From an optimization exercise on the open Yosys and OpenROAD flow, aimed at small area, a short achievable clock period and few clock cycles; shortcuts taken in it are not production practice.
RTL that was checked went through simulation tests only; none was proved equivalent to the original.
The series may have gaps, and a smaller design here may also do less where the tests do not look.
No functional check of the RTL was part of runs 2 to 6, 12, 13 and 15.
Power is estimated from default activity; no workload was simulated.

### flow/design.v
module ARS_des(clk,reset,key,din,flag,dout,ready);
 input [64:1] din;
input [64:1] key;
input clk,reset;
input flag;
output [64:1] dout;
output ready;
reg [64:1] data1;
reg [64:1] key1;
wire [32:1] dout1,dout2;
wire [48:1] key2;
reg [4:1] round;
reg [4:1] state;
reg ready;
reg [64:1] dout;
parameter s0=4'h0,s1=4'h1,s2= 4'h2,s3=4'h3,s4= 4'h4,s5= 4'h5,s6= 4'h6,s7= 4'h7,s8= 4'h8,s9= 4'h9,s10= 4'ha,s11= 4'hb,s12= 4'hc;
function [64:1]	IP;
input	[64:1]	IPin;
begin
IP=	 {IPin[58],IPin[50],IPin[42],IPin[34],IPin[26],IPin[18],IPin[10],IPin[2],
      IPin[60],IPin[52],IPin[44],IPin[36],IPin[28],IPin[20],IPin[12],IPin[4],
      IPin[62],IPin[54],IPin[46],IPin[38],IPin[30],IPin[22],IPin[14],IPin[6],
      IPin[64],IPin[56],IPin[48],IPin[40],IPin[32],IPin[24],IPin[16],IPin[8],
      IPin[57],IPin[49],IPin[41],IPin[33],IPin[25],IPin[17],IPin[9],IPin[1],
      IPin[59],IPin[51],IPin[43],IPin[35],IPin[27],IPin[19],IPin[11],IPin[3],
      IPin[61],IPin[53],IPin[45],IPin[37],IPin[29],IPin[21],IPin[13],IPin[5],
      IPin[63],IPin[55],IPin[47],IPin[39],IPin[31],IPin[23],IPin[15],IPin[7]};
end
endfunction
function [64:1] IVIP;
input    [64:1]  IP_1in;
begin
IVIP = {IP_1in[40],IP_1in[8],IP_1in[48],IP_1in[16],IP_1in[56],IP_1in[24],IP_1in[64],IP_1in[32],
        IP_1in[39],IP_1in[7],IP_1in[47],IP_1in[15],IP_1in[55],IP_1in[23],IP_1in[63],IP_1in[31],
        IP_1in[38],IP_1in[6],IP_1in[46],IP_1in[14],IP_1in[54],IP_1in[22],IP_1in[62],IP_1in[30],
        IP_1in[37],IP_1in[5],IP_1in[45],IP_1in[13],IP_1in[53],IP_1in[21],IP_1in[61],IP_1in[29],
        IP_1in[36],IP_1in[4],IP_1in[44],IP_1in[12],IP_1in[52],IP_1in[20],IP_1in[60],IP_1in[28],
        IP_1in[35],IP_1in[3],IP_1in[43],IP_1in[11],IP_1in[51],IP_1in[19],IP_1in[59],IP_1in[27],
        IP_1in[34],IP_1in[2],IP_1in[42],IP_1in[10],IP_1in[50],IP_1in[18],IP_1in[58],IP_1in[26],
        IP_1in[33],IP_1in[1],IP_1in[41],IP_1in[9],IP_1in[49],IP_1in[17],IP_1in[57],IP_1in[25]};
end
endfunction
always @(posedge clk) 
begin
if(reset == 0) begin  
             state	=	s0;
		     ready	=	0;
		     round=	(flag == 0)? 4'h0  : 4'hf;
             end 
else 
case(state)
		s0 : begin 
		     data1  = din;  
		     key1  = key; 
		     state = s1; 
		     end
		s1 : begin 
				data1 = IP({data1[64:33], data1[32:1]});
				if(flag == 0) 
				begin 
				round = 0; 
				state = s2; 
				end
				else          
				begin 
				round = 15;state = s4; 
				end
			 end
		s2 : begin  
				data1 = {dout1, dout2};
				round = round + 4'h1;
				state = s3;
			 end
		s3 : begin 
				if(round == 15) 
					begin 
						data1 = IVIP({dout2, dout1}); 
						state = s6;
					end
				else 
				state = s2; 
			 end
		s4 : begin 
				data1 = {dout1, dout2};
				round = round - 4'h1;
				state = s5;
			 end
		s5 : begin 
				if(round == 0) 
					begin 
						data1 = IVIP({dout2, dout1}); 
						state = s6;
					end
				else state = s4; 
			 end
		s6: begin 
				dout = data1; ready = 1; 
				state = s7; 
			 end
		s7: begin 
		      ready = 1; 
		      state = s7;
		      end
		default : state = s7;
		endcase
end
ARS_ENDEcrp 	c1 (.OUTR(dout2),  .OUTL(dout1),  .INR(data1[32:1]),  .INL(data1[64:33]),  .K_sub(key2));
ARS_keyExtension	c2(.K_sub(key2), .key(key1), .round(round));
endmodule
module ARS_ENDEcrp(OUTR, OUTL, INR, INL, K_sub);
output	[32:1]	OUTR, OUTL;
input	[32:1]	INR, INL;
input	[48:1]	K_sub;
wire	[48:1] E;
wire	[48:1] X;
wire	[48:1] S;
assign E[48:1] = {	INR[32], INR[1], INR[2], INR[3], INR[4], INR[5], INR[4], INR[5],
			INR[6], INR[7], INR[8], INR[9], INR[8], INR[9], INR[10], INR[11],
			INR[12], INR[13], INR[12], INR[13], INR[14], INR[15], INR[16],
			INR[17], INR[16], INR[17], INR[18], INR[19], INR[20], INR[21],
			INR[20], INR[21], INR[22], INR[23], INR[24], INR[25], INR[24],
			INR[25], INR[26], INR[27], INR[28], INR[29], INR[28], INR[29],
			INR[30], INR[31], INR[32], INR[1]};
assign X = E ^ K_sub;
ARS_sbox1 u0( .addr(X[06:01]), .dout(S[04:01]) );
ARS_sbox2 u1( .addr(X[12:07]), .dout(S[08:05]) );
ARS_sbox3 u2( .addr(X[18:13]), .dout(S[12:09]) );
ARS_sbox4 u3( .addr(X[24:19]), .dout(S[16:13]) );
ARS_sbox5 u4( .addr(X[30:25]), .dout(S[20:17]) );
ARS_sbox6 u5( .addr(X[36:31]), .dout(S[24:21]) );
ARS_sbox7 u6( .addr(X[42:37]), .dout(S[28:25]) );
ARS_sbox8 u7( .addr(X[48:43]), .dout(S[32:29]) );
assign OUTR = {	S[16], S[7], S[20], S[21], S[29], S[12], S[28],
			S[17], S[1], S[15], S[23], S[26], S[5], S[18],
			S[31], S[10], S[2], S[8], S[24], S[14], S[32],
			S[27], S[3], S[9], S[19], S[13], S[30], S[6],
			S[22], S[11], S[4], S[25]}^ INL;
assign OUTL = INR;
endmodule
module ARS_sbox1(addr, dout);
input	[6:1] addr;
output	[4:1] dout;
reg	[4:1] dout;
always @(addr) begin
    case ({addr[6],addr[1], addr[5:2]})	
         0:  dout =  14;
         1:  dout =   4;
         2:  dout =  13;
         3:  dout =   1;
         4:  dout =   2;
         5:  dout =  15;
         6:  dout =  11;
         7:  dout =   8;
         8:  dout =   3;
         9:  dout =  10;
        10:  dout =   6;
        11:  dout =  12;
        12:  dout =   5;
        13:  dout =   9;
        14:  dout =   0;
        15:  dout =   7;
        16:  dout =   0;
        17:  dout =  15;
        18:  dout =   7;
        19:  dout =   4;
        20:  dout =  14;
        21:  dout =   2;
        22:  dout =  13;
        23:  dout =   1;
        24:  dout =  10;
        25:  dout =   6;
        26:  dout =  12;
        27:  dout =  11;
        28:  dout =   9;
        29:  dout =   5;
        30:  dout =   3;
        31:  dout =   8;
        32:  dout =   4;
        33:  dout =   1;
        34:  dout =  14;
        35:  dout =   8;
        36:  dout =  13;
        37:  dout =   6;
        38:  dout =   2;
        39:  dout =  11;
        40:  dout =  15;
        41:  dout =  12;
        42:  dout =   9;
        43:  dout =   7;
        44:  dout =   3;
        45:  dout =  10;
        46:  dout =   5;
        47:  dout =   0;
        48:  dout =  15;
        49:  dout =  12;
        50:  dout =   8;
        51:  dout =   2;
        52:  dout =   4;
        53:  dout =   9;
        54:  dout =   1;
        55:  dout =   7;
        56:  dout =   5;
        57:  dout =  11;
        58:  dout =   3;
        59:  dout =  14;
        60:  dout =  10;
        61:  dout =   0;
        62:  dout =   6;
        63:  dout =  13;
    endcase
    end
endmodule
module ARS_sbox2(addr, dout);
input	[6:1] addr;
output	[4:1] dout;
reg	[4:1] dout;
always @(addr) begin
    case ({addr[6],addr[1], addr[5:2]})
         0:  dout = 15;
         1:  dout =  1;
         2:  dout =  8;
         3:  dout = 14;
         4:  dout =  6;
         5:  dout = 11;
         6:  dout =  3;
         7:  dout =  4;
         8:  dout =  9;
         9:  dout =  7;
        10:  dout =  2;
        11:  dout = 13;
        12:  dout = 12;
        13:  dout =  0;
        14:  dout =  5;
        15:  dout = 10;
        16:  dout =  3;
        17:  dout = 13;
        18:  dout =  4;
        19:  dout =  7;
        20:  dout = 15;
        21:  dout =  2;
        22:  dout =  8;
        23:  dout = 14;
        24:  dout = 12;
        25:  dout =  0;
        26:  dout =  1;
        27:  dout = 10;
        28:  dout =  6;
        29:  dout =  9;
        30:  dout = 11;
        31:  dout =  5;
        32:  dout =  0;
        33:  dout = 14;
        34:  dout =  7;
        35:  dout = 11;
        36:  dout = 10;
        37:  dout =  4;
        38:  dout = 13;
        39:  dout =  1;
        40:  dout =  5;
        41:  dout =  8;
        42:  dout = 12;
        43:  dout =  6;
        44:  dout =  9;
        45:  dout =  3;
        46:  dout =  2;
        47:  dout = 15;
        48:  dout = 13;
        49:  dout =  8;
        50:  dout = 10;
        51:  dout =  1;
        52:  dout =  3;
        53:  dout = 15;
        54:  dout =  4;
        55:  dout =  2;
        56:  dout = 11;
        57:  dout =  6;
        58:  dout =  7;
        59:  dout = 12;
        60:  dout =  0;
        61:  dout =  5;
        62:  dout = 14;
        63:  dout =  9;
    endcase
    end
endmodule
module ARS_sbox3(addr, dout);
input	[6:1] addr;
output	[4:1] dout;
reg	[4:1] dout;
always @(addr) begin
    case ({addr[6],addr[1], addr[5:2]})
         0:  dout = 10;
         1:  dout =  0;
         2:  dout =  9;
         3:  dout = 14;
         4:  dout =  6;
         5:  dout =  3;
         6:  dout = 15;
         7:  dout =  5;
         8:  dout =  1;
         9:  dout = 13;
        10:  dout = 12;
        11:  dout =  7;
        12:  dout = 11;
        13:  dout =  4;
        14:  dout =  2;
        15:  dout =  8;
        16:  dout = 13;
        17:  dout =  7;
        18:  dout =  0;
        19:  dout =  9;
        20:  dout =  3;
        21:  dout =  4;
        22:  dout =  6;
        23:  dout = 10;
        24:  dout =  2;
        25:  dout =  8;
        26:  dout =  5;
        27:  dout = 14;
        28:  dout = 12;
        29:  dout = 11;
        30:  dout = 15;
        31:  dout =  1;
        32:  dout = 13;
        33:  dout =  6;
        34:  dout =  4;
        35:  dout =  9;
        36:  dout =  8;
        37:  dout = 15;
        38:  dout =  3;
        39:  dout =  0;
        40:  dout = 11;
        41:  dout =  1;
        42:  dout =  2;
        43:  dout = 12;
        44:  dout =  5;
        45:  dout = 10;
        46:  dout = 14;
        47:  dout =  7;
        48:  dout =  1;
        49:  dout = 10;
        50:  dout = 13;
        51:  dout =  0;
        52:  dout =  6;
        53:  dout =  9;
        54:  dout =  8;
        55:  dout =  7;
        56:  dout =  4;
        57:  dout = 15;
        58:  dout = 14;
        59:  dout =  3;
        60:  dout = 11;
        61:  dout =  5;
        62:  dout =  2;
        63:  dout = 12;
    endcase
    end
endmodule
module ARS_sbox4(addr, dout);
input	[6:1] addr;
output	[4:1] dout;
reg	[4:1] dout;
always @(addr) begin
    case ({addr[6],addr[1], addr[5:2]})
         0:  dout =  7;
         1:  dout = 13;
         2:  dout = 14;
         3:  dout =  3;
         4:  dout =  0;
         5:  dout =  6;
         6:  dout =  9;
         7:  dout = 10;
         8:  dout =  1;
         9:  dout =  2;
        10:  dout =  8;
        11:  dout =  5;
        12:  dout = 11;
        13:  dout = 12;
        14:  dout =  4;
        15:  dout = 15;
        16:  dout = 13;
        17:  dout =  8;
        18:  dout = 11;
        19:  dout =  5;
        20:  dout =  6;
        21:  dout = 15;
        22:  dout =  0;
        23:  dout =  3;
        24:  dout =  4;
        25:  dout =  7;
        26:  dout =  2;
        27:  dout = 12;
        28:  dout =  1;
        29:  dout = 10;
        30:  dout = 14;
        31:  dout =  9;
        32:  dout = 10;
        33:  dout =  6;
        34:  dout =  9;
        35:  dout =  0;
        36:  dout = 12;
        37:  dout = 11;
        38:  dout =  7;
        39:  dout = 13;
        40:  dout = 15;
        41:  dout =  1;
        42:  dout =  3;
        43:  dout = 14;
        44:  dout =  5;
        45:  dout =  2;
        46:  dout =  8;
        47:  dout =  4;
        48:  dout =  3;
        49:  dout = 15;
        50:  dout =  0;
        51:  dout =  6;
        52:  dout = 10;
        53:  dout =  1;
        54:  dout = 13;
        55:  dout =  8;
        56:  dout =  9;
        57:  dout =  4;
        58:  dout =  5;
        59:  dout = 11;
        60:  dout = 12;
        61:  dout =  7;
        62:  dout =  2;
        63:  dout = 14;
    endcase
    end
endmodule
module ARS_sbox5(addr, dout);
input	[6:1] addr;
output	[4:1] dout;
reg	[4:1] dout;
always @(addr) begin
    case ({addr[6],addr[1], addr[5:2]})	
         0:  dout =  2;
         1:  dout = 12;
         2:  dout =  4;
         3:  dout =  1;
         4:  dout =  7;
         5:  dout = 10;
         6:  dout = 11;
         7:  dout =  6;
         8:  dout =  8;
         9:  dout =  5;
        10:  dout =  3;
        11:  dout = 15;
        12:  dout = 13;
        13:  dout =  0;
        14:  dout = 14;
        15:  dout =  9;
        16:  dout = 14;
        17:  dout = 11;
        18:  dout =  2;
        19:  dout = 12;
        20:  dout =  4;
        21:  dout =  7;
        22:  dout = 13;
        23:  dout =  1;
        24:  dout =  5;
        25:  dout =  0;
        26:  dout = 15;
        27:  dout = 10;
        28:  dout =  3;
        29:  dout =  9;
        30:  dout =  8;
        31:  dout =  6;
        32:  dout =  4;
        33:  dout =  2;
        34:  dout =  1;
        35:  dout = 11;
        36:  dout = 10;
        37:  dout = 13;
        38:  dout =  7;
        39:  dout =  8;
        40:  dout = 15;
        41:  dout =  9;
        42:  dout = 12;
        43:  dout =  5;
        44:  dout =  6;
        45:  dout =  3;
        46:  dout =  0;
        47:  dout = 14;
        48:  dout = 11;
        49:  dout =  8;
        50:  dout = 12;
        51:  dout =  7;
        52:  dout =  1;
        53:  dout = 14;
        54:  dout =  2;
        55:  dout = 13;
        56:  dout =  6;
        57:  dout = 15;
        58:  dout =  0;
        59:  dout =  9;
        60:  dout = 10;
        61:  dout =  4;
        62:  dout =  5;
        63:  dout =  3;
    endcase
    end
endmodule
module ARS_sbox6(addr, dout);
input	[6:1] addr;
output	[4:1] dout;
reg	[4:1] dout;
always @(addr) begin
    case ({addr[6],addr[1], addr[5:2]})	
         0:  dout = 12;
         1:  dout =  1;
         2:  dout = 10;
         3:  dout = 15;
         4:  dout =  9;
         5:  dout =  2;
         6:  dout =  6;
         7:  dout =  8;
         8:  dout =  0;
         9:  dout = 13;
        10:  dout =  3;
        11:  dout =  4;
        12:  dout = 14;
        13:  dout =  7;
        14:  dout =  5;
        15:  dout = 11;
        16:  dout = 10;
        17:  dout = 15;
        18:  dout =  4;
        19:  dout =  2;
        20:  dout =  7;
        21:  dout = 12;
        22:  dout =  9;
        23:  dout =  5;
        24:  dout =  6;
        25:  dout =  1;
        26:  dout = 13;
        27:  dout = 14;
        28:  dout =  0;
        29:  dout = 11;
        30:  dout =  3;
        31:  dout =  8;
        32:  dout =  9;
        33:  dout = 14;
        34:  dout = 15;
        35:  dout =  5;
        36:  dout =  2;
        37:  dout =  8;
        38:  dout = 12;
        39:  dout =  3;
        40:  dout =  7;
        41:  dout =  0;
        42:  dout =  4;
        43:  dout = 10;
        44:  dout =  1;
        45:  dout = 13;
        46:  dout = 11;
        47:  dout =  6;
        48:  dout =  4;
        49:  dout =  3;
        50:  dout =  2;
        51:  dout = 12;
        52:  dout =  9;
        53:  dout =  5;
        54:  dout = 15;
        55:  dout = 10;
        56:  dout = 11;
        57:  dout = 14;
        58:  dout =  1;
        59:  dout =  7;
        60:  dout =  6;
        61:  dout =  0;
        62:  dout =  8;
        63:  dout = 13;
    endcase
    end
endmodule
module ARS_sbox7(addr, dout);
input	[6:1] addr;
output	[4:1] dout;
reg	[4:1] dout;
always @(addr) begin
    case ({addr[6],addr[1], addr[5:2]})	
         0:  dout =  4;
         1:  dout = 11;
         2:  dout =  2;
         3:  dout = 14;
         4:  dout = 15;
         5:  dout =  0;
         6:  dout =  8;
         7:  dout = 13;
         8:  dout =  3;
         9:  dout = 12;
        10:  dout =  9;
        11:  dout =  7;
        12:  dout =  5;
        13:  dout = 10;
        14:  dout =  6;
        15:  dout =  1;
        16:  dout = 13;
        17:  dout =  0;
        18:  dout = 11;
        19:  dout =  7;
        20:  dout =  4;
        21:  dout =  9;
        22:  dout =  1;
        23:  dout = 10;
        24:  dout = 14;
        25:  dout =  3;
        26:  dout =  5;
        27:  dout = 12;
        28:  dout =  2;
        29:  dout = 15;
        30:  dout =  8;
        31:  dout =  6;
        32:  dout =  1;
        33:  dout =  4;
        34:  dout = 11;
        35:  dout = 13;
        36:  dout = 12;
        37:  dout =  3;
        38:  dout =  7;
        39:  dout = 14;
        40:  dout = 10;
        41:  dout = 15;
        42:  dout =  6;
        43:  dout =  8;
        44:  dout =  0;
        45:  dout =  5;
        46:  dout =  9;
        47:  dout =  2;
        48:  dout =  6;
        49:  dout = 11;
        50:  dout = 13;
        51:  dout =  8;
        52:  dout =  1;
        53:  dout =  4;
        54:  dout = 10;
        55:  dout =  7;
        56:  dout =  9;
        57:  dout =  5;
        58:  dout =  0;
        59:  dout = 15;
        60:  dout = 14;
        61:  dout =  2;
        62:  dout =  3;
        63:  dout = 12;
    endcase
    end
endmodule
module ARS_sbox8(addr, dout);
input	[6:1] addr;
output	[4:1] dout;
reg	[4:1] dout;
always @(addr) begin
    case ({addr[6],addr[1], addr[5:2]})	
         0:  dout = 13;
         1:  dout =  2;
         2:  dout =  8;
         3:  dout =  4;
         4:  dout =  6;
         5:  dout = 15;
         6:  dout = 11;
         7:  dout =  1;
         8:  dout = 10;
         9:  dout =  9;
        10:  dout =  3;
        11:  dout = 14;
        12:  dout =  5;
        13:  dout =  0;
        14:  dout = 12;
        15:  dout =  7;
        16:  dout =  1;
        17:  dout = 15;
        18:  dout = 13;
        19:  dout =  8;
        20:  dout = 10;
        21:  dout =  3;
        22:  dout =  7;
        23:  dout =  4;
        24:  dout = 12;
        25:  dout =  5;
        26:  dout =  6;
        27:  dout = 11;
        28:  dout =  0;
        29:  dout = 14;
        30:  dout =  9;
        31:  dout =  2;
        32:  dout =  7;
        33:  dout = 11;
        34:  dout =  4;
        35:  dout =  1;
        36:  dout =  9;
        37:  dout = 12;
        38:  dout = 14;
        39:  dout =  2;
        40:  dout =  0;
        41:  dout =  6;
        42:  dout = 10;
        43:  dout = 13;
        44:  dout = 15;
        45:  dout =  3;
        46:  dout =  5;
        47:  dout =  8;
        48:  dout =  2;
        49:  dout =  1;
        50:  dout = 14;
        51:  dout =  7;
        52:  dout =  4;
        53:  dout = 10;
        54:  dout =  8;
        55:  dout = 13;
        56:  dout = 15;
        57:  dout = 12;
        58:  dout =  9;
        59:  dout =  0;
        60:  dout =  3;
        61:  dout =  5;
        62:  dout =  6;
        63:  dout = 11;
    endcase
    end
endmodule
module ARS_keyExtension(K_sub, key, round);
output	[1:48]	K_sub;
input	[1:64]	key;
input	[3:0]	round;
wire [55:0]	K;
reg  [1:48]	K_sub;
wire [1:48]	K1, K2, K3, K4, K5, K6, K7, K8, K9;
wire [1:48]	K10, K11, K12, K13, K14, K15, K16;
assign K = {		key[01 : 07], key[09:15], key[17:23], key[25:31],
				key[33: 39], key[41:47], key[49:55], key[57:63]
		   }; 
always @(K1 or K2 or K3 or K4 or K5 or K6 or K7 or K8 or K9 or K10
              or K11 or K12 or K13 or K14 or K15 or K16 or round)
	case (round)
            0:  K_sub = K1;
            1:  K_sub = K2;
            2:  K_sub = K3;
            3:  K_sub = K4;
            4:  K_sub = K5;
            5:  K_sub = K6;
            6:  K_sub = K7;
            7:  K_sub = K8;
            8:  K_sub = K9;
            9:  K_sub = K10;
            10: K_sub = K11;
            11: K_sub = K12;
            12: K_sub = K13;
            13: K_sub = K14;
            14: K_sub = K15;
            15: K_sub = K16;
	endcase
assign K1[1] = K[47];
assign K1[2] = K[11];
assign K1[3] = K[26];
assign K1[4] = K[3];
assign K1[5] = K[13];
assign K1[6] = K[41];
assign K1[7] = K[27];
assign K1[8] = K[6];
assign K1[9] = K[54];
assign K1[10] = K[48];
assign K1[11] = K[39];
assign K1[12] = K[19];
assign K1[13] = K[53];
assign K1[14] = K[25];
assign K1[15] = K[33];
assign K1[16] = K[34];
assign K1[17] = K[17];
assign K1[18] = K[5];
assign K1[19] = K[4];
assign K1[20] = K[55];
assign K1[21] = K[24];
assign K1[22] = K[32];
assign K1[23] = K[40];
assign K1[24] = K[20];
assign K1[25] = K[36];
assign K1[26] = K[31];
assign K1[27] = K[21];
assign K1[28] = K[8];
assign K1[29] = K[23];
assign K1[30] = K[52];
assign K1[31] = K[14];
assign K1[32] = K[29];
assign K1[33] = K[51];
assign K1[34] = K[9];
assign K1[35] = K[35];
assign K1[36] = K[30];
assign K1[37] = K[2];
assign K1[38] = K[37];
assign K1[39] = K[22];
assign K1[40] = K[0];
assign K1[41] = K[42];
assign K1[42] = K[38];
assign K1[43] = K[16];
assign K1[44] = K[43];
assign K1[45] = K[44];
assign K1[46] = K[1];
assign K1[47] = K[7];
assign K1[48] = K[28];
assign K2[1] = K[54];
assign K2[2] = K[18];
assign K2[3] = K[33];
assign K2[4] = K[10];
assign K2[5] = K[20];
assign K2[6] = K[48];
assign K2[7] = K[34];
assign K2[8] = K[13];
assign K2[9] = K[4];
assign K2[10] = K[55];
assign K2[11] = K[46];
assign K2[12] = K[26];
assign K2[13] = K[3];
assign K2[14] = K[32];
assign K2[15] = K[40];
assign K2[16] = K[41];
assign K2[17] = K[24];
assign K2[18] = K[12];
assign K2[19] = K[11];
assign K2[20] = K[5];
assign K2[21] = K[6];
assign K2[22] = K[39];
assign K2[23] = K[47];
assign K2[24] = K[27];
assign K2[25] = K[43];
assign K2[26] = K[38];
assign K2[27] = K[28];
assign K2[28] = K[15];
assign K2[29] = K[30];
assign K2[30] = K[0];
assign K2[31] = K[21];
assign K2[32] = K[36];
assign K2[33] = K[31];
assign K2[34] = K[16];
assign K2[35] = K[42];
assign K2[36] = K[37];
assign K2[37] = K[9];
assign K2[38] = K[44];
assign K2[39] = K[29];
assign K2[40] = K[7];
assign K2[41] = K[49];
assign K2[42] = K[45];
assign K2[43] = K[23];
assign K2[44] = K[50];
assign K2[45] = K[51];
assign K2[46] = K[8];
assign K2[47] = K[14];
assign K2[48] = K[35];
assign K3[1] = K[11];
assign K3[2] = K[32];
assign K3[3] = K[47];
assign K3[4] = K[24];
assign K3[5] = K[34];
assign K3[6] = K[5];
assign K3[7] = K[48];
assign K3[8] = K[27];
assign K3[9] = K[18];
assign K3[10] = K[12];
assign K3[11] = K[3];
assign K3[12] = K[40];
assign K3[13] = K[17];
assign K3[14] = K[46];
assign K3[15] = K[54];
assign K3[16] = K[55];
assign K3[17] = K[13];
assign K3[18] = K[26];
assign K3[19] = K[25];
assign K3[20] = K[19];
assign K3[21] = K[20];
assign K3[22] = K[53];
assign K3[23] = K[4];
assign K3[24] = K[41];
assign K3[25] = K[2];
assign K3[26] = K[52];
assign K3[27] = K[42];
assign K3[28] = K[29];
assign K3[29] = K[44];
assign K3[30] = K[14];
assign K3[31] = K[35];
assign K3[32] = K[50];
assign K3[33] = K[45];
assign K3[34] = K[30];
assign K3[35] = K[1];
assign K3[36] = K[51];
assign K3[37] = K[23];
assign K3[38] = K[31];
assign K3[39] = K[43];
assign K3[40] = K[21];
assign K3[41] = K[8];
assign K3[42] = K[0];
assign K3[43] = K[37];
assign K3[44] = K[9];
assign K3[45] = K[38];
assign K3[46] = K[22];
assign K3[47] = K[28];
assign K3[48] = K[49];
assign K4[1] = K[25];
assign K4[2] = K[46];
assign K4[3] = K[4];
assign K4[4] = K[13];
assign K4[5] = K[48];
assign K4[6] = K[19];
assign K4[7] = K[5];
assign K4[8] = K[41];
assign K4[9] = K[32];
assign K4[10] = K[26];
assign K4[11] = K[17];
assign K4[12] = K[54];
assign K4[13] = K[6];
assign K4[14] = K[3];
assign K4[15] = K[11];
assign K4[16] = K[12];
assign K4[17] = K[27];
assign K4[18] = K[40];
assign K4[19] = K[39];
assign K4[20] = K[33];
assign K4[21] = K[34];
assign K4[22] = K[10];
assign K4[23] = K[18];
assign K4[24] = K[55];
assign K4[25] = K[16];
assign K4[26] = K[7];
assign K4[27] = K[1];
assign K4[28] = K[43];
assign K4[29] = K[31];
assign K4[30] = K[28];
assign K4[31] = K[49];
assign K4[32] = K[9];
assign K4[33] = K[0];
assign K4[34] = K[44];
assign K4[35] = K[15];
assign K4[36] = K[38];
assign K4[37] = K[37];
assign K4[38] = K[45];
assign K4[39] = K[2];
assign K4[40] = K[35];
assign K4[41] = K[22];
assign K4[42] = K[14];
assign K4[43] = K[51];
assign K4[44] = K[23];
assign K4[45] = K[52];
assign K4[46] = K[36];
assign K4[47] = K[42];
assign K4[48] = K[8];
assign K5[1] = K[39];
assign K5[2] = K[3];
assign K5[3] = K[18];
assign K5[4] = K[27];
assign K5[5] = K[5];
assign K5[6] = K[33];
assign K5[7] = K[19];
assign K5[8] = K[55];
assign K5[9] = K[46];
assign K5[10] = K[40];
assign K5[11] = K[6];
assign K5[12] = K[11];
assign K5[13] = K[20];
assign K5[14] = K[17];
assign K5[15] = K[25];
assign K5[16] = K[26];
assign K5[17] = K[41];
assign K5[18] = K[54];
assign K5[19] = K[53];
assign K5[20] = K[47];
assign K5[21] = K[48];
assign K5[22] = K[24];
assign K5[23] = K[32];
assign K5[24] = K[12];
assign K5[25] = K[30];
assign K5[26] = K[21];
assign K5[27] = K[15];
assign K5[28] = K[2];
assign K5[29] = K[45];
assign K5[30] = K[42];
assign K5[31] = K[8];
assign K5[32] = K[23];
assign K5[33] = K[14];
assign K5[34] = K[31];
assign K5[35] = K[29];
assign K5[36] = K[52];
assign K5[37] = K[51];
assign K5[38] = K[0];
assign K5[39] = K[16];
assign K5[40] = K[49];
assign K5[41] = K[36];
assign K5[42] = K[28];
assign K5[43] = K[38];
assign K5[44] = K[37];
assign K5[45] = K[7];
assign K5[46] = K[50];
assign K5[47] = K[1];
assign K5[48] = K[22];
assign K6[1] = K[53];
assign K6[2] = K[17];
assign K6[3] = K[32];
assign K6[4] = K[41];
assign K6[5] = K[19];
assign K6[6] = K[47];
assign K6[7] = K[33];
assign K6[8] = K[12];
assign K6[9] = K[3];
assign K6[10] = K[54];
assign K6[11] = K[20];
assign K6[12] = K[25];
assign K6[13] = K[34];
assign K6[14] = K[6];
assign K6[15] = K[39];
assign K6[16] = K[40];
assign K6[17] = K[55];
assign K6[18] = K[11];
assign K6[19] = K[10];
assign K6[20] = K[4];
assign K6[21] = K[5];
assign K6[22] = K[13];
assign K6[23] = K[46];
assign K6[24] = K[26];
assign K6[25] = K[44];
assign K6[26] = K[35];
assign K6[27] = K[29];
assign K6[28] = K[16];
assign K6[29] = K[0];
assign K6[30] = K[1];
assign K6[31] = K[22];
assign K6[32] = K[37];
assign K6[33] = K[28];
assign K6[34] = K[45];
assign K6[35] = K[43];
assign K6[36] = K[7];
assign K6[37] = K[38];
assign K6[38] = K[14];
assign K6[39] = K[30];
assign K6[40] = K[8];
assign K6[41] = K[50];
assign K6[42] = K[42];
assign K6[43] = K[52];
assign K6[44] = K[51];
assign K6[45] = K[21];
assign K6[46] = K[9];
assign K6[47] = K[15];
assign K6[48] = K[36];
assign K7[1] = K[10];
assign K7[2] = K[6];
assign K7[3] = K[46];
assign K7[4] = K[55];
assign K7[5] = K[33];
assign K7[6] = K[4];
assign K7[7] = K[47];
assign K7[8] = K[26];
assign K7[9] = K[17];
assign K7[10] = K[11];
assign K7[11] = K[34];
assign K7[12] = K[39];
assign K7[13] = K[48];
assign K7[14] = K[20];
assign K7[15] = K[53];
assign K7[16] = K[54];
assign K7[17] = K[12];
assign K7[18] = K[25];
assign K7[19] = K[24];
assign K7[20] = K[18];
assign K7[21] = K[19];
assign K7[22] = K[27];
assign K7[23] = K[3];
assign K7[24] = K[40];
assign K7[25] = K[31];
assign K7[26] = K[49];
assign K7[27] = K[43];
assign K7[28] = K[30];
assign K7[29] = K[14];
assign K7[30] = K[15];
assign K7[31] = K[36];
assign K7[32] = K[51];
assign K7[33] = K[42];
assign K7[34] = K[0];
assign K7[35] = K[2];
assign K7[36] = K[21];
assign K7[37] = K[52];
assign K7[38] = K[28];
assign K7[39] = K[44];
assign K7[40] = K[22];
assign K7[41] = K[9];
assign K7[42] = K[1];
assign K7[43] = K[7];
assign K7[44] = K[38];
assign K7[45] = K[35];
assign K7[46] = K[23];
assign K7[47] = K[29];
assign K7[48] = K[50];
assign K8[1] = K[24];
assign K8[2] = K[20];
assign K8[3] = K[3];
assign K8[4] = K[12];
assign K8[5] = K[47];
assign K8[6] = K[18];
assign K8[7] = K[4];
assign K8[8] = K[40];
assign K8[9] = K[6];
assign K8[10] = K[25];
assign K8[11] = K[48];
assign K8[12] = K[53];
assign K8[13] = K[5];
assign K8[14] = K[34];
assign K8[15] = K[10];
assign K8[16] = K[11];
assign K8[17] = K[26];
assign K8[18] = K[39];
assign K8[19] = K[13];
assign K8[20] = K[32];
assign K8[21] = K[33];
assign K8[22] = K[41];
assign K8[23] = K[17];
assign K8[24] = K[54];
assign K8[25] = K[45];
assign K8[26] = K[8];
assign K8[27] = K[2];
assign K8[28] = K[44];
assign K8[29] = K[28];
assign K8[30] = K[29];
assign K8[31] = K[50];
assign K8[32] = K[38];
assign K8[33] = K[1];
assign K8[34] = K[14];
assign K8[35] = K[16];
assign K8[36] = K[35];
assign K8[37] = K[7];
assign K8[38] = K[42];
assign K8[39] = K[31];
assign K8[40] = K[36];
assign K8[41] = K[23];
assign K8[42] = K[15];
assign K8[43] = K[21];
assign K8[44] = K[52];
assign K8[45] = K[49];
assign K8[46] = K[37];
assign K8[47] = K[43];
assign K8[48] = K[9];
assign K9[1] = K[6];
assign K9[2] = K[27];
assign K9[3] = K[10];
assign K9[4] = K[19];
assign K9[5] = K[54];
assign K9[6] = K[25];
assign K9[7] = K[11];
assign K9[8] = K[47];
assign K9[9] = K[13];
assign K9[10] = K[32];
assign K9[11] = K[55];
assign K9[12] = K[3];
assign K9[13] = K[12];
assign K9[14] = K[41];
assign K9[15] = K[17];
assign K9[16] = K[18];
assign K9[17] = K[33];
assign K9[18] = K[46];
assign K9[19] = K[20];
assign K9[20] = K[39];
assign K9[21] = K[40];
assign K9[22] = K[48];
assign K9[23] = K[24];
assign K9[24] = K[4];
assign K9[25] = K[52];
assign K9[26] = K[15];
assign K9[27] = K[9];
assign K9[28] = K[51];
assign K9[29] = K[35];
assign K9[30] = K[36];
assign K9[31] = K[2];
assign K9[32] = K[45];
assign K9[33] = K[8];
assign K9[34] = K[21];
assign K9[35] = K[23];
assign K9[36] = K[42];
assign K9[37] = K[14];
assign K9[38] = K[49];
assign K9[39] = K[38];
assign K9[40] = K[43];
assign K9[41] = K[30];
assign K9[42] = K[22];
assign K9[43] = K[28];
assign K9[44] = K[0];
assign K9[45] = K[1];
assign K9[46] = K[44];
assign K9[47] = K[50];
assign K9[48] = K[16];
assign K10[1] = K[20];
assign K10[2] = K[41];
assign K10[3] = K[24];
assign K10[4] = K[33];
assign K10[5] = K[11];
assign K10[6] = K[39];
assign K10[7] = K[25];
assign K10[8] = K[4];
assign K10[9] = K[27];
assign K10[10] = K[46];
assign K10[11] = K[12];
assign K10[12] = K[17];
assign K10[13] = K[26];
assign K10[14] = K[55];
assign K10[15] = K[6];
assign K10[16] = K[32];
assign K10[17] = K[47];
assign K10[18] = K[3];
assign K10[19] = K[34];
assign K10[20] = K[53];
assign K10[21] = K[54];
assign K10[22] = K[5];
assign K10[23] = K[13];
assign K10[24] = K[18];
assign K10[25] = K[7];
assign K10[26] = K[29];
assign K10[27] = K[23];
assign K10[28] = K[38];
assign K10[29] = K[49];
assign K10[30] = K[50];
assign K10[31] = K[16];
assign K10[32] = K[0];
assign K10[33] = K[22];
assign K10[34] = K[35];
assign K10[35] = K[37];
assign K10[36] = K[1];
assign K10[37] = K[28];
assign K10[38] = K[8];
assign K10[39] = K[52];
assign K10[40] = K[2];
assign K10[41] = K[44];
assign K10[42] = K[36];
assign K10[43] = K[42];
assign K10[44] = K[14];
assign K10[45] = K[15];
assign K10[46] = K[31];
assign K10[47] = K[9];
assign K10[48] = K[30];
assign K11[1] = K[34];
assign K11[2] = K[55];
assign K11[3] = K[13];
assign K11[4] = K[47];
assign K11[5] = K[25];
assign K11[6] = K[53];
assign K11[7] = K[39];
assign K11[8] = K[18];
assign K11[9] = K[41];
assign K11[10] = K[3];
assign K11[11] = K[26];
assign K11[12] = K[6];
assign K11[13] = K[40];
assign K11[14] = K[12];
assign K11[15] = K[20];
assign K11[16] = K[46];
assign K11[17] = K[4];
assign K11[18] = K[17];
assign K11[19] = K[48];
assign K11[20] = K[10];
assign K11[21] = K[11];
assign K11[22] = K[19];
assign K11[23] = K[27];
assign K11[24] = K[32];
assign K11[25] = K[21];
assign K11[26] = K[43];
assign K11[27] = K[37];
assign K11[28] = K[52];
assign K11[29] = K[8];
assign K11[30] = K[9];
assign K11[31] = K[30];
assign K11[32] = K[14];
assign K11[33] = K[36];
assign K11[34] = K[49];
assign K11[35] = K[51];
assign K11[36] = K[15];
assign K11[37] = K[42];
assign K11[38] = K[22];
assign K11[39] = K[7];
assign K11[40] = K[16];
assign K11[41] = K[31];
assign K11[42] = K[50];
assign K11[43] = K[1];
assign K11[44] = K[28];
assign K11[45] = K[29];
assign K11[46] = K[45];
assign K11[47] = K[23];
assign K11[48] = K[44];
assign K12[1] = K[48];
assign K12[2] = K[12];
assign K12[3] = K[27];
assign K12[4] = K[4];
assign K12[5] = K[39];
assign K12[6] = K[10];
assign K12[7] = K[53];
assign K12[8] = K[32];
assign K12[9] = K[55];
assign K12[10] = K[17];
assign K12[11] = K[40];
assign K12[12] = K[20];
assign K12[13] = K[54];
assign K12[14] = K[26];
assign K12[15] = K[34];
assign K12[16] = K[3];
assign K12[17] = K[18];
assign K12[18] = K[6];
assign K12[19] = K[5];
assign K12[20] = K[24];
assign K12[21] = K[25];
assign K12[22] = K[33];
assign K12[23] = K[41];
assign K12[24] = K[46];
assign K12[25] = K[35];
assign K12[26] = K[2];
assign K12[27] = K[51];
assign K12[28] = K[7];
assign K12[29] = K[22];
assign K12[30] = K[23];
assign K12[31] = K[44];
assign K12[32] = K[28];
assign K12[33] = K[50];
assign K12[34] = K[8];
assign K12[35] = K[38];
assign K12[36] = K[29];
assign K12[37] = K[1];
assign K12[38] = K[36];
assign K12[39] = K[21];
assign K12[40] = K[30];
assign K12[41] = K[45];
assign K12[42] = K[9];
assign K12[43] = K[15];
assign K12[44] = K[42];
assign K12[45] = K[43];
assign K12[46] = K[0];
assign K12[47] = K[37];
assign K12[48] = K[31];
assign K13[1] = K[5];
assign K13[2] = K[26];
assign K13[3] = K[41];
assign K13[4] = K[18];
assign K13[5] = K[53];
assign K13[6] = K[24];
assign K13[7] = K[10];
assign K13[8] = K[46];
assign K13[9] = K[12];
assign K13[10] = K[6];
assign K13[11] = K[54];
assign K13[12] = K[34];
assign K13[13] = K[11];
assign K13[14] = K[40];
assign K13[15] = K[48];
assign K13[16] = K[17];
assign K13[17] = K[32];
assign K13[18] = K[20];
assign K13[19] = K[19];
assign K13[20] = K[13];
assign K13[21] = K[39];
assign K13[22] = K[47];
assign K13[23] = K[55];
assign K13[24] = K[3];
assign K13[25] = K[49];
assign K13[26] = K[16];
assign K13[27] = K[38];
assign K13[28] = K[21];
assign K13[29] = K[36];
assign K13[30] = K[37];
assign K13[31] = K[31];
assign K13[32] = K[42];
assign K13[33] = K[9];
assign K13[34] = K[22];
assign K13[35] = K[52];
assign K13[36] = K[43];
assign K13[37] = K[15];
assign K13[38] = K[50];
assign K13[39] = K[35];
assign K13[40] = K[44];
assign K13[41] = K[0];
assign K13[42] = K[23];
assign K13[43] = K[29];
assign K13[44] = K[1];
assign K13[45] = K[2];
assign K13[46] = K[14];
assign K13[47] = K[51];
assign K13[48] = K[45];
assign K14[1] = K[19];
assign K14[2] = K[40];
assign K14[3] = K[55];
assign K14[4] = K[32];
assign K14[5] = K[10];
assign K14[6] = K[13];
assign K14[7] = K[24];
assign K14[8] = K[3];
assign K14[9] = K[26];
assign K14[10] = K[20];
assign K14[11] = K[11];
assign K14[12] = K[48];
assign K14[13] = K[25];
assign K14[14] = K[54];
assign K14[15] = K[5];
assign K14[16] = K[6];
assign K14[17] = K[46];
assign K14[18] = K[34];
assign K14[19] = K[33];
assign K14[20] = K[27];
assign K14[21] = K[53];
assign K14[22] = K[4];
assign K14[23] = K[12];
assign K14[24] = K[17];
assign K14[25] = K[8];
assign K14[26] = K[30];
assign K14[27] = K[52];
assign K14[28] = K[35];
assign K14[29] = K[50];
assign K14[30] = K[51];
assign K14[31] = K[45];
assign K14[32] = K[1];
assign K14[33] = K[23];
assign K14[34] = K[36];
assign K14[35] = K[7];
assign K14[36] = K[2];
assign K14[37] = K[29];
assign K14[38] = K[9];
assign K14[39] = K[49];
assign K14[40] = K[31];
assign K14[41] = K[14];
assign K14[42] = K[37];
assign K14[43] = K[43];
assign K14[44] = K[15];
assign K14[45] = K[16];
assign K14[46] = K[28];
assign K14[47] = K[38];
assign K14[48] = K[0];
assign K15[1] = K[33];
assign K15[2] = K[54];
assign K15[3] = K[12];
assign K15[4] = K[46];
assign K15[5] = K[24];
assign K15[6] = K[27];
assign K15[7] = K[13];
assign K15[8] = K[17];
assign K15[9] = K[40];
assign K15[10] = K[34];
assign K15[11] = K[25];
assign K15[12] = K[5];
assign K15[13] = K[39];
assign K15[14] = K[11];
assign K15[15] = K[19];
assign K15[16] = K[20];
assign K15[17] = K[3];
assign K15[18] = K[48];
assign K15[19] = K[47];
assign K15[20] = K[41];
assign K15[21] = K[10];
assign K15[22] = K[18];
assign K15[23] = K[26];
assign K15[24] = K[6];
assign K15[25] = K[22];
assign K15[26] = K[44];
assign K15[27] = K[7];
assign K15[28] = K[49];
assign K15[29] = K[9];
assign K15[30] = K[38];
assign K15[31] = K[0];
assign K15[32] = K[15];
assign K15[33] = K[37];
assign K15[34] = K[50];
assign K15[35] = K[21];
assign K15[36] = K[16];
assign K15[37] = K[43];
assign K15[38] = K[23];
assign K15[39] = K[8];
assign K15[40] = K[45];
assign K15[41] = K[28];
assign K15[42] = K[51];
assign K15[43] = K[2];
assign K15[44] = K[29];
assign K15[45] = K[30];
assign K15[46] = K[42];
assign K15[47] = K[52];
assign K15[48] = K[14];
assign K16[1] = K[40];
assign K16[2] = K[4];
assign K16[3] = K[19];
assign K16[4] = K[53];
assign K16[5] = K[6];
assign K16[6] = K[34];
assign K16[7] = K[20];
assign K16[8] = K[24];
assign K16[9] = K[47];
assign K16[10] = K[41];
assign K16[11] = K[32];
assign K16[12] = K[12];
assign K16[13] = K[46];
assign K16[14] = K[18];
assign K16[15] = K[26];
assign K16[16] = K[27];
assign K16[17] = K[10];
assign K16[18] = K[55];
assign K16[19] = K[54];
assign K16[20] = K[48];
assign K16[21] = K[17];
assign K16[22] = K[25];
assign K16[23] = K[33];
assign K16[24] = K[13];
assign K16[25] = K[29];
assign K16[26] = K[51];
assign K16[27] = K[14];
assign K16[28] = K[1];
assign K16[29] = K[16];
assign K16[30] = K[45];
assign K16[31] = K[7];
assign K16[32] = K[22];
assign K16[33] = K[44];
assign K16[34] = K[2];
assign K16[35] = K[28];
assign K16[36] = K[23];
assign K16[37] = K[50];
assign K16[38] = K[30];
assign K16[39] = K[15];
assign K16[40] = K[52];
assign K16[41] = K[35];
assign K16[42] = K[31];
assign K16[43] = K[9];
assign K16[44] = K[36];
assign K16[45] = K[37];
assign K16[46] = K[49];
assign K16[47] = K[0];
assign K16[48] = K[21];
endmodule
### flow/config.mk
export PLATFORM = sky130hd
export DESIGN_NAME = ARS_des
export DESIGN_NICKNAME = ARS_des
export VERILOG_FILES = /design/flow/design.v
export SDC_FILE = /design/flow/constraint.sdc
export NUM_CORES = 4
export LEC_CHECK = 0
export CAP_MARGIN = 20
export CORE_MARGIN = 2
export CORE_UTILIZATION = 40
export SLEW_MARGIN = 20
### flow/run.sh
#!/bin/bash
# synth_recipe.tcl (not shown) runs the flow's synth.tcl, then flattens the netlist and writes it again
# the make line also repeats each setting of config.mk as NAME=value (left out here)
make -C /OpenROAD-flow-scripts/flow DESIGN_CONFIG=/design/flow/config.mk WORK_HOME=/design/flow/orfs CLKGATE_MAP_FILE= SYNTH_SCRIPT=/design/flow/synth_recipe.tcl finish
### flow/constraint.sdc
create_clock -name core_clock -period 6.0 [get_ports {clk}]
set_input_delay 1.2000 -clock core_clock [delete_from_list [all_inputs] [get_ports {clk}]]
set_output_delay 1.2000 -clock core_clock [all_outputs]
set_load 0.01 [all_outputs]
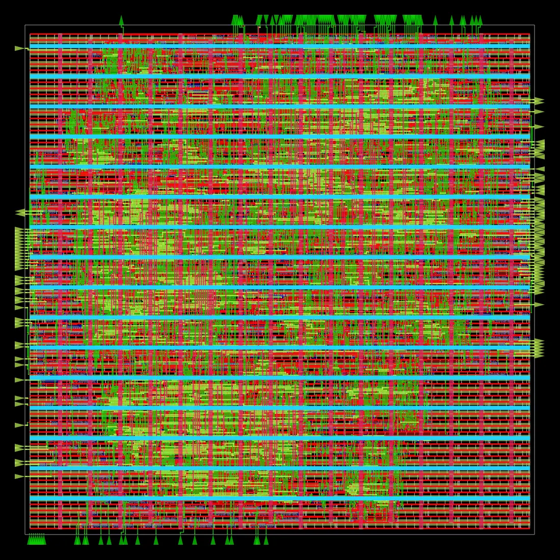
**Above:** run 1 (full-chip view from the flow's report step).
final core occ: 0.463
DIE AREA: 52800 um2
final wirelength: 86100 um

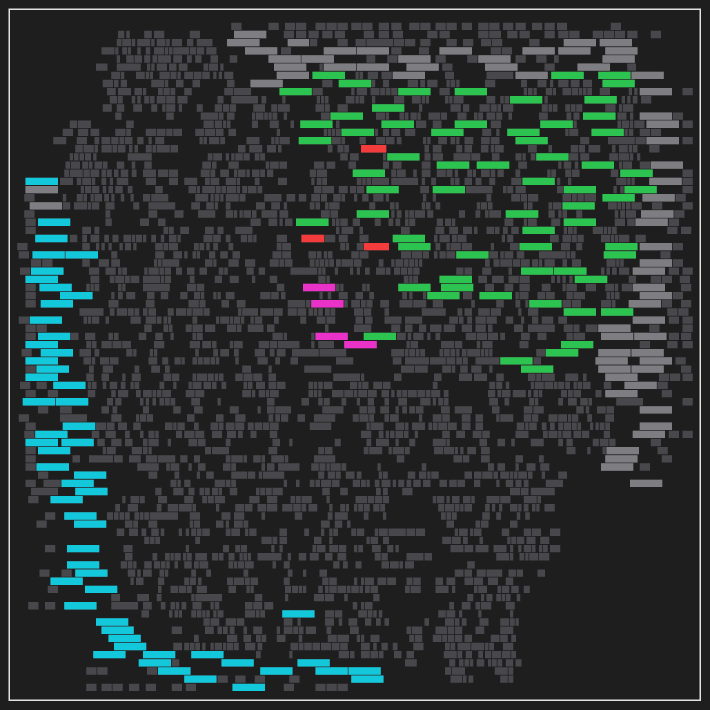
**Above:** run 1 (register map, names as in the netlist).
Drawn at 3 px/um. Other sequential cells in the stronger gray, the rest of the logic in the fainter gray.
- round: magenta (sequential cells 4; where center)
- key1: cyan (sequential cells 56)
- data1: green (sequential cells 64)
- state: red (sequential cells 3)
- not colored: 65
power dissipated in sequential cells: 2.03 mW
sequential share of cell area: 0.246

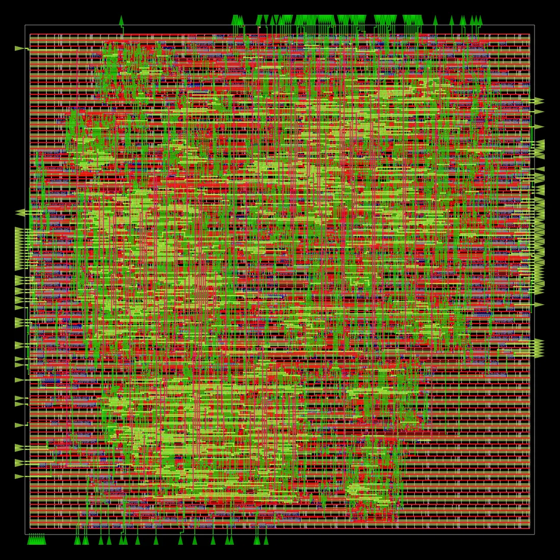
**Above:** run 1 (signal routing as the flow saved it).
WL per Instance: 27.1 um
Top Layer Used: met4
met1 wire length: 34500 um
met2 layer wire length in the routed design: 36500 um
met3 WL post-DR: 9880 um

==> results.txt, run 1 <==
- The worst-case hold slack is 490 ps.
- The proportion of register bits with asynchronous set or reset after synthesis is 0.
- The group that draws the most power in this run is combinational cells.
- The number of inserted filler cells in the final layout is 4935.
- The critical setup path kind is reg -> reg.
- The adder and majority gate portion of the synthesized area is 0.0307.
- The total of buffers placed on input and output ports is 187.
- The number of I/O pins is 196.
- The area share of the largest cell type after synthesis is 0.277.
- The final layout contains 2668 nets.
- For this run, global-route usage on met1 was measured as 0.434.
- Clock latency on the worst-skew pair, taken at its later pin, is 510 ps.
- Of the total synthesized cell area, the portion taken by XOR and XNOR cells is 0.0453.
- The via count of the first global-routing pass came to 20100.
- The flow ran to the end and the layout has no timing, DRC or antenna violations.
- The CTS sink count is 192.
- The clock buffer instance count of the final layout is 17.
- The non-clock inverter instance count of the final layout is 63.
- The number of cells on the worst reg-to-reg path is 18.
- The met3 usage in global routing is 0.0727.
- The class of the tightest hold or removal check is reg -> reg.
- The design received a total of 672 well taps at floorplan.
- The number of buffers created by CTS is 17.
- The combinational family with the most area after synthesis is compound AO/OA/AOI/OAI gates.
- The most critical setup path has its startpoint at round[2].
- The HPWL after detailed placement is 60000 um.
- The most used flip-flop cell after synthesis is edfxtp_1.
- The register cell area after layout is 5730 um2.
- Leaving out the clock tree, the finished layout contains a buffer count of 289.
- After clock tree synthesis, the flow added hold-fix buffers numbering 0.
- The cell area power density is 429 nW/um2.
- The post-route clock period utilization is 0.946.
- The final instance area is 23300 um2.
- The critical path goes through inv_1, ha_4, or3_4, nor2_4, buf_4, nor4_1, a21oi_1, xor2_1, inv_2, ha_1, or3_1, o311ai_0, a21oi_1, nor4_2, buf_4, nor3b_1, o31a_1, nor3_2.
- In this run the tightest slew margin relative to its limit is 0.230.
- The initial antenna violation count is 3.
- The signed area change from the synthesized netlist to the final layout is 14.1%.
- For the pin with the worst max-slew slack, the measured transition is 1150 ps.
- Including well taps, the total number of placed cells is 3140.
- The endpoint identified for the worst register-to-register timing path is data1[20].
- The number of standard cells after synthesis is 2457.
- Once the clock tree was built, the setup fixing pass inserted 0 buffers.
- After clock tree synthesis, the clock-pin slew on the worst setup and hold paths is 90 ps.
- The repair_antennas step left the layout with diodes totalling 1.
- In this run the number of cells on the critical path is 18.
- The clock share of power is 0.122.
- The wire length of the first global-routing pass is 129000 um.
- The buffering stage count on the worst path with inverters included is 4.
- The floorplan step set the die height to 230 um.
- Setup violations remaining at the end of the flow were counted as 0.
- The biggest area contributor in the post-synthesis netlist is edfxtp_1.
- The critical path launch point type is a flop.
- After synthesis the netlist holds a flip-flop and latch count of 192.
- The share of the Yosys chip area taken by registers is 0.281.
- Of the cells placed in the final design, the portion with a size suffix greater than 1 is 0.104.
- The synthesized area per cell is 8.30 um2.
- The share of final layout cell area taken by clock buffers and inverters is 0.0263.
- In this run, power in combinational logic comes to 6.73 mW.
- Of the total standard cell area in the layout, the multi-input combinational portion is 0.564.
- Across the VDD grid, the largest voltage drop is 0.242 mV.
- After detailed placement, the total cell area comes to 22700 um2.
- The startpoint of the lowest-slack hold path is data1[37].
- TritonCTS built the clock tree.
- The floorplan step set the die width to 230 um.
- The maximum clock path buffer count is 2.
- The fraction of area in non-clock buffers is 0.118.
- Of the total synthesized cell area, the portion taken by AND, OR, NAND and NOR gates is 0.164.
Testbench counts for the RTL of run 1, summed over its fixed seeds: cycles 26,112.
**Run 1: clock distribution**

Drawn at 2 px/um.
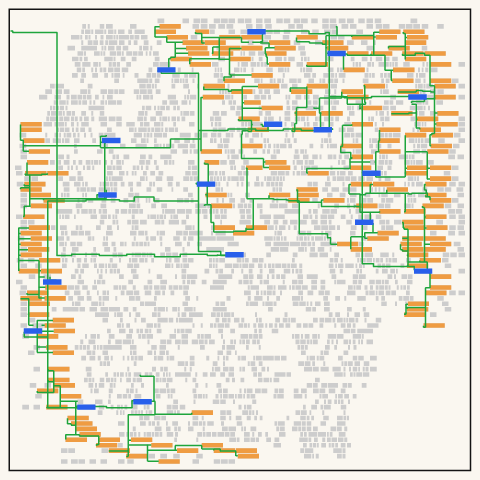

--- run 2 (changed files replaced; the others as in run 1) ---
==> flow/design.v <==
module ARS_des(clk,reset,key,din,flag,dout,ready);
input [64:1] din;
input [64:1] key;
input clk,reset;
input flag;
output [64:1] dout;
output ready;
function [64:1]	IP;
input	[64:1]	IPin;
begin
IP=	 {IPin[58],IPin[50],IPin[42],IPin[34],IPin[26],IPin[18],IPin[10],IPin[2],
      IPin[60],IPin[52],IPin[44],IPin[36],IPin[28],IPin[20],IPin[12],IPin[4],
      IPin[62],IPin[54],IPin[46],IPin[38],IPin[30],IPin[22],IPin[14],IPin[6],
      IPin[64],IPin[56],IPin[48],IPin[40],IPin[32],IPin[24],IPin[16],IPin[8],
      IPin[57],IPin[49],IPin[41],IPin[33],IPin[25],IPin[17],IPin[9],IPin[1],
      IPin[59],IPin[51],IPin[43],IPin[35],IPin[27],IPin[19],IPin[11],IPin[3],
      IPin[61],IPin[53],IPin[45],IPin[37],IPin[29],IPin[21],IPin[13],IPin[5],
      IPin[63],IPin[55],IPin[47],IPin[39],IPin[31],IPin[23],IPin[15],IPin[7]};
end
endfunction
function [64:1] IVIP;
input    [64:1]  IP_1in;
begin
IVIP = {IP_1in[40],IP_1in[8],IP_1in[48],IP_1in[16],IP_1in[56],IP_1in[24],IP_1in[64],IP_1in[32],
        IP_1in[39],IP_1in[7],IP_1in[47],IP_1in[15],IP_1in[55],IP_1in[23],IP_1in[63],IP_1in[31],
        IP_1in[38],IP_1in[6],IP_1in[46],IP_1in[14],IP_1in[54],IP_1in[22],IP_1in[62],IP_1in[30],
        IP_1in[37],IP_1in[5],IP_1in[45],IP_1in[13],IP_1in[53],IP_1in[21],IP_1in[61],IP_1in[29],
        IP_1in[36],IP_1in[4],IP_1in[44],IP_1in[12],IP_1in[52],IP_1in[20],IP_1in[60],IP_1in[28],
        IP_1in[35],IP_1in[3],IP_1in[43],IP_1in[11],IP_1in[51],IP_1in[19],IP_1in[59],IP_1in[27],
        IP_1in[34],IP_1in[2],IP_1in[42],IP_1in[10],IP_1in[50],IP_1in[18],IP_1in[58],IP_1in[26],
        IP_1in[33],IP_1in[1],IP_1in[41],IP_1in[9],IP_1in[49],IP_1in[17],IP_1in[57],IP_1in[25]};
end
endfunction
reg [64:1] data;      
reg [1:56] cd;        
reg [3:0] cnt;        
reg mode;             
reg ready;
wire [48:1] ksub = {cd[14], cd[17], cd[11], cd[24], cd[1], cd[5], cd[3], cd[28], cd[15], cd[6], cd[21], cd[10], cd[23], cd[19], cd[12], cd[4], cd[26], cd[8], cd[16], cd[7], cd[27], cd[20], cd[13], cd[2], cd[41], cd[52], cd[31], cd[37], cd[47], cd[55], cd[30], cd[40], cd[51], cd[45], cd[33], cd[48], cd[44], cd[49], cd[39], cd[56], cd[34], cd[53], cd[46], cd[42], cd[50], cd[36], cd[29], cd[32]};
wire [32:1] rl, rr;
ARS_ENDEcrp c1 (.OUTR(rr), .OUTL(rl), .INR(data[32:1]), .INL(data[64:33]), .K_sub(ksub));
wire one = (cnt == 4'd0) | (cnt == 4'd7) | (cnt == 4'd14);
always @(posedge clk) begin
  if (reset == 1'b0) begin
    data  <= IP(din);
    cd    <= flag ? {key[8], key[16], key[24], key[32], key[40], key[48], key[56], key[64], key[7], key[15], key[23], key[31], key[39], key[47], key[55], key[63], key[6], key[14], key[22], key[30], key[38], key[46], key[54], key[62], key[5], key[13], key[21], key[29], key[2], key[10], key[18], key[26], key[34], key[42], key[50], key[58], key[3], key[11], key[19], key[27], key[35], key[43], key[51], key[59], key[4], key[12], key[20], key[28], key[36], key[44], key[52], key[60], key[37], key[45], key[53], key[61]} : {key[16], key[24], key[32], key[40], key[48], key[56], key[64], key[7], key[15], key[23], key[31], key[39], key[47], key[55], key[63], key[6], key[14], key[22], key[30], key[38], key[46], key[54], key[62], key[5], key[13], key[21], key[29], key[8], key[10], key[18], key[26], key[34], key[42], key[50], key[58], key[3], key[11], key[19], key[27], key[35], key[43], key[51], key[59], key[4], key[12], key[20], key[28], key[36], key[44], key[52], key[60], key[37], key[45], key[53], key[61], key[2]};
    mode  <= flag;
    cnt   <= 4'd0;
    ready <= 1'b0;
  end else begin
    if (!ready) data <= {rl, rr};
    if (mode)
      cd <= one ? {cd[28], cd[1], cd[2], cd[3], cd[4], cd[5], cd[6], cd[7], cd[8], cd[9], cd[10], cd[11], cd[12], cd[13], cd[14], cd[15], cd[16], cd[17], cd[18], cd[19], cd[20], cd[21], cd[22], cd[23], cd[24], cd[25], cd[26], cd[27], cd[56], cd[29], cd[30], cd[31], cd[32], cd[33], cd[34], cd[35], cd[36], cd[37], cd[38], cd[39], cd[40], cd[41], cd[42], cd[43], cd[44], cd[45], cd[46], cd[47], cd[48], cd[49], cd[50], cd[51], cd[52], cd[53], cd[54], cd[55]} : {cd[27], cd[28], cd[1], cd[2], cd[3], cd[4], cd[5], cd[6], cd[7], cd[8], cd[9], cd[10], cd[11], cd[12], cd[13], cd[14], cd[15], cd[16], cd[17], cd[18], cd[19], cd[20], cd[21], cd[22], cd[23], cd[24], cd[25], cd[26], cd[55], cd[56], cd[29], cd[30], cd[31], cd[32], cd[33], cd[34], cd[35], cd[36], cd[37], cd[38], cd[39], cd[40], cd[41], cd[42], cd[43], cd[44], cd[45], cd[46], cd[47], cd[48], cd[49], cd[50], cd[51], cd[52], cd[53], cd[54]};
    else
      cd <= one ? {cd[2], cd[3], cd[4], cd[5], cd[6], cd[7], cd[8], cd[9], cd[10], cd[11], cd[12], cd[13], cd[14], cd[15], cd[16], cd[17], cd[18], cd[19], cd[20], cd[21], cd[22], cd[23], cd[24], cd[25], cd[26], cd[27], cd[28], cd[1], cd[30], cd[31], cd[32], cd[33], cd[34], cd[35], cd[36], cd[37], cd[38], cd[39], cd[40], cd[41], cd[42], cd[43], cd[44], cd[45], cd[46], cd[47], cd[48], cd[49], cd[50], cd[51], cd[52], cd[53], cd[54], cd[55], cd[56], cd[29]} : {cd[3], cd[4], cd[5], cd[6], cd[7], cd[8], cd[9], cd[10], cd[11], cd[12], cd[13], cd[14], cd[15], cd[16], cd[17], cd[18], cd[19], cd[20], cd[21], cd[22], cd[23], cd[24], cd[25], cd[26], cd[27], cd[28], cd[1], cd[2], cd[31], cd[32], cd[33], cd[34], cd[35], cd[36], cd[37], cd[38], cd[39], cd[40], cd[41], cd[42], cd[43], cd[44], cd[45], cd[46], cd[47], cd[48], cd[49], cd[50], cd[51], cd[52], cd[53], cd[54], cd[55], cd[56], cd[29], cd[30]};
    cnt <= cnt + 4'd1;
    if (cnt == 4'd15) ready <= 1'b1;
  end
end
assign dout = IVIP({data[32:1], data[64:33]});
endmodule
module ARS_ENDEcrp(OUTR, OUTL, INR, INL, K_sub);
output	[32:1]	OUTR, OUTL;
input	[32:1]	INR, INL;
input	[48:1]	K_sub;
wire	[48:1] E;
wire	[48:1] X;
wire	[48:1] S;
assign E[48:1] = {	INR[32], INR[1], INR[2], INR[3], INR[4], INR[5], INR[4], INR[5],
			INR[6], INR[7], INR[8], INR[9], INR[8], INR[9], INR[10], INR[11],
			INR[12], INR[13], INR[12], INR[13], INR[14], INR[15], INR[16],
			INR[17], INR[16], INR[17], INR[18], INR[19], INR[20], INR[21],
			INR[20], INR[21], INR[22], INR[23], INR[24], INR[25], INR[24],
			INR[25], INR[26], INR[27], INR[28], INR[29], INR[28], INR[29],
			INR[30], INR[31], INR[32], INR[1]};
assign X = E ^ K_sub;
ARS_sbox1 u0( .addr(X[06:01]), .dout(S[04:01]) );
ARS_sbox2 u1( .addr(X[12:07]), .dout(S[08:05]) );
ARS_sbox3 u2( .addr(X[18:13]), .dout(S[12:09]) );
ARS_sbox4 u3( .addr(X[24:19]), .dout(S[16:13]) );
ARS_sbox5 u4( .addr(X[30:25]), .dout(S[20:17]) );
ARS_sbox6 u5( .addr(X[36:31]), .dout(S[24:21]) );
ARS_sbox7 u6( .addr(X[42:37]), .dout(S[28:25]) );
ARS_sbox8 u7( .addr(X[48:43]), .dout(S[32:29]) );
assign OUTR = {	S[16], S[7], S[20], S[21], S[29], S[12], S[28],
			S[17], S[1], S[15], S[23], S[26], S[5], S[18],
			S[31], S[10], S[2], S[8], S[24], S[14], S[32],
			S[27], S[3], S[9], S[19], S[13], S[30], S[6],
			S[22], S[11], S[4], S[25]}^ INL;
assign OUTL = INR;
endmodule
module ARS_sbox1(addr, dout);
input	[6:1] addr;
output	[4:1] dout;
reg	[4:1] dout;
always @(addr) begin
    case ({addr[6],addr[1], addr[5:2]})	
         0:  dout =  14;
         1:  dout =   4;
         2:  dout =  13;
         3:  dout =   1;
         4:  dout =   2;
         5:  dout =  15;
         6:  dout =  11;
         7:  dout =   8;
         8:  dout =   3;
         9:  dout =  10;
        10:  dout =   6;
        11:  dout =  12;
        12:  dout =   5;
        13:  dout =   9;
        14:  dout =   0;
        15:  dout =   7;
        16:  dout =   0;
        17:  dout =  15;
        18:  dout =   7;
        19:  dout =   4;
        20:  dout =  14;
        21:  dout =   2;
        22:  dout =  13;
        23:  dout =   1;
        24:  dout =  10;
        25:  dout =   6;
        26:  dout =  12;
        27:  dout =  11;
        28:  dout =   9;
        29:  dout =   5;
        30:  dout =   3;
        31:  dout =   8;
        32:  dout =   4;
        33:  dout =   1;
        34:  dout =  14;
        35:  dout =   8;
        36:  dout =  13;
        37:  dout =   6;
        38:  dout =   2;
        39:  dout =  11;
        40:  dout =  15;
        41:  dout =  12;
        42:  dout =   9;
        43:  dout =   7;
        44:  dout =   3;
        45:  dout =  10;
        46:  dout =   5;
        47:  dout =   0;
        48:  dout =  15;
        49:  dout =  12;
        50:  dout =   8;
        51:  dout =   2;
        52:  dout =   4;
        53:  dout =   9;
        54:  dout =   1;
        55:  dout =   7;
        56:  dout =   5;
        57:  dout =  11;
        58:  dout =   3;
        59:  dout =  14;
        60:  dout =  10;
        61:  dout =   0;
        62:  dout =   6;
        63:  dout =  13;
    endcase
    end
endmodule
module ARS_sbox2(addr, dout);
input	[6:1] addr;
output	[4:1] dout;
reg	[4:1] dout;
always @(addr) begin
    case ({addr[6],addr[1], addr[5:2]})
         0:  dout = 15;
         1:  dout =  1;
         2:  dout =  8;
         3:  dout = 14;
         4:  dout =  6;
         5:  dout = 11;
         6:  dout =  3;
         7:  dout =  4;
         8:  dout =  9;
         9:  dout =  7;
        10:  dout =  2;
        11:  dout = 13;
        12:  dout = 12;
        13:  dout =  0;
        14:  dout =  5;
        15:  dout = 10;
        16:  dout =  3;
        17:  dout = 13;
        18:  dout =  4;
        19:  dout =  7;
        20:  dout = 15;
        21:  dout =  2;
        22:  dout =  8;
        23:  dout = 14;
        24:  dout = 12;
        25:  dout =  0;
        26:  dout =  1;
        27:  dout = 10;
        28:  dout =  6;
        29:  dout =  9;
        30:  dout = 11;
        31:  dout =  5;
        32:  dout =  0;
        33:  dout = 14;
        34:  dout =  7;
        35:  dout = 11;
        36:  dout = 10;
        37:  dout =  4;
        38:  dout = 13;
        39:  dout =  1;
        40:  dout =  5;
        41:  dout =  8;
        42:  dout = 12;
        43:  dout =  6;
        44:  dout =  9;
        45:  dout =  3;
        46:  dout =  2;
        47:  dout = 15;
        48:  dout = 13;
        49:  dout =  8;
        50:  dout = 10;
        51:  dout =  1;
        52:  dout =  3;
        53:  dout = 15;
        54:  dout =  4;
        55:  dout =  2;
        56:  dout = 11;
        57:  dout =  6;
        58:  dout =  7;
        59:  dout = 12;
        60:  dout =  0;
        61:  dout =  5;
        62:  dout = 14;
        63:  dout =  9;
    endcase
    end
endmodule
module ARS_sbox3(addr, dout);
input	[6:1] addr;
output	[4:1] dout;
reg	[4:1] dout;
always @(addr) begin
    case ({addr[6],addr[1], addr[5:2]})
         0:  dout = 10;
         1:  dout =  0;
         2:  dout =  9;
         3:  dout = 14;
         4:  dout =  6;
         5:  dout =  3;
         6:  dout = 15;
         7:  dout =  5;
         8:  dout =  1;
         9:  dout = 13;
        10:  dout = 12;
        11:  dout =  7;
        12:  dout = 11;
        13:  dout =  4;
        14:  dout =  2;
        15:  dout =  8;
        16:  dout = 13;
        17:  dout =  7;
        18:  dout =  0;
        19:  dout =  9;
        20:  dout =  3;
        21:  dout =  4;
        22:  dout =  6;
        23:  dout = 10;
        24:  dout =  2;
        25:  dout =  8;
        26:  dout =  5;
        27:  dout = 14;
        28:  dout = 12;
        29:  dout = 11;
        30:  dout = 15;
        31:  dout =  1;
        32:  dout = 13;
        33:  dout =  6;
        34:  dout =  4;
        35:  dout =  9;
        36:  dout =  8;
        37:  dout = 15;
        38:  dout =  3;
        39:  dout =  0;
        40:  dout = 11;
        41:  dout =  1;
        42:  dout =  2;
        43:  dout = 12;
        44:  dout =  5;
        45:  dout = 10;
        46:  dout = 14;
        47:  dout =  7;
        48:  dout =  1;
        49:  dout = 10;
        50:  dout = 13;
        51:  dout =  0;
        52:  dout =  6;
        53:  dout =  9;
        54:  dout =  8;
        55:  dout =  7;
        56:  dout =  4;
        57:  dout = 15;
        58:  dout = 14;
        59:  dout =  3;
        60:  dout = 11;
        61:  dout =  5;
        62:  dout =  2;
        63:  dout = 12;
    endcase
    end
endmodule
module ARS_sbox4(addr, dout);
input	[6:1] addr;
output	[4:1] dout;
reg	[4:1] dout;
always @(addr) begin
    case ({addr[6],addr[1], addr[5:2]})
         0:  dout =  7;
         1:  dout = 13;
         2:  dout = 14;
         3:  dout =  3;
         4:  dout =  0;
         5:  dout =  6;
         6:  dout =  9;
         7:  dout = 10;
         8:  dout =  1;
         9:  dout =  2;
        10:  dout =  8;
        11:  dout =  5;
        12:  dout = 11;
        13:  dout = 12;
        14:  dout =  4;
        15:  dout = 15;
        16:  dout = 13;
        17:  dout =  8;
        18:  dout = 11;
        19:  dout =  5;
        20:  dout =  6;
        21:  dout = 15;
        22:  dout =  0;
        23:  dout =  3;
        24:  dout =  4;
        25:  dout =  7;
        26:  dout =  2;
        27:  dout = 12;
        28:  dout =  1;
        29:  dout = 10;
        30:  dout = 14;
        31:  dout =  9;
        32:  dout = 10;
        33:  dout =  6;
        34:  dout =  9;
        35:  dout =  0;
        36:  dout = 12;
        37:  dout = 11;
        38:  dout =  7;
        39:  dout = 13;
        40:  dout = 15;
        41:  dout =  1;
        42:  dout =  3;
        43:  dout = 14;
        44:  dout =  5;
        45:  dout =  2;
        46:  dout =  8;
        47:  dout =  4;
        48:  dout =  3;
        49:  dout = 15;
        50:  dout =  0;
        51:  dout =  6;
        52:  dout = 10;
        53:  dout =  1;
        54:  dout = 13;
        55:  dout =  8;
        56:  dout =  9;
        57:  dout =  4;
        58:  dout =  5;
        59:  dout = 11;
        60:  dout = 12;
        61:  dout =  7;
        62:  dout =  2;
        63:  dout = 14;
    endcase
    end
endmodule
module ARS_sbox5(addr, dout);
input	[6:1] addr;
output	[4:1] dout;
reg	[4:1] dout;
always @(addr) begin
    case ({addr[6],addr[1], addr[5:2]})	
         0:  dout =  2;
         1:  dout = 12;
         2:  dout =  4;
         3:  dout =  1;
         4:  dout =  7;
         5:  dout = 10;
         6:  dout = 11;
         7:  dout =  6;
         8:  dout =  8;
         9:  dout =  5;
        10:  dout =  3;
        11:  dout = 15;
        12:  dout = 13;
        13:  dout =  0;
        14:  dout = 14;
        15:  dout =  9;
        16:  dout = 14;
        17:  dout = 11;
        18:  dout =  2;
        19:  dout = 12;
        20:  dout =  4;
        21:  dout =  7;
        22:  dout = 13;
        23:  dout =  1;
        24:  dout =  5;
        25:  dout =  0;
        26:  dout = 15;
        27:  dout = 10;
        28:  dout =  3;
        29:  dout =  9;
        30:  dout =  8;
        31:  dout =  6;
        32:  dout =  4;
        33:  dout =  2;
        34:  dout =  1;
        35:  dout = 11;
        36:  dout = 10;
        37:  dout = 13;
        38:  dout =  7;
        39:  dout =  8;
        40:  dout = 15;
        41:  dout =  9;
        42:  dout = 12;
        43:  dout =  5;
        44:  dout =  6;
        45:  dout =  3;
        46:  dout =  0;
        47:  dout = 14;
        48:  dout = 11;
        49:  dout =  8;
        50:  dout = 12;
        51:  dout =  7;
        52:  dout =  1;
        53:  dout = 14;
        54:  dout =  2;
        55:  dout = 13;
        56:  dout =  6;
        57:  dout = 15;
        58:  dout =  0;
        59:  dout =  9;
        60:  dout = 10;
        61:  dout =  4;
        62:  dout =  5;
        63:  dout =  3;
    endcase
    end
endmodule
module ARS_sbox6(addr, dout);
input	[6:1] addr;
output	[4:1] dout;
reg	[4:1] dout;
always @(addr) begin
    case ({addr[6],addr[1], addr[5:2]})	
         0:  dout = 12;
         1:  dout =  1;
         2:  dout = 10;
         3:  dout = 15;
         4:  dout =  9;
         5:  dout =  2;
         6:  dout =  6;
         7:  dout =  8;
         8:  dout =  0;
         9:  dout = 13;
        10:  dout =  3;
        11:  dout =  4;
        12:  dout = 14;
        13:  dout =  7;
        14:  dout =  5;
        15:  dout = 11;
        16:  dout = 10;
        17:  dout = 15;
        18:  dout =  4;
        19:  dout =  2;
        20:  dout =  7;
        21:  dout = 12;
        22:  dout =  9;
        23:  dout =  5;
        24:  dout =  6;
        25:  dout =  1;
        26:  dout = 13;
        27:  dout = 14;
        28:  dout =  0;
        29:  dout = 11;
        30:  dout =  3;
        31:  dout =  8;
        32:  dout =  9;
        33:  dout = 14;
        34:  dout = 15;
        35:  dout =  5;
        36:  dout =  2;
        37:  dout =  8;
        38:  dout = 12;
        39:  dout =  3;
        40:  dout =  7;
        41:  dout =  0;
        42:  dout =  4;
        43:  dout = 10;
        44:  dout =  1;
        45:  dout = 13;
        46:  dout = 11;
        47:  dout =  6;
        48:  dout =  4;
        49:  dout =  3;
        50:  dout =  2;
        51:  dout = 12;
        52:  dout =  9;
        53:  dout =  5;
        54:  dout = 15;
        55:  dout = 10;
        56:  dout = 11;
        57:  dout = 14;
        58:  dout =  1;
        59:  dout =  7;
        60:  dout =  6;
        61:  dout =  0;
        62:  dout =  8;
        63:  dout = 13;
    endcase
    end
endmodule
module ARS_sbox7(addr, dout);
input	[6:1] addr;
output	[4:1] dout;
reg	[4:1] dout;
always @(addr) begin
    case ({addr[6],addr[1], addr[5:2]})	
         0:  dout =  4;
         1:  dout = 11;
         2:  dout =  2;
         3:  dout = 14;
         4:  dout = 15;
         5:  dout =  0;
         6:  dout =  8;
         7:  dout = 13;
         8:  dout =  3;
         9:  dout = 12;
        10:  dout =  9;
        11:  dout =  7;
        12:  dout =  5;
        13:  dout = 10;
        14:  dout =  6;
        15:  dout =  1;
        16:  dout = 13;
        17:  dout =  0;
        18:  dout = 11;
        19:  dout =  7;
        20:  dout =  4;
        21:  dout =  9;
        22:  dout =  1;
        23:  dout = 10;
        24:  dout = 14;
        25:  dout =  3;
        26:  dout =  5;
        27:  dout = 12;
        28:  dout =  2;
        29:  dout = 15;
        30:  dout =  8;
        31:  dout =  6;
        32:  dout =  1;
        33:  dout =  4;
        34:  dout = 11;
        35:  dout = 13;
        36:  dout = 12;
        37:  dout =  3;
        38:  dout =  7;
        39:  dout = 14;
        40:  dout = 10;
        41:  dout = 15;
        42:  dout =  6;
        43:  dout =  8;
        44:  dout =  0;
        45:  dout =  5;
        46:  dout =  9;
        47:  dout =  2;
        48:  dout =  6;
        49:  dout = 11;
        50:  dout = 13;
        51:  dout =  8;
        52:  dout =  1;
        53:  dout =  4;
        54:  dout = 10;
        55:  dout =  7;
        56:  dout =  9;
        57:  dout =  5;
        58:  dout =  0;
        59:  dout = 15;
        60:  dout = 14;
        61:  dout =  2;
        62:  dout =  3;
        63:  dout = 12;
    endcase
    end
endmodule
module ARS_sbox8(addr, dout);
input	[6:1] addr;
output	[4:1] dout;
reg	[4:1] dout;
always @(addr) begin
    case ({addr[6],addr[1], addr[5:2]})	
         0:  dout = 13;
         1:  dout =  2;
         2:  dout =  8;
         3:  dout =  4;
         4:  dout =  6;
         5:  dout = 15;
         6:  dout = 11;
         7:  dout =  1;
         8:  dout = 10;
         9:  dout =  9;
        10:  dout =  3;
        11:  dout = 14;
        12:  dout =  5;
        13:  dout =  0;
        14:  dout = 12;
        15:  dout =  7;
        16:  dout =  1;
        17:  dout = 15;
        18:  dout = 13;
        19:  dout =  8;
        20:  dout = 10;
        21:  dout =  3;
        22:  dout =  7;
        23:  dout =  4;
        24:  dout = 12;
        25:  dout =  5;
        26:  dout =  6;
        27:  dout = 11;
        28:  dout =  0;
        29:  dout = 14;
        30:  dout =  9;
        31:  dout =  2;
        32:  dout =  7;
        33:  dout = 11;
        34:  dout =  4;
        35:  dout =  1;
        36:  dout =  9;
        37:  dout = 12;
        38:  dout = 14;
        39:  dout =  2;
        40:  dout =  0;
        41:  dout =  6;
        42:  dout = 10;
        43:  dout = 13;
        44:  dout = 15;
        45:  dout =  3;
        46:  dout =  5;
        47:  dout =  8;
        48:  dout =  2;
        49:  dout =  1;
        50:  dout = 14;
        51:  dout =  7;
        52:  dout =  4;
        53:  dout = 10;
        54:  dout =  8;
        55:  dout = 13;
        56:  dout = 15;
        57:  dout = 12;
        58:  dout =  9;
        59:  dout =  0;
        60:  dout =  3;
        61:  dout =  5;
        62:  dout =  6;
        63:  dout = 11;
    endcase
    end
endmodule
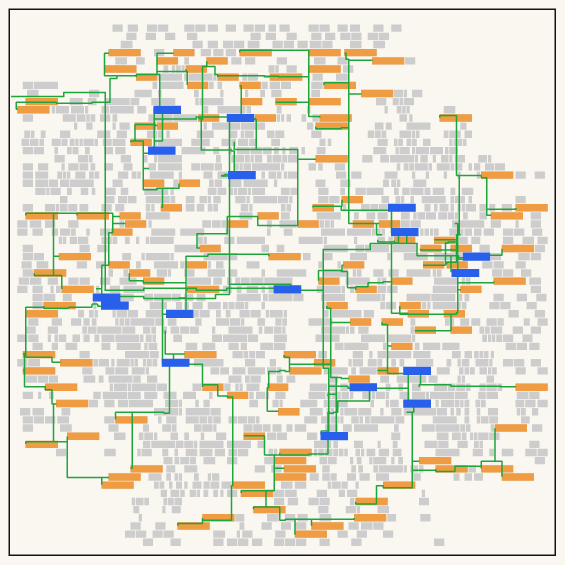
**Above:** run 2 (clock distribution).
Drawn at 3 px/um.
- clock drivers: blue (count 17)
- flip-flops: orange (count 126)
- clock wires: green (length 2450 um)
- routed clock nets: 18
- flops lie: all over the die
Final Skew: 13.6 ps
Clk Latency, worst-skew pair: 440 ps

==> results.txt, run 2 <==
- For met1 alone, demand over resource in global routing was 0.311.
- For this run, global-route usage on met3 was measured as 0.0375.
- Tracing the worst setup path back leads to its startpoint at data[32].
- The initial antenna violation count is 0.
- The synthesized area per cell is 10.1 um2.
- The critical path is of the reg -> reg type.
- After routing the design area is 15300 um2.
- The count of cells resized by post-cts repair is 0.
- In this design, the critical path's most frequently occurring cell is mux4_2.
- The flop and latch count out of synthesis is 126.
- The HPWL after detailed placement is 27100 um.
- The completed layout was analyzed and its total power is 9.55 mW.
- Buffers added to address setup during post-CTS repair amount to 0.
- The number of cells on the critical path is 7.
- The highest signal layer in the routed design is met4.
- The die footprint is 32900 um2.
- For this configuration, the core starts out at a cell density of 0.409.
- The total length of routed met3 wires is 2330 um.
- The number of tap instances is 396.
- Of the total synthesized cell area, the portion taken by full adders, half adders and majority gates is 0.0661.
- The die is 182 um wide.
- The startpoint identified for the worst hold timing path is cnt[0].
- Of all the cell area in the finished design, non-clock buffers hold 0.132.
- The xor and xnor fraction of the mapped netlist area is 0.0951.
- Entering global routing, the biggest net connects 128 pins.
- The via count of the first global-routing pass was 10400.
- The master cell of the clock root buffer is clkbuf_16.
- The number of inserted filler cells in the final layout is 2802.
- Of the available clock period, the critical path in the final layout requires 0.623.
- Wires add up to 37800 um.
- The number of multi-input combinational cells in the layout is 992.
- In the global route stage, met2 resource usage came out at 0.369.
- The largest voltage drop on the vdd net is 0.288 mV.
- The worst register-to-register path has a depth of 7.
- The sum of routed wire segments on met1 is 16500 um.
- The global-route layer with the greatest usage is met2.
- At the pin with the least slew margin, the transition time is 1120 ps.
- Routability-driven placement finished with a final weighted congestion of 0.907.
- The proportion of register bits with asynchronous set or reset after synthesis is 0.
- Walking the worst path, the cells encountered are xor2_1, inv_1, ha_1, mux4_2, mux4_2, xnor2_1, mux2_2.
- The clock buffer instance count of the final layout is 19.
- The share of total power dissipated in combinational logic is 0.702.
- Counting flops per register, the top entry is data.
- The worst register-to-register path ends at data[10].
- The register cell area after layout is 3170 um2.
- Among all stages on the critical path, the largest delay is contributed by xor2_1.
- The critical path launch point type is a flop.
- TritonCTS built the clock tree.
- Of the total synthesized cell area, the portion taken by AND, OR, NAND and NOR gates is 0.112.
- After clock tree synthesis, the clock-pin slew on the worst setup and hold paths is 60 ps.
- The highest net fanout along the worst path is 11.
- The first global-routing pass estimated 59200 um of wire.
- The top cell type by total area after synthesis is mux4_2.
- In the layout the commonest cells are 185 x clkdlybuf4s50_1, 116 x nand2_1, 113 x mux2i_1, 87 x mux4_2, 77 x o21ai_0.
- The combinational power is 6.70 mW.
- After detailed placement, the design holds a cell count of 1766.
- Headroom to the max-slew limit came out at 0.249.
- The shortest period the worst path allows is 3740 ps.
- The number of standard cells after synthesis is 1249.
- Of the synthesized area, sequential elements account for 0.252.
- Dividing the detail-routed via count by the number of cells gives 5.99.
- Across all hold checks on the routed design, the worst slack comes to 453 ps.
- The met2 wire length is 18000 um.
- The combinational family with the most area after synthesis is multiplexers.
- Counting along the longest clock path gives a buffer depth of 2.
- The area of the multi-input gates is 8870 um2.
- At the worst endpoint, the required time is 6190 ps.
- The CTS sink count is 126.
- The instance area after placement is 14700 um2.
- The number of nets in the final layout is 1586.
- The final count of pins violating max slew came to 0.
- The routed length per placed instance is 21.0 um.
- The cell area after synthesis is 12600 um2.
- In this run the vertical extent of the chip is 182 um.
- For this run, design rule violations remaining after detail routing come to 0.
- Of the total power, the clock network draws 0.110.
- The switching share of power is 0.474.
- The data arrival at the endpoint of the critical path is 3930 ps.
- In this run, CTS created clock tree buffers numbering 17.
- The non-clock inverter instance count of the final layout is 50.
- The total of endpoints with negative setup slack in the final report is 0.
- The area share of the largest cell type after synthesis is 0.155.
- The proportion of cell area occupied by multi-input gates is 0.580.
- The sort of element at the end of the critical path is a flop.
- The number of maximum-capacitance constraint violations is 0.
- The hold buffer count at CTS is 0.
- From synthesis to final layout, the design area changed by 21.5%.
- The number of failing hold endpoints at the final stage came to 0.
- Of all the cell area in the finished design, the clock network holds 0.0363.
- The dominant power group is combinational cells.
- The accumulated negative setup slack is 0 ps.
- The internal power consumption is 5.02 mW.
- 0 antenna diodes ended up in the layout.
- The class of the tightest hold or removal check is reg -> reg.
- The total of buffers placed on input and output ports is 187.
- Counting both buffers and inverters, the worst setup path holds a total of 1.
- The cell area power density is 624 nW/um2.
- The maximum clock rate is 0.268 GHz.
- The static power due to leakage is 5.90 nW.
- The critical path ends at data[10].
- The fraction of layout cells with a size suffix above 1 is 0.148.
- Leaving out the clock tree, the finished layout contains a buffer count of 203.
- The leading cell type in the layout, fill and taps excluded is clkdlybuf4s50_1.
- The most used flip-flop cell after synthesis is edfxtp_1.
- The share of total power dissipated in sequential elements is 0.188.
- The number of I/O pins is 196.
- The run finished with no timing, DRC or antenna violations.
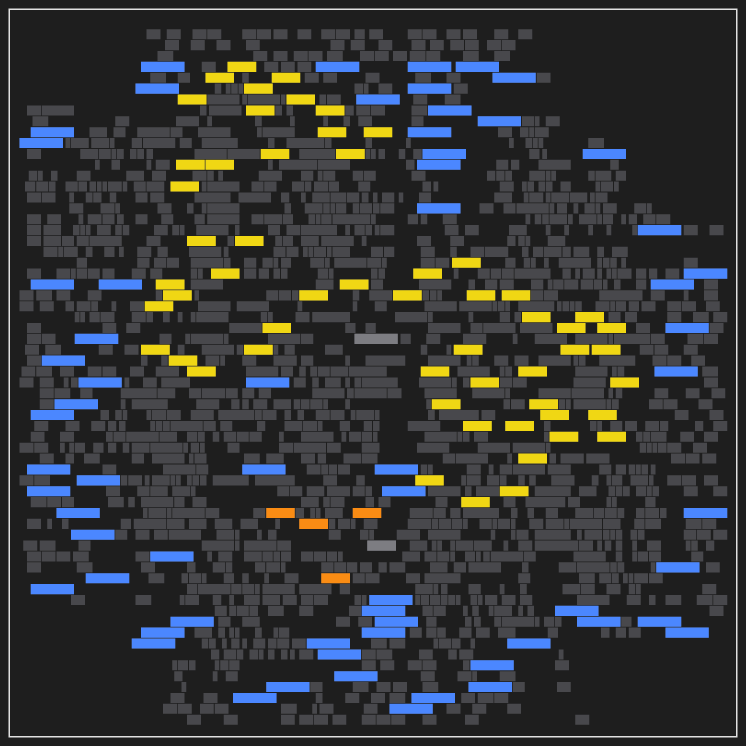
**Above:** run 2 (register map, names as in the netlist).
Drawn at 4 px/um. Other sequential cells in the stronger gray, the rest of the logic in the fainter gray.
final core occ: 0.497
power dissipated in sequential cells: 1.80 mW
sequential share of cell area: 0.207

**Run 2: signal routing as the flow saved it**

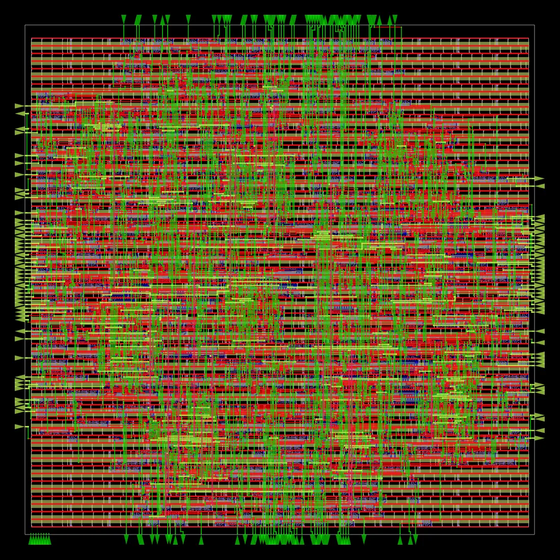

==> inputs of run 3 (changes only) <==
--- a/flow/config.mk
+++ b/flow/config.mk
@@ -8,4 +8,5 @@
 export CAP_MARGIN = 20
 export CORE_MARGIN = 2
 export CORE_UTILIZATION = 40
+export SETUP_SLACK_MARGIN = 3.0
 export SLEW_MARGIN = 20
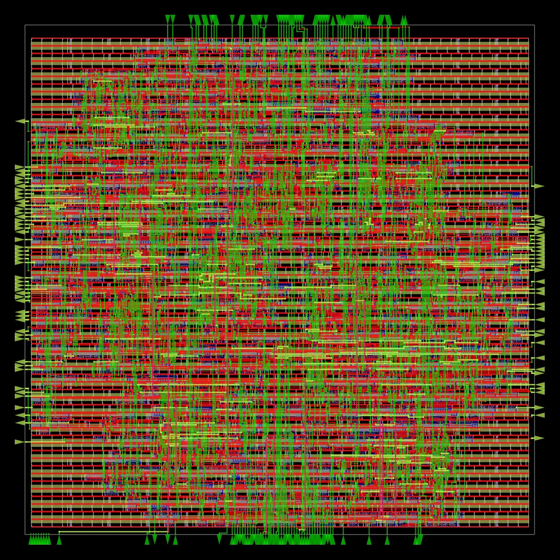
**Above:** run 3 (signal routing as the flow saved it).
met1 wire length: 17200 um
total routing resource utilization after global routing: 0.234
met2 layer wire length in the routed design: 18600 um
WL per Instance: 20.9 um

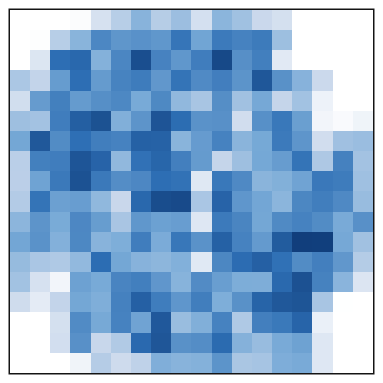
**Above:** run 3 (cell density map).
Drawn at 2 px/um. 18 x 18 tiles, from white (low) to dark blue (high), 0 to 100% covered.
- tiles over 75% full: 12%
- nearly empty tiles: 11%
- emptiest ninth of the die: north-east
final core occ: 0.521
initial cell density of the core: 0.409
Core ar.: 30800 um2

==> results.txt, run 3 <==
- The run finished with no timing, DRC or antenna violations.
- After detailed routing, the met3 layer carries 2020 um of wire.
- In the finished design, the share of the clock period the worst path needs comes to 0.512.
- The number of diodes added for antenna fixing is 2.
- The horizontal extent of the die is 182 um.
- The clock transition at the register clock pins on the worst setup and hold paths after CTS is 60 ps.
- In the layout the commonest cells are 185 x clkdlybuf4s50_1, 116 x nand2_1, 113 x mux2i_1, 87 x mux4_2, 77 x o21ai_0.
- Clock tree synthesis found a total of 126 sinks.
- The flop and latch count out of synthesis is 126.
- The die footprint is 32900 um2.
- The share of total power dissipated in the clock network is 0.104.
- The clock insertion delay at the later pin of the skew report is 460 ps.
- The largest voltage drop on the vdd net is 0.312 mV.
- The data arrival at the endpoint of the critical path is 3270 ps.
- The worst path needs 3070 ps of the cycle, external delays included.
- Of the total standard cell area in the layout, the multi-input combinational portion is 0.576.
- In this run, CTS created clock tree buffers numbering 17.
- The maximum number of pins on one net before global-route repair is 91.
- Of the total standard cell area in the layout, the sequential portion is 0.198.
- The overall power is 10.2 mW.
- Summing all flip-flop and latch instances after layout gives 3180 um2.
- For this run, global-route usage on met2 was measured as 0.384.
- The weighted congestion reported at the end of routability-driven placement is 0.898.
- The number of cells on the critical path is 7.
- The critical path contains buffers and inverters numbering 0 combined.
- The master cell of the clock root buffer is clkbuf_16.
- The share of total power dissipated in sequential elements is 0.175.
- The area share of the largest cell type after synthesis is 0.155.
- In this run the vertical extent of the chip is 182 um.
- The worst slew margin relative to its limit is 0.280.
- In the final layout, the share of cells above drive strength 1 is 0.196.
- In the final timing run, aggregate negative setup slack is 0 ps.
- The largest part of the power goes to combinational cells.
- The share of total power dissipated in combinational logic is 0.721.
- The top cell type by total area after synthesis is mux4_2.
- For this design, the slowest cell found on the critical path is edfxtp_1.
- The count of cells resized by post-cts repair is 23.
- After detailed routing, the number of vias per cell comes to 5.94.
- The global routing stage identified its most utilized layer as met2.
- The number of multi-input combinational cells in the layout is 992.
- The final instance area is 16100 um2.
- The critical setup path kind is reg -> reg.
- The fraction of area in non-clock buffers is 0.147.
- TritonCTS built the clock tree.
- Summing all placed instances gives a cell area of 14700 um2.
- Detailed placement ended at an HPWL of 27400 um.
- For this run, design rule violations remaining after detail routing come to 0.
- The cell area after synthesis is 12600 um2.
- For met3 alone, demand over resource in global routing was 0.0417.
- Measured on the final layout, the clock distribution area share stands at 0.0359.
- The register with the most flip-flops is data.
- The class of the tightest hold or removal check is reg -> reg.
- The clock buffer instance count of the final layout is 20.
- The total of endpoints with negative setup slack in the final report is 0.
- Counting stages on the worst path, the most repeated cell is mux2_2.
- The non-clock inverter instance count of the final layout is 50.
- The worst register-to-register path ends at data[10].
- The number of I/O pins is 196.
- The initial antenna violation count came to 2.
- Of the total synthesized cell area, the portion taken by AND, OR, NAND and NOR gates is 0.112.
- Of the total power, the share spent switching nets is 0.470.
- Of all nets on the critical path, the largest fanout is 9.
- The area of the multi-input gates is 9260 um2.
- The number of failing hold endpoints at the final stage came to 0.
- The via count of the first global-routing pass was 10600.
- Traced cell by cell, the critical path runs through xor2_4, ha_1, maj3_1, mux2_2, mux4_2, xnor2_1, mux2_2.
- The xor and xnor fraction of the mapped netlist area is 0.0951.
**Run 3: register map, names as in the netlist**

Drawn at 4 px/um. Other sequential cells in the stronger gray, the rest of the logic in the fainter gray.
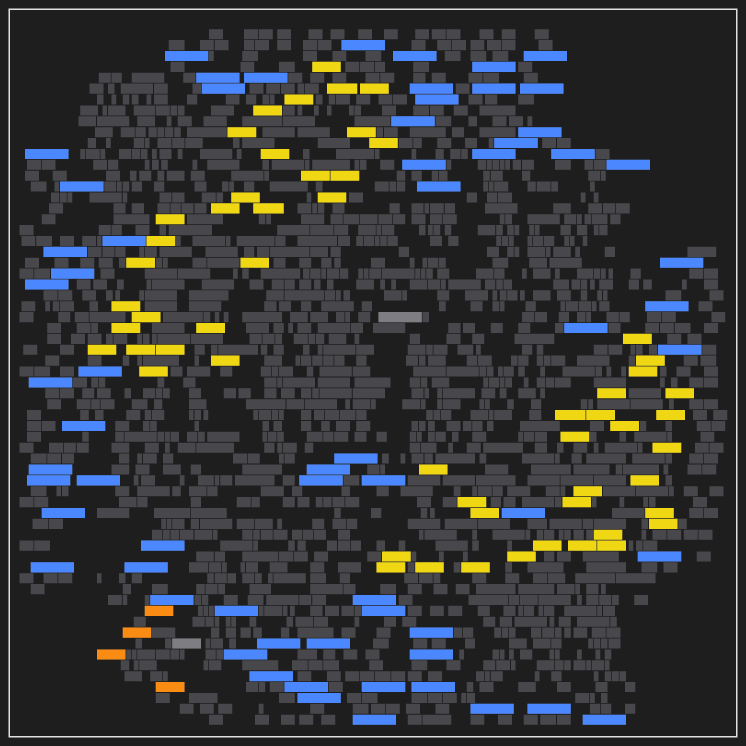

==> inputs of run 4 (changes only) <==
--- a/flow/config.mk
+++ b/flow/config.mk
@@ -5,6 +5,7 @@
 export SDC_FILE = /design/flow/constraint.sdc
 export NUM_CORES = 4
 export LEC_CHECK = 0
+export ABC_AREA = 1
 export CAP_MARGIN = 20
 export CORE_MARGIN = 2
 export CORE_UTILIZATION = 40
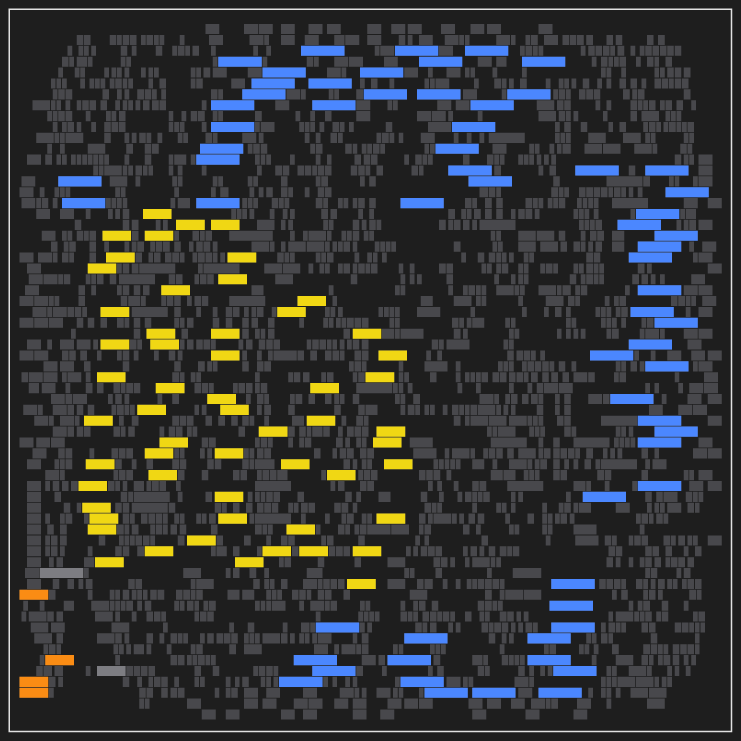
**Above:** run 4 (register map, names as in the netlist).
Drawn at 4 px/um. Other sequential cells in the stronger gray, the rest of the logic in the fainter gray.
sequential cell area: 3170 um2
sequential share of cell area: 0.211

==> results.txt, run 4 <==
- The flow ran to the end and the layout has no timing, DRC or antenna violations.
- The number of tap instances is 396.
- The combinational power is 5.34 mW.
- The source of the critical timing path is data[5].
- The synthesized area per cell is 5.89 um2.
- The initial antenna violation count was 0.
- The internal power consumption is 3.71 mW.
- Of the total power, registers draw 0.200.
- The non-clock inverters instantiated in the layout total 200.
- Of all the cell area in the finished design, non-clock buffers hold 0.129.
- The weighted congestion reported at the end of routability-driven placement is 0.883.
- The share of total power dissipated in the clock network is 0.134.
- The routed design has 45300 um of wire.
- In the finished design, the share of the clock period the worst path needs comes to 0.486.
- The count of buffers added on input and output ports is 187.
- The final count of pins violating max slew is 0.
- Of the total power, the share spent switching nets is 0.538.
- The top cell types in the final layout, fill and taps aside, are 822 x nand2_1, 573 x nand3_1, 193 x inv_1, 185 x clkdlybuf4s50_1, 90 x o21ai_0.
- For the sequential group, total power comes out at 1.61 mW.
- The number of multi-input combinational cells in the layout is 1694.
- The first global-routing pass estimated 69900 um of wire.
- The largest total area in the synthesized netlist belongs to nand2_1.
- Leaving out fill and tap cells, the most frequent cell in the layout is nand2_1.
- The die footprint is 32500 um2.
- TritonCTS created 17 clock buffers.
- Power spread over the standard cell area amounts to 533 nW/um2.
- Entering global routing, the biggest net connects 150 pins.
- The buffering stage count on the worst path with inverters included is 1.
- The accumulated negative setup slack is 0 ps.
- After synthesis, the largest family of logic cells by area is simple AND/OR/NAND/NOR gates.
- The via count of the first global-routing pass is 12900.
- The highest signal layer in the routed design is met4.
- The share of synthesized area in the top cell type comes to 0.249.
- The CTS tree is built.
- Synthesis produced 2107 cells.
- In this run the most critical hold path is launched from cnt[0].
- The count of cells resized by post-cts repair is 0.
- The largest individual stage delay along the critical path comes from the cell edfxtp_1.
- Max-cap violations in this run came to 0.
- The clock reaches the later pin of the worst-skew pair after 440 ps.
- The critical setup path kind is reg -> out.
- STA classifies the critical path startpoint as a flop.
- The last element of the critical path is dout[40].
- The data arrival at the endpoint of the critical path is 1710 ps.
- The number of I/O pins is 196.
- Setup violations remaining at the end of the flow were counted as 0.
- The number of inserted filler cells in the final layout is 3205.
- After synthesis, the share of flip-flops with an asynchronous set or reset is 0.
- The number of standard cells in the final layout excluding fillers is 2643.
- The most instantiated flip-flop cell in the synthesis netlist is edfxtp_1.
- The clock transition at the register clock pins on the worst setup and hold paths after CTS is 60 ps.
- The vertical die dimension is 180 um.
- The non-clock buffer instance count of the final layout is 195.
- Clock tree synthesis selected as its root buffer the cell clkbuf_16.
- The met1 track demand over resource is 0.374.
- The biggest slice of the total power is consumed by combinational cells.
- Once detailed placement completed, the half-perimeter wirelength came to 34200 um.
- Traced cell by cell, the critical path runs through clkdlybuf4s50_1.
- Including well taps, the total number of placed cells is 2610.
- The cell area that synthesis handed to floorplanning was 12400 um2.
- The part of the power in combinational logic is 0.666.
- Synthesis inferred 126 register bits.
- Of all the cell area in the finished design, the clock network holds 0.0397.
- The clock buffer instance count of the final layout is 22.
- Counting instances, the worst hold path has a depth of 1.
- The met3 usage in global routing is 0.0449.
- The required time of the worst setup path is 4800 ps.
- The static power due to leakage is 7.53 nW.
- Buffers added to address setup during post-CTS repair amount to 1.
- The post-route clock skew is 13.9 ps.
- The fraction of the yosys area taken by sequential cells is 0.255.
- In the final layout, the share of cells above drive strength 1 is 0.0307.
- Counting cells, the worst reg-to-reg path comes to 10.
- In the detailed route, the total length drawn on met2 is 20200 um.
- The highest net fanout along the worst path is 5.
- In this run the number of cells on the critical path is 1.
- After layout, the minimum clock period comes to 2910 ps.
- The share of synthesized cell area in and, or, nand and nor gates is 0.501.
- The instance area after placement is 14500 um2.
- The sum of routed wire segments on met1 is 20800 um.
- The sort of element at the end of the critical path is a primary output.
- Counting flops per register, the top entry is data.
- Of the total synthesized cell area, the portion taken by XOR and XNOR cells is 0.0236.
- The transition time of the tightest slew-check pin is 1120 ps.
- The worst register-to-register path ends at cd[44].
- For this run, the total global-route usage over all layers was measured as 0.270.
- Multi-input logic gates represent a cell area share of 0.538.
- The maximum clock path buffer count is 2.
- The total length of routed met3 wires is 3050 um.
- The min-delay analysis places its worst path in the category reg -> reg.
- The worst slew margin relative to its limit is 0.250.
- The area of the multi-input gates is 8110 um2.
- The met2 track demand over resource is 0.429.
- 0 antenna diodes ended up in the layout.
- Of the total synthesized cell area, the portion taken by full adders, half adders and majority gates is 0.0655.
- The overall power is 8.03 mW.
- After routing the design area is 15100 um2.
- The worst-case hold slack is 479 ps.
- In the routed design, unresolved DRC markers number 0.
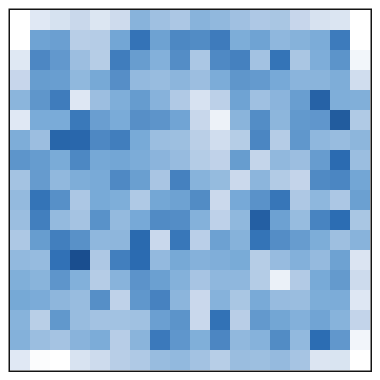
**Above:** run 4 (cell density map).
Drawn at 2 px/um. 18 x 18 tiles, from white (low) to dark blue (high), 0 to 100% covered.
- fullest tile: 88%
- mean over tiles: 45%
- nearly empty tiles: 2.2%
final core occ: 0.493
initial cell density of the core: 0.406
Core ar.: 30600 um2

**Run 4: gate families picked out**

Drawn at 2 px/um.
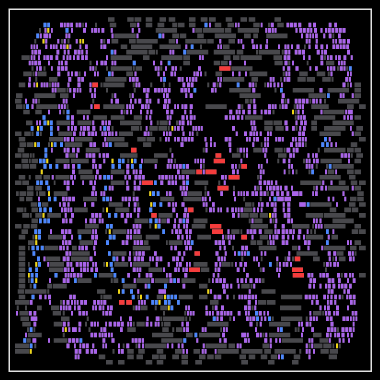

==> inputs of run 5 (changes only) <==
--- a/flow/config.mk
+++ b/flow/config.mk
@@ -9,5 +9,5 @@
 export CAP_MARGIN = 20
 export CORE_MARGIN = 2
 export CORE_UTILIZATION = 40
-export SETUP_SLACK_MARGIN = 3.0
+export SETUP_SLACK_MARGIN = 4.2
 export SLEW_MARGIN = 20
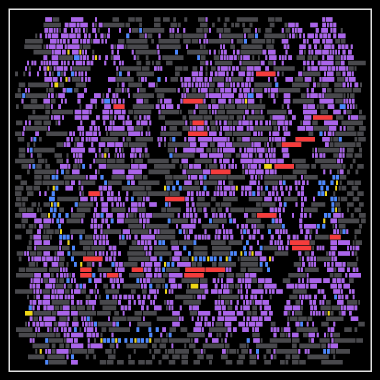
**Above:** run 5 (gate families picked out).
Drawn at 2 px/um.
- inverting AOI/OAI gates: blue (cells 154; most used o21ai_0; where all over the die)
- NAND gates: purple (cells 1413; most used nand2_1; where all over the die)
- XOR/XNOR gates: red (cells 24; most used xnor2_4)
- NOR gates: yellow (cells 39; most used nor2_1; where all over the die)
leading cell type in the layout, fill and taps excluded: nand2_1
final std cells w/o fill: 2869
multi-input gate share of total cell area: 0.552

==> results.txt, run 5 <==
- The depth of the worst register-to-register path is 10.
- Of the post-synthesis cell area, the dominant cell type holds 0.249.
- Including well taps, the total number of placed cells is 2610.
- The dominant power group is combinational cells.
- After the last flow step, the layout net total stands at 2655.
- The total sequential power is 1.49 mW.
- Measured on the final layout, the clock distribution area share stands at 0.0282.
- The post-route core utilization is 0.672.
- The critical path launch point type is a flop.
- Registers represent a cell area share of 0.156.
- Once the clock tree was built, the resizer swapped 705 gates to a different size.
- The fraction of layout cells with a size suffix above 1 is 0.366.
- The class of the tightest hold or removal check is reg -> reg.
- The hold buffer count at CTS is 0.
- The total of buffers placed on input and output ports is 187.
- The sum of routed wire segments on met1 is 22900 um.
- Of the total power, the share spent switching nets is 0.525.
- The library cells used most frequently in the layout, excluding fill and tap cells, are 612 x nand2_1, 358 x nand3_1, 190 x nand3_2, 158 x inv_1, 145 x buf_4.
- Counting plain and timing-repair buffers in the layout gives 414.
- The highest signal layer in the routed design is met4.
- The initial antenna violation count is 1.
- The critical path goes through buf_2.
- The number of maximum-capacitance constraint violations is 0.
- The overall power is 11.6 mW.
- The routed design uses 4140 um of met3 wire.
- The number of tap instances is 396.
- For the pin with the worst max-slew slack, the measured transition is 595 ps.
- The internal power consumption is 5.53 mW.
- The worst setup path is of the reg -> out kind.
- The buffering stage count on the worst path with inverters included is 1.
- The sort of element at the end of the critical path is a primary output.
- The register with the most flip-flops is data.
- For this run, the total global-route usage over all layers was measured as 0.305.
- After clock tree synthesis, the clock-pin slew on the worst setup and hold paths is 70 ps.
- Of the total synthesized cell area, the portion taken by full adders, half adders and majority gates is 0.0655.
- The number of cells on the critical path is 1.
- The fraction of the yosys area taken by sequential cells is 0.255.
- The routed design has 55100 um of wire.
- The source of the critical timing path is data[13].
- Across the whole layout, storage elements account for 3200 um2.
- The number of failing hold endpoints at the final stage is 0.
- The die covers 32500 um2.
- The met2 wire length is 25900 um.
- The starting density of the core is 0.406.
- The run finished with no timing, DRC or antenna violations.
- The HPWL after detailed placement is 33400 um.
- The signed area change from the synthesized netlist to the final layout is 65.5%.
- TritonCTS built the clock tree.
- After detailed routing, the number of vias per cell comes to 5.63.
- The clock insertion delay at the later pin of the skew report is 440 ps.
- The non-clock inverter instance count of the final layout is 204.
- The smallest clock period supported by the final layout is computed as 2410 ps.
- The met3 usage in global routing is 0.0435.
- The die is 180 um wide.
- Counting every instance in the synthesized netlist gives 2107.
- The share of total power dissipated in combinational logic is 0.780.
- The highest net fanout along the worst path is 2.
- The proportion of register bits with asynchronous set or reset after synthesis is 0.
- The share of total power dissipated in sequential elements is 0.128.
- The master cell of the clock root buffer is clkbuf_16.
- The xor and xnor fraction of the mapped netlist area is 0.0236.
- The last element of the critical path is dout[38].
- No sink is reached through more buffers than the 2 on the longest clock path.
- After floorplanning, the core was sized to cover 30600 um2.
- For met2 alone, demand over resource in global routing was 0.499.
- The largest voltage drop on the vdd net is 0.283 mV.
- The maximum clock rate is 0.415 GHz.
- The instance area after placement is 14500 um2.
- In this run the most critical hold path is launched from cnt[3].
- The static power due to leakage is 9.74 nW.
- The number of I/O pins is 196.
- In this run the tightest slew margin relative to its limit is 0.602.
- Of the available clock period, the critical path in the final layout requires 0.401.
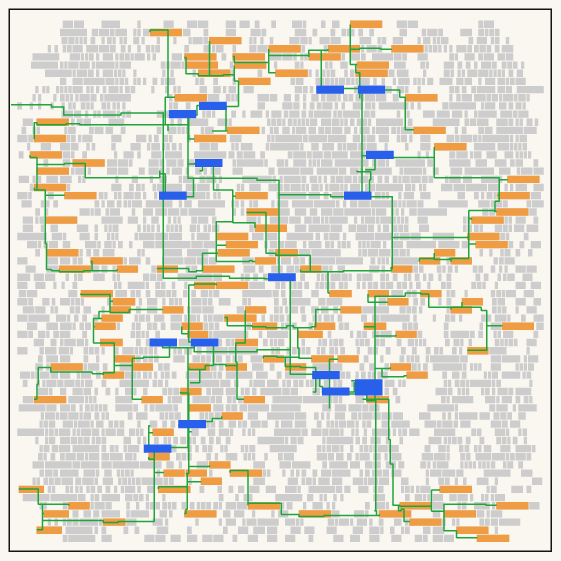
**Above:** run 5 (clock distribution).
Drawn at 3 px/um.
- clock wires: green (length 2340 um)
- clock drivers: blue (count 17)
- flip-flops: orange (count 126)
- flops lie: all over the die
Final Skew: 15.3 ps
total clock network power: 1.07 mW
part of the total power dissipated in the clock network: 0.092

**Run 5: full-chip view from the flow's report step**

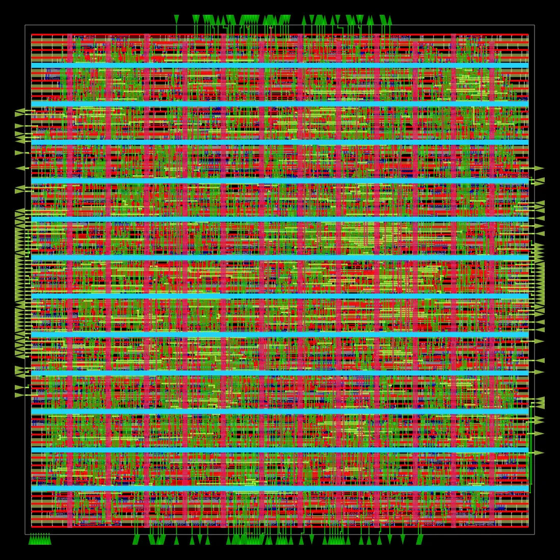

==> inputs of run 6 (changes only) <==
--- a/flow/config.mk
+++ b/flow/config.mk
@@ -9,5 +9,5 @@
 export CAP_MARGIN = 20
 export CORE_MARGIN = 2
 export CORE_UTILIZATION = 40
-export SETUP_SLACK_MARGIN = 4.2
+export SETUP_SLACK_MARGIN = 3.6
 export SLEW_MARGIN = 20
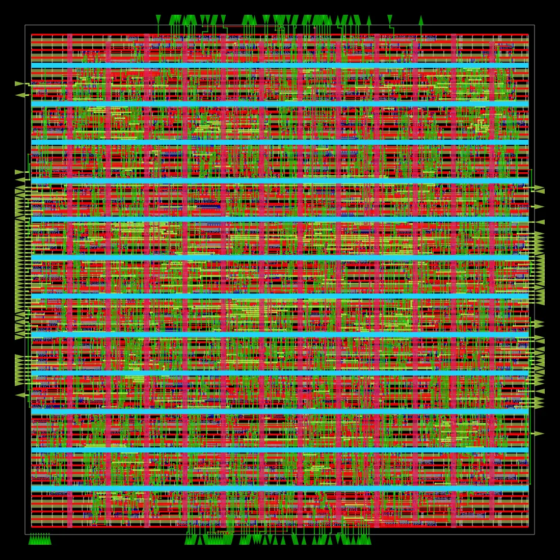
**Above:** run 6 (full-chip view from the flow's report step).
overall die width: 180 um
site row count: 64
final std cells w/o fill: 2710

==> results.txt, run 6 <==
- Dividing the detail-routed wire length by the instance count gives 17.2 um.
- The number of inserted filler cells in the final layout is 3228.
- The sequential share of power is 0.165.
- The count of cells resized by post-cts repair is 121.
- The number of multi-input combinational cells in the layout is 1695.
- The number of standard cells after synthesis is 2107.
- The proportion of register bits with asynchronous set or reset after synthesis is 0.
- The die footprint is 32500 um2.
- The non-clock inverter instance count of the final layout is 200.
- The via density per instance is 5.43.
- The weighted congestion reported at the end of routability-driven placement is 0.903.
- In the layout the commonest cells are 792 x nand2_1, 558 x nand3_1, 185 x inv_1, 120 x clkdlybuf4s50_1, 90 x o21ai_0.
- Of the available clock period, the critical path in the final layout requires 0.407.
- The number of I/O pins is 196.
- Counting along the longest clock path gives a buffer depth of 2.
- The signed area change from the synthesized netlist to the final layout is 28.3%.
- In this run the critical register-to-register path is captured at data[25].
- The post-route clock skew is 13.3 ps.
- The number of cells on the critical path is 1.
- The internal power consumption is 4.07 mW.
- met2 is the most crowded layer.
- The flow ran to the end and the layout has no timing, DRC or antenna violations.
- The clock-net power is 1.18 mW.
- The leading cell type in the layout, fill and taps excluded is nand2_1.
- In this run the tool buffered the top-level ports with 187 buffer cells.
- The number of buffers created by CTS is 17.
- The required time of the worst setup path is 4800 ps.
- CTS placed an instance of clkbuf_16 at the clock tree root.
- The met1 track demand over resource is 0.365.
- Summing all non-filler instances in the final layout gives an area of 15900 um2.
- The via count of the first global-routing pass was 13500.
- For this run, the leading register cell type out of synthesis is edfxtp_1.
- In the finished layout, the clock tree contains a buffer count of 23.
- The clock insertion delay at the later pin of the skew report is 430 ps.
- The met3 usage in global routing is 0.0455.
- The number of placed instances with taps included is 2612.
- The initial antenna violation count is 0.
- The clock period could shrink to 2440 ps.
- The maximum clock rate is 0.410 GHz.
- Walking the worst path, the cells encountered are dlygate4sd2_1.
- Max-cap violations in this run came to 0.
- The overall track demand over capacity in global routing is 0.276.
- Of the total synthesized cell area, the portion taken by XOR and XNOR cells is 0.0236.
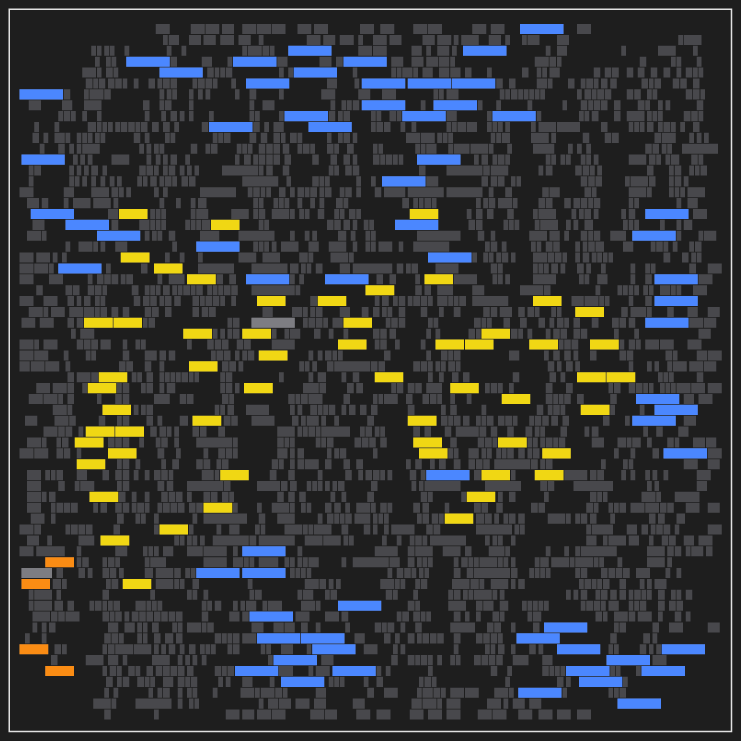
**Above:** run 6 (register map, names as in the netlist).
Drawn at 4 px/um. Other sequential cells in the stronger gray, the rest of the logic in the fainter gray.
final core occ: 0.521
power dissipated in sequential cells: 1.41 mW
sequential cell area: 3170 um2

**Run 6: gate families picked out**

Drawn at 2 px/um.
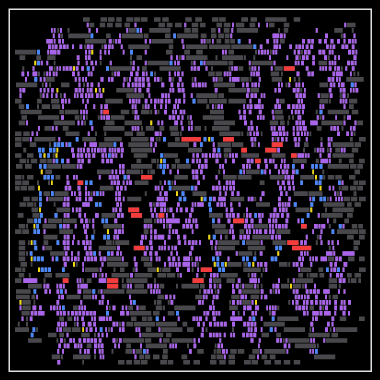

==> inputs of run 7 (changes only) <==
--- a/flow/design.v
+++ b/flow/design.v
@@ -36,10 +36,10 @@
 reg [3:0] cnt;        
 reg mode;             
 reg ready;
+reg sh1;              
 wire [48:1] ksub = {cd[14], cd[17], cd[11], cd[24], cd[1], cd[5], cd[3], cd[28], cd[15], cd[6], cd[21], cd[10], cd[23], cd[19], cd[12], cd[4], cd[26], cd[8], cd[16], cd[7], cd[27], cd[20], cd[13], cd[2], cd[41], cd[52], cd[31], cd[37], cd[47], cd[55], cd[30], cd[40], cd[51], cd[45], cd[33], cd[48], cd[44], cd[49], cd[39], cd[56], cd[34], cd[53], cd[46], cd[42], cd[50], cd[36], cd[29], cd[32]};
 wire [32:1] rl, rr;
 ARS_ENDEcrp c1 (.OUTR(rr), .OUTL(rl), .INR(data[32:1]), .INL(data[64:33]), .K_sub(ksub));
-wire one = (cnt == 4'd0) | (cnt == 4'd7) | (cnt == 4'd14);
 always @(posedge clk) begin
   if (reset == 1'b0) begin
     data  <= IP(din);
@@ -47,13 +47,15 @@
     mode  <= flag;
     cnt   <= 4'd0;
     ready <= 1'b0;
+    sh1   <= 1'b1;
   end else begin
     if (!ready) data <= {rl, rr};
     if (mode)
-      cd <= one ? {cd[28], cd[1], cd[2], cd[3], cd[4], cd[5], cd[6], cd[7], cd[8], cd[9], cd[10], cd[11], cd[12], cd[13], cd[14], cd[15], cd[16], cd[17], cd[18], cd[19], cd[20], cd[21], cd[22], cd[23], cd[24], cd[25], cd[26], cd[27], cd[56], cd[29], cd[30], cd[31], cd[32], cd[33], cd[34], cd[35], cd[36], cd[37], cd[38], cd[39], cd[40], cd[41], cd[42], cd[43], cd[44], cd[45], cd[46], cd[47], cd[48], cd[49], cd[50], cd[51], cd[52], cd[53], cd[54], cd[55]} : {cd[27], cd[28], cd[1], cd[2], cd[3], cd[4], cd[5], cd[6], cd[7], cd[8], cd[9], cd[10], cd[11], cd[12], cd[13], cd[14], cd[15], cd[16], cd[17], cd[18], cd[19], cd[20], cd[21], cd[22], cd[23], cd[24], cd[25], cd[26], cd[55], cd[56], cd[29], cd[30], cd[31], cd[32], cd[33], cd[34], cd[35], cd[36], cd[37], cd[38], cd[39], cd[40], cd[41], cd[42], cd[43], cd[44], cd[45], cd[46], cd[47], cd[48], cd[49], cd[50], cd[51], cd[52], cd[53], cd[54]};
+      cd <= sh1 ? {cd[28], cd[1], cd[2], cd[3], cd[4], cd[5], cd[6], cd[7], cd[8], cd[9], cd[10], cd[11], cd[12], cd[13], cd[14], cd[15], cd[16], cd[17], cd[18], cd[19], cd[20], cd[21], cd[22], cd[23], cd[24], cd[25], cd[26], cd[27], cd[56], cd[29], cd[30], cd[31], cd[32], cd[33], cd[34], cd[35], cd[36], cd[37], cd[38], cd[39], cd[40], cd[41], cd[42], cd[43], cd[44], cd[45], cd[46], cd[47], cd[48], cd[49], cd[50], cd[51], cd[52], cd[53], cd[54], cd[55]} : {cd[27], cd[28], cd[1], cd[2], cd[3], cd[4], cd[5], cd[6], cd[7], cd[8], cd[9], cd[10], cd[11], cd[12], cd[13], cd[14], cd[15], cd[16], cd[17], cd[18], cd[19], cd[20], cd[21], cd[22], cd[23], cd[24], cd[25], cd[26], cd[55], cd[56], cd[29], cd[30], cd[31], cd[32], cd[33], cd[34], cd[35], cd[36], cd[37], cd[38], cd[39], cd[40], cd[41], cd[42], cd[43], cd[44], cd[45], cd[46], cd[47], cd[48], cd[49], cd[50], cd[51], cd[52], cd[53], cd[54]};
     else
-      cd <= one ? {cd[2], cd[3], cd[4], cd[5], cd[6], cd[7], cd[8], cd[9], cd[10], cd[11], cd[12], cd[13], cd[14], cd[15], cd[16], cd[17], cd[18], cd[19], cd[20], cd[21], cd[22], cd[23], cd[24], cd[25], cd[26], cd[27], cd[28], cd[1], cd[30], cd[31], cd[32], cd[33], cd[34], cd[35], cd[36], cd[37], cd[38], cd[39], cd[40], cd[41], cd[42], cd[43], cd[44], cd[45], cd[46], cd[47], cd[48], cd[49], cd[50], cd[51], cd[52], cd[53], cd[54], cd[55], cd[56], cd[29]} : {cd[3], cd[4], cd[5], cd[6], cd[7], cd[8], cd[9], cd[10], cd[11], cd[12], cd[13], cd[14], cd[15], cd[16], cd[17], cd[18], cd[19], cd[20], cd[21], cd[22], cd[23], cd[24], cd[25], cd[26], cd[27], cd[28], cd[1], cd[2], cd[31], cd[32], cd[33], cd[34], cd[35], cd[36], cd[37], cd[38], cd[39], cd[40], cd[41], cd[42], cd[43], cd[44], cd[45], cd[46], cd[47], cd[48], cd[49], cd[50], cd[51], cd[52], cd[53], cd[54], cd[55], cd[56], cd[29], cd[30]};
+      cd <= sh1 ? {cd[2], cd[3], cd[4], cd[5], cd[6], cd[7], cd[8], cd[9], cd[10], cd[11], cd[12], cd[13], cd[14], cd[15], cd[16], cd[17], cd[18], cd[19], cd[20], cd[21], cd[22], cd[23], cd[24], cd[25], cd[26], cd[27], cd[28], cd[1], cd[30], cd[31], cd[32], cd[33], cd[34], cd[35], cd[36], cd[37], cd[38], cd[39], cd[40], cd[41], cd[42], cd[43], cd[44], cd[45], cd[46], cd[47], cd[48], cd[49], cd[50], cd[51], cd[52], cd[53], cd[54], cd[55], cd[56], cd[29]} : {cd[3], cd[4], cd[5], cd[6], cd[7], cd[8], cd[9], cd[10], cd[11], cd[12], cd[13], cd[14], cd[15], cd[16], cd[17], cd[18], cd[19], cd[20], cd[21], cd[22], cd[23], cd[24], cd[25], cd[26], cd[27], cd[28], cd[1], cd[2], cd[31], cd[32], cd[33], cd[34], cd[35], cd[36], cd[37], cd[38], cd[39], cd[40], cd[41], cd[42], cd[43], cd[44], cd[45], cd[46], cd[47], cd[48], cd[49], cd[50], cd[51], cd[52], cd[53], cd[54], cd[55], cd[56], cd[29], cd[30]};
     cnt <= cnt + 4'd1;
+    sh1 <= (cnt == 4'd6) | (cnt == 4'd13);
     if (cnt == 4'd15) ready <= 1'b1;
   end
 end
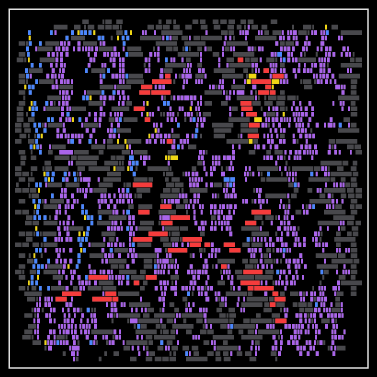
**Above:** run 7 (gate families picked out).
Drawn at 2 px/um.
final std cells w/o fill: 2620
multi-input gate share of total cell area: 0.535

==> results.txt, run 7 <==
- The final wirelength is 43400 um.
- Synthesis inferred 127 register bits.
- TritonCTS built the clock tree.
- Once the clock tree was built, the setup fixing pass inserted 45 buffers.
- The fraction of final cell area spent on clock buffers and inverters in this run is 0.0369.
- The run finished with no timing, DRC or antenna violations.
- The critical path ends at dout[33].
- The hold buffer count at CTS is 0.
- The dominant power group is combinational cells.
- In this run the cell area of the synthesized design comes to 12200 um2.
- The register fraction of the total cell area is 0.201.
- The die is 179 um tall.
- In the global route stage, met2 resource usage came out at 0.409.
- The sum of routed wire segments on met1 is 19700 um.
- The startpoint of the lowest-slack hold path is cnt[2].
- The number of I/O pins is 196.
- The total of endpoints with negative setup slack in the final report is 0.
- For this run, the leading register cell type out of synthesis is edfxtp_1.
- Registers take 3200 um2.
- Counting flops per register, the top entry is data.
- The multi-input combinational cells in the finished layout cover a total of 8520 um2.
- Leaving out fill and tap cells, the most frequent cell in the layout is nand2_1.
- The starting density of the core is 0.409.
- The met2 wire length is 19200 um.
- The shortest period the worst path allows is 2370 ps.
- The clock drives 127 sinks.
- After floorplanning, the core was divided into 63 placement rows.
- In this run the worst hold path is classified as reg -> reg.
- The final count of pins violating max slew is 0.
- The largest voltage drop on the vdd net is 0.256 mV.
- The number of maximum-capacitance constraint violations is 0.
- Among all stages on the critical path, the largest delay is contributed by edfxtp_1.
- Along the worst path, the maximum fanout reaches 3.
- A synthesized cell averages 6.03 um2.
- The tree is rooted in a clkbuf_16.
- After legalization and detailed placement, the total HPWL measured 31000 um.
- The critical path in this run is classified as reg -> out.
- For this run, global-route usage on met3 was measured as 0.0448.
- The worst slew margin relative to its limit is 0.533.
- In the final layout, the share of cells above drive strength 1 is 0.0996.
- The number of placed instances with taps included is 2513.
- The highest metal layer carrying signal wires in the routed design is met5.
- In this run the standard cell core region covers 29800 um2.
- The cell area power density is 548 nW/um2.
- The number of nets in the final layout is 2413.
- The placed instances occupy a cell area of 14200 um2.
- For the pin with the worst max-slew slack, the measured transition is 697 ps.
- The number of tap instances is 390.
- The static power due to leakage is 7.87 nW.
- The number of failing hold endpoints at the final stage is 0.
- The number of buffers created by CTS is 17.
- The number of diodes added for antenna fixing is 0.
- In the layout the commonest cells are 762 x nand2_1, 513 x nand3_1, 154 x inv_1, 120 x clkdlybuf4s50_1, 87 x o21ai_0.
- The worst hold path passes through 2 cells.
- Of the synthesized area, sequential elements account for 0.262.
- The part of the power in combinational logic is 0.712.
- The count of cells resized by post-cts repair is 141.
- The worst setup path is captured at a primary output.
- Based on the critical path, the design can be clocked at up to 0.422 GHz.
- The worst setup path is launched from a flop.
- Non-clock buffers in the final layout number 271.
- On the final layout, the worst clock skew is 14.1 ps.
- The area share of the largest cell type after synthesis is 0.240.
- The number of cells on the critical path is 1.
- The fraction of area in non-clock buffers is 0.155.
- The biggest area contributor in the post-synthesis netlist is nand2_1.
- The data arrival at the endpoint of the critical path is 1170 ps.
- The horizontal extent of the die is 179 um.
- Of the total power, the clock network draws 0.124.
- The signed area change from the synthesized netlist to the final layout is 30.5%.
- The die footprint is 31900 um2.
Testbench counts for the RTL of run 7, summed over its fixed seeds: cycles 13,056.
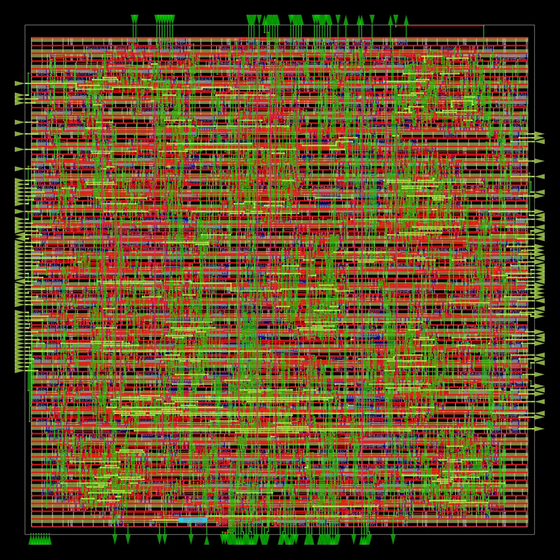
**Above:** run 7 (signal routing as the flow saved it).
WL per Instance: 16.6 um
total routing resource utilization after global routing: 0.271
vias after detailed routing: 14000

**Run 7: clock distribution**

Drawn at 3 px/um.
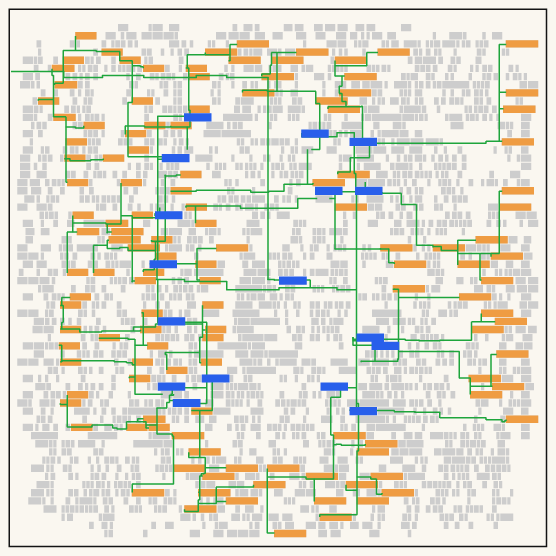

==> inputs of run 8 (changes only) <==
==> flow/flow/run.sh (new file) <==
#!/bin/bash
# Own layout flow: the standard ORFS layout, with ports buffered by sky130_fd_sc_hd__buf_1
# instead of the default buffer cell. Each make run's full output goes to its own log file here.
set -euo pipefail
work=$(pwd)
bash standard.sh synth > "$work/synth.log" 2>&1
bash standard.sh finish BUFFER_PORTS_ARGS="-buffer_cell sky130_fd_sc_hd__buf_1" > "$work/layout.log" 2>&1
test -f "$work/out/final.def"
==> flow/standard.sh (new file) <==
#!/bin/bash
# synth_recipe.tcl (not shown) runs the flow's synth.tcl, then flattens the netlist and writes it again
# the make line also repeats each setting of config.mk as NAME=value (left out here)
make -C /OpenROAD-flow-scripts/flow DESIGN_CONFIG=/design/flow/config.mk WORK_HOME=/design/flow/orfs CLKGATE_MAP_FILE= SYNTH_SCRIPT=/design/flow/synth_recipe.tcl "${@:-finish}"
removed: flow/run.sh
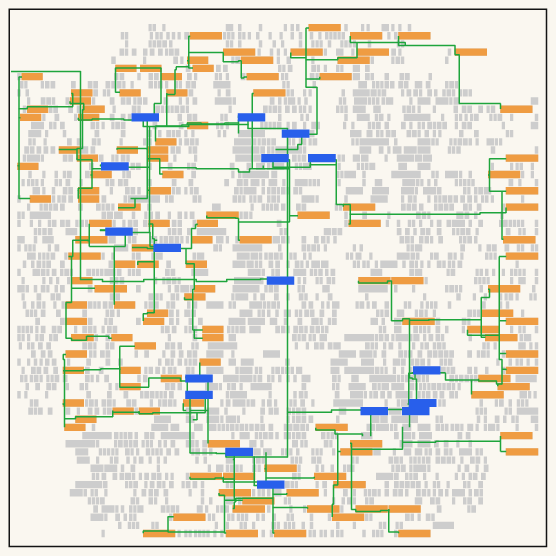
**Above:** run 8 (clock distribution).
Drawn at 3 px/um.
part of the total power dissipated in the clock network: 0.132
Final Skew: 13.6 ps
total clock network power: 1.11 mW

==> results.txt, run 8 <==
- The number of buffers created by CTS is 17.
- The top cell type by total area after synthesis is nand2_1.
- In the synthesized netlist, the number of instances is 2021.
- The final wirelength is 41500 um.
- For the worst setup path, the data required time is 4800 ps.
- The last element of the critical path is dout[6].
- The instance area after placement is 13100 um2.
- The non-clock inverter instance count of the final layout is 172.
- After filler insertion, the fill cell instance count of the layout stands at 3120.
- The routed design uses 3230 um of met3 wire.
- In the detailed route, the total length drawn on met2 is 18100 um.
- The critical path starts at data[9].
- The final count of pins violating max slew is 0.
- In the final layout, the multi-input gates occupy 8450 um2.
- The startpoint of the lowest-slack hold path is cnt[0].
- The critical path goes through buf_1.
- Across the whole layout, storage elements account for 3200 um2.
- The library cell used most frequently in the layout, excluding fill and tap cells, is nand2_1.
- Power attributed to combinational cells is 5.85 mW.
- The initial antenna violation count came to 1.
- The worst slew margin relative to its limit is 0.509.
- The cell area power density is 577 nW/um2.
- The synthesized area per cell is 6.03 um2.
- The most instantiated flip-flop cell in the synthesis netlist is edfxtp_1.
- The row count is 63.
- Entering global routing, the biggest net connects 78 pins.
- The vertical die dimension is 179 um.
- The flop and latch count out of synthesis is 127.
- The standard cell with the maximum stage delay on the critical path is edfxtp_1.
- Summed over all failing endpoints, the final setup total negative slack is 0 ps.
- The number of nets in the final layout is 2393.
- The overall via count from detail_route is 13900.
- The highest signal layer in the routed design is met5.
- Dividing the detail-routed wire length by the instance count gives 16.0 um.
- The tool flagged a number of max-cap violations equal to 0.
- The sort of element at the end of the critical path is a primary output.
- The overall track demand over capacity in global routing is 0.254.
- The layout contains a multi-input combinational cell count of 1629.
- Measured in cells, the most critical reg-to-reg path has a length of 13.
- The shortest period the worst path allows is 2390 ps.
- The critical path is of the reg -> out type.
- The starting density of the core is 0.409.
- In this run the worst hold path is classified as reg -> reg.
- The flow ran to the end and the layout has no timing, DRC or antenna violations.
- The largest voltage drop on the vdd net is 0.232 mV.
- The met1 track demand over resource is 0.364.
- Counting tap cells, the placed design contains a total of 2513 instances.
- The number of I/O pins is 196.
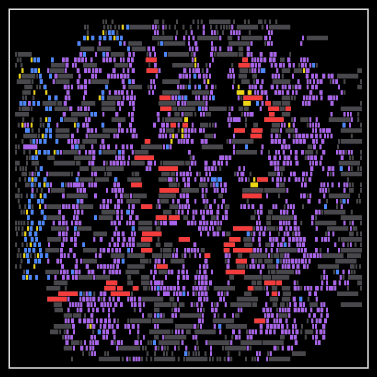
**Above:** run 8 (gate families picked out).
Drawn at 2 px/um.
- NOR gates: yellow (cells 48; most used nor2_1)
- NAND gates: purple (cells 1309; most used nand2_1; where all over the die)
- XOR/XNOR gates: red (cells 52; most used xnor2_2)
- inverting AOI/OAI gates: blue (cells 153; most used o21ai_0)
final std cells w/o fill: 2600
multi-input gate share of total cell area: 0.577

**Run 8: signal routing as the flow saved it**

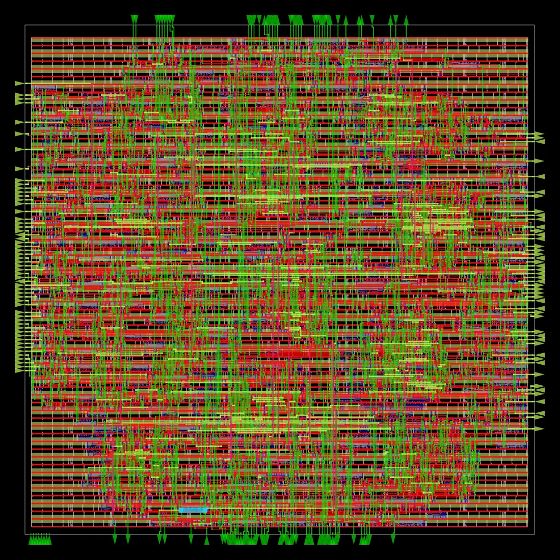

==> inputs of run 9 (changes only) <==
--- a/flow/config.mk
+++ b/flow/config.mk
@@ -9,5 +9,5 @@
 export CAP_MARGIN = 20
 export CORE_MARGIN = 2
 export CORE_UTILIZATION = 40
-export SETUP_SLACK_MARGIN = 3.6
+export SETUP_SLACK_MARGIN = 3.8
 export SLEW_MARGIN = 20
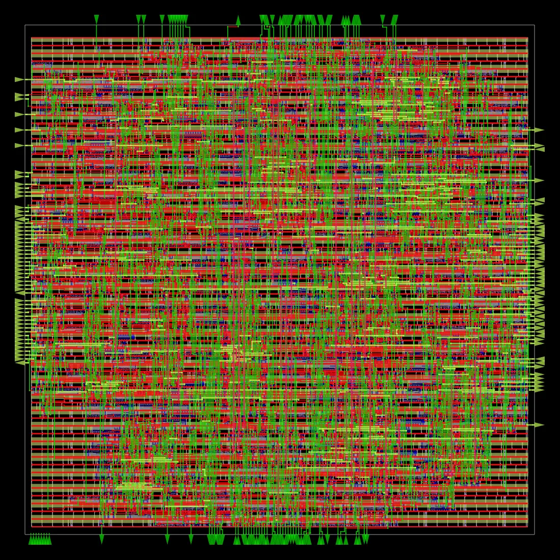
**Above:** run 9 (signal routing as the flow saved it).
WL per Instance: 17.1 um
final wirelength: 46200 um
met2 layer wire length in the routed design: 21400 um

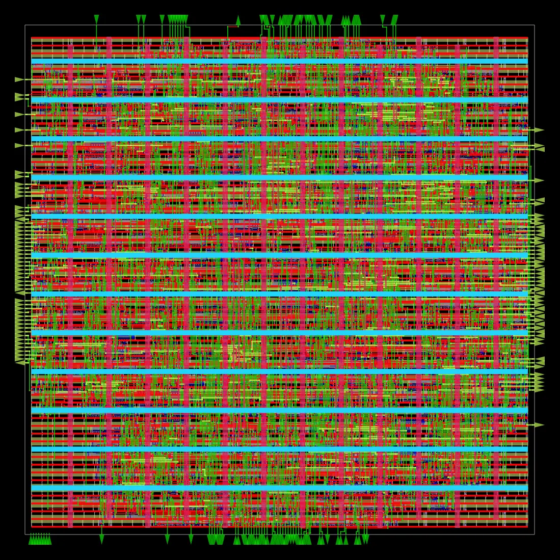
**Above:** run 9 (full-chip view from the flow's report step).
Finished Cell Area: 17400 um2
final std cells w/o fill: 2708

==> results.txt, run 9 <==
- The number of inserted filler cells in the final layout is 2857.
- The internal portion of the total power is 5.08 mW.
- In this run the number of cells on the critical path is 1.
- The vertical die dimension is 179 um.
- The post-route clock skew is 10.3 ps.
- The sum of routed wire segments on met1 is 20000 um.
- The switching share of power is 0.518.
- The later pin in the worst-skew pair is clocked with a latency of 450 ps.
- Routability-driven placement finished with a final weighted congestion of 0.940.
- The total of endpoints with negative setup slack in the final report is 0.
- The worst register-to-register path ends at data[26].
- The maximum clock rate is 0.417 GHz.
- The die covers 31900 um2.
- The last element of the critical path is dout[52].
- Power attributed to the clock group is 1.06 mW.
- The register cell area after layout is 3210 um2.
- Per report_power, the Combinational row totals 8.02 mW.
- The analysis attributes to cell leakage a power of 8.36 nW.
- The die is 179 um wide.
- Along the worst path, the maximum fanout reaches 4.
- The proportion of cell area occupied by multi-input gates is 0.575.
- Once detailed placement completed, the half-perimeter wirelength came to 30700 um.
- The layout contains a multi-input combinational cell count of 1630.
- The fraction of area in non-clock buffers is 0.141.
- The initial antenna violation count is 1.
- The share of synthesized area in the top cell type comes to 0.240.
- The clock share of power is 0.100.
- The tightest min-delay check is of the reg -> reg type.
- The global-route layer with the greatest usage is met2.
- The transition time of the tightest slew-check pin is 888 ps.
- CTS placed an instance of clkbuf_16 at the clock tree root.
- The area of the core region is 29800 um2.
- Dividing the final minimum period by the clock period gives 0.400.
- The flow ran to the end and the layout has no timing, DRC or antenna violations.
- The data arrival at the endpoint of the critical path is 1200 ps.
- For met3 alone, demand over resource in global routing was 0.0533.
- The post-route core utilization is 0.583.
- The signal on the critical path passes through buf_2.
- The longest clock path from root to sink contains 2 buffers.
- The number of I/O pins is 196.
- More flip-flops sit in one register than any other, and that register is data.
- The shortest period the worst path allows is 2400 ps.
- The biggest cell category by area in the final layout is multi-input gates.
- The number of nets in the final layout is 2500.
- The non-clock inverters instantiated in the layout total 171.
- The standard cell with the maximum stage delay on the critical path is edfxtp_1.
- Using the TritonRoute via totals, the vias-per-cell ratio works out to 5.38.
- Synthesis produced a netlist whose cell count is 2021.
- The cell area power density is 606 nW/um2.
- The multi-input combinational cells in the finished layout cover a total of 9990 um2.
- The CTS sink count is 127.
- After layout, the buffer instance count without clock buffers stands at 357.
- After synthesis, the mean cell area works out to 6.03 um2.
- The critical setup path kind is reg -> out.
- The number of diodes added for antenna fixing is 1.
- The DRC violation count after routing is 0.
- The number of failing hold endpoints at the final stage was 0.
- The overall track demand over capacity in global routing is 0.267.
- nand2_1 takes more of the synthesized area than any other cell.
- The post-CTS repair timing setup buffer count is 96.
- Per report_power, the top consumer among the power groups is combinational cells.
- The number of gates resized after CTS was 121.
- The via count of the first global-routing pass is 12400.
- Of the total standard cell area in the layout, the sequential portion is 0.185.
- The depth of the worst register-to-register path is 14.
- The most used flip-flop cell after synthesis is edfxtp_1.
- The number of cells on the worst hold path is 1.
- The worst-case IR drop observed on VDD is 0.273 mV.
- The final count of pins violating max slew was 0.
- Relative to the synthesized area, the layout overhead comes to 42.5%.
- The number of placed instances with taps included is 2513.
- The number of buffers and inverters on the critical path is 1.
- The worst slew margin relative to its limit is 0.408.
- The clock transition at the register clock pins on the worst setup and hold paths after CTS is 60 ps.
- The worst-case hold slack is 485 ps.
- The share of final layout cell area taken by clock buffers and inverters is 0.0334.
- The cell area after synthesis is 12200 um2.
- In the finished layout, the clock tree contains a buffer count of 19.
- The overall via count from detail_route is 14600.
- The number of tap instances is 390.
- The hold buffer count at CTS is 0.
- STA classifies the critical path endpoint as a primary output.
- The highest signal layer in the routed design is met4.
- The required time of the worst setup path is 4800 ps.
- The first global-routing pass estimated 65700 um of wire.
- The instance area after placement is 13100 um2.
- The source of the critical timing path is data[23].
- The number of buffers created by CTS is 17.
- Port buffering added 187 buffers.
- The number of maximum-capacitance constraint violations is 0.
- In this run, the number of DRC markers left after iteration 0 of detailed routing was 1345.
- Of the total synthesized cell area, the portion taken by full adders, half adders and majority gates is 0.0667.
- The leading cell type in the layout, fill and taps excluded is nand2_1.
- For this run, the register share of the synthesized area comes to 0.262.
- The worst setup path is launched from a flop.
- The part of the power in combinational logic is 0.761.
- TritonCTS built the clock tree.
**Run 9: clock distribution**

Drawn at 3 px/um.
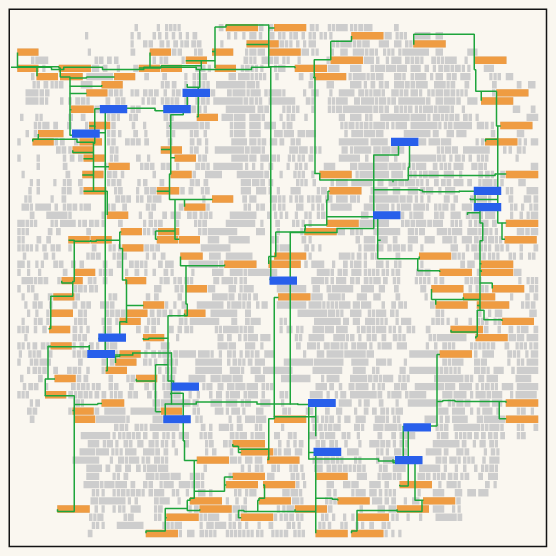

==> inputs of run 10 (changes only) <==
--- a/flow/config.mk
+++ b/flow/config.mk
@@ -9,5 +9,5 @@
 export CAP_MARGIN = 20
 export CORE_MARGIN = 2
 export CORE_UTILIZATION = 40
-export SETUP_SLACK_MARGIN = 3.8
+export SETUP_SLACK_MARGIN = 4.0
 export SLEW_MARGIN = 20
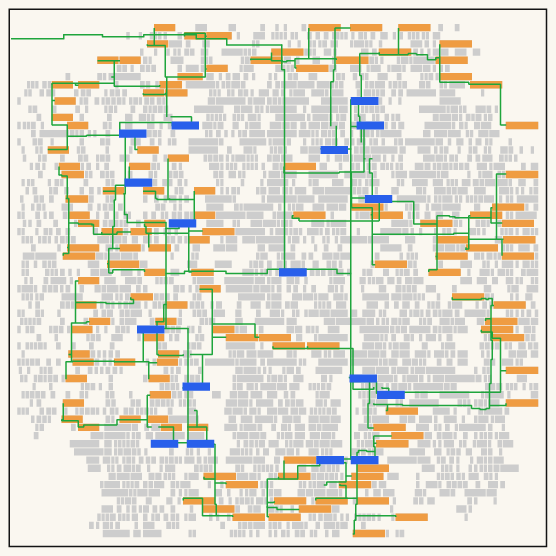
**Above:** run 10 (clock distribution).
Drawn at 3 px/um.
total clock network power: 1.06 mW
Final Skew: 16.0 ps

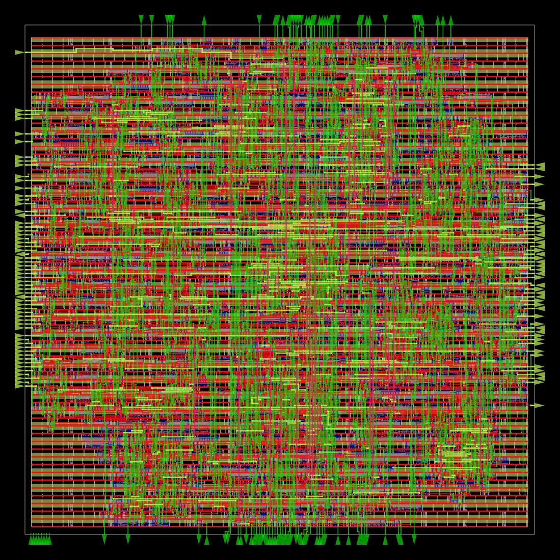
**Above:** run 10 (signal routing as the flow saved it).
vias after detailed routing: 14800
met2 layer wire length in the routed design: 21400 um
met3 WL post-DR: 3980 um
met1 wire length: 19800 um

==> results.txt, run 10 <==
- Based on the critical path, the design can be clocked at up to 0.422 GHz.
- The cell area after synthesis is 12200 um2.
- The critical setup path kind is reg -> out.
- In the global route stage, overall resource usage came out at 0.281.
- In this run the number of cells on the critical path is 1.
- The most used flip-flop cell after synthesis is edfxtp_1.
- The master cell of the clock root buffer is clkbuf_16.
- The instance area after placement is 13200 um2.
- For this run, the register share of the synthesized area comes to 0.262.
- For this run, global-route usage on met1 was measured as 0.379.
- For this design the ratio of total power to cell area is 608 nW/um2.
- For this design the static power due to leakage is 8.55 nW.
- Combinational cells consume a total of 8.33 mW.
- After layout, the clock buffer instance count stands at 17.
- The final count of pins violating max slew was 0.
- The post-route core utilization is 0.600.
- The area share of the largest cell type after synthesis is 0.240.
- The register cell area after layout is 3210 um2.
- The largest voltage drop on the vdd net is 0.303 mV.
- The top cell type by total area after synthesis is nand2_1.
- The wire length of the first global-routing pass is 69300 um.
- The global-route layer with the greatest usage is met2.
- The met3 usage in global routing is 0.0543.
- In the final design database the tool counted 2517 nets.
- The post-route clock period utilization is 0.395.
- The via count of the first global-routing pass came to 13000.
- At the later pin of the worst-skew pair, clock insertion delay measures 450 ps.
- Synthesis produced a netlist whose cell count is 2021.
- The sequential share of power is 0.137.
- The number of cells on the worst hold path is 1.
- The post-CTS repair timing setup buffer count is 134.
- Of the total synthesized cell area, the portion taken by full adders, half adders and majority gates is 0.0667.
- In this run the deepest clock path goes through 2 buffers.
- The die covers 31900 um2.
- In this run, post-CTS hold repair placed 0 buffers.
- Multi-input logic gates represent a cell area share of 0.573.
- The shortest period the worst path allows is 2370 ps.
- The flop and latch count out of synthesis is 127.
- The number of failing hold endpoints at the final stage came to 0.
- The DRC violation count after routing is 0.
- The horizontal extent of the die is 179 um.
- Of the total power, the share spent switching nets is 0.521.
- In this run the top signal layer used is met4.
- The maximum number of pins on one net before global-route repair is 75.
- The total of endpoints with negative setup slack in the final report is 0.
- The required time of the worst setup path is 4800 ps.
- The detailed router finished its first iteration with 1518 violations.
- By area, the combinational part of the netlist is dominated by simple AND/OR/NAND/NOR gates.
- The register with the most flip-flops is data.
- The area of the core region is 29800 um2.
- The weighted congestion reported at the end of routability-driven placement is 0.928.
- The run finished with no timing, DRC or antenna violations.
**Run 10: cell density map**

Drawn at 2 px/um. 18 x 18 tiles, from white (low) to dark blue (high), 0 to 100% covered.
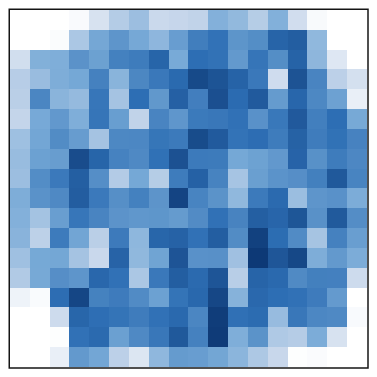

==> inputs of run 11 (changes only) <==
==> flow/flow/run.sh (replaced) <==
#!/bin/bash
# Own layout flow: the standard ORFS layout with two changes.
#  1. Synthesis maps the logic with an area-oriented ABC script (flow/abc_area.script) instead of
#     ORFS's, and without the full-adder extraction. Flip-flop mapping (dfflibmap) is unchanged, so
#     the registers, their names and cell types are those of the standard synthesis.
#  2. Ports are buffered with sky130_fd_sc_hd__buf_1 instead of the default buffer cell.
# Each make run's full output goes to its own log file in this folder.
set -euo pipefail
work=$(pwd)
rm -rf "$work/scripts_area"
cp -r "$FLOW_HOME/scripts" "$work/scripts_area"
cp "$work/flow/abc_area.script" "$work/scripts_area/abc_area.script"
bash standard.sh synth SCRIPTS_DIR="$work/scripts_area" ABC_AREA=1 ADDER_MAP_FILE= > "$work/synth.log" 2>&1
bash standard.sh finish BUFFER_PORTS_ARGS="-buffer_cell sky130_fd_sc_hd__buf_1" > "$work/layout.log" 2>&1
test -f "$work/out/final.def"
==> flow/flow/abc_area.script (new file) <==
strash
&get -n
&deepsyn -T 60
&put
dch -f
map -a
topo
--- a/flow/config.mk
+++ b/flow/config.mk
@@ -9,5 +9,5 @@
 export CAP_MARGIN = 20
 export CORE_MARGIN = 2
 export CORE_UTILIZATION = 40
-export SETUP_SLACK_MARGIN = 4.0
+export SETUP_SLACK_MARGIN = 3.6
 export SLEW_MARGIN = 20
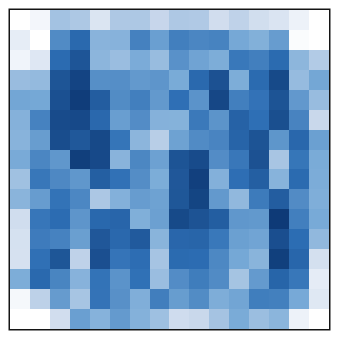
**Above:** run 11 (cell density map).
Drawn at 2 px/um. 16 x 16 tiles, from white (low) to dark blue (high), 0 to 100% covered.
- mean over tiles: 56%
- tiles over 75% full: 24%
- nearly empty tiles: 2.7%
- fullest tile: 96%
initial cell density of the core: 0.409
Core ar.: 23600 um2
final core occ: 0.625

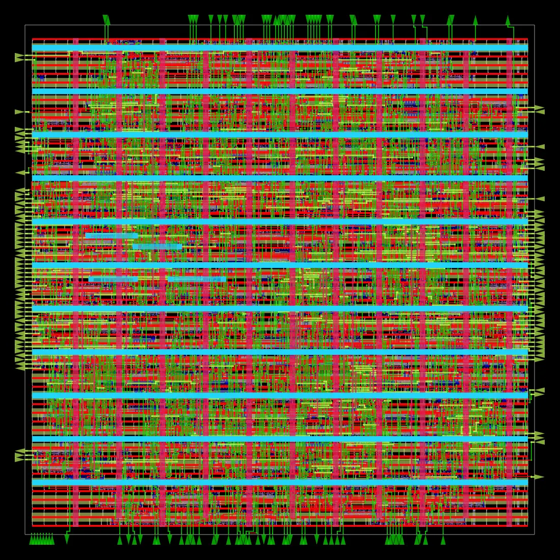
**Above:** run 11 (full-chip view from the flow's report step).
final wirelength: 39000 um
overall die width: 159 um
DIE AREA: 25400 um2

==> results.txt, run 11 <==
- Across all hold checks on the routed design, the worst slack comes to 458 ps.
- The number of failing hold endpoints at the final stage is 0.
- The most instantiated flip-flop cell in the synthesis netlist is edfxtp_1.
- The worst slew margin relative to its limit is 0.313.
- Wire segments on met2 add up to 18300 um in the final route.
- The fraction of the yosys area taken by sequential cells is 0.330.
- The first global-routing pass estimated 57000 um of wire.
- The number of buffers created by CTS is 17.
- The combinational power is 6.50 mW.
- The layout contains a multi-input combinational cell count of 1261.
- The fraction of final cell area spent on clock buffers and inverters in this run is 0.0408.
- The endpoint of the worst-slack reg-to-reg timing path is data[31].
- After synthesis the cells add up to 9670 um2.
- Counting I/O delays and the setup requirement, the final critical path takes 2660 ps.
- After detailed routing, the average wire length per cell comes to 17.5 um.
- The internal power consumption is 4.60 mW.
- The DRC violation count after routing is 0.
- The number of maximum-capacitance constraint violations is 0.
- The post-route clock period utilization is 0.443.
- Along the worst hold path, the cell count comes to 1.
- The flow ran to the end and the layout has no timing, DRC or antenna violations.
- The critical path contains buffers and inverters numbering 2 combined.
- The post-route clock skew is 15.5 ps.
- The required time of the worst setup path is 6160 ps.
- The number of hold buffers added after CTS was 0.
- For the pin with the worst max-slew slack, the measured transition is 1030 ps.
- The top cell type by total area after synthesis is edfxtp_1.
- Of the total power, the share spent switching nets is 0.491.
- The flow inserted 319 tap cells.
- In the final layout, the multi-input gates occupy 7610 um2.
- In the synthesized netlist, the number of instances is 1533.
- Counting stages on the worst path, the most repeated cell is nand2_2.
- CTS saw 127 sinks.
- The met3 usage in global routing is 0.0758.
- The weighted congestion reported at the end of routability-driven placement is 0.923.
- The maximum number of pins on one net before global-route repair is 111.
- The proportion of register bits with asynchronous set or reset after synthesis is 0.
- In this run, power in the clock network comes to 1.08 mW.
- The biggest cell category by area in the final layout is multi-input gates.
- The number of inserted filler cells in the final layout is 2191.
- In the final timing run, aggregate negative setup slack is 0 ps.
- The share of total power dissipated in combinational logic is 0.718.
- The library cell used most frequently in the layout, excluding fill and tap cells, is nand2_1.
- Measured in cells, the most critical reg-to-reg path has a length of 14.
- Input and output buffers added on the ports amount to 187.
- In this run the deepest clock path goes through 2 buffers.
- The initial detailed-routing violation count is 1308.
- The number of placed instances with taps included is 2044.
- The last element of the critical path is data[31].
- Post-CTS repair changed the size of 246 cells.
- After detailed placement, the total cell area comes to 11000 um2.
- The via count of the first global-routing pass came to 11000.
- Of the total synthesized cell area, the portion taken by XOR and XNOR cells is 0.0317.
- The non-clock inverter instance count of the final layout is 145.
- The startpoint of the lowest-slack hold path is cnt[0].
- The number of cells on the critical path is 14.
- Across the VDD grid, the largest voltage drop is 0.349 mV.
- The share of synthesized area in the top cell type comes to 0.202.
- The static power due to leakage is 5.88 nW.
- The root buffer cell chosen for the clock tree is clkbuf_16.
- The sort of element at the end of the critical path is a flop.
- For met1 alone, demand over resource in global routing was 0.373.
- The share of total power dissipated in sequential elements is 0.162.
- The most critical setup path has its startpoint at data[26].
- The met2 track demand over resource is 0.440.
- The floorplan has 56 rows.
- Power spread over the standard cell area amounts to 613 nW/um2.
- The maximum clock rate is 0.377 GHz.
- Traced cell by cell, the critical path runs through xnor2_4, inv_4, nor2_4, nor2_4, inv_4, nand2_4, nand2_2, nand2_2, nand2_2, a31oi_1, nor2_1, o31ai_2, xor2_1, a21oi_1.
- The share of synthesized cell area in and, or, nand and nor gates is 0.366.
- A synthesized cell averages 6.31 um2.
- The non-clock buffer instance count of the final layout is 346.
- Along the worst path, the maximum fanout reaches 4.
- The number of diodes added for antenna fixing is 0.
- In this run the most used layer during global routing was met2.
- Of the total standard cell area in the layout, the sequential portion is 0.217.
- The clock insertion delay at the later pin of the skew report is 440 ps.
- For the sequential group, total power comes out at 1.47 mW.
- Compared with the post-synthesis result, the final layout area differs by 52.6%.
- In the final layout, flip-flops and latches occupy 3200 um2.
- In the global route stage, overall resource usage came out at 0.280.
- The number of I/O pins is 196.
- The standard cell with the maximum stage delay on the critical path is edfxtp_1.
- After detailed routing, no signal wire sits above met5.
- Counting the clock-network buffers in the layout gives 20.
- The initial antenna violation count was 4.
- The group that draws the most power in this run is combinational cells.
- Once the clock tree was built, the setup fixing pass inserted 93 buffers.
- Leaving out fill and tap cells, the most frequent cells in the layout are 248 x nand2_1, 203 x nor2_1, 189 x nand3_1, 173 x buf_1, 156 x o21ai_0.
- The total of endpoints with negative setup slack in the final report is 0.
- The data arrival at the endpoint of the critical path is 2820 ps.
- For this run, the number of standard cells in the final layout without fillers is 2229.
- The overall power is 9.05 mW.
- The number of nets in the final layout is 2029.
- The overall via count from detail_route is 12500.
- Counting flops and latches in the post-synthesis netlist gives 127.
- Of the total synthesized cell area, the portion taken by full adders, half adders and majority gates is 0.
- The worst setup path is launched from a flop.
- The CTS tree is built.
**Run 11: clock distribution**

Drawn at 4 px/um.
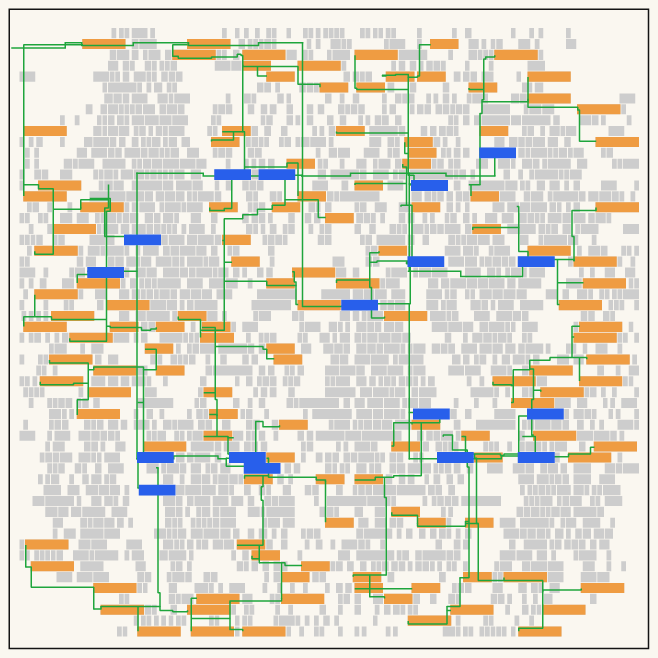

==> inputs of run 12 (changes only) <==
--- a/flow/design.v
+++ b/flow/design.v
@@ -36,6 +36,7 @@
 reg [3:0] cnt;        
 reg mode;             
 reg ready;
+reg busy;             
 reg sh1;              
 wire [48:1] ksub = {cd[14], cd[17], cd[11], cd[24], cd[1], cd[5], cd[3], cd[28], cd[15], cd[6], cd[21], cd[10], cd[23], cd[19], cd[12], cd[4], cd[26], cd[8], cd[16], cd[7], cd[27], cd[20], cd[13], cd[2], cd[41], cd[52], cd[31], cd[37], cd[47], cd[55], cd[30], cd[40], cd[51], cd[45], cd[33], cd[48], cd[44], cd[49], cd[39], cd[56], cd[34], cd[53], cd[46], cd[42], cd[50], cd[36], cd[29], cd[32]};
 wire [32:1] rl, rr;
@@ -47,16 +48,20 @@
     mode  <= flag;
     cnt   <= 4'd0;
     ready <= 1'b0;
+    busy  <= 1'b1;
     sh1   <= 1'b1;
   end else begin
-    if (!ready) data <= {rl, rr};
+    if (busy) data <= {rl, rr};
     if (mode)
       cd <= sh1 ? {cd[28], cd[1], cd[2], cd[3], cd[4], cd[5], cd[6], cd[7], cd[8], cd[9], cd[10], cd[11], cd[12], cd[13], cd[14], cd[15], cd[16], cd[17], cd[18], cd[19], cd[20], cd[21], cd[22], cd[23], cd[24], cd[25], cd[26], cd[27], cd[56], cd[29], cd[30], cd[31], cd[32], cd[33], cd[34], cd[35], cd[36], cd[37], cd[38], cd[39], cd[40], cd[41], cd[42], cd[43], cd[44], cd[45], cd[46], cd[47], cd[48], cd[49], cd[50], cd[51], cd[52], cd[53], cd[54], cd[55]} : {cd[27], cd[28], cd[1], cd[2], cd[3], cd[4], cd[5], cd[6], cd[7], cd[8], cd[9], cd[10], cd[11], cd[12], cd[13], cd[14], cd[15], cd[16], cd[17], cd[18], cd[19], cd[20], cd[21], cd[22], cd[23], cd[24], cd[25], cd[26], cd[55], cd[56], cd[29], cd[30], cd[31], cd[32], cd[33], cd[34], cd[35], cd[36], cd[37], cd[38], cd[39], cd[40], cd[41], cd[42], cd[43], cd[44], cd[45], cd[46], cd[47], cd[48], cd[49], cd[50], cd[51], cd[52], cd[53], cd[54]};
     else
       cd <= sh1 ? {cd[2], cd[3], cd[4], cd[5], cd[6], cd[7], cd[8], cd[9], cd[10], cd[11], cd[12], cd[13], cd[14], cd[15], cd[16], cd[17], cd[18], cd[19], cd[20], cd[21], cd[22], cd[23], cd[24], cd[25], cd[26], cd[27], cd[28], cd[1], cd[30], cd[31], cd[32], cd[33], cd[34], cd[35], cd[36], cd[37], cd[38], cd[39], cd[40], cd[41], cd[42], cd[43], cd[44], cd[45], cd[46], cd[47], cd[48], cd[49], cd[50], cd[51], cd[52], cd[53], cd[54], cd[55], cd[56], cd[29]} : {cd[3], cd[4], cd[5], cd[6], cd[7], cd[8], cd[9], cd[10], cd[11], cd[12], cd[13], cd[14], cd[15], cd[16], cd[17], cd[18], cd[19], cd[20], cd[21], cd[22], cd[23], cd[24], cd[25], cd[26], cd[27], cd[28], cd[1], cd[2], cd[31], cd[32], cd[33], cd[34], cd[35], cd[36], cd[37], cd[38], cd[39], cd[40], cd[41], cd[42], cd[43], cd[44], cd[45], cd[46], cd[47], cd[48], cd[49], cd[50], cd[51], cd[52], cd[53], cd[54], cd[55], cd[56], cd[29], cd[30]};
     cnt <= cnt + 4'd1;
     sh1 <= (cnt == 4'd6) | (cnt == 4'd13);
-    if (cnt == 4'd15) ready <= 1'b1;
+    if (cnt == 4'd15) begin
+      ready <= 1'b1;
+      busy  <= 1'b0;
+    end
   end
 end
 assign dout = IVIP({data[32:1], data[64:33]});
==> flow/flow/run.sh (replaced) <==
#!/bin/bash
# Own layout flow: the standard ORFS layout with two changes.
#  1. Synthesis skips ORFS's full-adder extraction (ADDER_MAP_FILE empty), which otherwise turns
#     the XORs of the round function into half-adder cells that ABC cannot optimise. Flip-flop
#     mapping is unchanged, so the registers, their names and cell types are the standard ones.
#  2. Ports are buffered with sky130_fd_sc_hd__buf_1 instead of the default buffer cell.
# Each make run's full output goes to its own log file in this folder.
set -euo pipefail
work=$(pwd)
bash standard.sh synth ADDER_MAP_FILE= > "$work/synth.log" 2>&1
bash standard.sh finish BUFFER_PORTS_ARGS="-buffer_cell sky130_fd_sc_hd__buf_1" > "$work/layout.log" 2>&1
test -f "$work/out/final.def"
removed: flow/flow/abc_area.script
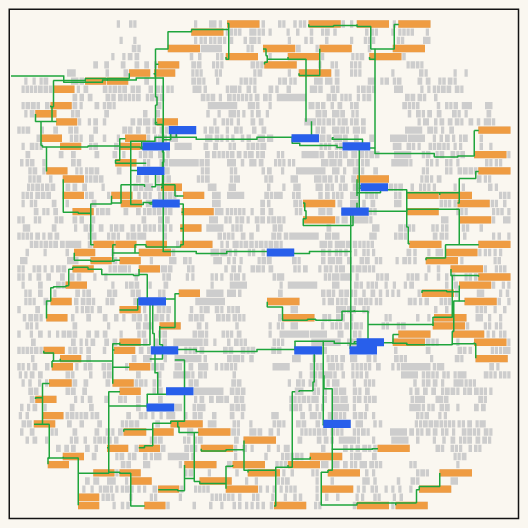
**Above:** run 12 (clock distribution).
Drawn at 3 px/um.
- flip-flops: orange (count 128)
- clock wires: green (length 2210 um)
- clock drivers: blue (count 17)
- flops lie: all over the die
- routed clock nets: 18
Final Skew: 10.6 ps
total clock network power: 1.04 mW
part of the total power dissipated in the clock network: 0.134
Clk Latency, worst-skew pair: 430 ps

==> results.txt, run 12 <==
- The number of inserted filler cells in the final layout is 2916.
- The synthesized area per cell is 5.96 um2.
- The met1 track demand over resource is 0.359.
- The worst slew margin relative to its limit is 0.451.
- Entering global routing, the biggest net connects 77 pins.
- The floorplan has 60 rows.
- After clock tree synthesis, the flow added hold-fix buffers numbering 0.
- The final count of pins violating max slew came to 0.
- The non-clock buffer instance count of the final layout is 257.
- The final layout contains 2161 nets.
- The number of failing hold endpoints at the final stage is 0.
- The die footprint is 28600 um2.
- Setup violations remaining at the end of the flow were counted as 0.
- The flop and latch count out of synthesis is 128.
- After layout, the clock buffer instance count stands at 19.
- The depth of the worst register-to-register path is 10.
- The largest part of the power goes to combinational cells.
- The initial antenna violation count came to 0.
- The number of placed instances with taps included is 2291.
- The count of cells resized by post-cts repair is 22.
- After synthesis, the largest family of logic cells by area is simple AND/OR/NAND/NOR gates.
- Summing all non-filler instances in the final layout gives an area of 13200 um2.
- The required time of the worst setup path is 4800 ps.
- The library cell used most frequently in the layout, excluding fill and tap cells, is nand2_1.
- Counting flops per register, the top entry is data.
- In this run the most critical hold path is launched from ready.
- The sequential share of power is 0.196.
- The endpoint of the worst-slack reg-to-reg timing path is data[22].
- The cell area power density is 586 nW/um2.
- The fraction of final cell area spent on clock buffers and inverters in this run is 0.0431.
- The highest net fanout along the worst path is 4.
- The global-route layer with the greatest usage is met2.
- The buffering stage count on the worst path with inverters included is 1.
- The cell sitting at the root of the clock tree is a clkbuf_16.
- The number of cells on the worst hold path is 2.
- In the synthesized netlist the dominant register cell turns out to be edfxtp_1.
- The top cell types in the final layout, fill and taps aside, are 712 x nand2_1, 442 x nand3_1, 183 x buf_1, 122 x inv_1, 93 x o21ai_0.
- During placement, the flow inserted port buffers numbering 187.
- The horizontal extent of the die is 169 um.
- The number of flip-flops in the largest register is 64.
- TritonCTS built the clock tree.
- For this run, the number of standard cells in the final layout without fillers is 2384.
- The signed area change from the synthesized netlist to the final layout is 20.7%.
- Clock-pin slew was measured on the worst setup and hold paths at 70 ps.
- Of the available clock period, the critical path in the final layout requires 0.406.
- The area of the core region is 26900 um2.
- The repair_antennas step left the layout with diodes totalling 0.
- The number of maximum-capacitance constraint violations is 0.
- VDD sags by at most 0.239 mV.
- Of the cells placed in the final design, the portion with a size suffix greater than 1 is 0.0852.
- The highest layer touched by signal routing is met4.
- For the final routed database, the setup TNS stands at 0 ps.
- Summed over all layers, the routed wires come to 37900 um.
- In the detailed route, the total length drawn on met3 is 2920 um.
- The shortest period the worst path allows is 2440 ps.
- The critical setup path kind is reg -> out.
- The slowest stage of the critical path is the edfxtp_1 cell.
- After detailed routing, the met2 layer carries 16600 um of wire.
- In this run, power in combinational logic comes to 5.17 mW.
- For this run, design rule violations remaining after detail routing come to 0.
- Counting flops with an async set or reset pin after synthesis yields a share of 0.
- The number of multi-input combinational cells in the layout is 1494.
- The via density per instance is 5.40.
- Counting along the longest clock path gives a buffer depth of 2.
- The largest total area in the synthesized netlist belongs to nand2_1.
- The number of clock buffers added by TritonCTS is 17.
- Measured on the final layout, buffering overhead outside the clock network stands at 0.0951.
- For met2 alone, demand over resource in global routing was 0.392.
- The flow ran to the end and the layout has no timing, DRC or antenna violations.
- The fraction of the yosys area taken by sequential cells is 0.294.
- At the end of routability-driven placement, the weighted congestion stood at 0.957.
- Dividing the detail-routed wire length by the instance count gives 15.9 um.
- The instance area after placement is 11800 um2.
- The transition time of the tightest slew-check pin is 823 ps.
- On the final layout, the worst hold slack is 469 ps.
- For this block, the initial DRC count from the detailed router was 1419.
- By count the netlist is led by 716 x nand2_1, 443 x nand3_1, 129 x inv_1, 93 x o21ai_0, 78 x a21oi_1.
- The initial utilization of the core area, before any placement, comes to 0.406.
- In the final routing, the length of wire on met1 measures 17000 um.
- In this run the worst setup path terminates at dout[14].
- The top cell family by delay on the critical path is flip-flops.
- Buffers added to address setup during post-CTS repair amount to 22.
- The maximum clock rate is 0.411 GHz.
- Of the total synthesized cell area, the portion taken by AND, OR, NAND and NOR gates is 0.496.
- The switching share of power is 0.529.
- The met3 usage in global routing is 0.0494.
- The via count of the first global-routing pass is 11100.
- The routed layout has 12900 vias.
- The part of the power in combinational logic is 0.669.
- The source of the critical timing path is data[10].
- Of the total standard cell area in the layout, the multi-input combinational portion is 0.546.
- The non-clock inverter instance count of the final layout is 132.
- The overall power is 7.73 mW.
- The number of I/O pins is 196.
- The critical path goes through buf_2.
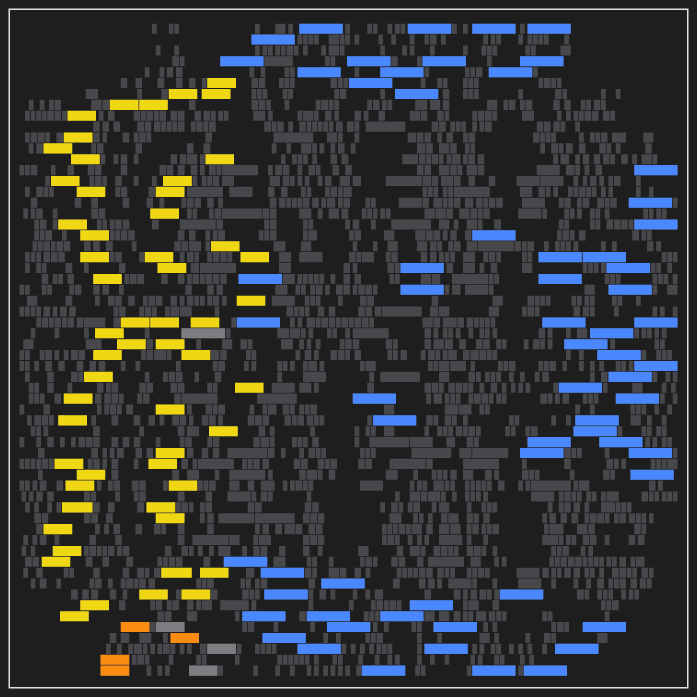
**Above:** run 12 (register map, names as in the netlist).
Drawn at 4 px/um. Other sequential cells in the stronger gray, the rest of the logic in the fainter gray.
- cd: yellow (sequential cells 56; where a vertical strip on the left)
- cnt: orange (sequential cells 4; where south-west)
- data: blue (sequential cells 64)
- not colored: 4
sequential share of cell area: 0.244
final core occ: 0.491
power dissipated in sequential cells: 1.52 mW
sequential cell area: 3220 um2

**Run 12: full-chip view from the flow's report step**

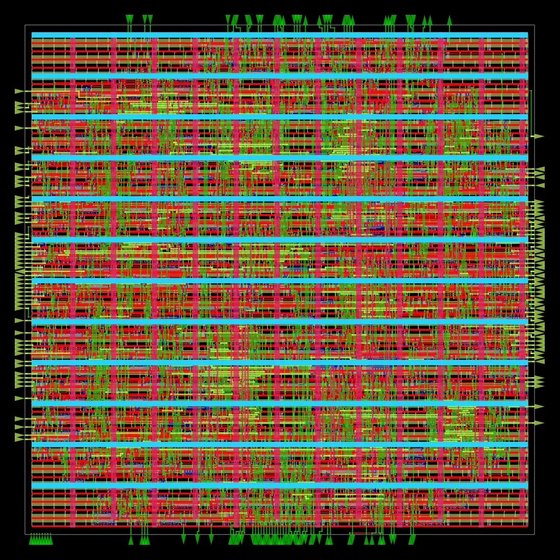

==> inputs of run 13 (changes only) <==
--- a/flow/config.mk
+++ b/flow/config.mk
@@ -8,6 +8,6 @@
 export ABC_AREA = 1
 export CAP_MARGIN = 20
 export CORE_MARGIN = 2
-export CORE_UTILIZATION = 40
+export CORE_UTILIZATION = 55
 export SETUP_SLACK_MARGIN = 3.6
 export SLEW_MARGIN = 20
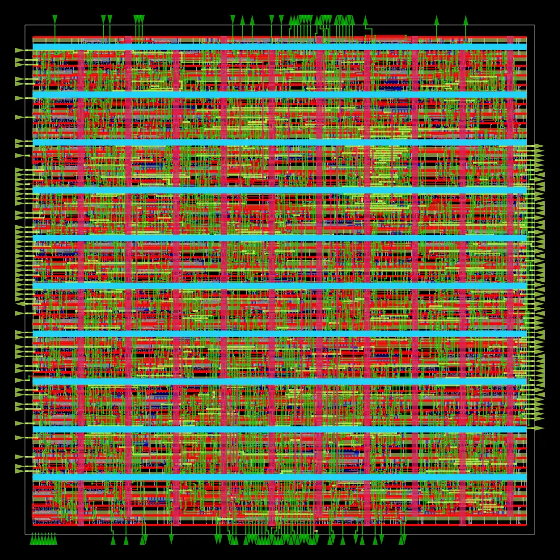
**Above:** run 13 (full-chip view from the flow's report step).
I/O pin count: 196
overall die width: 145 um
Die Span Y: 145 um
DIE AREA: 21000 um2

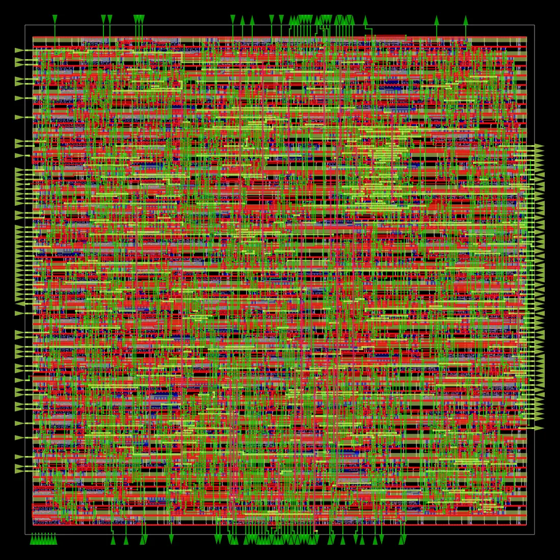
**Above:** run 13 (signal routing as the flow saved it).
vias after detailed routing: 13000
met2 layer wire length in the routed design: 15700 um
met1 wire length: 15600 um

==> results.txt, run 13 <==
- The run finished with no timing, DRC or antenna violations.
- The final instance area is 12800 um2.
- The area of the core region is 19500 um2.
- The combinational power is 4.87 mW.
- The CTS sink count is 128.
- The share of the Yosys chip area taken by registers is 0.294.
- Non-clock buffers in the final layout number 226.
- In this run, placement finished with an instance count of 2216.
- For this run, global-route usage on met2 was measured as 0.503.
- The HPWL after detailed placement is 25300 um.
- In this run the most critical hold path is launched from ready.
- The initial detailed-routing violation count is 1485.
- The count of cells resized by post-cts repair is 17.
- The tree is rooted in a clkbuf_16.
- The register with the most flip-flops in the layout has 64 of them.
- Relative to the synthesized area, the layout overhead comes to 17.3%.
- The group that draws the most power in this run is combinational cells.
- The initial antenna violation count is 0.
- The xor and xnor fraction of the mapped netlist area is 0.0490.
- The proportion of register bits with asynchronous set or reset after synthesis is 0.
- The post-CTS repair timing setup buffer count is 7.
- The fraction of area in non-clock buffers is 0.0815.
- Using the TritonRoute via totals, the vias-per-cell ratio works out to 5.71.
- The total of buffers placed on input and output ports is 187.
- The overall power is 7.46 mW.
- The global-route layer with the greatest usage is met2.
- The number of tap instances is 265.
- The buffering stage count on the worst path with inverters included is 1.
- The number of antenna diodes in the final layout is 0.
- Clock latency on the worst-skew pair, taken at its later pin, is 440 ps.
- The number of failing hold endpoints at the final stage is 0.
- The first global-routing pass estimated 55600 um of wire.
- The part of the power in combinational logic is 0.653.
- The critical path launch point type is a flop.
- For the sequential group, total power comes out at 1.56 mW.
- Clock-pin slew was measured on the worst setup and hold paths at 60 ps.
- For this run, design rule violations remaining after detail routing come to 0.
- The sequential share of power is 0.209.
- For this block, the routed nets add up to 35300 um of wire.
- In the global route stage, overall resource usage came out at 0.323.
- Leaving out filler cells and counting taps, the final layout contains 2278.
- The number of cells on the worst hold path is 2.
- In the final design database the tool counted 2131 nets.
- The proportion of cell area occupied by multi-input gates is 0.558.
- Power attributed to the clock group is 1.02 mW.
- The endpoint of the worst-slack reg-to-reg timing path is data[6].
- The synthesized area per cell is 5.96 um2.
- By area, the combinational part of the netlist is dominated by simple AND/OR/NAND/NOR gates.
- In the finished design, the share of the clock period the worst path needs comes to 0.408.
- TritonCTS built the clock tree.
- The cell area power density is 582 nW/um2.
- The required time of the worst setup path is 4800 ps.
- The register with the most flip-flops is data.
- Of the cells placed in the final design, the portion with a size suffix greater than 1 is 0.0646.
- Setup total negative slack on the finished layout was measured at 0 ps.
- The number of clock buffers added by TritonCTS is 17.
- The routed length per placed instance is 15.5 um.
- In the global route stage, met3 resource usage came out at 0.0544.
- The number of maximum-capacitance constraint violations is 0.
- The weighted congestion reported at the end of routability-driven placement is 0.985.
- Non-clock inverters in the final layout number 132.
- Measured on the final layout, the clock distribution area share stands at 0.0444.
- STA puts the critical path data arrival time at 1250 ps.
- In this run the top signal layer used is met4.
- The final count of pins violating max slew is 0.
- The leading cell type in the layout, fill and taps excluded is nand2_1.
- The starting density of the core is 0.561.
- The maximum clock path buffer count is 2.
- The maximum clock rate is 0.409 GHz.
- Registers represent a cell area share of 0.251.
- Summing all multi-input logic gate instances after layout gives 7150 um2.
- The transition time of the tightest slew-check pin is 628 ps.
**Run 13: cell density map**

Drawn at 2 px/um. 14 x 14 tiles, from white (low) to dark blue (high), 0 to 100% covered.
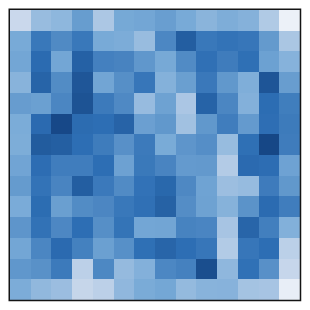

==> inputs of run 14 (changes only) <==
--- a/flow/design.v
+++ b/flow/design.v
@@ -36,7 +36,6 @@
 reg [3:0] cnt;        
 reg mode;             
 reg ready;
-reg busy;             
 reg sh1;              
 wire [48:1] ksub = {cd[14], cd[17], cd[11], cd[24], cd[1], cd[5], cd[3], cd[28], cd[15], cd[6], cd[21], cd[10], cd[23], cd[19], cd[12], cd[4], cd[26], cd[8], cd[16], cd[7], cd[27], cd[20], cd[13], cd[2], cd[41], cd[52], cd[31], cd[37], cd[47], cd[55], cd[30], cd[40], cd[51], cd[45], cd[33], cd[48], cd[44], cd[49], cd[39], cd[56], cd[34], cd[53], cd[46], cd[42], cd[50], cd[36], cd[29], cd[32]};
 wire [32:1] rl, rr;
@@ -48,20 +47,16 @@
     mode  <= flag;
     cnt   <= 4'd0;
     ready <= 1'b0;
-    busy  <= 1'b1;
     sh1   <= 1'b1;
   end else begin
-    if (busy) data <= {rl, rr};
+    if (!ready) data <= {rl, rr};
     if (mode)
       cd <= sh1 ? {cd[28], cd[1], cd[2], cd[3], cd[4], cd[5], cd[6], cd[7], cd[8], cd[9], cd[10], cd[11], cd[12], cd[13], cd[14], cd[15], cd[16], cd[17], cd[18], cd[19], cd[20], cd[21], cd[22], cd[23], cd[24], cd[25], cd[26], cd[27], cd[56], cd[29], cd[30], cd[31], cd[32], cd[33], cd[34], cd[35], cd[36], cd[37], cd[38], cd[39], cd[40], cd[41], cd[42], cd[43], cd[44], cd[45], cd[46], cd[47], cd[48], cd[49], cd[50], cd[51], cd[52], cd[53], cd[54], cd[55]} : {cd[27], cd[28], cd[1], cd[2], cd[3], cd[4], cd[5], cd[6], cd[7], cd[8], cd[9], cd[10], cd[11], cd[12], cd[13], cd[14], cd[15], cd[16], cd[17], cd[18], cd[19], cd[20], cd[21], cd[22], cd[23], cd[24], cd[25], cd[26], cd[55], cd[56], cd[29], cd[30], cd[31], cd[32], cd[33], cd[34], cd[35], cd[36], cd[37], cd[38], cd[39], cd[40], cd[41], cd[42], cd[43], cd[44], cd[45], cd[46], cd[47], cd[48], cd[49], cd[50], cd[51], cd[52], cd[53], cd[54]};
     else
       cd <= sh1 ? {cd[2], cd[3], cd[4], cd[5], cd[6], cd[7], cd[8], cd[9], cd[10], cd[11], cd[12], cd[13], cd[14], cd[15], cd[16], cd[17], cd[18], cd[19], cd[20], cd[21], cd[22], cd[23], cd[24], cd[25], cd[26], cd[27], cd[28], cd[1], cd[30], cd[31], cd[32], cd[33], cd[34], cd[35], cd[36], cd[37], cd[38], cd[39], cd[40], cd[41], cd[42], cd[43], cd[44], cd[45], cd[46], cd[47], cd[48], cd[49], cd[50], cd[51], cd[52], cd[53], cd[54], cd[55], cd[56], cd[29]} : {cd[3], cd[4], cd[5], cd[6], cd[7], cd[8], cd[9], cd[10], cd[11], cd[12], cd[13], cd[14], cd[15], cd[16], cd[17], cd[18], cd[19], cd[20], cd[21], cd[22], cd[23], cd[24], cd[25], cd[26], cd[27], cd[28], cd[1], cd[2], cd[31], cd[32], cd[33], cd[34], cd[35], cd[36], cd[37], cd[38], cd[39], cd[40], cd[41], cd[42], cd[43], cd[44], cd[45], cd[46], cd[47], cd[48], cd[49], cd[50], cd[51], cd[52], cd[53], cd[54], cd[55], cd[56], cd[29], cd[30]};
     cnt <= cnt + 4'd1;
     sh1 <= (cnt == 4'd6) | (cnt == 4'd13);
-    if (cnt == 4'd15) begin
-      ready <= 1'b1;
-      busy  <= 1'b0;
-    end
+    if (cnt == 4'd15) ready <= 1'b1;
   end
 end
 assign dout = IVIP({data[32:1], data[64:33]});
--- a/flow/config.mk
+++ b/flow/config.mk
@@ -8,6 +8,6 @@
 export ABC_AREA = 1
 export CAP_MARGIN = 20
 export CORE_MARGIN = 2
-export CORE_UTILIZATION = 55
+export CORE_UTILIZATION = 40
 export SETUP_SLACK_MARGIN = 3.6
 export SLEW_MARGIN = 20
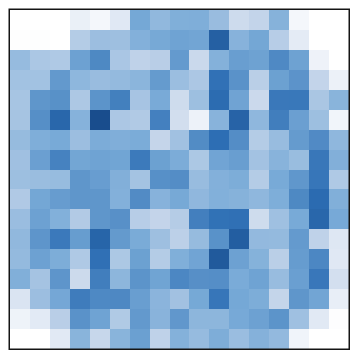
**Above:** run 14 (cell density map).
Drawn at 2 px/um. 17 x 17 tiles, from white (low) to dark blue (high), 0 to 100% covered.
final core occ: 0.482
Core ar.: 26900 um2
initial cell density of the core: 0.407

==> results.txt, run 14 <==
- The number of multi-input combinational cells in the layout is 1494.
- Among all flip-flop cells after synthesis, the most frequent one is edfxtp_1.
- The number of I/O pins is 196.
- The met2 track demand over resource is 0.407.
- The wire length of the first global-routing pass is 59000 um.
- The overall power is 7.59 mW.
- For this block, the initial DRC count from the detailed router was 1176.
- The largest individual stage delay along the critical path comes from the cell dfxtp_1.
- The register cell area after layout is 3190 um2.
- The master cell of the clock root buffer is clkbuf_16.
- Along the worst hold path, the cell count comes to 1.
- The number of buffers and inverters on the critical path is 1.
- In this run the mean area of a mapped cell was 5.98 um2.
- The overall track demand over capacity in global routing is 0.258.
- The highest net fanout along the worst path is 3.
- nand2_1 takes more of the synthesized area than any other cell.
- The startpoint of the lowest-slack hold path is cnt[0].
- The clock period could shrink to 2470 ps.
- The area of the multi-input gates is 7210 um2.
- Synthesis handed over a netlist of 1826 instances.
- The part of the power in combinational logic is 0.655.
- In the final design, more cell area goes to multi-input gates than to any other class.
- The fraction of layout cells with a size suffix above 1 is 0.0702.
- The fraction of area in non-clock buffers is 0.0791.
- The met3 usage in global routing is 0.0275.
- The sort of element at the end of the critical path is a primary output.
- The cell area power density is 587 nW/um2.
- Tap insertion was completed with 341 tapcells.
- After detailed routing, the number of remaining DRC violations is 0.
- The leading cell type in the layout, fill and taps excluded is nand2_1.
- For this design the static power due to leakage is 6.21 nW.
- The internal power consumption is 3.53 mW.
- Summed over the clock group, the power is 1.05 mW.
- The run finished with no timing, DRC or antenna violations.
- The instance area after placement is 11900 um2.
- The adder and majority gate portion of the synthesized area is 0.
- For the worst setup path, the data arrival time is 1270 ps.
- The worst-case hold slack is 478 ps.
- After synthesis, the most frequently instantiated cells are 711 x nand2_1, 441 x nand3_1, 119 x inv_1, 87 x o21ai_0, 78 x a21oi_1.
- The horizontal extent of the die is 169 um.
- The weighted congestion reported at the end of routability-driven placement is 0.930.
- The critical path in this run is classified as reg -> out.
- The HPWL after detailed placement is 27500 um.
- After synthesis the netlist holds a flip-flop and latch count of 127.
- For this block, the routed nets add up to 38000 um of wire.
- The maximum clock rate is 0.405 GHz.
- The maximum number of pins on one net before global-route repair is 90.
- For the combinational group, total power comes out at 4.97 mW.
- The vertical die dimension is 169 um.
- The total sequential power is 1.57 mW.
- The number of inserted filler cells in the final layout is 2936.
- The dominant power group is combinational cells.
- The post-route clock period utilization is 0.411.
- After routing the design area is 12900 um2.
- The source of the critical timing path is ready.
- The number of failing hold endpoints at the final stage came to 0.
- Traced cell by cell, the critical path runs through buf_1.
- The sequential share of power is 0.206.
Testbench counts for the RTL of run 14, summed over its fixed seeds: cycles 13,056.
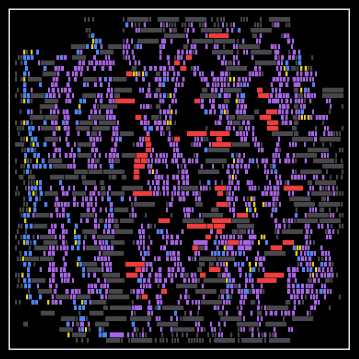
**Above:** run 14 (gate families picked out).
Drawn at 2 px/um.
- NOR gates: yellow (cells 70; most used nor2_1)
- NAND gates: purple (cells 1188; most used nand2_1; where all over the die)
- XOR/XNOR gates: red (cells 54; most used xnor2_1)
- inverting AOI/OAI gates: blue (cells 179; most used o21ai_0; where all over the die)
final std cells w/o fill: 2351
multi-input gate share of total cell area: 0.557

**Run 14: register map, names as in the netlist**

Drawn at 4 px/um. Other sequential cells in the stronger gray, the rest of the logic in the fainter gray.
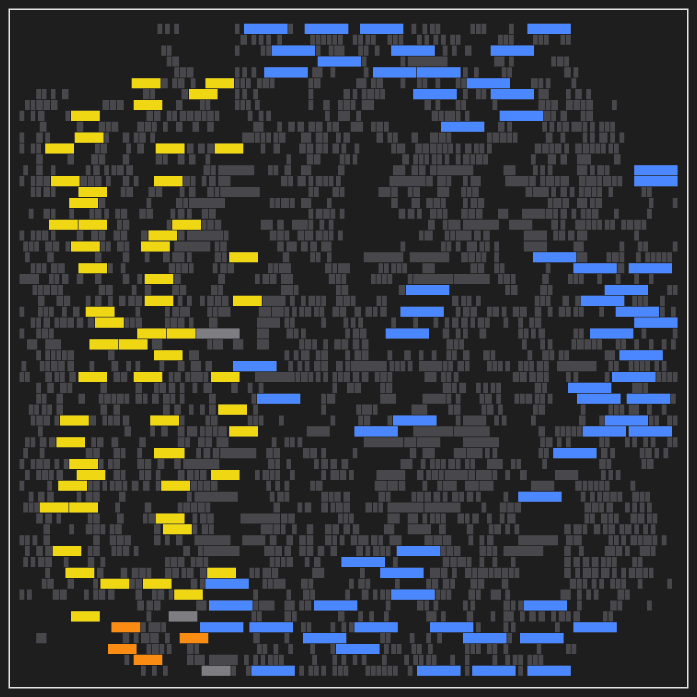

==> inputs of run 15 (changes only) <==
--- a/flow/design.v
+++ b/flow/design.v
@@ -36,6 +36,7 @@
 reg [3:0] cnt;        
 reg mode;             
 reg ready;
+reg busy;             
 reg sh1;              
 wire [48:1] ksub = {cd[14], cd[17], cd[11], cd[24], cd[1], cd[5], cd[3], cd[28], cd[15], cd[6], cd[21], cd[10], cd[23], cd[19], cd[12], cd[4], cd[26], cd[8], cd[16], cd[7], cd[27], cd[20], cd[13], cd[2], cd[41], cd[52], cd[31], cd[37], cd[47], cd[55], cd[30], cd[40], cd[51], cd[45], cd[33], cd[48], cd[44], cd[49], cd[39], cd[56], cd[34], cd[53], cd[46], cd[42], cd[50], cd[36], cd[29], cd[32]};
 wire [32:1] rl, rr;
@@ -47,16 +48,20 @@
     mode  <= flag;
     cnt   <= 4'd0;
     ready <= 1'b0;
+    busy  <= 1'b1;
     sh1   <= 1'b1;
   end else begin
-    if (!ready) data <= {rl, rr};
+    if (busy) data <= {rl, rr};
     if (mode)
       cd <= sh1 ? {cd[28], cd[1], cd[2], cd[3], cd[4], cd[5], cd[6], cd[7], cd[8], cd[9], cd[10], cd[11], cd[12], cd[13], cd[14], cd[15], cd[16], cd[17], cd[18], cd[19], cd[20], cd[21], cd[22], cd[23], cd[24], cd[25], cd[26], cd[27], cd[56], cd[29], cd[30], cd[31], cd[32], cd[33], cd[34], cd[35], cd[36], cd[37], cd[38], cd[39], cd[40], cd[41], cd[42], cd[43], cd[44], cd[45], cd[46], cd[47], cd[48], cd[49], cd[50], cd[51], cd[52], cd[53], cd[54], cd[55]} : {cd[27], cd[28], cd[1], cd[2], cd[3], cd[4], cd[5], cd[6], cd[7], cd[8], cd[9], cd[10], cd[11], cd[12], cd[13], cd[14], cd[15], cd[16], cd[17], cd[18], cd[19], cd[20], cd[21], cd[22], cd[23], cd[24], cd[25], cd[26], cd[55], cd[56], cd[29], cd[30], cd[31], cd[32], cd[33], cd[34], cd[35], cd[36], cd[37], cd[38], cd[39], cd[40], cd[41], cd[42], cd[43], cd[44], cd[45], cd[46], cd[47], cd[48], cd[49], cd[50], cd[51], cd[52], cd[53], cd[54]};
     else
       cd <= sh1 ? {cd[2], cd[3], cd[4], cd[5], cd[6], cd[7], cd[8], cd[9], cd[10], cd[11], cd[12], cd[13], cd[14], cd[15], cd[16], cd[17], cd[18], cd[19], cd[20], cd[21], cd[22], cd[23], cd[24], cd[25], cd[26], cd[27], cd[28], cd[1], cd[30], cd[31], cd[32], cd[33], cd[34], cd[35], cd[36], cd[37], cd[38], cd[39], cd[40], cd[41], cd[42], cd[43], cd[44], cd[45], cd[46], cd[47], cd[48], cd[49], cd[50], cd[51], cd[52], cd[53], cd[54], cd[55], cd[56], cd[29]} : {cd[3], cd[4], cd[5], cd[6], cd[7], cd[8], cd[9], cd[10], cd[11], cd[12], cd[13], cd[14], cd[15], cd[16], cd[17], cd[18], cd[19], cd[20], cd[21], cd[22], cd[23], cd[24], cd[25], cd[26], cd[27], cd[28], cd[1], cd[2], cd[31], cd[32], cd[33], cd[34], cd[35], cd[36], cd[37], cd[38], cd[39], cd[40], cd[41], cd[42], cd[43], cd[44], cd[45], cd[46], cd[47], cd[48], cd[49], cd[50], cd[51], cd[52], cd[53], cd[54], cd[55], cd[56], cd[29], cd[30]};
     cnt <= cnt + 4'd1;
     sh1 <= (cnt == 4'd6) | (cnt == 4'd13);
-    if (cnt == 4'd15) ready <= 1'b1;
+    if (cnt == 4'd15) begin
+      ready <= 1'b1;
+      busy  <= 1'b0;
+    end
   end
 end
 assign dout = IVIP({data[32:1], data[64:33]});
==> flow/flow/run.sh (replaced) <==
#!/bin/bash
# Own layout flow: the standard ORFS layout with two changes.
#  1. Synthesis maps the logic with an area-oriented ABC script (flow/abc_area.script, used in
#     place of ORFS's) and skips ORFS's full-adder extraction (ADDER_MAP_FILE empty). Flip-flop
#     mapping is unchanged, so the registers, their names and cell types are the standard ones.
#  2. Ports are buffered with sky130_fd_sc_hd__buf_1 instead of the default buffer cell.
# Each make run's full output goes to its own log file in this folder.
set -euo pipefail
work=$(pwd)
rm -rf "$work/scripts_area"
cp -r "$FLOW_HOME/scripts" "$work/scripts_area"
cp "$work/flow/abc_area.script" "$work/scripts_area/abc_area.script"
bash standard.sh synth SCRIPTS_DIR="$work/scripts_area" ADDER_MAP_FILE= > "$work/synth.log" 2>&1
bash standard.sh finish BUFFER_PORTS_ARGS="-buffer_cell sky130_fd_sc_hd__buf_1" > "$work/layout.log" 2>&1
test -f "$work/out/final.def"
==> flow/flow/abc_area.script (new file) <==
strash
dch -f
map -a
topo
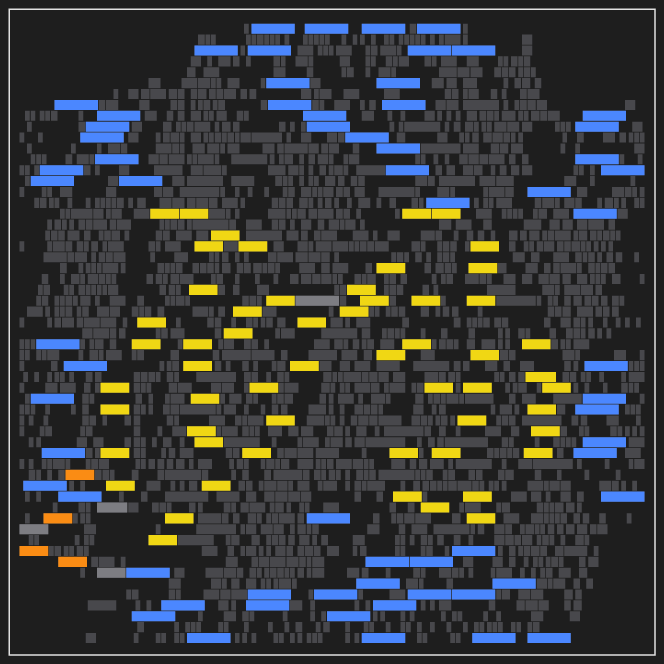
**Above:** run 15 (register map, names as in the netlist).
Drawn at 4 px/um. Other sequential cells in the stronger gray, the rest of the logic in the fainter gray.
- cd: yellow (sequential cells 56)
- cnt: orange (sequential cells 4; where south-west)
- data: blue (sequential cells 64; where all over the die)
- not colored: 4
final core occ: 0.567
sequential share of cell area: 0.234
power dissipated in sequential cells: 1.43 mW

==> results.txt, run 15 <==
- Of the total synthesized cell area, the portion taken by AND, OR, NAND and NOR gates is 0.313.
- The first global-routing pass estimated 54300 um of wire.
- STA puts the critical path data arrival time at 1330 ps.
- Across the run, the number of max-cap violations was 0.
- The highest net fanout along the worst path is 3.
- Among cell families on the critical path, the largest total delay comes from buffers and inverters.
- The clock buffer instance count of the final layout is 18.
- The total of endpoints with negative setup slack in the final report is 0.
- In the final routed layout, each cell accounts on average for 16.9 um.
- The number of inserted filler cells in the final layout is 2392.
- The synthesized area per cell is 6.51 um2.
- The master cell of the clock root buffer is clkbuf_16.
- The number of flip-flops in the largest register is 64.
- VDD sags by at most 0.212 mV.
- The routed design could run at a clock period as short as 2530 ps.
- The share of total power dissipated in sequential elements is 0.178.
- The combinational power is 5.52 mW.
- The HPWL after detailed placement is 23600 um.
- For met2 alone, demand over resource in global routing was 0.428.
- The internal power consumption is 4.05 mW.
- Measured on the final layout, the clock distribution area share stands at 0.0422.
- In this run the critical register-to-register path is captured at data[8].
- The non-clock inverter instance count of the final layout is 154.
- The fraction of the yosys area taken by sequential cells is 0.326.
- Power spread over the standard cell area amounts to 583 nW/um2.
- The part of the power in combinational logic is 0.689.
- Summed over all cells, the static leakage comes to 5.52 nW.
- The post-route clock skew is 13.6 ps.
- Summed over the clock group, the power is 1.07 mW.
- By area, the combinational part of the netlist is dominated by simple AND/OR/NAND/NOR gates.
- The flop and latch count out of synthesis is 128.
- On the final layout, the worst hold slack is 454 ps.
- STA classifies the critical path endpoint as a primary output.
- The placed instances occupy a cell area of 11100 um2.
- The adder and majority gate portion of the synthesized area is 0.
- The via count of the first global-routing pass was 10700.
- The number of cells on the critical path is 3.
- The initial antenna violation count was 1.
- The standard cell with the maximum stage delay on the critical path is edfxtp_1.
- The clock reaches the later pin of the worst-skew pair after 440 ps.
- In the final design database the tool counted 1959 nets.
- Of the total power, the clock network draws 0.133.
- The number of standard cells in the final layout excluding fillers is 2166.
- The number of I/O pins is 196.
- The required time of the worst setup path is 4800 ps.
- At the pin with the least slew margin, the transition time is 964 ps.
- Post-CTS timing repair inserted 41 buffers for setup.
- The maximum clock path buffer count is 2.
- The top cell type by total area after synthesis is edfxtp_1.
- The number of placed instances with taps included is 2031.
- The total of buffers placed on input and output ports is 187.
- The clock transition at the register clock pins on the worst setup and hold paths after CTS is 70 ps.
- In the global route stage, met1 resource usage came out at 0.348.
- The largest part of the power goes to combinational cells.
- After clock tree synthesis, the flow added hold-fix buffers numbering 0.
- In this run, the number of DRC markers left after iteration 0 of detailed routing was 1023.
- The final count of pins violating max slew came to 0.
- In this run the most critical hold path is launched from cnt[0].
- The run finished with no timing, DRC or antenna violations.
- Counting the buffers created by CTS gives 17.
- Ranked by flip-flop count, first place goes to data.
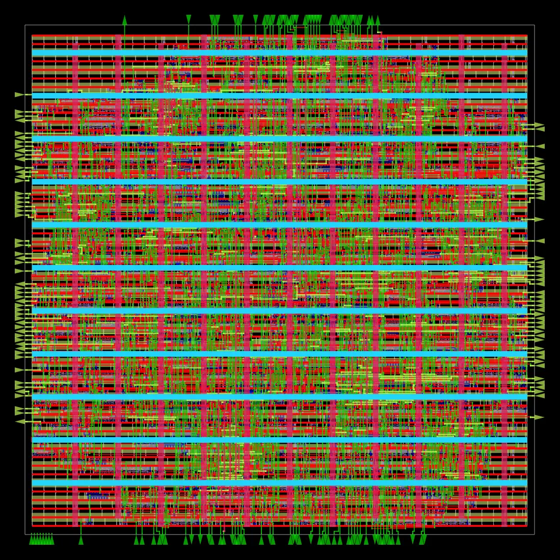
**Above:** run 15 (full-chip view from the flow's report step).
Die Span Y: 161 um
site row count: 57
DIE AREA: 26000 um2
Finished Cell Area: 13800 um2

**Run 15: cell density map**

Drawn at 2 px/um. 16 x 16 tiles, from white (low) to dark blue (high), 0 to 100% covered.
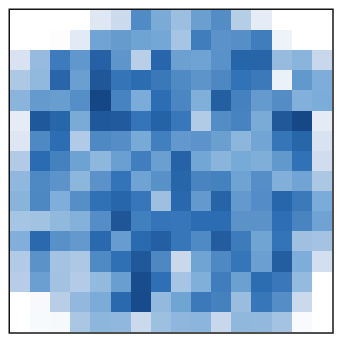

==> inputs of run 16 (changes only) <==
--- a/flow/design.v
+++ b/flow/design.v
@@ -41,10 +41,19 @@
 wire [48:1] ksub = {cd[14], cd[17], cd[11], cd[24], cd[1], cd[5], cd[3], cd[28], cd[15], cd[6], cd[21], cd[10], cd[23], cd[19], cd[12], cd[4], cd[26], cd[8], cd[16], cd[7], cd[27], cd[20], cd[13], cd[2], cd[41], cd[52], cd[31], cd[37], cd[47], cd[55], cd[30], cd[40], cd[51], cd[45], cd[33], cd[48], cd[44], cd[49], cd[39], cd[56], cd[34], cd[53], cd[46], cd[42], cd[50], cd[36], cd[29], cd[32]};
 wire [32:1] rl, rr;
 ARS_ENDEcrp c1 (.OUTR(rr), .OUTL(rl), .INR(data[32:1]), .INL(data[64:33]), .K_sub(ksub));
+wire ld_dec = ~reset & flag;
+wire ld_enc = ~reset & ~flag;
+wire ro_l1 = reset & ~mode & sh1;
+wire ro_l2 = reset & ~mode & ~sh1;
+wire ro_r1 = reset & mode & sh1;
+wire ro_r2 = reset & mode & ~sh1;
+always @(posedge clk)
+  cd <= ({56{ld_dec}} & {key[8], key[16], key[24], key[32], key[40], key[48], key[56], key[64], key[7], key[15], key[23], key[31], key[39], key[47], key[55], key[63], key[6], key[14], key[22], key[30], key[38], key[46], key[54], key[62], key[5], key[13], key[21], key[29], key[2], key[10], key[18], key[26], key[34], key[42], key[50], key[58], key[3], key[11], key[19], key[27], key[35], key[43], key[51], key[59], key[4], key[12], key[20], key[28], key[36], key[44], key[52], key[60], key[37], key[45], key[53], key[61]}) | ({56{ld_enc}} & {key[16], key[24], key[32], key[40], key[48], key[56], key[64], key[7], key[15], key[23], key[31], key[39], key[47], key[55], key[63], key[6], key[14], key[22], key[30], key[38], key[46], key[54], key[62], key[5], key[13], key[21], key[29], key[8], key[10], key[18], key[26], key[34], key[42], key[50], key[58], key[3], key[11], key[19], key[27], key[35], key[43], key[51], key[59], key[4], key[12], key[20], key[28], key[36], key[44], key[52], key[60], key[37], key[45], key[53], key[61], key[2]}) |
+        ({56{ro_l1}} & {cd[2], cd[3], cd[4], cd[5], cd[6], cd[7], cd[8], cd[9], cd[10], cd[11], cd[12], cd[13], cd[14], cd[15], cd[16], cd[17], cd[18], cd[19], cd[20], cd[21], cd[22], cd[23], cd[24], cd[25], cd[26], cd[27], cd[28], cd[1], cd[30], cd[31], cd[32], cd[33], cd[34], cd[35], cd[36], cd[37], cd[38], cd[39], cd[40], cd[41], cd[42], cd[43], cd[44], cd[45], cd[46], cd[47], cd[48], cd[49], cd[50], cd[51], cd[52], cd[53], cd[54], cd[55], cd[56], cd[29]}) | ({56{ro_l2}} & {cd[3], cd[4], cd[5], cd[6], cd[7], cd[8], cd[9], cd[10], cd[11], cd[12], cd[13], cd[14], cd[15], cd[16], cd[17], cd[18], cd[19], cd[20], cd[21], cd[22], cd[23], cd[24], cd[25], cd[26], cd[27], cd[28], cd[1], cd[2], cd[31], cd[32], cd[33], cd[34], cd[35], cd[36], cd[37], cd[38], cd[39], cd[40], cd[41], cd[42], cd[43], cd[44], cd[45], cd[46], cd[47], cd[48], cd[49], cd[50], cd[51], cd[52], cd[53], cd[54], cd[55], cd[56], cd[29], cd[30]}) |
+        ({56{ro_r1}} & {cd[28], cd[1], cd[2], cd[3], cd[4], cd[5], cd[6], cd[7], cd[8], cd[9], cd[10], cd[11], cd[12], cd[13], cd[14], cd[15], cd[16], cd[17], cd[18], cd[19], cd[20], cd[21], cd[22], cd[23], cd[24], cd[25], cd[26], cd[27], cd[56], cd[29], cd[30], cd[31], cd[32], cd[33], cd[34], cd[35], cd[36], cd[37], cd[38], cd[39], cd[40], cd[41], cd[42], cd[43], cd[44], cd[45], cd[46], cd[47], cd[48], cd[49], cd[50], cd[51], cd[52], cd[53], cd[54], cd[55]}) | ({56{ro_r2}} & {cd[27], cd[28], cd[1], cd[2], cd[3], cd[4], cd[5], cd[6], cd[7], cd[8], cd[9], cd[10], cd[11], cd[12], cd[13], cd[14], cd[15], cd[16], cd[17], cd[18], cd[19], cd[20], cd[21], cd[22], cd[23], cd[24], cd[25], cd[26], cd[55], cd[56], cd[29], cd[30], cd[31], cd[32], cd[33], cd[34], cd[35], cd[36], cd[37], cd[38], cd[39], cd[40], cd[41], cd[42], cd[43], cd[44], cd[45], cd[46], cd[47], cd[48], cd[49], cd[50], cd[51], cd[52], cd[53], cd[54]});
 always @(posedge clk) begin
   if (reset == 1'b0) begin
     data  <= IP(din);
-    cd    <= flag ? {key[8], key[16], key[24], key[32], key[40], key[48], key[56], key[64], key[7], key[15], key[23], key[31], key[39], key[47], key[55], key[63], key[6], key[14], key[22], key[30], key[38], key[46], key[54], key[62], key[5], key[13], key[21], key[29], key[2], key[10], key[18], key[26], key[34], key[42], key[50], key[58], key[3], key[11], key[19], key[27], key[35], key[43], key[51], key[59], key[4], key[12], key[20], key[28], key[36], key[44], key[52], key[60], key[37], key[45], key[53], key[61]} : {key[16], key[24], key[32], key[40], key[48], key[56], key[64], key[7], key[15], key[23], key[31], key[39], key[47], key[55], key[63], key[6], key[14], key[22], key[30], key[38], key[46], key[54], key[62], key[5], key[13], key[21], key[29], key[8], key[10], key[18], key[26], key[34], key[42], key[50], key[58], key[3], key[11], key[19], key[27], key[35], key[43], key[51], key[59], key[4], key[12], key[20], key[28], key[36], key[44], key[52], key[60], key[37], key[45], key[53], key[61], key[2]};
     mode  <= flag;
     cnt   <= 4'd0;
     ready <= 1'b0;
@@ -52,10 +61,6 @@
     sh1   <= 1'b1;
   end else begin
     if (busy) data <= {rl, rr};
-    if (mode)
-      cd <= sh1 ? {cd[28], cd[1], cd[2], cd[3], cd[4], cd[5], cd[6], cd[7], cd[8], cd[9], cd[10], cd[11], cd[12], cd[13], cd[14], cd[15], cd[16], cd[17], cd[18], cd[19], cd[20], cd[21], cd[22], cd[23], cd[24], cd[25], cd[26], cd[27], cd[56], cd[29], cd[30], cd[31], cd[32], cd[33], cd[34], cd[35], cd[36], cd[37], cd[38], cd[39], cd[40], cd[41], cd[42], cd[43], cd[44], cd[45], cd[46], cd[47], cd[48], cd[49], cd[50], cd[51], cd[52], cd[53], cd[54], cd[55]} : {cd[27], cd[28], cd[1], cd[2], cd[3], cd[4], cd[5], cd[6], cd[7], cd[8], cd[9], cd[10], cd[11], cd[12], cd[13], cd[14], cd[15], cd[16], cd[17], cd[18], cd[19], cd[20], cd[21], cd[22], cd[23], cd[24], cd[25], cd[26], cd[55], cd[56], cd[29], cd[30], cd[31], cd[32], cd[33], cd[34], cd[35], cd[36], cd[37], cd[38], cd[39], cd[40], cd[41], cd[42], cd[43], cd[44], cd[45], cd[46], cd[47], cd[48], cd[49], cd[50], cd[51], cd[52], cd[53], cd[54]};
-    else
-      cd <= sh1 ? {cd[2], cd[3], cd[4], cd[5], cd[6], cd[7], cd[8], cd[9], cd[10], cd[11], cd[12], cd[13], cd[14], cd[15], cd[16], cd[17], cd[18], cd[19], cd[20], cd[21], cd[22], cd[23], cd[24], cd[25], cd[26], cd[27], cd[28], cd[1], cd[30], cd[31], cd[32], cd[33], cd[34], cd[35], cd[36], cd[37], cd[38], cd[39], cd[40], cd[41], cd[42], cd[43], cd[44], cd[45], cd[46], cd[47], cd[48], cd[49], cd[50], cd[51], cd[52], cd[53], cd[54], cd[55], cd[56], cd[29]} : {cd[3], cd[4], cd[5], cd[6], cd[7], cd[8], cd[9], cd[10], cd[11], cd[12], cd[13], cd[14], cd[15], cd[16], cd[17], cd[18], cd[19], cd[20], cd[21], cd[22], cd[23], cd[24], cd[25], cd[26], cd[27], cd[28], cd[1], cd[2], cd[31], cd[32], cd[33], cd[34], cd[35], cd[36], cd[37], cd[38], cd[39], cd[40], cd[41], cd[42], cd[43], cd[44], cd[45], cd[46], cd[47], cd[48], cd[49], cd[50], cd[51], cd[52], cd[53], cd[54], cd[55], cd[56], cd[29], cd[30]};
     cnt <= cnt + 4'd1;
     sh1 <= (cnt == 4'd6) | (cnt == 4'd13);
     if (cnt == 4'd15) begin
==> flow/flow/run.sh (replaced) <==
#!/bin/bash
# Own layout flow: the standard ORFS layout with two changes.
#  1. Synthesis skips ORFS's full-adder extraction (ADDER_MAP_FILE empty), which otherwise turns
#     the XORs of the round function into half-adder cells that ABC cannot optimise. Flip-flop
#     mapping is unchanged, so the registers, their names and cell types are the standard ones.
#  2. Ports are buffered with sky130_fd_sc_hd__buf_1 instead of the default buffer cell.
# Each make run's full output goes to its own log file in this folder.
set -euo pipefail
work=$(pwd)
bash standard.sh synth ADDER_MAP_FILE= > "$work/synth.log" 2>&1
bash standard.sh finish BUFFER_PORTS_ARGS="-buffer_cell sky130_fd_sc_hd__buf_1" > "$work/layout.log" 2>&1
test -f "$work/out/final.def"
removed: flow/flow/abc_area.script
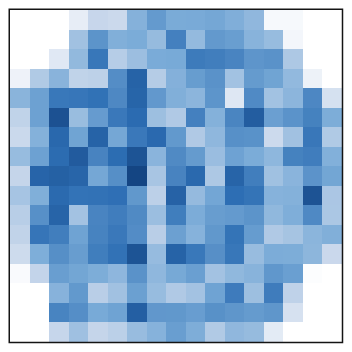
**Above:** run 16 (cell density map).
Drawn at 2 px/um. 17 x 17 tiles, from white (low) to dark blue (high), 0 to 100% covered.
Core ar.: 25900 um2
final core occ: 0.504
initial cell density of the core: 0.404

==> results.txt, run 16 <==
- Across all hold checks on the routed design, the worst slack comes to 468 ps.
- Across every metal layer, demand over resource in global routing totals 0.279.
- The dominant power group is combinational cells.
- The adder and majority gate portion of the synthesized area is 0.
- The highest signal layer in the routed design is met4.
- The root buffer cell chosen for the clock tree is clkbuf_16.
- The sequential share of power is 0.200.
- The placed instances occupy a cell area of 11500 um2.
- The clock share of power is 0.133.
- The sort of element at the end of the critical path is a primary output.
- The CTS tree is built.
- The transition time of the tightest slew-check pin is 671 ps.
- The register with the most flip-flops in the layout has 64 of them.
- The share of synthesized cell area in and, or, nand and nor gates is 0.399.
- 0 antenna diodes ended up in the layout.
- The number of maximum-capacitance constraint violations is 0.
- At the worst endpoint, the required time is 4800 ps.
- The floorplan step set the die width to 166 um.
- Headroom to the max-slew limit came out at 0.550.
- The startpoint identified for the worst hold timing path is cnt[0].
- The design draws 7.86 mW.
- Counting both buffers and inverters, the worst setup path holds a total of 1.
- The shortest period the worst path allows is 2420 ps.
- The flop and latch count out of synthesis is 128.
- The synthesized design spends more area on one cell type than any other, namely nand2_1.
- Once placement completed, the tool counted placed cells totaling 2120.
- The number of hold buffers added after CTS was 0.
- At the end of routability-driven placement, the weighted congestion stood at 0.953.
- The wire-length estimate of the detail-placed layout is 27900 um.
- In the detailed route, the total length drawn on met3 is 3990 um.
- Traced cell by cell, the critical path runs through buf_1.
- The run finished with no timing, DRC or antenna violations.
- The clock insertion delay at the later pin of the skew report is 440 ps.
- The last element of the critical path is dout[14].
- Timing would allow up to 0.413 GHz.
- The share of the Yosys chip area taken by registers is 0.307.
- The global-route layer with the greatest usage is met2.
- The register cell area after layout is 3210 um2.
- The final count of pins violating max slew is 0.
- The fraction of area in non-clock buffers is 0.117.
- Setup violations remaining at the end of the flow were counted as 0.
- In this run the critical register-to-register path is captured at data[14].
- The number of nets in the final layout is 2005.
- The most instantiated flip-flop cell in the synthesis netlist is edfxtp_1.
- After synthesis, the largest family of logic cells by area is simple AND/OR/NAND/NOR gates.
- The area of the multi-input gates is 6630 um2.
- The register with the most flip-flops is data.
- The number of I/O pins is 196.
- The met2 wire length is 17700 um.
- Of the total power, the share spent switching nets is 0.531.
- The cell area power density is 602 nW/um2.
- The maximum number of pins on one net before global-route repair is 79.
- The non-clock inverter instance count of the final layout is 170.
- Row generation in the floorplan step produced 59 rows.
- The critical setup path kind is reg -> out.
- Leaving out fill and tap cells, the most frequent cell in the layout is nand2_1.
- The met3 usage in global routing is 0.0484.
- The post-CTS repair timing setup buffer count is 30.
- The number of standard cells in the final layout excluding fillers is 2222.
- The number of failing hold endpoints at the final stage is 0.
- The clock transition at the register clock pins on the worst setup and hold paths after CTS is 70 ps.
- The biggest cell category by area in the final layout is multi-input gates.
- The proportion of register bits with asynchronous set or reset after synthesis is 0.
- After synthesis, the mean cell area works out to 6.35 um2.
- Sorting the synthesized cells by how often they occur yields 618 x nand2_1, 290 x nand3_1, 164 x inv_1, 65 x edfxtp_1, 63 x dfxtp_1.
- The via count of the first global-routing pass is 10900.
- The met2 track demand over resource is 0.427.
- The number of inserted filler cells in the final layout is 2714.
- Clock tree synthesis inserted a total of 17 buffers.
- The depth of the worst register-to-register path is 11.
Testbench counts for the RTL of run 16, summed over its fixed seeds: cycles 13,056.
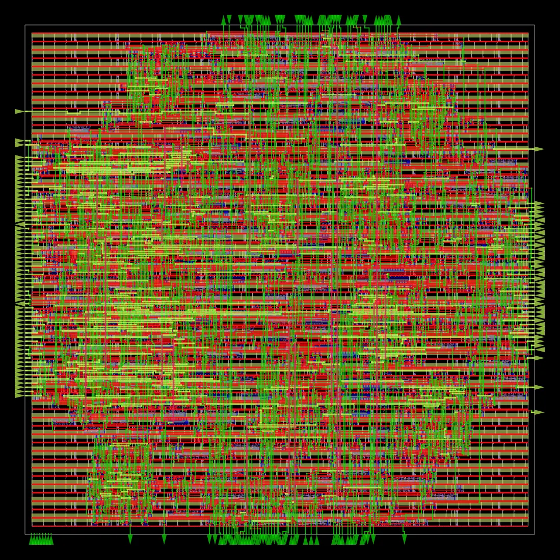
**Above:** run 16 (signal routing as the flow saved it).
final wirelength: 40400 um
WL per Instance: 18.2 um
met1 wire length: 17900 um
vias after detailed routing: 12600

**Run 16: gate families picked out**

Drawn at 2 px/um.
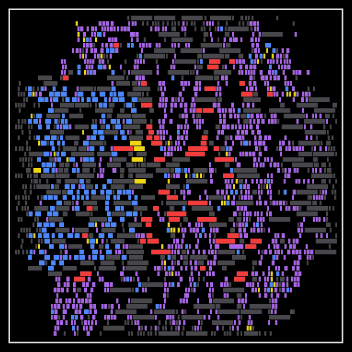

==> inputs of run 17 (changes only) <==
--- a/flow/config.mk
+++ b/flow/config.mk
@@ -9,5 +9,6 @@
 export CAP_MARGIN = 20
 export CORE_MARGIN = 2
 export CORE_UTILIZATION = 40
+export CTS_BUF_LIST = sky130_fd_sc_hd__clkbuf_4 sky130_fd_sc_hd__clkbuf_8
 export SETUP_SLACK_MARGIN = 3.6
 export SLEW_MARGIN = 20
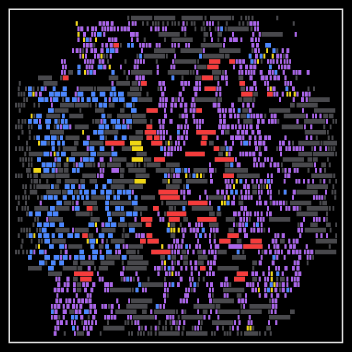
**Above:** run 17 (gate families picked out).
Drawn at 2 px/um.
- XOR/XNOR gates: red (cells 51; most used xnor2_1)
- inverting AOI/OAI gates: blue (cells 245; most used o21ai_0)
- NOR gates: yellow (cells 58; most used nor2_1; where all over the die)
- NAND gates: purple (cells 932; most used nand2_1; where all over the die)
final std cells w/o fill: 2218
multi-input gate share of total cell area: 0.518

==> results.txt, run 17 <==
- The flow ran to the end and the layout has no timing, DRC or antenna violations.
- Of the total synthesized cell area, the portion taken by full adders, half adders and majority gates is 0.
- The worst-case hold slack is 475 ps.
- The highest signal layer in the routed design is met4.
- For this block, the initial DRC count from the detailed router was 1405.
- The overall track demand over capacity in global routing is 0.277.
- The startpoint of the lowest-slack hold path is cnt[0].
- The met2 wire length is 17600 um.
- The biggest cell category by area in the final layout is multi-input gates.
- Dividing the final minimum period by the clock period gives 0.411.
- The area of the core region is 25900 um2.
- In this run, power in flip-flops and latches comes to 1.57 mW.
- The count of buffers added on input and output ports is 187.
- The global-route layer with the greatest usage is met2.
- The fraction of the yosys area taken by sequential cells is 0.307.
- Of the total synthesized cell area, the portion taken by XOR and XNOR cells is 0.0519.
- The leading cell type in the layout, fill and taps excluded is nand2_1.
- The largest voltage drop on the vdd net is 0.294 mV.
- Using the TritonRoute via totals, the vias-per-cell ratio works out to 5.64.
- The wire length of the first global-routing pass is 61000 um.
- Leaving out fill and tap cells, the most frequent cells in the layout are 610 x nand2_1, 290 x nand3_1, 183 x buf_1, 154 x inv_1, 65 x edfxtp_1.
- The data arrival at the endpoint of the critical path is 1260 ps.
- The number of standard cells after synthesis is 1651.
- The top cell family by delay on the critical path is flip-flops.
- The number of tap instances is 335.
- The met2 track demand over resource is 0.428.
- Summing all non-filler instances in the final layout gives an area of 12900 um2.
- For this design the ratio of total power to cell area is 597 nW/um2.
- The most instantiated flip-flop cell in the synthesis netlist is edfxtp_1.
- In this run the number of cells on the critical path is 1.
- The standard cell with the maximum stage delay on the critical path is edfxtp_1.
- The sequential cells in the finished layout cover a total of 3210 um2.
- The source of the critical timing path is data[1].
- Together, buffers and inverters on the worst path number 1.
- The shortest period the worst path allows is 2460 ps.
- The initial utilization of the core area, before any placement, comes to 0.404.
- The hold buffer count at CTS is 0.
- The signed area change from the synthesized netlist to the final layout is 23.2%.
- Across the routed clock network, the largest skew measured is 19.3 ps.
- The share of synthesized cell area in and, or, nand and nor gates is 0.399.
- The detailed router put a total of 18200 um of wire on met1.
- The via count of the first global-routing pass is 10900.
- The total of endpoints with negative setup slack in the final report is 0.
- The clock buffer instance count of the final layout is 19.
- The share of synthesized area in the top cell type comes to 0.221.
- Counting instances, the worst hold path has a depth of 1.
- The dominant power group is combinational cells.
- The post-CTS repair timing setup buffer count is 29.
- The floorplan has 59 rows.
- The share of final layout cell area taken by clock buffers and inverters is 0.0312.
- The critical path is of the reg -> out type.
- The number of multi-input combinational cells in the layout is 1287.
- Clock-pin slew was measured on the worst setup and hold paths at 90 ps.
- The sort of element at the end of the critical path is a primary output.
- The post-route core utilization is 0.498.
- Summed over all cells, the static leakage comes to 6.00 nW.
- The maximum clock path buffer count is 2.
- In this run the tightest slew margin relative to its limit is 0.514.
- The endpoint identified for the worst register-to-register timing path is data[28].
- For the combinational group, total power comes out at 5.33 mW.
- The count of cells resized by post-cts repair is 32.
- The final count of pins violating max slew is 0.
- The number of flip-flops in the largest register is 64.
- Counting flops with an async set or reset pin after synthesis yields a share of 0.
- Traced cell by cell, the critical path runs through clkbuf_2.
- The met3 usage in global routing is 0.0534.
- The fraction of layout cells with a size suffix above 1 is 0.0972.
- Entering global routing, the biggest net connects 79 pins.
- The layout has 2705 filler cells.
- The CTS sink count is 128.
- The instance area after placement is 11500 um2.
- The final wirelength is 40000 um.
- The weighted congestion reported at the end of routability-driven placement is 0.953.
- Summed over all failing endpoints, the final setup total negative slack is 0 ps.
- Averaged over all synthesized cells, the footprint is 6.35 um2.
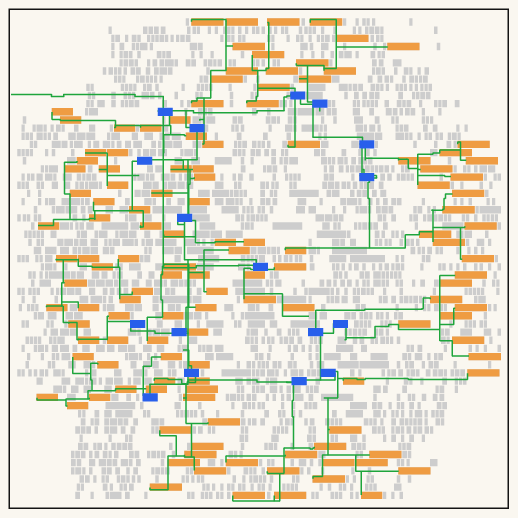
**Above:** run 17 (clock distribution).
Drawn at 3 px/um.
- clock drivers: blue (count 17)
- clock wires: green (length 2110 um)
- flip-flops: orange (count 128)
- flops lie: all over the die
total clock network power: 0.810 mW
part of the total power dissipated in the clock network: 0.105
Clk Latency, worst-skew pair: 480 ps

**Run 17: signal routing as the flow saved it**

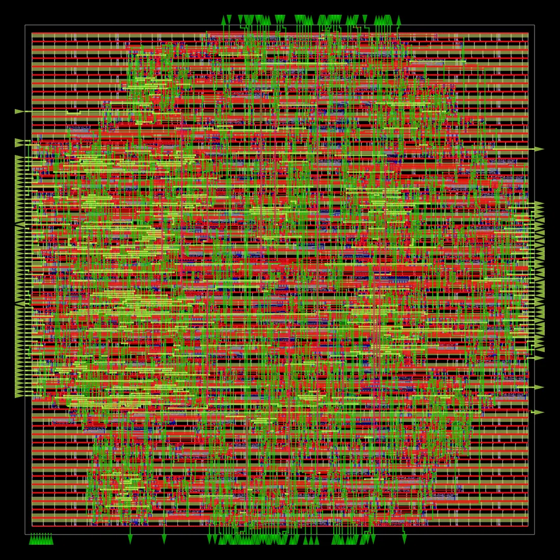

==> inputs of run 18 (changes only) <==
--- a/flow/config.mk
+++ b/flow/config.mk
@@ -8,7 +8,7 @@
 export ABC_AREA = 1
 export CAP_MARGIN = 20
 export CORE_MARGIN = 2
-export CORE_UTILIZATION = 40
+export CORE_UTILIZATION = 52
 export CTS_BUF_LIST = sky130_fd_sc_hd__clkbuf_4 sky130_fd_sc_hd__clkbuf_8
 export SETUP_SLACK_MARGIN = 3.6
 export SLEW_MARGIN = 20
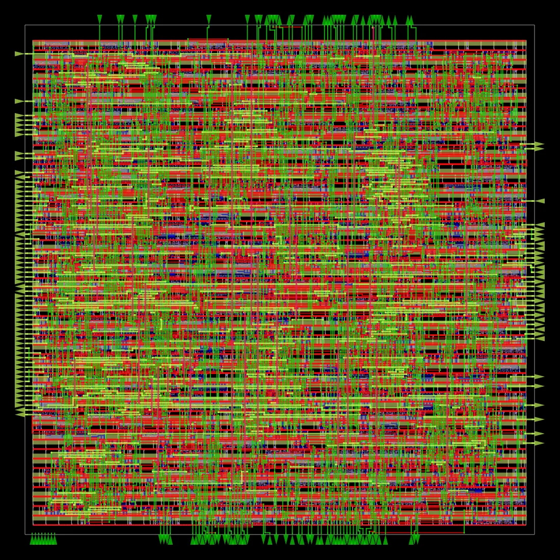
**Above:** run 18 (signal routing as the flow saved it).
WL per Instance: 17.6 um
total routing resource utilization after global routing: 0.338

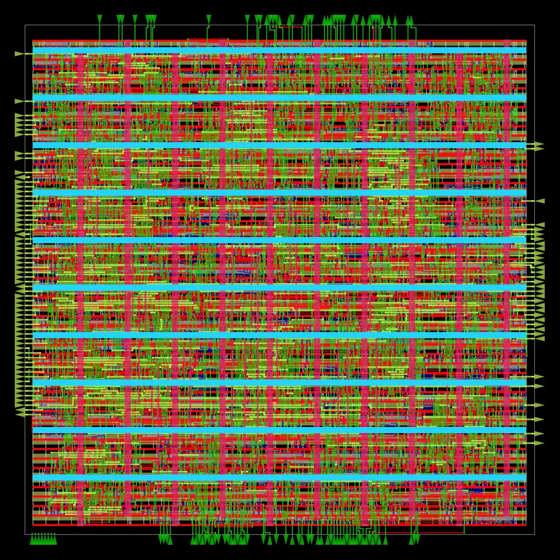
**Above:** run 18 (full-chip view from the flow's report step).
final std cells w/o fill: 2135
final wirelength: 37600 um
Finished Cell Area: 12600 um2
site row count: 51
Die Span Y: 146 um

==> results.txt, run 18 <==
- The floorplan step defined a core boundary enclosing 19600 um2.
- The maximum number of pins on one net before global-route repair is 79.
- The flow ran to the end and the layout has no timing, DRC or antenna violations.
- The critical path launch point type is a flop.
- The largest voltage drop on the vdd net is 0.276 mV.
- STA classifies the critical path endpoint as a primary output.
- Of the total power, combinational logic draws 0.684.
- The highest signal layer in the routed design is met4.
- Of the total synthesized cell area, the portion taken by full adders, half adders and majority gates is 0.
- The number of failing hold endpoints at the final stage is 0.
- The required time of the worst setup path is 4800 ps.
- The cell sitting at the root of the clock tree is a clkbuf_8.
- The number of buffers created by CTS is 17.
- The floorplan step defined a die boundary enclosing 21300 um2.
- In the layout the commonest cells are 609 x nand2_1, 290 x nand3_1, 185 x buf_1, 155 x inv_1, 65 x edfxtp_1.
- The clock-net power is 0.803 mW.
- The met3 usage in global routing is 0.0611.
- Of the total power, the share spent switching nets is 0.544.
- At the end of the flow, the number of nets in the layout was 1988.
- The wire length of the first global-routing pass is 57600 um.
- The flop and latch count out of synthesis is 128.
- Routability-driven placement finished with a final weighted congestion of 0.994.
- The xor and xnor fraction of the mapped netlist area is 0.0519.
- The starting density of the core is 0.535.
- The standard cell with the maximum stage delay on the critical path is edfxtp_1.
- The number of diodes added for antenna fixing is 0.
- The combinational power is 5.18 mW.
- The number of cells on the critical path is 1.
- The startpoint identified for the worst hold timing path is ready.
- After detailed placement, the design holds a cell count of 2049.
- The accumulated negative setup slack is 0 ps.
- In the finished design, the share of the clock period the worst path needs comes to 0.408.
- The global-route layer with the greatest usage is met2.
- The proportion of cell area occupied by multi-input gates is 0.528.
- Together, buffers and inverters on the worst path number 1.
- In this run the power density over the cells is 599 nW/um2.
- The shortest period the worst path allows is 2450 ps.
- The number of I/O pins is 196.
- The critical setup path kind is reg -> out.
- Summing all placed instances gives a cell area of 11400 um2.
- Ranked by total area, the top cell class in this layout is multi-input gates.
**Run 18: clock distribution**

Drawn at 4 px/um.
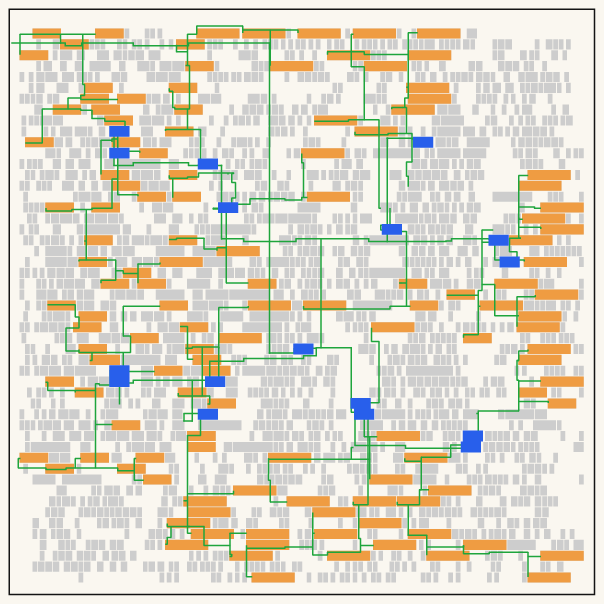

==> inputs of run 19 (changes only) <==
--- a/flow/config.mk
+++ b/flow/config.mk
@@ -9,6 +9,5 @@
 export CAP_MARGIN = 20
 export CORE_MARGIN = 2
 export CORE_UTILIZATION = 52
-export CTS_BUF_LIST = sky130_fd_sc_hd__clkbuf_4 sky130_fd_sc_hd__clkbuf_8
 export SETUP_SLACK_MARGIN = 3.6
 export SLEW_MARGIN = 20
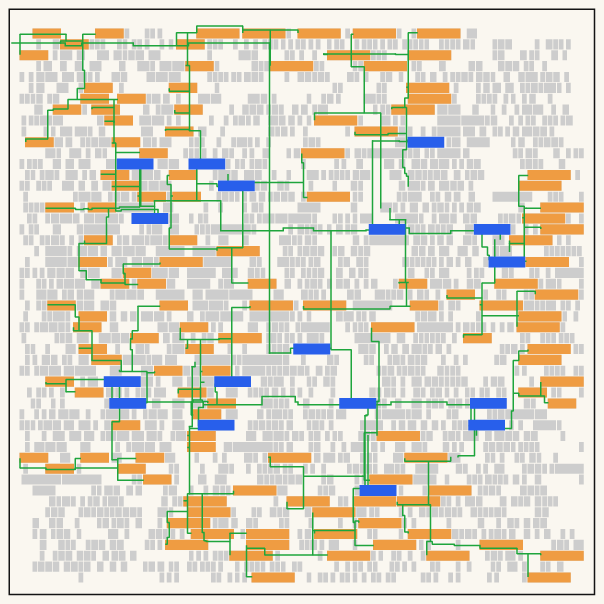
**Above:** run 19 (clock distribution).
Drawn at 4 px/um.
total clock network power: 1.06 mW
part of the total power dissipated in the clock network: 0.135

==> results.txt, run 19 <==
- Together, buffers and inverters on the worst path number 1.
- Of the total power, combinational logic draws 0.658.
- For the final routed database, the setup TNS stands at 0 ps.
- The highest signal layer in the routed design is met4.
- The filler cells instantiated in the layout total 1844.
- Dividing the final minimum period by the clock period gives 0.407.
- The internal power consumption is 3.67 mW.
- The hold buffer count at CTS is 0.
- In the layout the commonest cells are 614 x nand2_1, 290 x nand3_1, 185 x buf_1, 158 x inv_1, 65 x edfxtp_1.
- The number of I/O pins is 196.
- Traced cell by cell, the critical path runs through buf_1.
- The final count of pins violating max slew is 0.
- The highest net fanout along the worst path is 3.
- After synthesis, the largest family of logic cells by area is simple AND/OR/NAND/NOR gates.
- Power comes to 7.80 mW.
- The via density per instance is 5.83.
- Entering global routing, the biggest net connects 79 pins.
- The register with the most flip-flops in the layout has 64 of them.
- The commonest cells after synthesis are 618 x nand2_1, 290 x nand3_1, 164 x inv_1, 65 x edfxtp_1, 63 x dfxtp_1.
- The met3 usage in global routing is 0.0605.
- The overall track demand over capacity in global routing is 0.331.
- The signed area change from the synthesized netlist to the final layout is 22.3%.
- The combinational power is 5.14 mW.
- Dividing total power by cell area gives a power density of 609 nW/um2.
- At the end of routability-driven placement, the weighted congestion stood at 0.994.
- The area of the core region is 19600 um2.
- The adder and majority gate portion of the synthesized area is 0.
- Sequential cells consume a total of 1.61 mW.
- Across the whole layout, storage elements account for 3210 um2.
- Along the worst hold path, the cell count comes to 2.
- No sink is reached through more buffers than the 2 on the longest clock path.
- The top cell type by total area after synthesis is nand2_1.
- The run finished with no timing, DRC or antenna violations.
- Clock latency on the worst-skew pair, taken at its later pin, is 440 ps.
- In the final layout, the multi-input gates occupy 6620 um2.
- For this configuration, the core starts out at a cell density of 0.535.
- The met2 wire length is 16200 um.
- The slowest stage of the critical path is the edfxtp_1 cell.
- The routed length per placed instance is 17.5 um.
- Timing would allow up to 0.410 GHz.
- The source of the critical timing path is data[1].
- The non-clock inverter instance count of the final layout is 170.
- The share of the Yosys chip area taken by registers is 0.307.
- The worst setup path is launched from a flop.
- The post-route clock skew is 14.0 ps.
- The leading cell type in the layout, fill and taps excluded is nand2_1.
- The worst-case hold slack is 467 ps.
- The share of synthesized cell area in and, or, nand and nor gates is 0.399.
- Buffers added to address setup during post-CTS repair amount to 14.
- For this design the static power due to leakage is 6.02 nW.
- The wire length of the first global-routing pass is 56700 um.
- By area, multi-input gates come first.
- The CTS tree is built.
- In the global route stage, met2 resource usage came out at 0.489.
- The die footprint is 21300 um2.
- The worst slew margin relative to its limit is 0.567.
- The final instance area is 12800 um2.
- The overall via count from detail_route is 12500.
- The most instantiated flip-flop cell in the synthesis netlist is edfxtp_1.
- The number of placed instances with taps included is 2049.
- The required time of the worst setup path is 4800 ps.
- The initial antenna violation count came to 0.
- The number of antenna diodes in the final layout is 0.
- The cell area after synthesis is 10500 um2.
- After the last flow step, the layout net total stands at 1991.
- CTS saw 128 sinks.
- The initial detailed-routing violation count is 1236.
- The transition time of the tightest slew-check pin is 645 ps.
- The number of standard cells after synthesis is 1651.
- IR analysis of the VDD net gives a maximum drop of 0.280 mV.
- The non-clock buffer instance count of the final layout is 256.
- The met1 track demand over resource is 0.485.
- After clock tree synthesis, the repair step resized 21 gates.
- In the routed design, unresolved DRC markers number 0.
- The number of buffers created by CTS is 17.
- Of the cells placed in the final design, the portion with a size suffix greater than 1 is 0.0870.
- The floorplan has 51 rows.
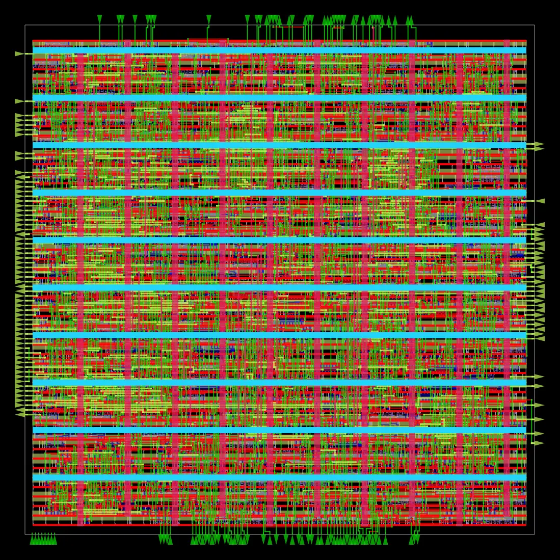
**Above:** run 19 (full-chip view from the flow's report step).
final std cells w/o fill: 2138
overall die width: 146 um
final core occ: 0.654

**Run 19: register map, names as in the netlist**

Drawn at 4 px/um. Other sequential cells in the stronger gray, the rest of the logic in the fainter gray.
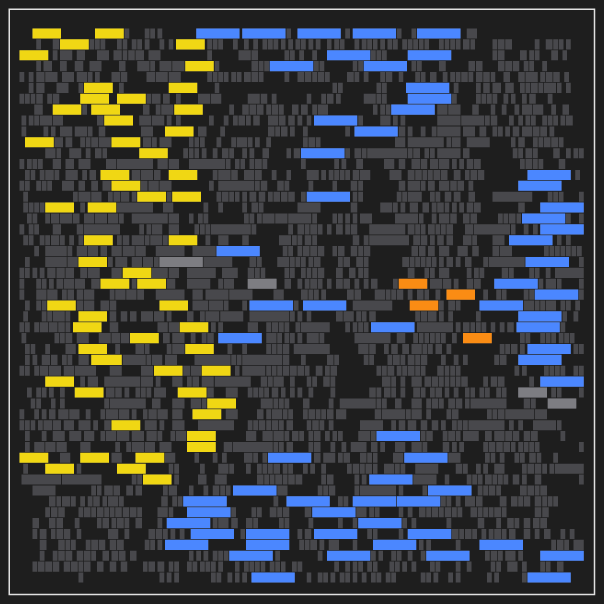

==> inputs of run 20 (changes only) <==
--- a/flow/config.mk
+++ b/flow/config.mk
@@ -8,6 +8,8 @@
 export ABC_AREA = 1
 export CAP_MARGIN = 20
 export CORE_MARGIN = 2
-export CORE_UTILIZATION = 52
+export CORE_UTILIZATION = 40
+export CTS_CLUSTER_DIAMETER = 300
+export CTS_CLUSTER_SIZE = 64
 export SETUP_SLACK_MARGIN = 3.6
 export SLEW_MARGIN = 20
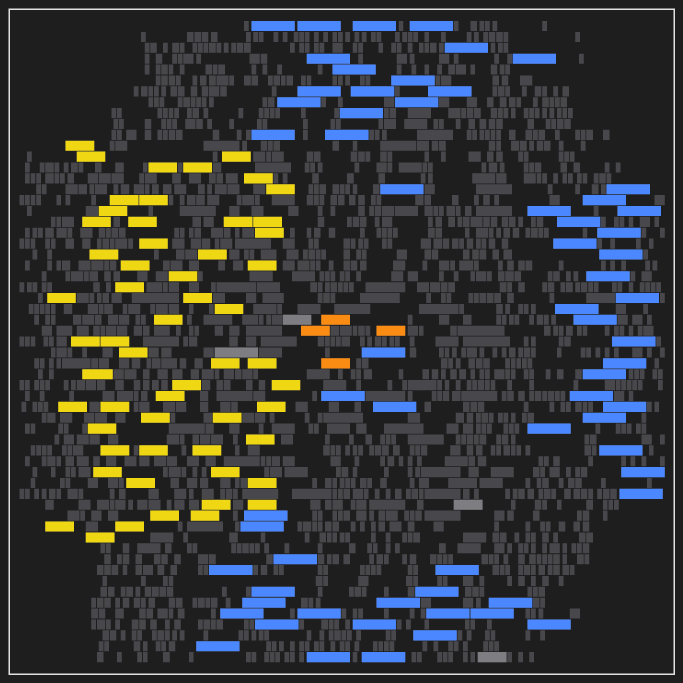
**Above:** run 20 (register map, names as in the netlist).
Drawn at 4 px/um. Other sequential cells in the stronger gray, the rest of the logic in the fainter gray.
power dissipated in sequential cells: 1.57 mW
sequential cell area: 3210 um2
sequential share of cell area: 0.246
final core occ: 0.504

==> results.txt, run 20 <==
- The xor and xnor fraction of the mapped netlist area is 0.0519.
- The number of flip-flops in the largest register is 64.
- In the finished design, the share of the clock period the worst path needs comes to 0.403.
- The HPWL after detailed placement is 27900 um.
- The first global-routing pass estimated 61300 um of wire.
- The dominant power group is combinational cells.
- The later pin in the worst-skew pair is clocked with a latency of 440 ps.
- The combinational family with the most area after synthesis is simple AND/OR/NAND/NOR gates.
- Across the VDD grid, the largest voltage drop is 0.270 mV.
- The die footprint is 27500 um2.
- The CTS sink count is 128.
- The number of cells on the worst hold path is 1.
- Traced cell by cell, the critical path runs through buf_1.
- After routing, the total negative slack on setup checks comes to 0 ps.
- The transition time of the tightest slew-check pin is 671 ps.
- The maximum clock rate is 0.413 GHz.
- Of the cells placed in the final design, the portion with a size suffix greater than 1 is 0.0949.
- The critical path launch point type is a flop.
- The internal portion of the total power is 3.69 mW.
- The DRC violation count after routing is 0.
- The top cell family by delay on the critical path is flip-flops.
- Synthesis inferred 128 register bits.
- The share of total power dissipated in sequential elements is 0.200.
- In the global route stage, met2 resource usage came out at 0.427.
- The maximum clock path buffer count is 2.
- After clock tree synthesis, the clock-pin slew on the worst setup and hold paths is 70 ps.
- After synthesis, the mean cell area works out to 6.35 um2.
- By startpoint and endpoint, the worst setup path is classified as reg -> out.
- The flow inserted 335 tap cells.
- In this run the number of cells on the critical path is 1.
- The area share of the largest cell type after synthesis is 0.221.
- For this block, the routed nets add up to 40400 um of wire.
- The first routing iteration left 1324 violations.
- The number of antenna diodes in the final layout is 0.
- In the final layout, the multi-input gates occupy 6630 um2.
- The overall via count from detail_route is 12600.
- The number of failing hold endpoints at the final stage is 0.
- The total of endpoints with negative setup slack in the final report is 0.
- For met3 alone, demand over resource in global routing was 0.0484.
- The total length of routed met3 wires is 3990 um.
- After detailed placement, the total cell area comes to 11500 um2.
- The number of buffers created by CTS is 17.
- The initial antenna violation count was 0.
- Among all flip-flop cells after synthesis, the most frequent one is edfxtp_1.
- After detailed routing, the met2 layer carries 17700 um of wire.
- The endpoint of the worst-slack reg-to-reg timing path is data[14].
- The startpoint of the lowest-slack hold path is cnt[0].
- STA puts the critical path data required time at 4800 ps.
- The min-delay analysis places its worst path in the category reg -> reg.
- The master cell of the clock root buffer is clkbuf_16.
- The final count of pins violating max slew is 0.
- The worst-case hold slack is 468 ps.
- Of the total power, combinational logic draws 0.667.
- The number of nets in the final layout is 2005.
- data holds more flip-flops than any other register.
- The proportion of register bits with asynchronous set or reset after synthesis is 0.
- Of the total power, the share spent switching nets is 0.531.
- Input and output buffers added on the ports amount to 187.
- The layout has 2714 filler cells.
- The layout has 170 inverters outside the clock class.
- Once layout is complete, the cells apart from fillers number 2222.
- Measured against its own limit, the worst slew margin works out to 0.550.
- Summed over all combinational cells, the power is 5.25 mW.
- The post-route clock skew is 10.2 ps.
- For the clock group, total power comes out at 1.04 mW.
- Leaving out fill and tap cells, the most frequent cells in the layout are 612 x nand2_1, 290 x nand3_1, 185 x buf_1, 155 x inv_1, 66 x buf_4.
- The worst register-to-register path has a depth of 11.
- The fraction of final cell area spent on non-clock buffers in this run is 0.117.
- The top cell type by total area after synthesis is nand2_1.
- The count of cells resized by post-cts repair is 35.
- The leading cell type in the layout, fill and taps excluded is nand2_1.
- The CTS tree is built.
- The run finished with no timing, DRC or antenna violations.
- In this run the worst path has a maximum fanout of 3.
- The weighted congestion reported at the end of routability-driven placement is 0.953.
- The shortest period the worst path allows is 2420 ps.
- The sort of element at the end of the critical path is a primary output.
- The fraction of final cell area spent on clock buffers and inverters in this run is 0.0442.
- The share of synthesized cell area in and, or, nand and nor gates is 0.399.
- The highest signal layer in the routed design is met4.
- Relative to the synthesized area, the layout overhead comes to 24.6%.
- The source of the critical timing path is data[10].
- The overall track demand over capacity in global routing is 0.279.
- After synthesis, the most frequently instantiated cells are 618 x nand2_1, 290 x nand3_1, 164 x inv_1, 65 x edfxtp_1, 63 x dfxtp_1.
- 196 I/O pins were placed.
- Of the total synthesized cell area, the portion taken by full adders, half adders and majority gates is 0.
- The met1 track demand over resource is 0.410.
- The initial utilization of the core area, before any placement, comes to 0.404.
- The post-CTS repair timing setup buffer count is 30.
- The number of standard cells after synthesis is 1651.
- The cell area after synthesis is 10500 um2.
- The data arrival at the endpoint of the critical path is 1220 ps.
- The via density per instance is 5.66.
- The number of maximum-capacitance constraint violations is 0.
- The overall power is 7.86 mW.
- The number of multi-input combinational cells in the layout is 1287.
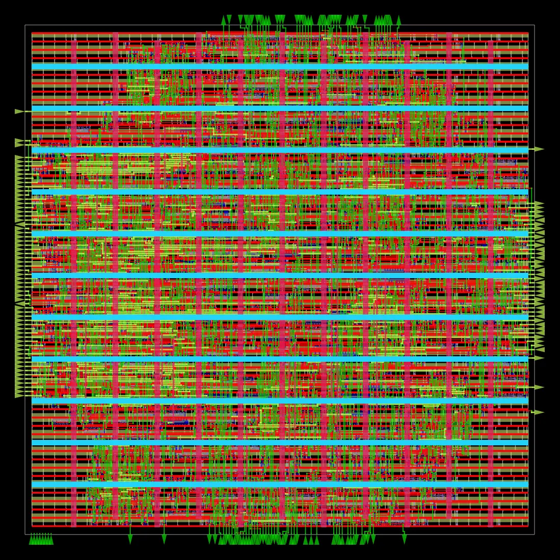
**Above:** run 20 (full-chip view from the flow's report step).
site row count: 59
overall die width: 166 um
Finished Cell Area: 13100 um2

**Run 20: clock distribution**

Drawn at 3 px/um.
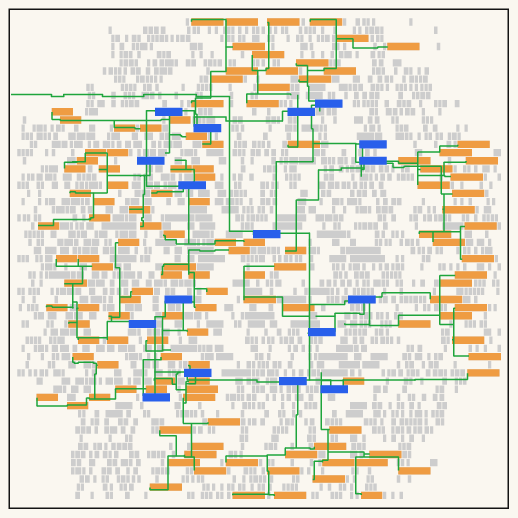

==> inputs of run 21 (changes only) <==
==> flow/flow/run.sh (replaced) <==
#!/bin/bash
# Own layout flow: the standard ORFS layout with two changes.
#  1. Synthesis maps the logic with an area-oriented ABC script (flow/abc_area.script, used in
#     place of ORFS's) and skips ORFS's full-adder extraction (ADDER_MAP_FILE empty). Flip-flop
#     mapping is unchanged, so the registers, their names and cell types are the standard ones.
#  2. Ports are buffered with sky130_fd_sc_hd__buf_1 instead of the default buffer cell.
# Each make run's full output goes to its own log file in this folder.
set -euo pipefail
work=$(pwd)
rm -rf "$work/scripts_area"
cp -r "$FLOW_HOME/scripts" "$work/scripts_area"
cp "$work/flow/abc_area.script" "$work/scripts_area/abc_area.script"
bash standard.sh synth SCRIPTS_DIR="$work/scripts_area" ADDER_MAP_FILE= > "$work/synth.log" 2>&1
bash standard.sh finish BUFFER_PORTS_ARGS="-buffer_cell sky130_fd_sc_hd__buf_1" > "$work/layout.log" 2>&1
test -f "$work/out/final.def"
==> flow/flow/abc_area.script (new file) <==
strash
&get -n
&dch
&nf -p
&put
topo
stime -c
buffer -c
upsize -c
dnsize -c
--- a/flow/config.mk
+++ b/flow/config.mk
@@ -9,7 +9,5 @@
 export CAP_MARGIN = 20
 export CORE_MARGIN = 2
 export CORE_UTILIZATION = 40
-export CTS_CLUSTER_DIAMETER = 300
-export CTS_CLUSTER_SIZE = 64
 export SETUP_SLACK_MARGIN = 3.6
 export SLEW_MARGIN = 20
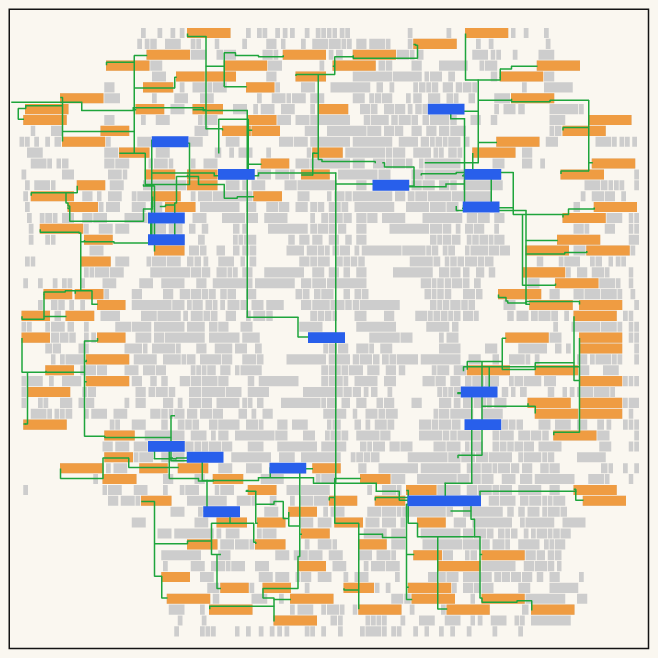
**Above:** run 21 (clock distribution).
Drawn at 4 px/um.
- flip-flops: orange (count 128)
- clock drivers: blue (count 17)
- clock wires: green (length 2140 um)
- flops lie: all over the die
Final Skew: 10.8 ps
total clock network power: 1.09 mW

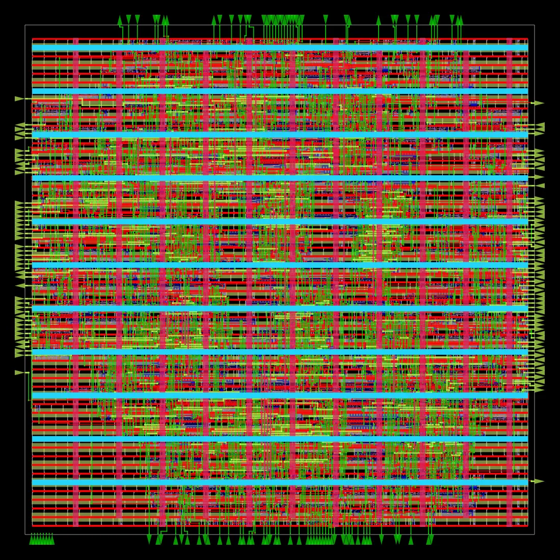
**Above:** run 21 (full-chip view from the flow's report step).
final wirelength: 33900 um
final std cells w/o fill: 1672
Finished Cell Area: 13600 um2

==> results.txt, run 21 <==
- The flow ran to the end and the layout has no timing, DRC or antenna violations.
- Traced cell by cell, the critical path runs through buf_12, xor2_4, nor2_4, or4_4, o211ai_1, o21ai_1, a21oi_2, xnor2_1, a21oi_1.
- Per report_power, the Sequential row totals 1.58 mW.
- The via count of the first global-routing pass is 9075.
- The internal portion of the total power is 5.13 mW.
- The weighted congestion reported at the end of routability-driven placement is 0.900.
- The area share of the largest cell type after synthesis is 0.202.
- In the final layout, the multi-input gates occupy 7480 um2.
- The non-clock inverter instance count of the final layout is 1.
- In this run the tool buffered the top-level ports with 187 buffer cells.
- The final count of pins violating max slew is 0.
- The standard cell with the maximum stage delay on the critical path is or4_4.
- The critical path in this run is classified as reg -> reg.
- The critical path starts at data[30].
- The worst setup path is launched from a flop.
- The HPWL after detailed placement is 22400 um.
- The tightest min-delay check is of the reg -> reg type.
- Along the worst hold path, the cell count comes to 2.
- Ranked by total area, the top cell class in this layout is multi-input gates.
- In the synthesized netlist, the cells that appear most often are 120 x nand2_1, 112 x a222oi_1, 104 x a21oi_1, 95 x nor2_1, 80 x o21ai_0.
- The die footprint is 25400 um2.
- The worst-case hold slack is 453 ps.
- The endpoint of the worst-slack reg-to-reg timing path is data[24].
- Clock tree synthesis inserted a total of 17 buffers.
- The number of I/O pins is 196.
- Headroom to the max-slew limit came out at 0.337.
- Counting flops per register, the top entry is data.
- For this run, global-route usage on met2 was measured as 0.371.
- The synthesized netlist occupies a cell area of 9660 um2.
- The initial utilization of the core area, before any placement, comes to 0.409.
- The tool flagged a number of max-cap violations equal to 0.
- The proportion of register bits with asynchronous set or reset after synthesis is 0.
- The number of tap instances is 319.
- In the final layout, flip-flops and latches occupy 3250 um2.
- The number of nets in the final layout is 1471.
- The fraction of final cell area spent on non-clock buffers in this run is 0.137.
- Clock-pin slew was measured on the worst setup and hold paths at 60 ps.
- The initial antenna violation count is 1.
- In this run the worst setup path terminates at data[24].
- Along the worst path, the maximum fanout reaches 5.
- Averaged over all synthesized cells, the footprint is 8.71 um2.
- The adder and majority gate portion of the synthesized area is 0.00104.
- The signed area change from the synthesized netlist to the final layout is 40.7%.
- Setup violations remaining at the end of the flow were counted as 0.
- The longest clock path from root to sink contains 2 buffers.
- Summed over all nets, wire length on met2 after detailed routing comes to 15600 um.
- Of the total synthesized cell area, the portion taken by XOR and XNOR cells is 0.153.
- The maximum clock rate is 0.402 GHz.
- In this run the power density over the cells is 726 nW/um2.
- The horizontal extent of the die is 159 um.
- The depth of the worst register-to-register path is 9.
- Registers represent a cell area share of 0.239.
- Routed signal wires occupy layers up through met4.
- The vertical die dimension is 159 um.
- Among cell families on the critical path, the largest total delay comes from simple AND/OR/NAND/NOR gates.
- The largest voltage drop on the vdd net is 0.252 mV.
**Run 21: signal routing as the flow saved it**

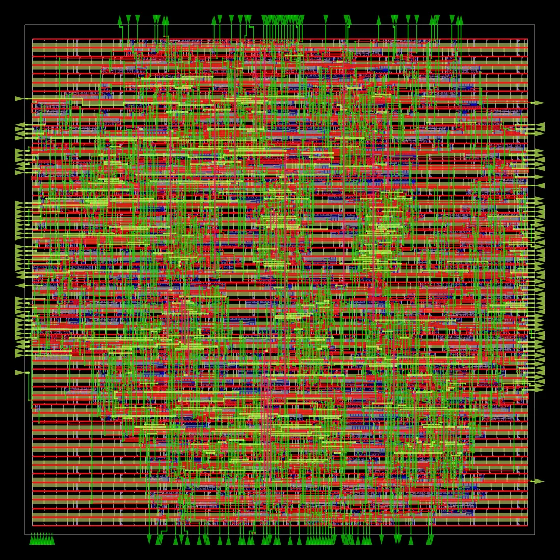

==> inputs of run 22 (changes only) <==
==> flow/flow/abc_area.script (replaced) <==
strash
&get -n
&dch
&nf -p -R 50
&put
topo
stime -c
buffer -c
upsize -c
dnsize -c
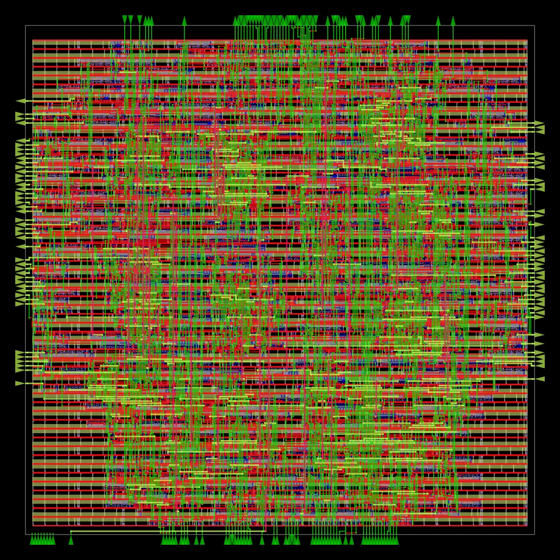
**Above:** run 22 (signal routing as the flow saved it).
met3 WL post-DR: 2530 um
total routing resource utilization after global routing: 0.261

==> results.txt, run 22 <==
- Tap insertion was completed with 313 tapcells.
- The number of multi-input combinational cells in the layout is 898.
- The flow ran to the end and the layout has no timing, DRC or antenna violations.
- The met3 usage in global routing is 0.0426.
- The met2 track demand over resource is 0.447.
- Counting the buffers created by CTS gives 17.
- The die footprint is 24600 um2.
- The flop and latch count out of synthesis is 128.
- The combinational family with the most area after synthesis is compound AO/OA/AOI/OAI gates.
- The biggest cell category by area in the final layout is multi-input gates.
- From synthesis to final layout, the design area changed by 41.2%.
- The number of cells on the worst hold path is 2.
- The final count of pins violating max slew is 0.
- Static timing analysis puts the maximum clock frequency at 0.376 GHz.
- In this run the tool buffered the top-level ports with 187 buffer cells.
- Entering global routing, the biggest net connects 91 pins.
- Power attributed to the clock group is 1.08 mW.
- The fraction of layout cells with a size suffix above 1 is 0.299.
- The non-clock buffer instance count of the final layout is 295.
- The smallest clock period supported by the final layout is computed as 2660 ps.
- The dominant power group is combinational cells.
- edfxtp_1 takes more of the synthesized area than any other cell.
- The worst register-to-register path ends at data[17].
- Headroom to the max-slew limit came out at 0.384.
- The most instantiated flip-flop cell in the synthesis netlist is edfxtp_1.
- The static power due to leakage is 4.80 nW.
- The post-route core utilization is 0.580.
- The clock transition at the register clock pins on the worst setup and hold paths after CTS is 70 ps.
- The library cells used most frequently in the layout, excluding fill and tap cells, are 182 x buf_1, 141 x nand2_1, 112 x a222oi_1, 103 x a21oi_1, 87 x buf_4.
- The accumulated negative setup slack is 0 ps.
- The count of cells in the finished layout, fillers not included, comes to 1667.
- The HPWL after detailed placement is 22700 um.
- The critical setup path kind is reg -> reg.
- The cell sitting at the root of the clock tree is a clkbuf_16.
- The number of inserted filler cells in the final layout is 1975.
- Counting every sink on the clock net gives 128.
- The largest voltage drop on the vdd net is 0.276 mV.
- The met1 track demand over resource is 0.326.
- The adder and majority gate portion of the synthesized area is 0.
- Cell internal power was estimated by the tool at 4.70 mW.
- The highest net fanout along the worst path is 4.
- The register with the most flip-flops is data.
- For the worst setup path, the data required time is 6160 ps.
- Combinational cells consume a total of 6.53 mW.
- The source of the critical timing path is data[24].
- The number of maximum-capacitance constraint violations is 0.
- The CTS tree is built.
- The routed length per placed instance is 20.6 um.
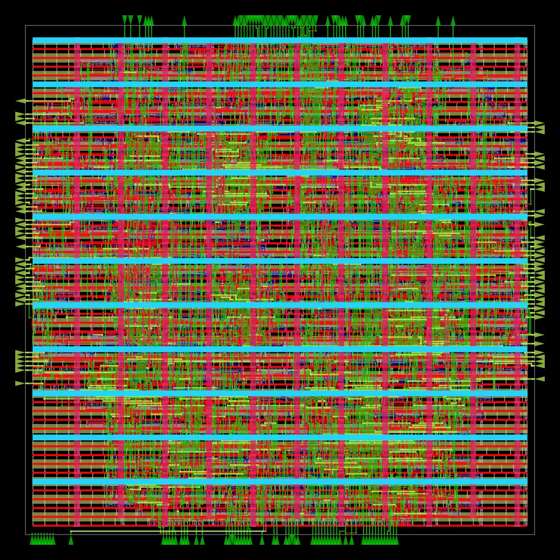
**Above:** run 22 (full-chip view from the flow's report step).
site row count: 55
Die Span Y: 157 um

**Run 22: gate families picked out**

Drawn at 2 px/um.
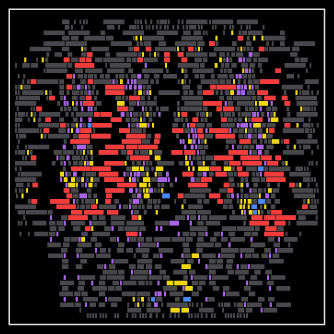

==> inputs of run 23 (changes only) <==
==> flow/flow/abc_area.script (replaced) <==
strash
&get -n
&dch
&nf -p
&put
topo
stime -c
buffer -c
upsize -c
dnsize -c
--- a/flow/config.mk
+++ b/flow/config.mk
@@ -8,6 +8,6 @@
 export ABC_AREA = 1
 export CAP_MARGIN = 20
 export CORE_MARGIN = 2
-export CORE_UTILIZATION = 40
+export CORE_UTILIZATION = 30
 export SETUP_SLACK_MARGIN = 3.6
 export SLEW_MARGIN = 20
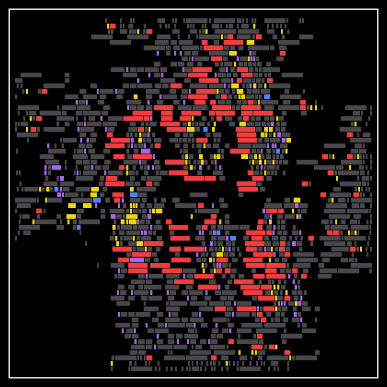
**Above:** run 23 (gate families picked out).
Drawn at 2 px/um.
- NAND gates: purple (cells 138; most used nand2_1)
- NOR gates: yellow (cells 125; most used nor2_1)
- AND and OR gates: blue (cells 9; most used or3_1)
- XOR/XNOR gates: red (cells 147; most used xnor2_1)
final std cells w/o fill: 1781
multi-input gate share of total cell area: 0.539
leading cell type in the layout, fill and taps excluded: buf_1

==> results.txt, run 23 <==
- The run finished with no timing, DRC or antenna violations.
- The non-clock buffer instance count of the final layout is 341.
- The critical setup path kind is reg -> reg.
- For the worst setup path, the data required time is 6200 ps.
- The clock-net power is 1.07 mW.
- The final count of pins violating max slew is 0.
- The source of the critical timing path is data[32].
- The share of total power dissipated in combinational logic is 0.739.
- The synthesized area per cell is 8.71 um2.
- In the final layout, the multi-input gates occupy 7590 um2.
- At the pin with the least slew margin, the transition time is 1040 ps.
- Non-clock inverters in the final layout number 1.
- The register cell area after layout is 3240 um2.
- The clock share of power is 0.104.
- Compared with the post-synthesis result, the final layout area differs by 45.7%.
- The worst hold path passes through 2 cells.
- The cell area after synthesis is 9660 um2.
- The layout has 21 clock buffers.
- In this run, the number of DRC markers left after iteration 0 of detailed routing was 1425.
- The die covers 33700 um2.
- In the finished design, the share of the clock period the worst path needs comes to 0.413.
- The most instantiated flip-flop cell in the synthesis netlist is edfxtp_1.
- The area share of the largest cell type after synthesis is 0.202.
- The met2 wire length is 16900 um.
- The dominant power group is combinational cells.
- The biggest slice of the area belongs to multi-input gates.
- In the layout the commonest cells are 177 x buf_1, 124 x buf_4, 117 x nand2_1, 112 x a222oi_1, 90 x a21oi_1.
- The complex-gate fraction of the synthesized area is 0.307.
- The shortest period the worst path allows is 2480 ps.
- The final instance area is 14100 um2.
- Once the clock tree was built, the resizer swapped 119 gates to a different size.
- Setup total negative slack on the finished layout was measured at 0 ps.
- The longest clock path from root to sink contains 2 buffers.
- In this run the vertical extent of the chip is 183 um.
- The internal power of the cells totals 5.37 mW.
- After detailed routing, no signal wire sits above met4.
- After detailed placement, the design holds a cell count of 1605.
- The share of synthesized cell area in and, or, nand and nor gates is 0.116.
- The maximum clock rate is 0.403 GHz.
- After technology mapping, the gate count stands at 1110.
- IR analysis of the VDD net gives a maximum drop of 0.231 mV.
- The standard cell with the maximum stage delay on the critical path is or4_4.
- Across the run, the number of max-cap violations was 0.
- The worst setup path is launched from a flop.
- The share of final layout cell area taken by clock buffers and inverters is 0.0413.
- The via count of the first global-routing pass is 9142.
- On the critical path the largest part of the delay comes from simple AND/OR/NAND/NOR gates.
- The number of nets in the final layout is 1497.
- The via density per instance is 5.89.
- The fraction of layout cells with a size suffix above 1 is 0.311.
- The HPWL after detailed placement is 24200 um.
- The horizontal extent of the die is 183 um.
- The clock transition at the register clock pins on the worst setup and hold paths after CTS is 60 ps.
- The number of flip-flops in the largest register is 64.
- Measured in cells, the most critical reg-to-reg path has a length of 10.
- In this run the power density over the cells is 729 nW/um2.
- The last element of the critical path is data[24].
- The register fraction of the total cell area is 0.230.
- The share of the Yosys chip area taken by registers is 0.333.
- The adder and majority gate portion of the synthesized area is 0.00104.
- After detailed routing, the average wire length per cell comes to 20.8 um.
- The sum of routed wire segments on met1 is 15700 um.
- The top cell type by total area after synthesis is edfxtp_1.
- The hold buffer count at CTS is 0.
- Along the worst path, the maximum fanout reaches 5.
- The maximum number of pins on one net before global-route repair is 71.
- Together, buffers and inverters on the worst path number 2.
- The combinational power is 7.59 mW.
- For this run, the total global-route usage over all layers was measured as 0.199.
- The initial antenna violation count is 0.
- The overall power is 10.3 mW.
- The met2 track demand over resource is 0.309.
- The xor and xnor fraction of the mapped netlist area is 0.153.
- The total of buffers placed on input and output ports is 187.
- In this run the most critical hold path is launched from cnt[2].
- The row count is 65.
- The fraction of area in non-clock buffers is 0.153.
- The switching share of power is 0.477.
- The CTS sink count is 128.
- The CTS tree is built.
- After detailed routing, the total wire length is 37000 um.
- Of the total power, registers draw 0.157.
- The post-route clock skew is 10.0 ps.
- The global routing stage identified its most utilized layer as met2.
- Across the placement rows, the number of tap cells is 402.
- The class of the tightest hold or removal check is reg -> reg.
- Across all hold checks on the routed design, the worst slack comes to 457 ps.
- STA classifies the critical path endpoint as a flop.
- Counting the fill cells in the layout gives 2950.
- The number of nets with antenna violations after detailed routing is 0.
- The register with the most flip-flops is data.
- The combinational family with the most area after synthesis is compound AO/OA/AOI/OAI gates.
- During I/O placement, the number of pins put on the boundary was 196.
- The total length of routed met3 wires is 3040 um.
- The worst pin sits at a relative slew slack of 0.306.
- Buffers added to address setup during post-CTS repair amount to 60.
- In the synthesized netlist, the cells that appear most often are 120 x nand2_1, 112 x a222oi_1, 104 x a21oi_1, 95 x nor2_1, 80 x o21ai_0.
- The total sequential power is 1.61 mW.
- For this block, the via count after detailed routing is 10500.
- TritonCTS created 17 clock buffers.
- The endpoint of the worst-slack reg-to-reg timing path is data[24].
- The first global-routing pass estimated 51800 um of wire.
- In this run, synthesis produced a sequential element count of 128.
- Summed over all cells, the static leakage comes to 5.06 nW.
- In the global route stage, met3 resource usage came out at 0.0468.
- At the worst endpoint, the arrival time is 2680 ps.
- The number of failing hold endpoints at the final stage was 0.
- The number of diodes added for antenna fixing is 0.
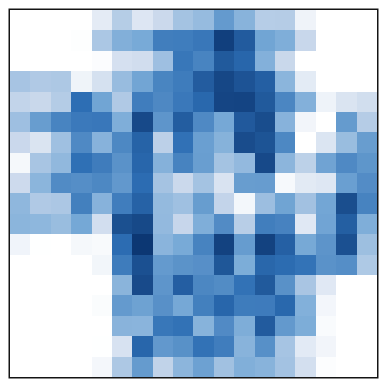
**Above:** run 23 (cell density map).
Drawn at 2 px/um. 18 x 18 tiles, from white (low) to dark blue (high), 0 to 100% covered.
- tiles over 75% full: 14%
- nearly empty tiles: 21%
- emptiest ninth of the die: south-west
- fullest tile: 97%
- mean over tiles: 40%
initial cell density of the core: 0.305
final core occ: 0.445
Core ar.: 31600 um2

**Run 23: full-chip view from the flow's report step**

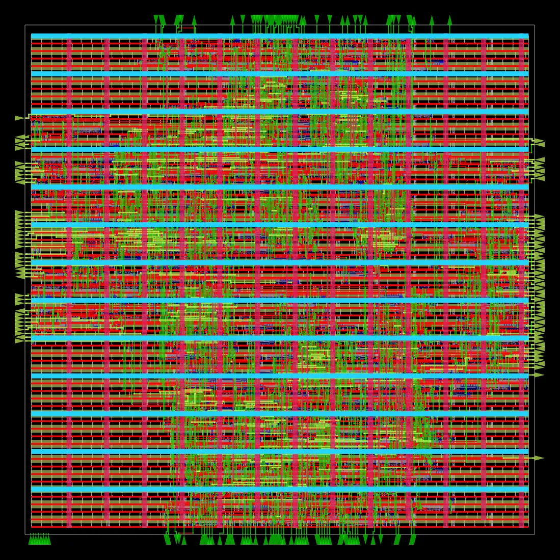

## Run 24: large edit since run 23, in outline
flow/design.v: 687 -> 696 lines; modules unchanged: 9
  ARS_des: edited, 73 -> 67 lines
  ARS_keyNext: new, 15 lines
==> flow/flow/run.sh (replaced) <==
#!/bin/bash
# Own layout flow: the standard ORFS layout with these changes.
#  1. Synthesis keeps the key schedule's next-state logic (module ARS_keyNext) apart until after
#     technology mapping (SYNTH_KEEP_MODULES; the standard flow's synthesis script flattens it afterwards)
#     and maps it with ABC's &nf mapper (flow/abc_keynext.script); the rest of the design is
#     mapped with ORFS's own area script. It skips ORFS's full-adder extraction
#     (ADDER_MAP_FILE empty). Flip-flop mapping is unchanged, so the registers, their names and
#     cell types are those of the standard synthesis.
#  2. Ports are buffered with sky130_fd_sc_hd__buf_1 instead of the default buffer cell.
# Each make run's full output goes to its own log file in this folder.
set -euo pipefail
work=$(pwd)
rm -rf "$work/scripts_own"
cp -r "$FLOW_HOME/scripts" "$work/scripts_own"
cp "$work/flow/abc_keynext.script" "$work/scripts_own/abc_keynext.script"
python3 - "$work/scripts_own/synth.tcl" <<'PY'
import sys
p = sys.argv[1]
s = open(p).read()
old = "  log_cmd abc {*}$abc_args\n"
assert s.count(old) == 1
new = ("  log_cmd abc {*}$abc_args ARS_des\n"
       "  log_cmd abc {*}[lreplace $abc_args 1 1 $::env(SCRIPTS_DIR)/abc_keynext.script] ARS_keyNext\n")
open(p, 'w').write(s.replace(old, new))
PY
bash standard.sh synth SCRIPTS_DIR="$work/scripts_own" ADDER_MAP_FILE= SYNTH_KEEP_MODULES=ARS_keyNext > "$work/synth.log" 2>&1
bash standard.sh finish BUFFER_PORTS_ARGS="-buffer_cell sky130_fd_sc_hd__buf_1" > "$work/layout.log" 2>&1
test -f "$work/out/final.def"
==> flow/flow/abc_keynext.script (new file) <==
strash
&get -n
&dch
&nf -p
&put
topo
stime -c
buffer -c
upsize -c
dnsize -c
--- a/flow/config.mk
+++ b/flow/config.mk
@@ -9,5 +9,6 @@
 export CAP_MARGIN = 20
 export CORE_MARGIN = 2
-export CORE_UTILIZATION = 30
-export SETUP_SLACK_MARGIN = 3.6
+export CORE_UTILIZATION = 40
+export CTS_BUF_LIST = sky130_fd_sc_hd__clkbuf_4 sky130_fd_sc_hd__clkbuf_8
+export SETUP_SLACK_MARGIN = 3.5
 export SLEW_MARGIN = 20
removed: flow/flow/abc_area.script
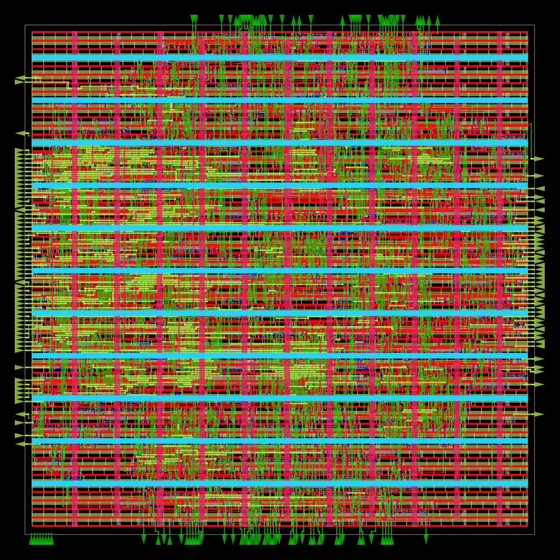
**Above:** run 24 (full-chip view from the flow's report step).
final wirelength: 36200 um
Finished Cell Area: 11600 um2

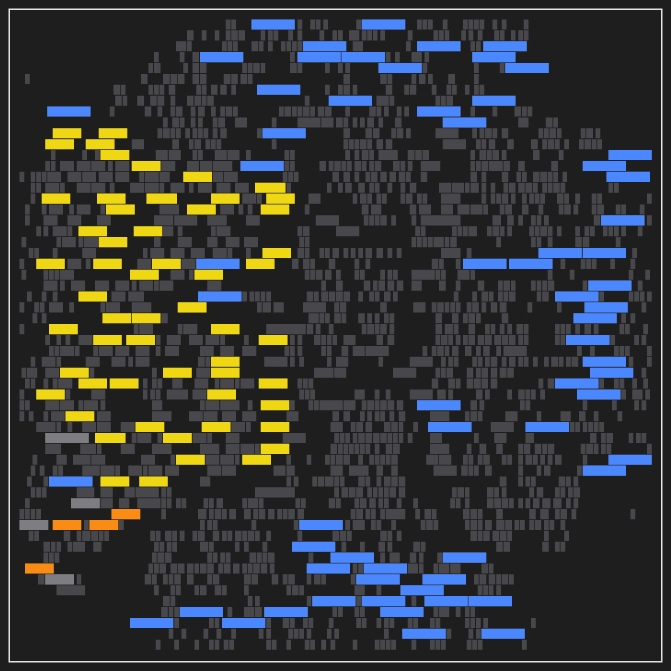
**Above:** run 24 (register map, names as in the netlist).
Drawn at 4 px/um. Other sequential cells in the stronger gray, the rest of the logic in the fainter gray.
sequential share of cell area: 0.278
final core occ: 0.463
sequential cell area: 3220 um2

==> results.txt, run 24 <==
- The starting density of the core is 0.404.
- Summing all placed instances gives a cell area of 11000 um2.
- The required time of the worst setup path is 4800 ps.
- The run finished with no timing, DRC or antenna violations.
- Clock tree synthesis found a total of 128 sinks.
- The share of synthesized cell area in and, or, nand and nor gates is 0.419.
- The number of failing hold endpoints at the final stage is 0.
- The startpoint identified for the worst hold timing path is cnt[0].
- For the pin with the worst max-slew slack, the measured transition is 859 ps.
- The switching share of power is 0.556.
- The master cell of the clock root buffer is clkbuf_8.
- Together, buffers and inverters on the worst path number 1.
- The number of inserted filler cells in the final layout is 2676.
- Of the total power, registers draw 0.232.
- The number of cells on the worst reg-to-reg path is 10.
- The met1 track demand over resource is 0.386.
- The cell area power density is 608 nW/um2.
- Row generation in the floorplan step produced 58 rows.
- The HPWL after detailed placement is 25700 um.
- The endpoint of the worst-slack reg-to-reg timing path is data[1].
- After floorplanning, the core was sized to cover 25000 um2.
- The adder and majority gate portion of the synthesized area is 0.
- Among all stages on the critical path, the largest delay is contributed by edfxtp_1.
- Across the run, the number of max-cap violations was 0.
- In the routed layout, each cell is associated on average with a via count of 5.84.
- The met3 usage in global routing is 0.0586.
- Of the total synthesized cell area, the portion taken by XOR and XNOR cells is 0.0556.
- The clock transition at the register clock pins on the worst setup and hold paths after CTS is 90 ps.
- The total of endpoints with negative setup slack in the final report is 0.
- The combinational family with the most area after synthesis is simple AND/OR/NAND/NOR gates.
- TritonCTS built the clock tree.
- The number of cells on the worst hold path is 1.
- The register with the most flip-flops in the final layout is data.
- From synthesis to final layout, the design area changed by 14.7%.
- The via count of the first global-routing pass is 10100.
- The dominant power group is combinational cells.
- Port buffering added 187 buffers.
- The synthesized netlist occupies a cell area of 10100 um2.
- The finished layout holds 2017 standard cells, fillers aside.
- The proportion of cell area occupied by multi-input gates is 0.551.
- Non-clock inverters in the final layout number 97.
- The highest layer touched by signal routing is met4.
- The worst-case hold slack is 481 ps.
- The vertical die dimension is 163 um.
- The most used flip-flop cell after synthesis is edfxtp_1.
- The shortest period the worst path allows is 2460 ps.
- Of the cells placed in the final design, the portion with a size suffix greater than 1 is 0.0616.
- Overall power consumption after layout is estimated at 7.03 mW.
- The number of cells on the critical path is 1.
- The synthesized design spends more area on one cell type than any other, namely nand2_1.
- The clock passes through at most 2 buffers.
- The hold buffer count at CTS is 0.
- The critical path goes through buf_1.
- The layer flagged by global routing as most heavily used is met2.
Testbench counts for the RTL of run 24, summed over its fixed seeds: cycles 13,056.

==> gallery <==
Clock distribution.
panel A
Drawn at 3 px/um.
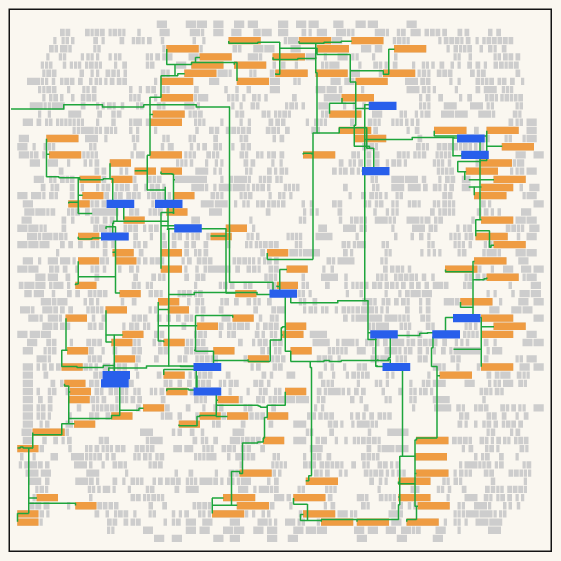
panel B
Drawn at 4 px/um.
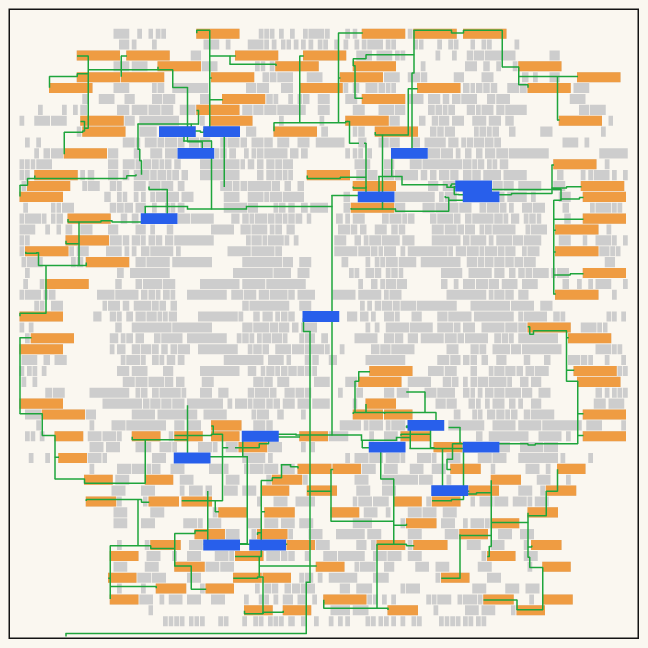
panel C
Drawn at 3 px/um.
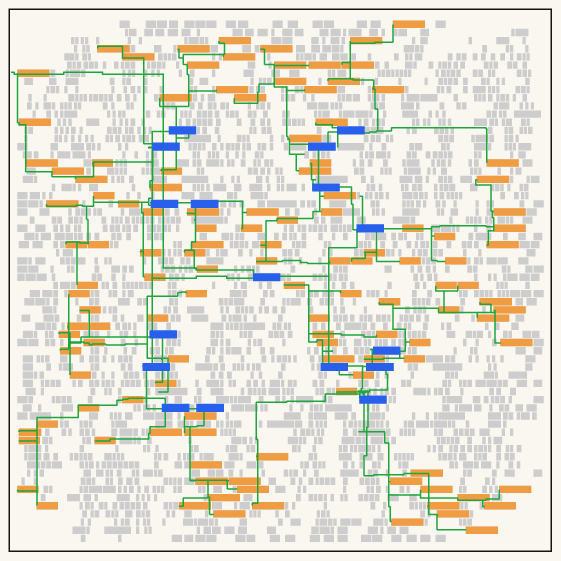
panel D
Drawn at 4 px/um.
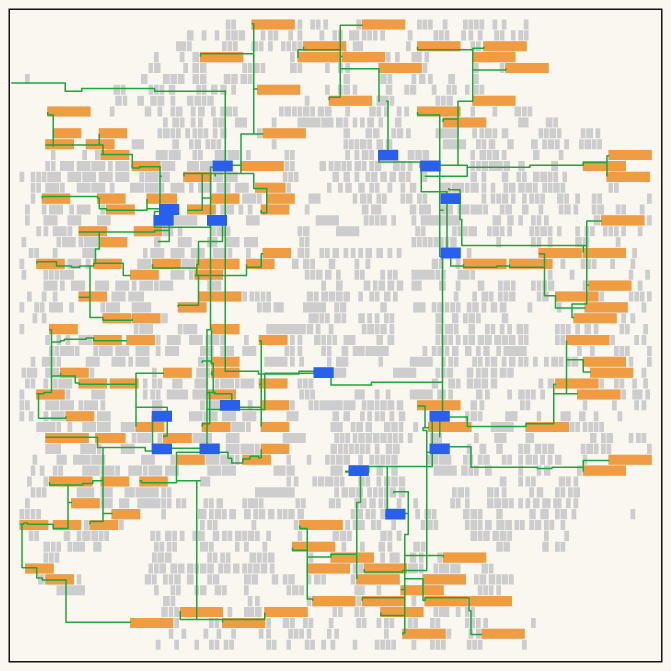
panel E
Drawn at 3 px/um.
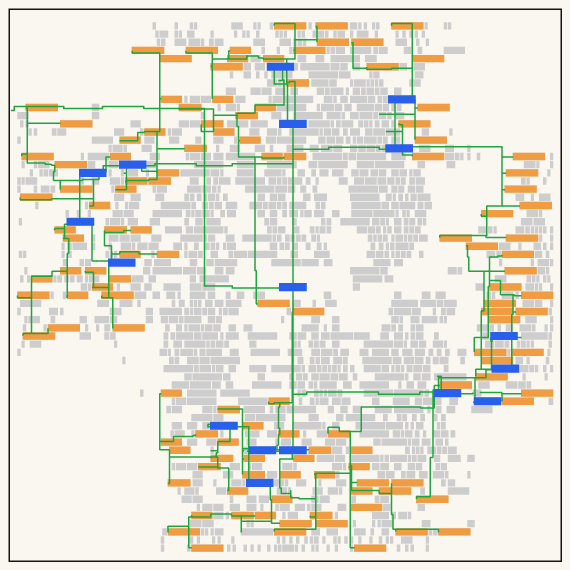
panel F
Drawn at 4 px/um.
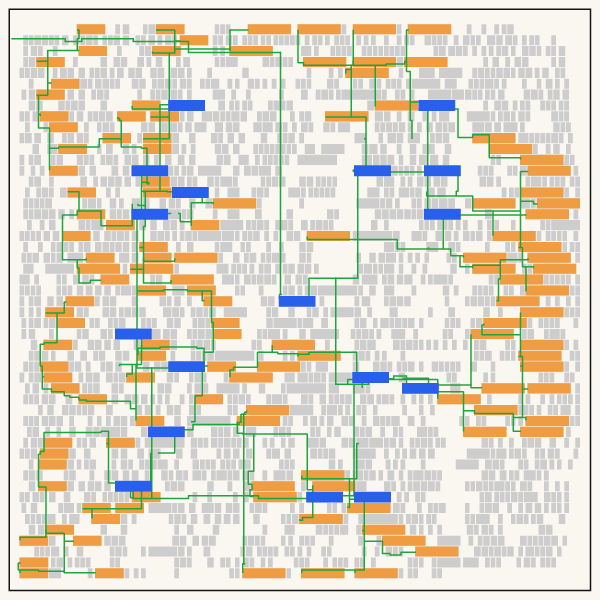
run 4: panel A
run 24: panel D
run 23: panel E
run 22: panel B
run 13: panel F
run 6: panel C

Key to panel D:
- flip-flops: orange (count 128)
- clock drivers: blue (count 17)
- clock wires: green (length 2060 um)
- flops lie: all over the die


==> notes/layouts.md <==
Pictures saved along the way, in no particular order.

Clock distribution.
(a)
Drawn at 4 px/um.
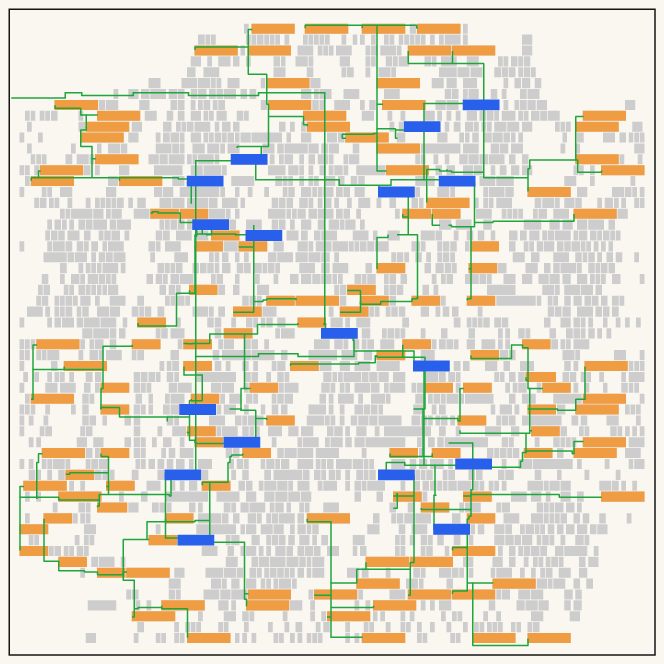
(b)
Drawn at 3 px/um.
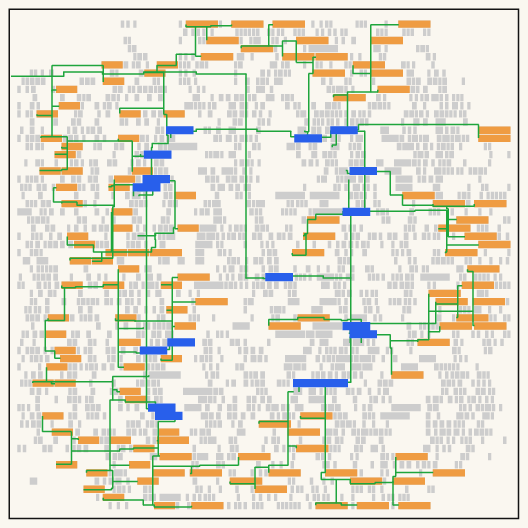
(c)
Drawn at 3 px/um.
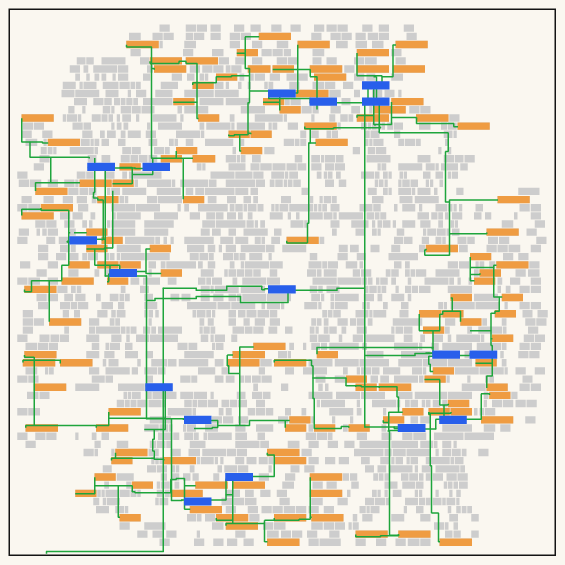
(b) is run 14.
(a) is run 15.
(c) is run 3.

Key to (b):
- clock drivers: blue (count 17)
- flip-flops: orange (count 127)
- clock wires: green (length 2200 um)
- flops lie: all over the die

## separate check: timing with driven ports
In the flow no input, the clock included, has a driving cell. The finished layouts below were timed again as built, in two steps.
Step 1, drivers: a clkbuf_16 drives clk and a buf_2 each remaining input, both assumed.
Step 2 also shifts input and output timing later by t, the mid clock arrival at the registers, as if the neighbouring blocks saw the same clock.
Three values: ideal, step 1, step 2; two values: the first two.
run	t, ns	setup WS [ns]	latest minus earliest clock arrival (ns)	cell pins on the clock port's net
run 1	0.568	0.322 / 0.322 / 0.322	0.023 / 0.023	1
run 2	0.486	2.263 / 2.263 / 2.263	0.015 / 0.014	1
run 3	0.502	2.929 / 2.900 / 2.825	0.018 / 0.019	1
run 4	0.478	3.086 / 3.035 / 2.861	0.015 / 0.015	1
run 5	0.484	3.591 / 3.541 / 3.667	0.015 / 0.016	1
run 6	0.467	3.561 / 3.513 / 3.169	0.015 / 0.014	1
run 7	0.484	3.632 / 3.580 / 3.301	0.014 / 0.015	1
run 8	0.487	3.608 / 3.559 / 3.296	0.015 / 0.014	1
run 9	0.494	3.603 / 3.552 / 3.356	0.011 / 0.011	1
run 10	0.492	3.629 / 3.575 / 3.592	0.017 / 0.017	1
run 11	0.484	3.345 / 3.345 / 3.203	0.016 / 0.015	1
run 12	0.476	3.564 / 3.515 / 3.165	0.011 / 0.011	1
run 13	0.478	3.553 / 3.505 / 3.276	0.011 / 0.010	1
run 14	0.482	3.534 / 3.483 / 3.275	0.022 / 0.022	1
run 15	0.479	3.470 / 3.421 / 3.072	0.014 / 0.014	1
run 16	0.478	3.580 / 3.534 / 3.197	0.011 / 0.011	1
run 17	0.516	3.535 / 3.492 / 3.201	0.019 / 0.020	1
run 18	0.501	3.554 / 3.509 / 3.081	0.015 / 0.016	1
run 19	0.479	3.560 / 3.510 / 3.144	0.014 / 0.015	1
run 20	0.478	3.580 / 3.534 / 3.197	0.011 / 0.011	1
run 21	0.478	3.510 / 3.470 / 3.160	0.011 / 0.011	1
run 22	0.466	3.340 / 3.340 / 3.231	0.011 / 0.011	1
run 23	0.489	3.519 / 3.519 / 3.191	0.011 / 0.011	1
run 24	0.491	3.536 / 3.492 / 3.084	0.017 / 0.017	1
After both steps every run listed still meets setup and hold. The setup slack of run 18, which loses most, moves by -0.045 ns with the drivers and by -0.473 ns with both steps.
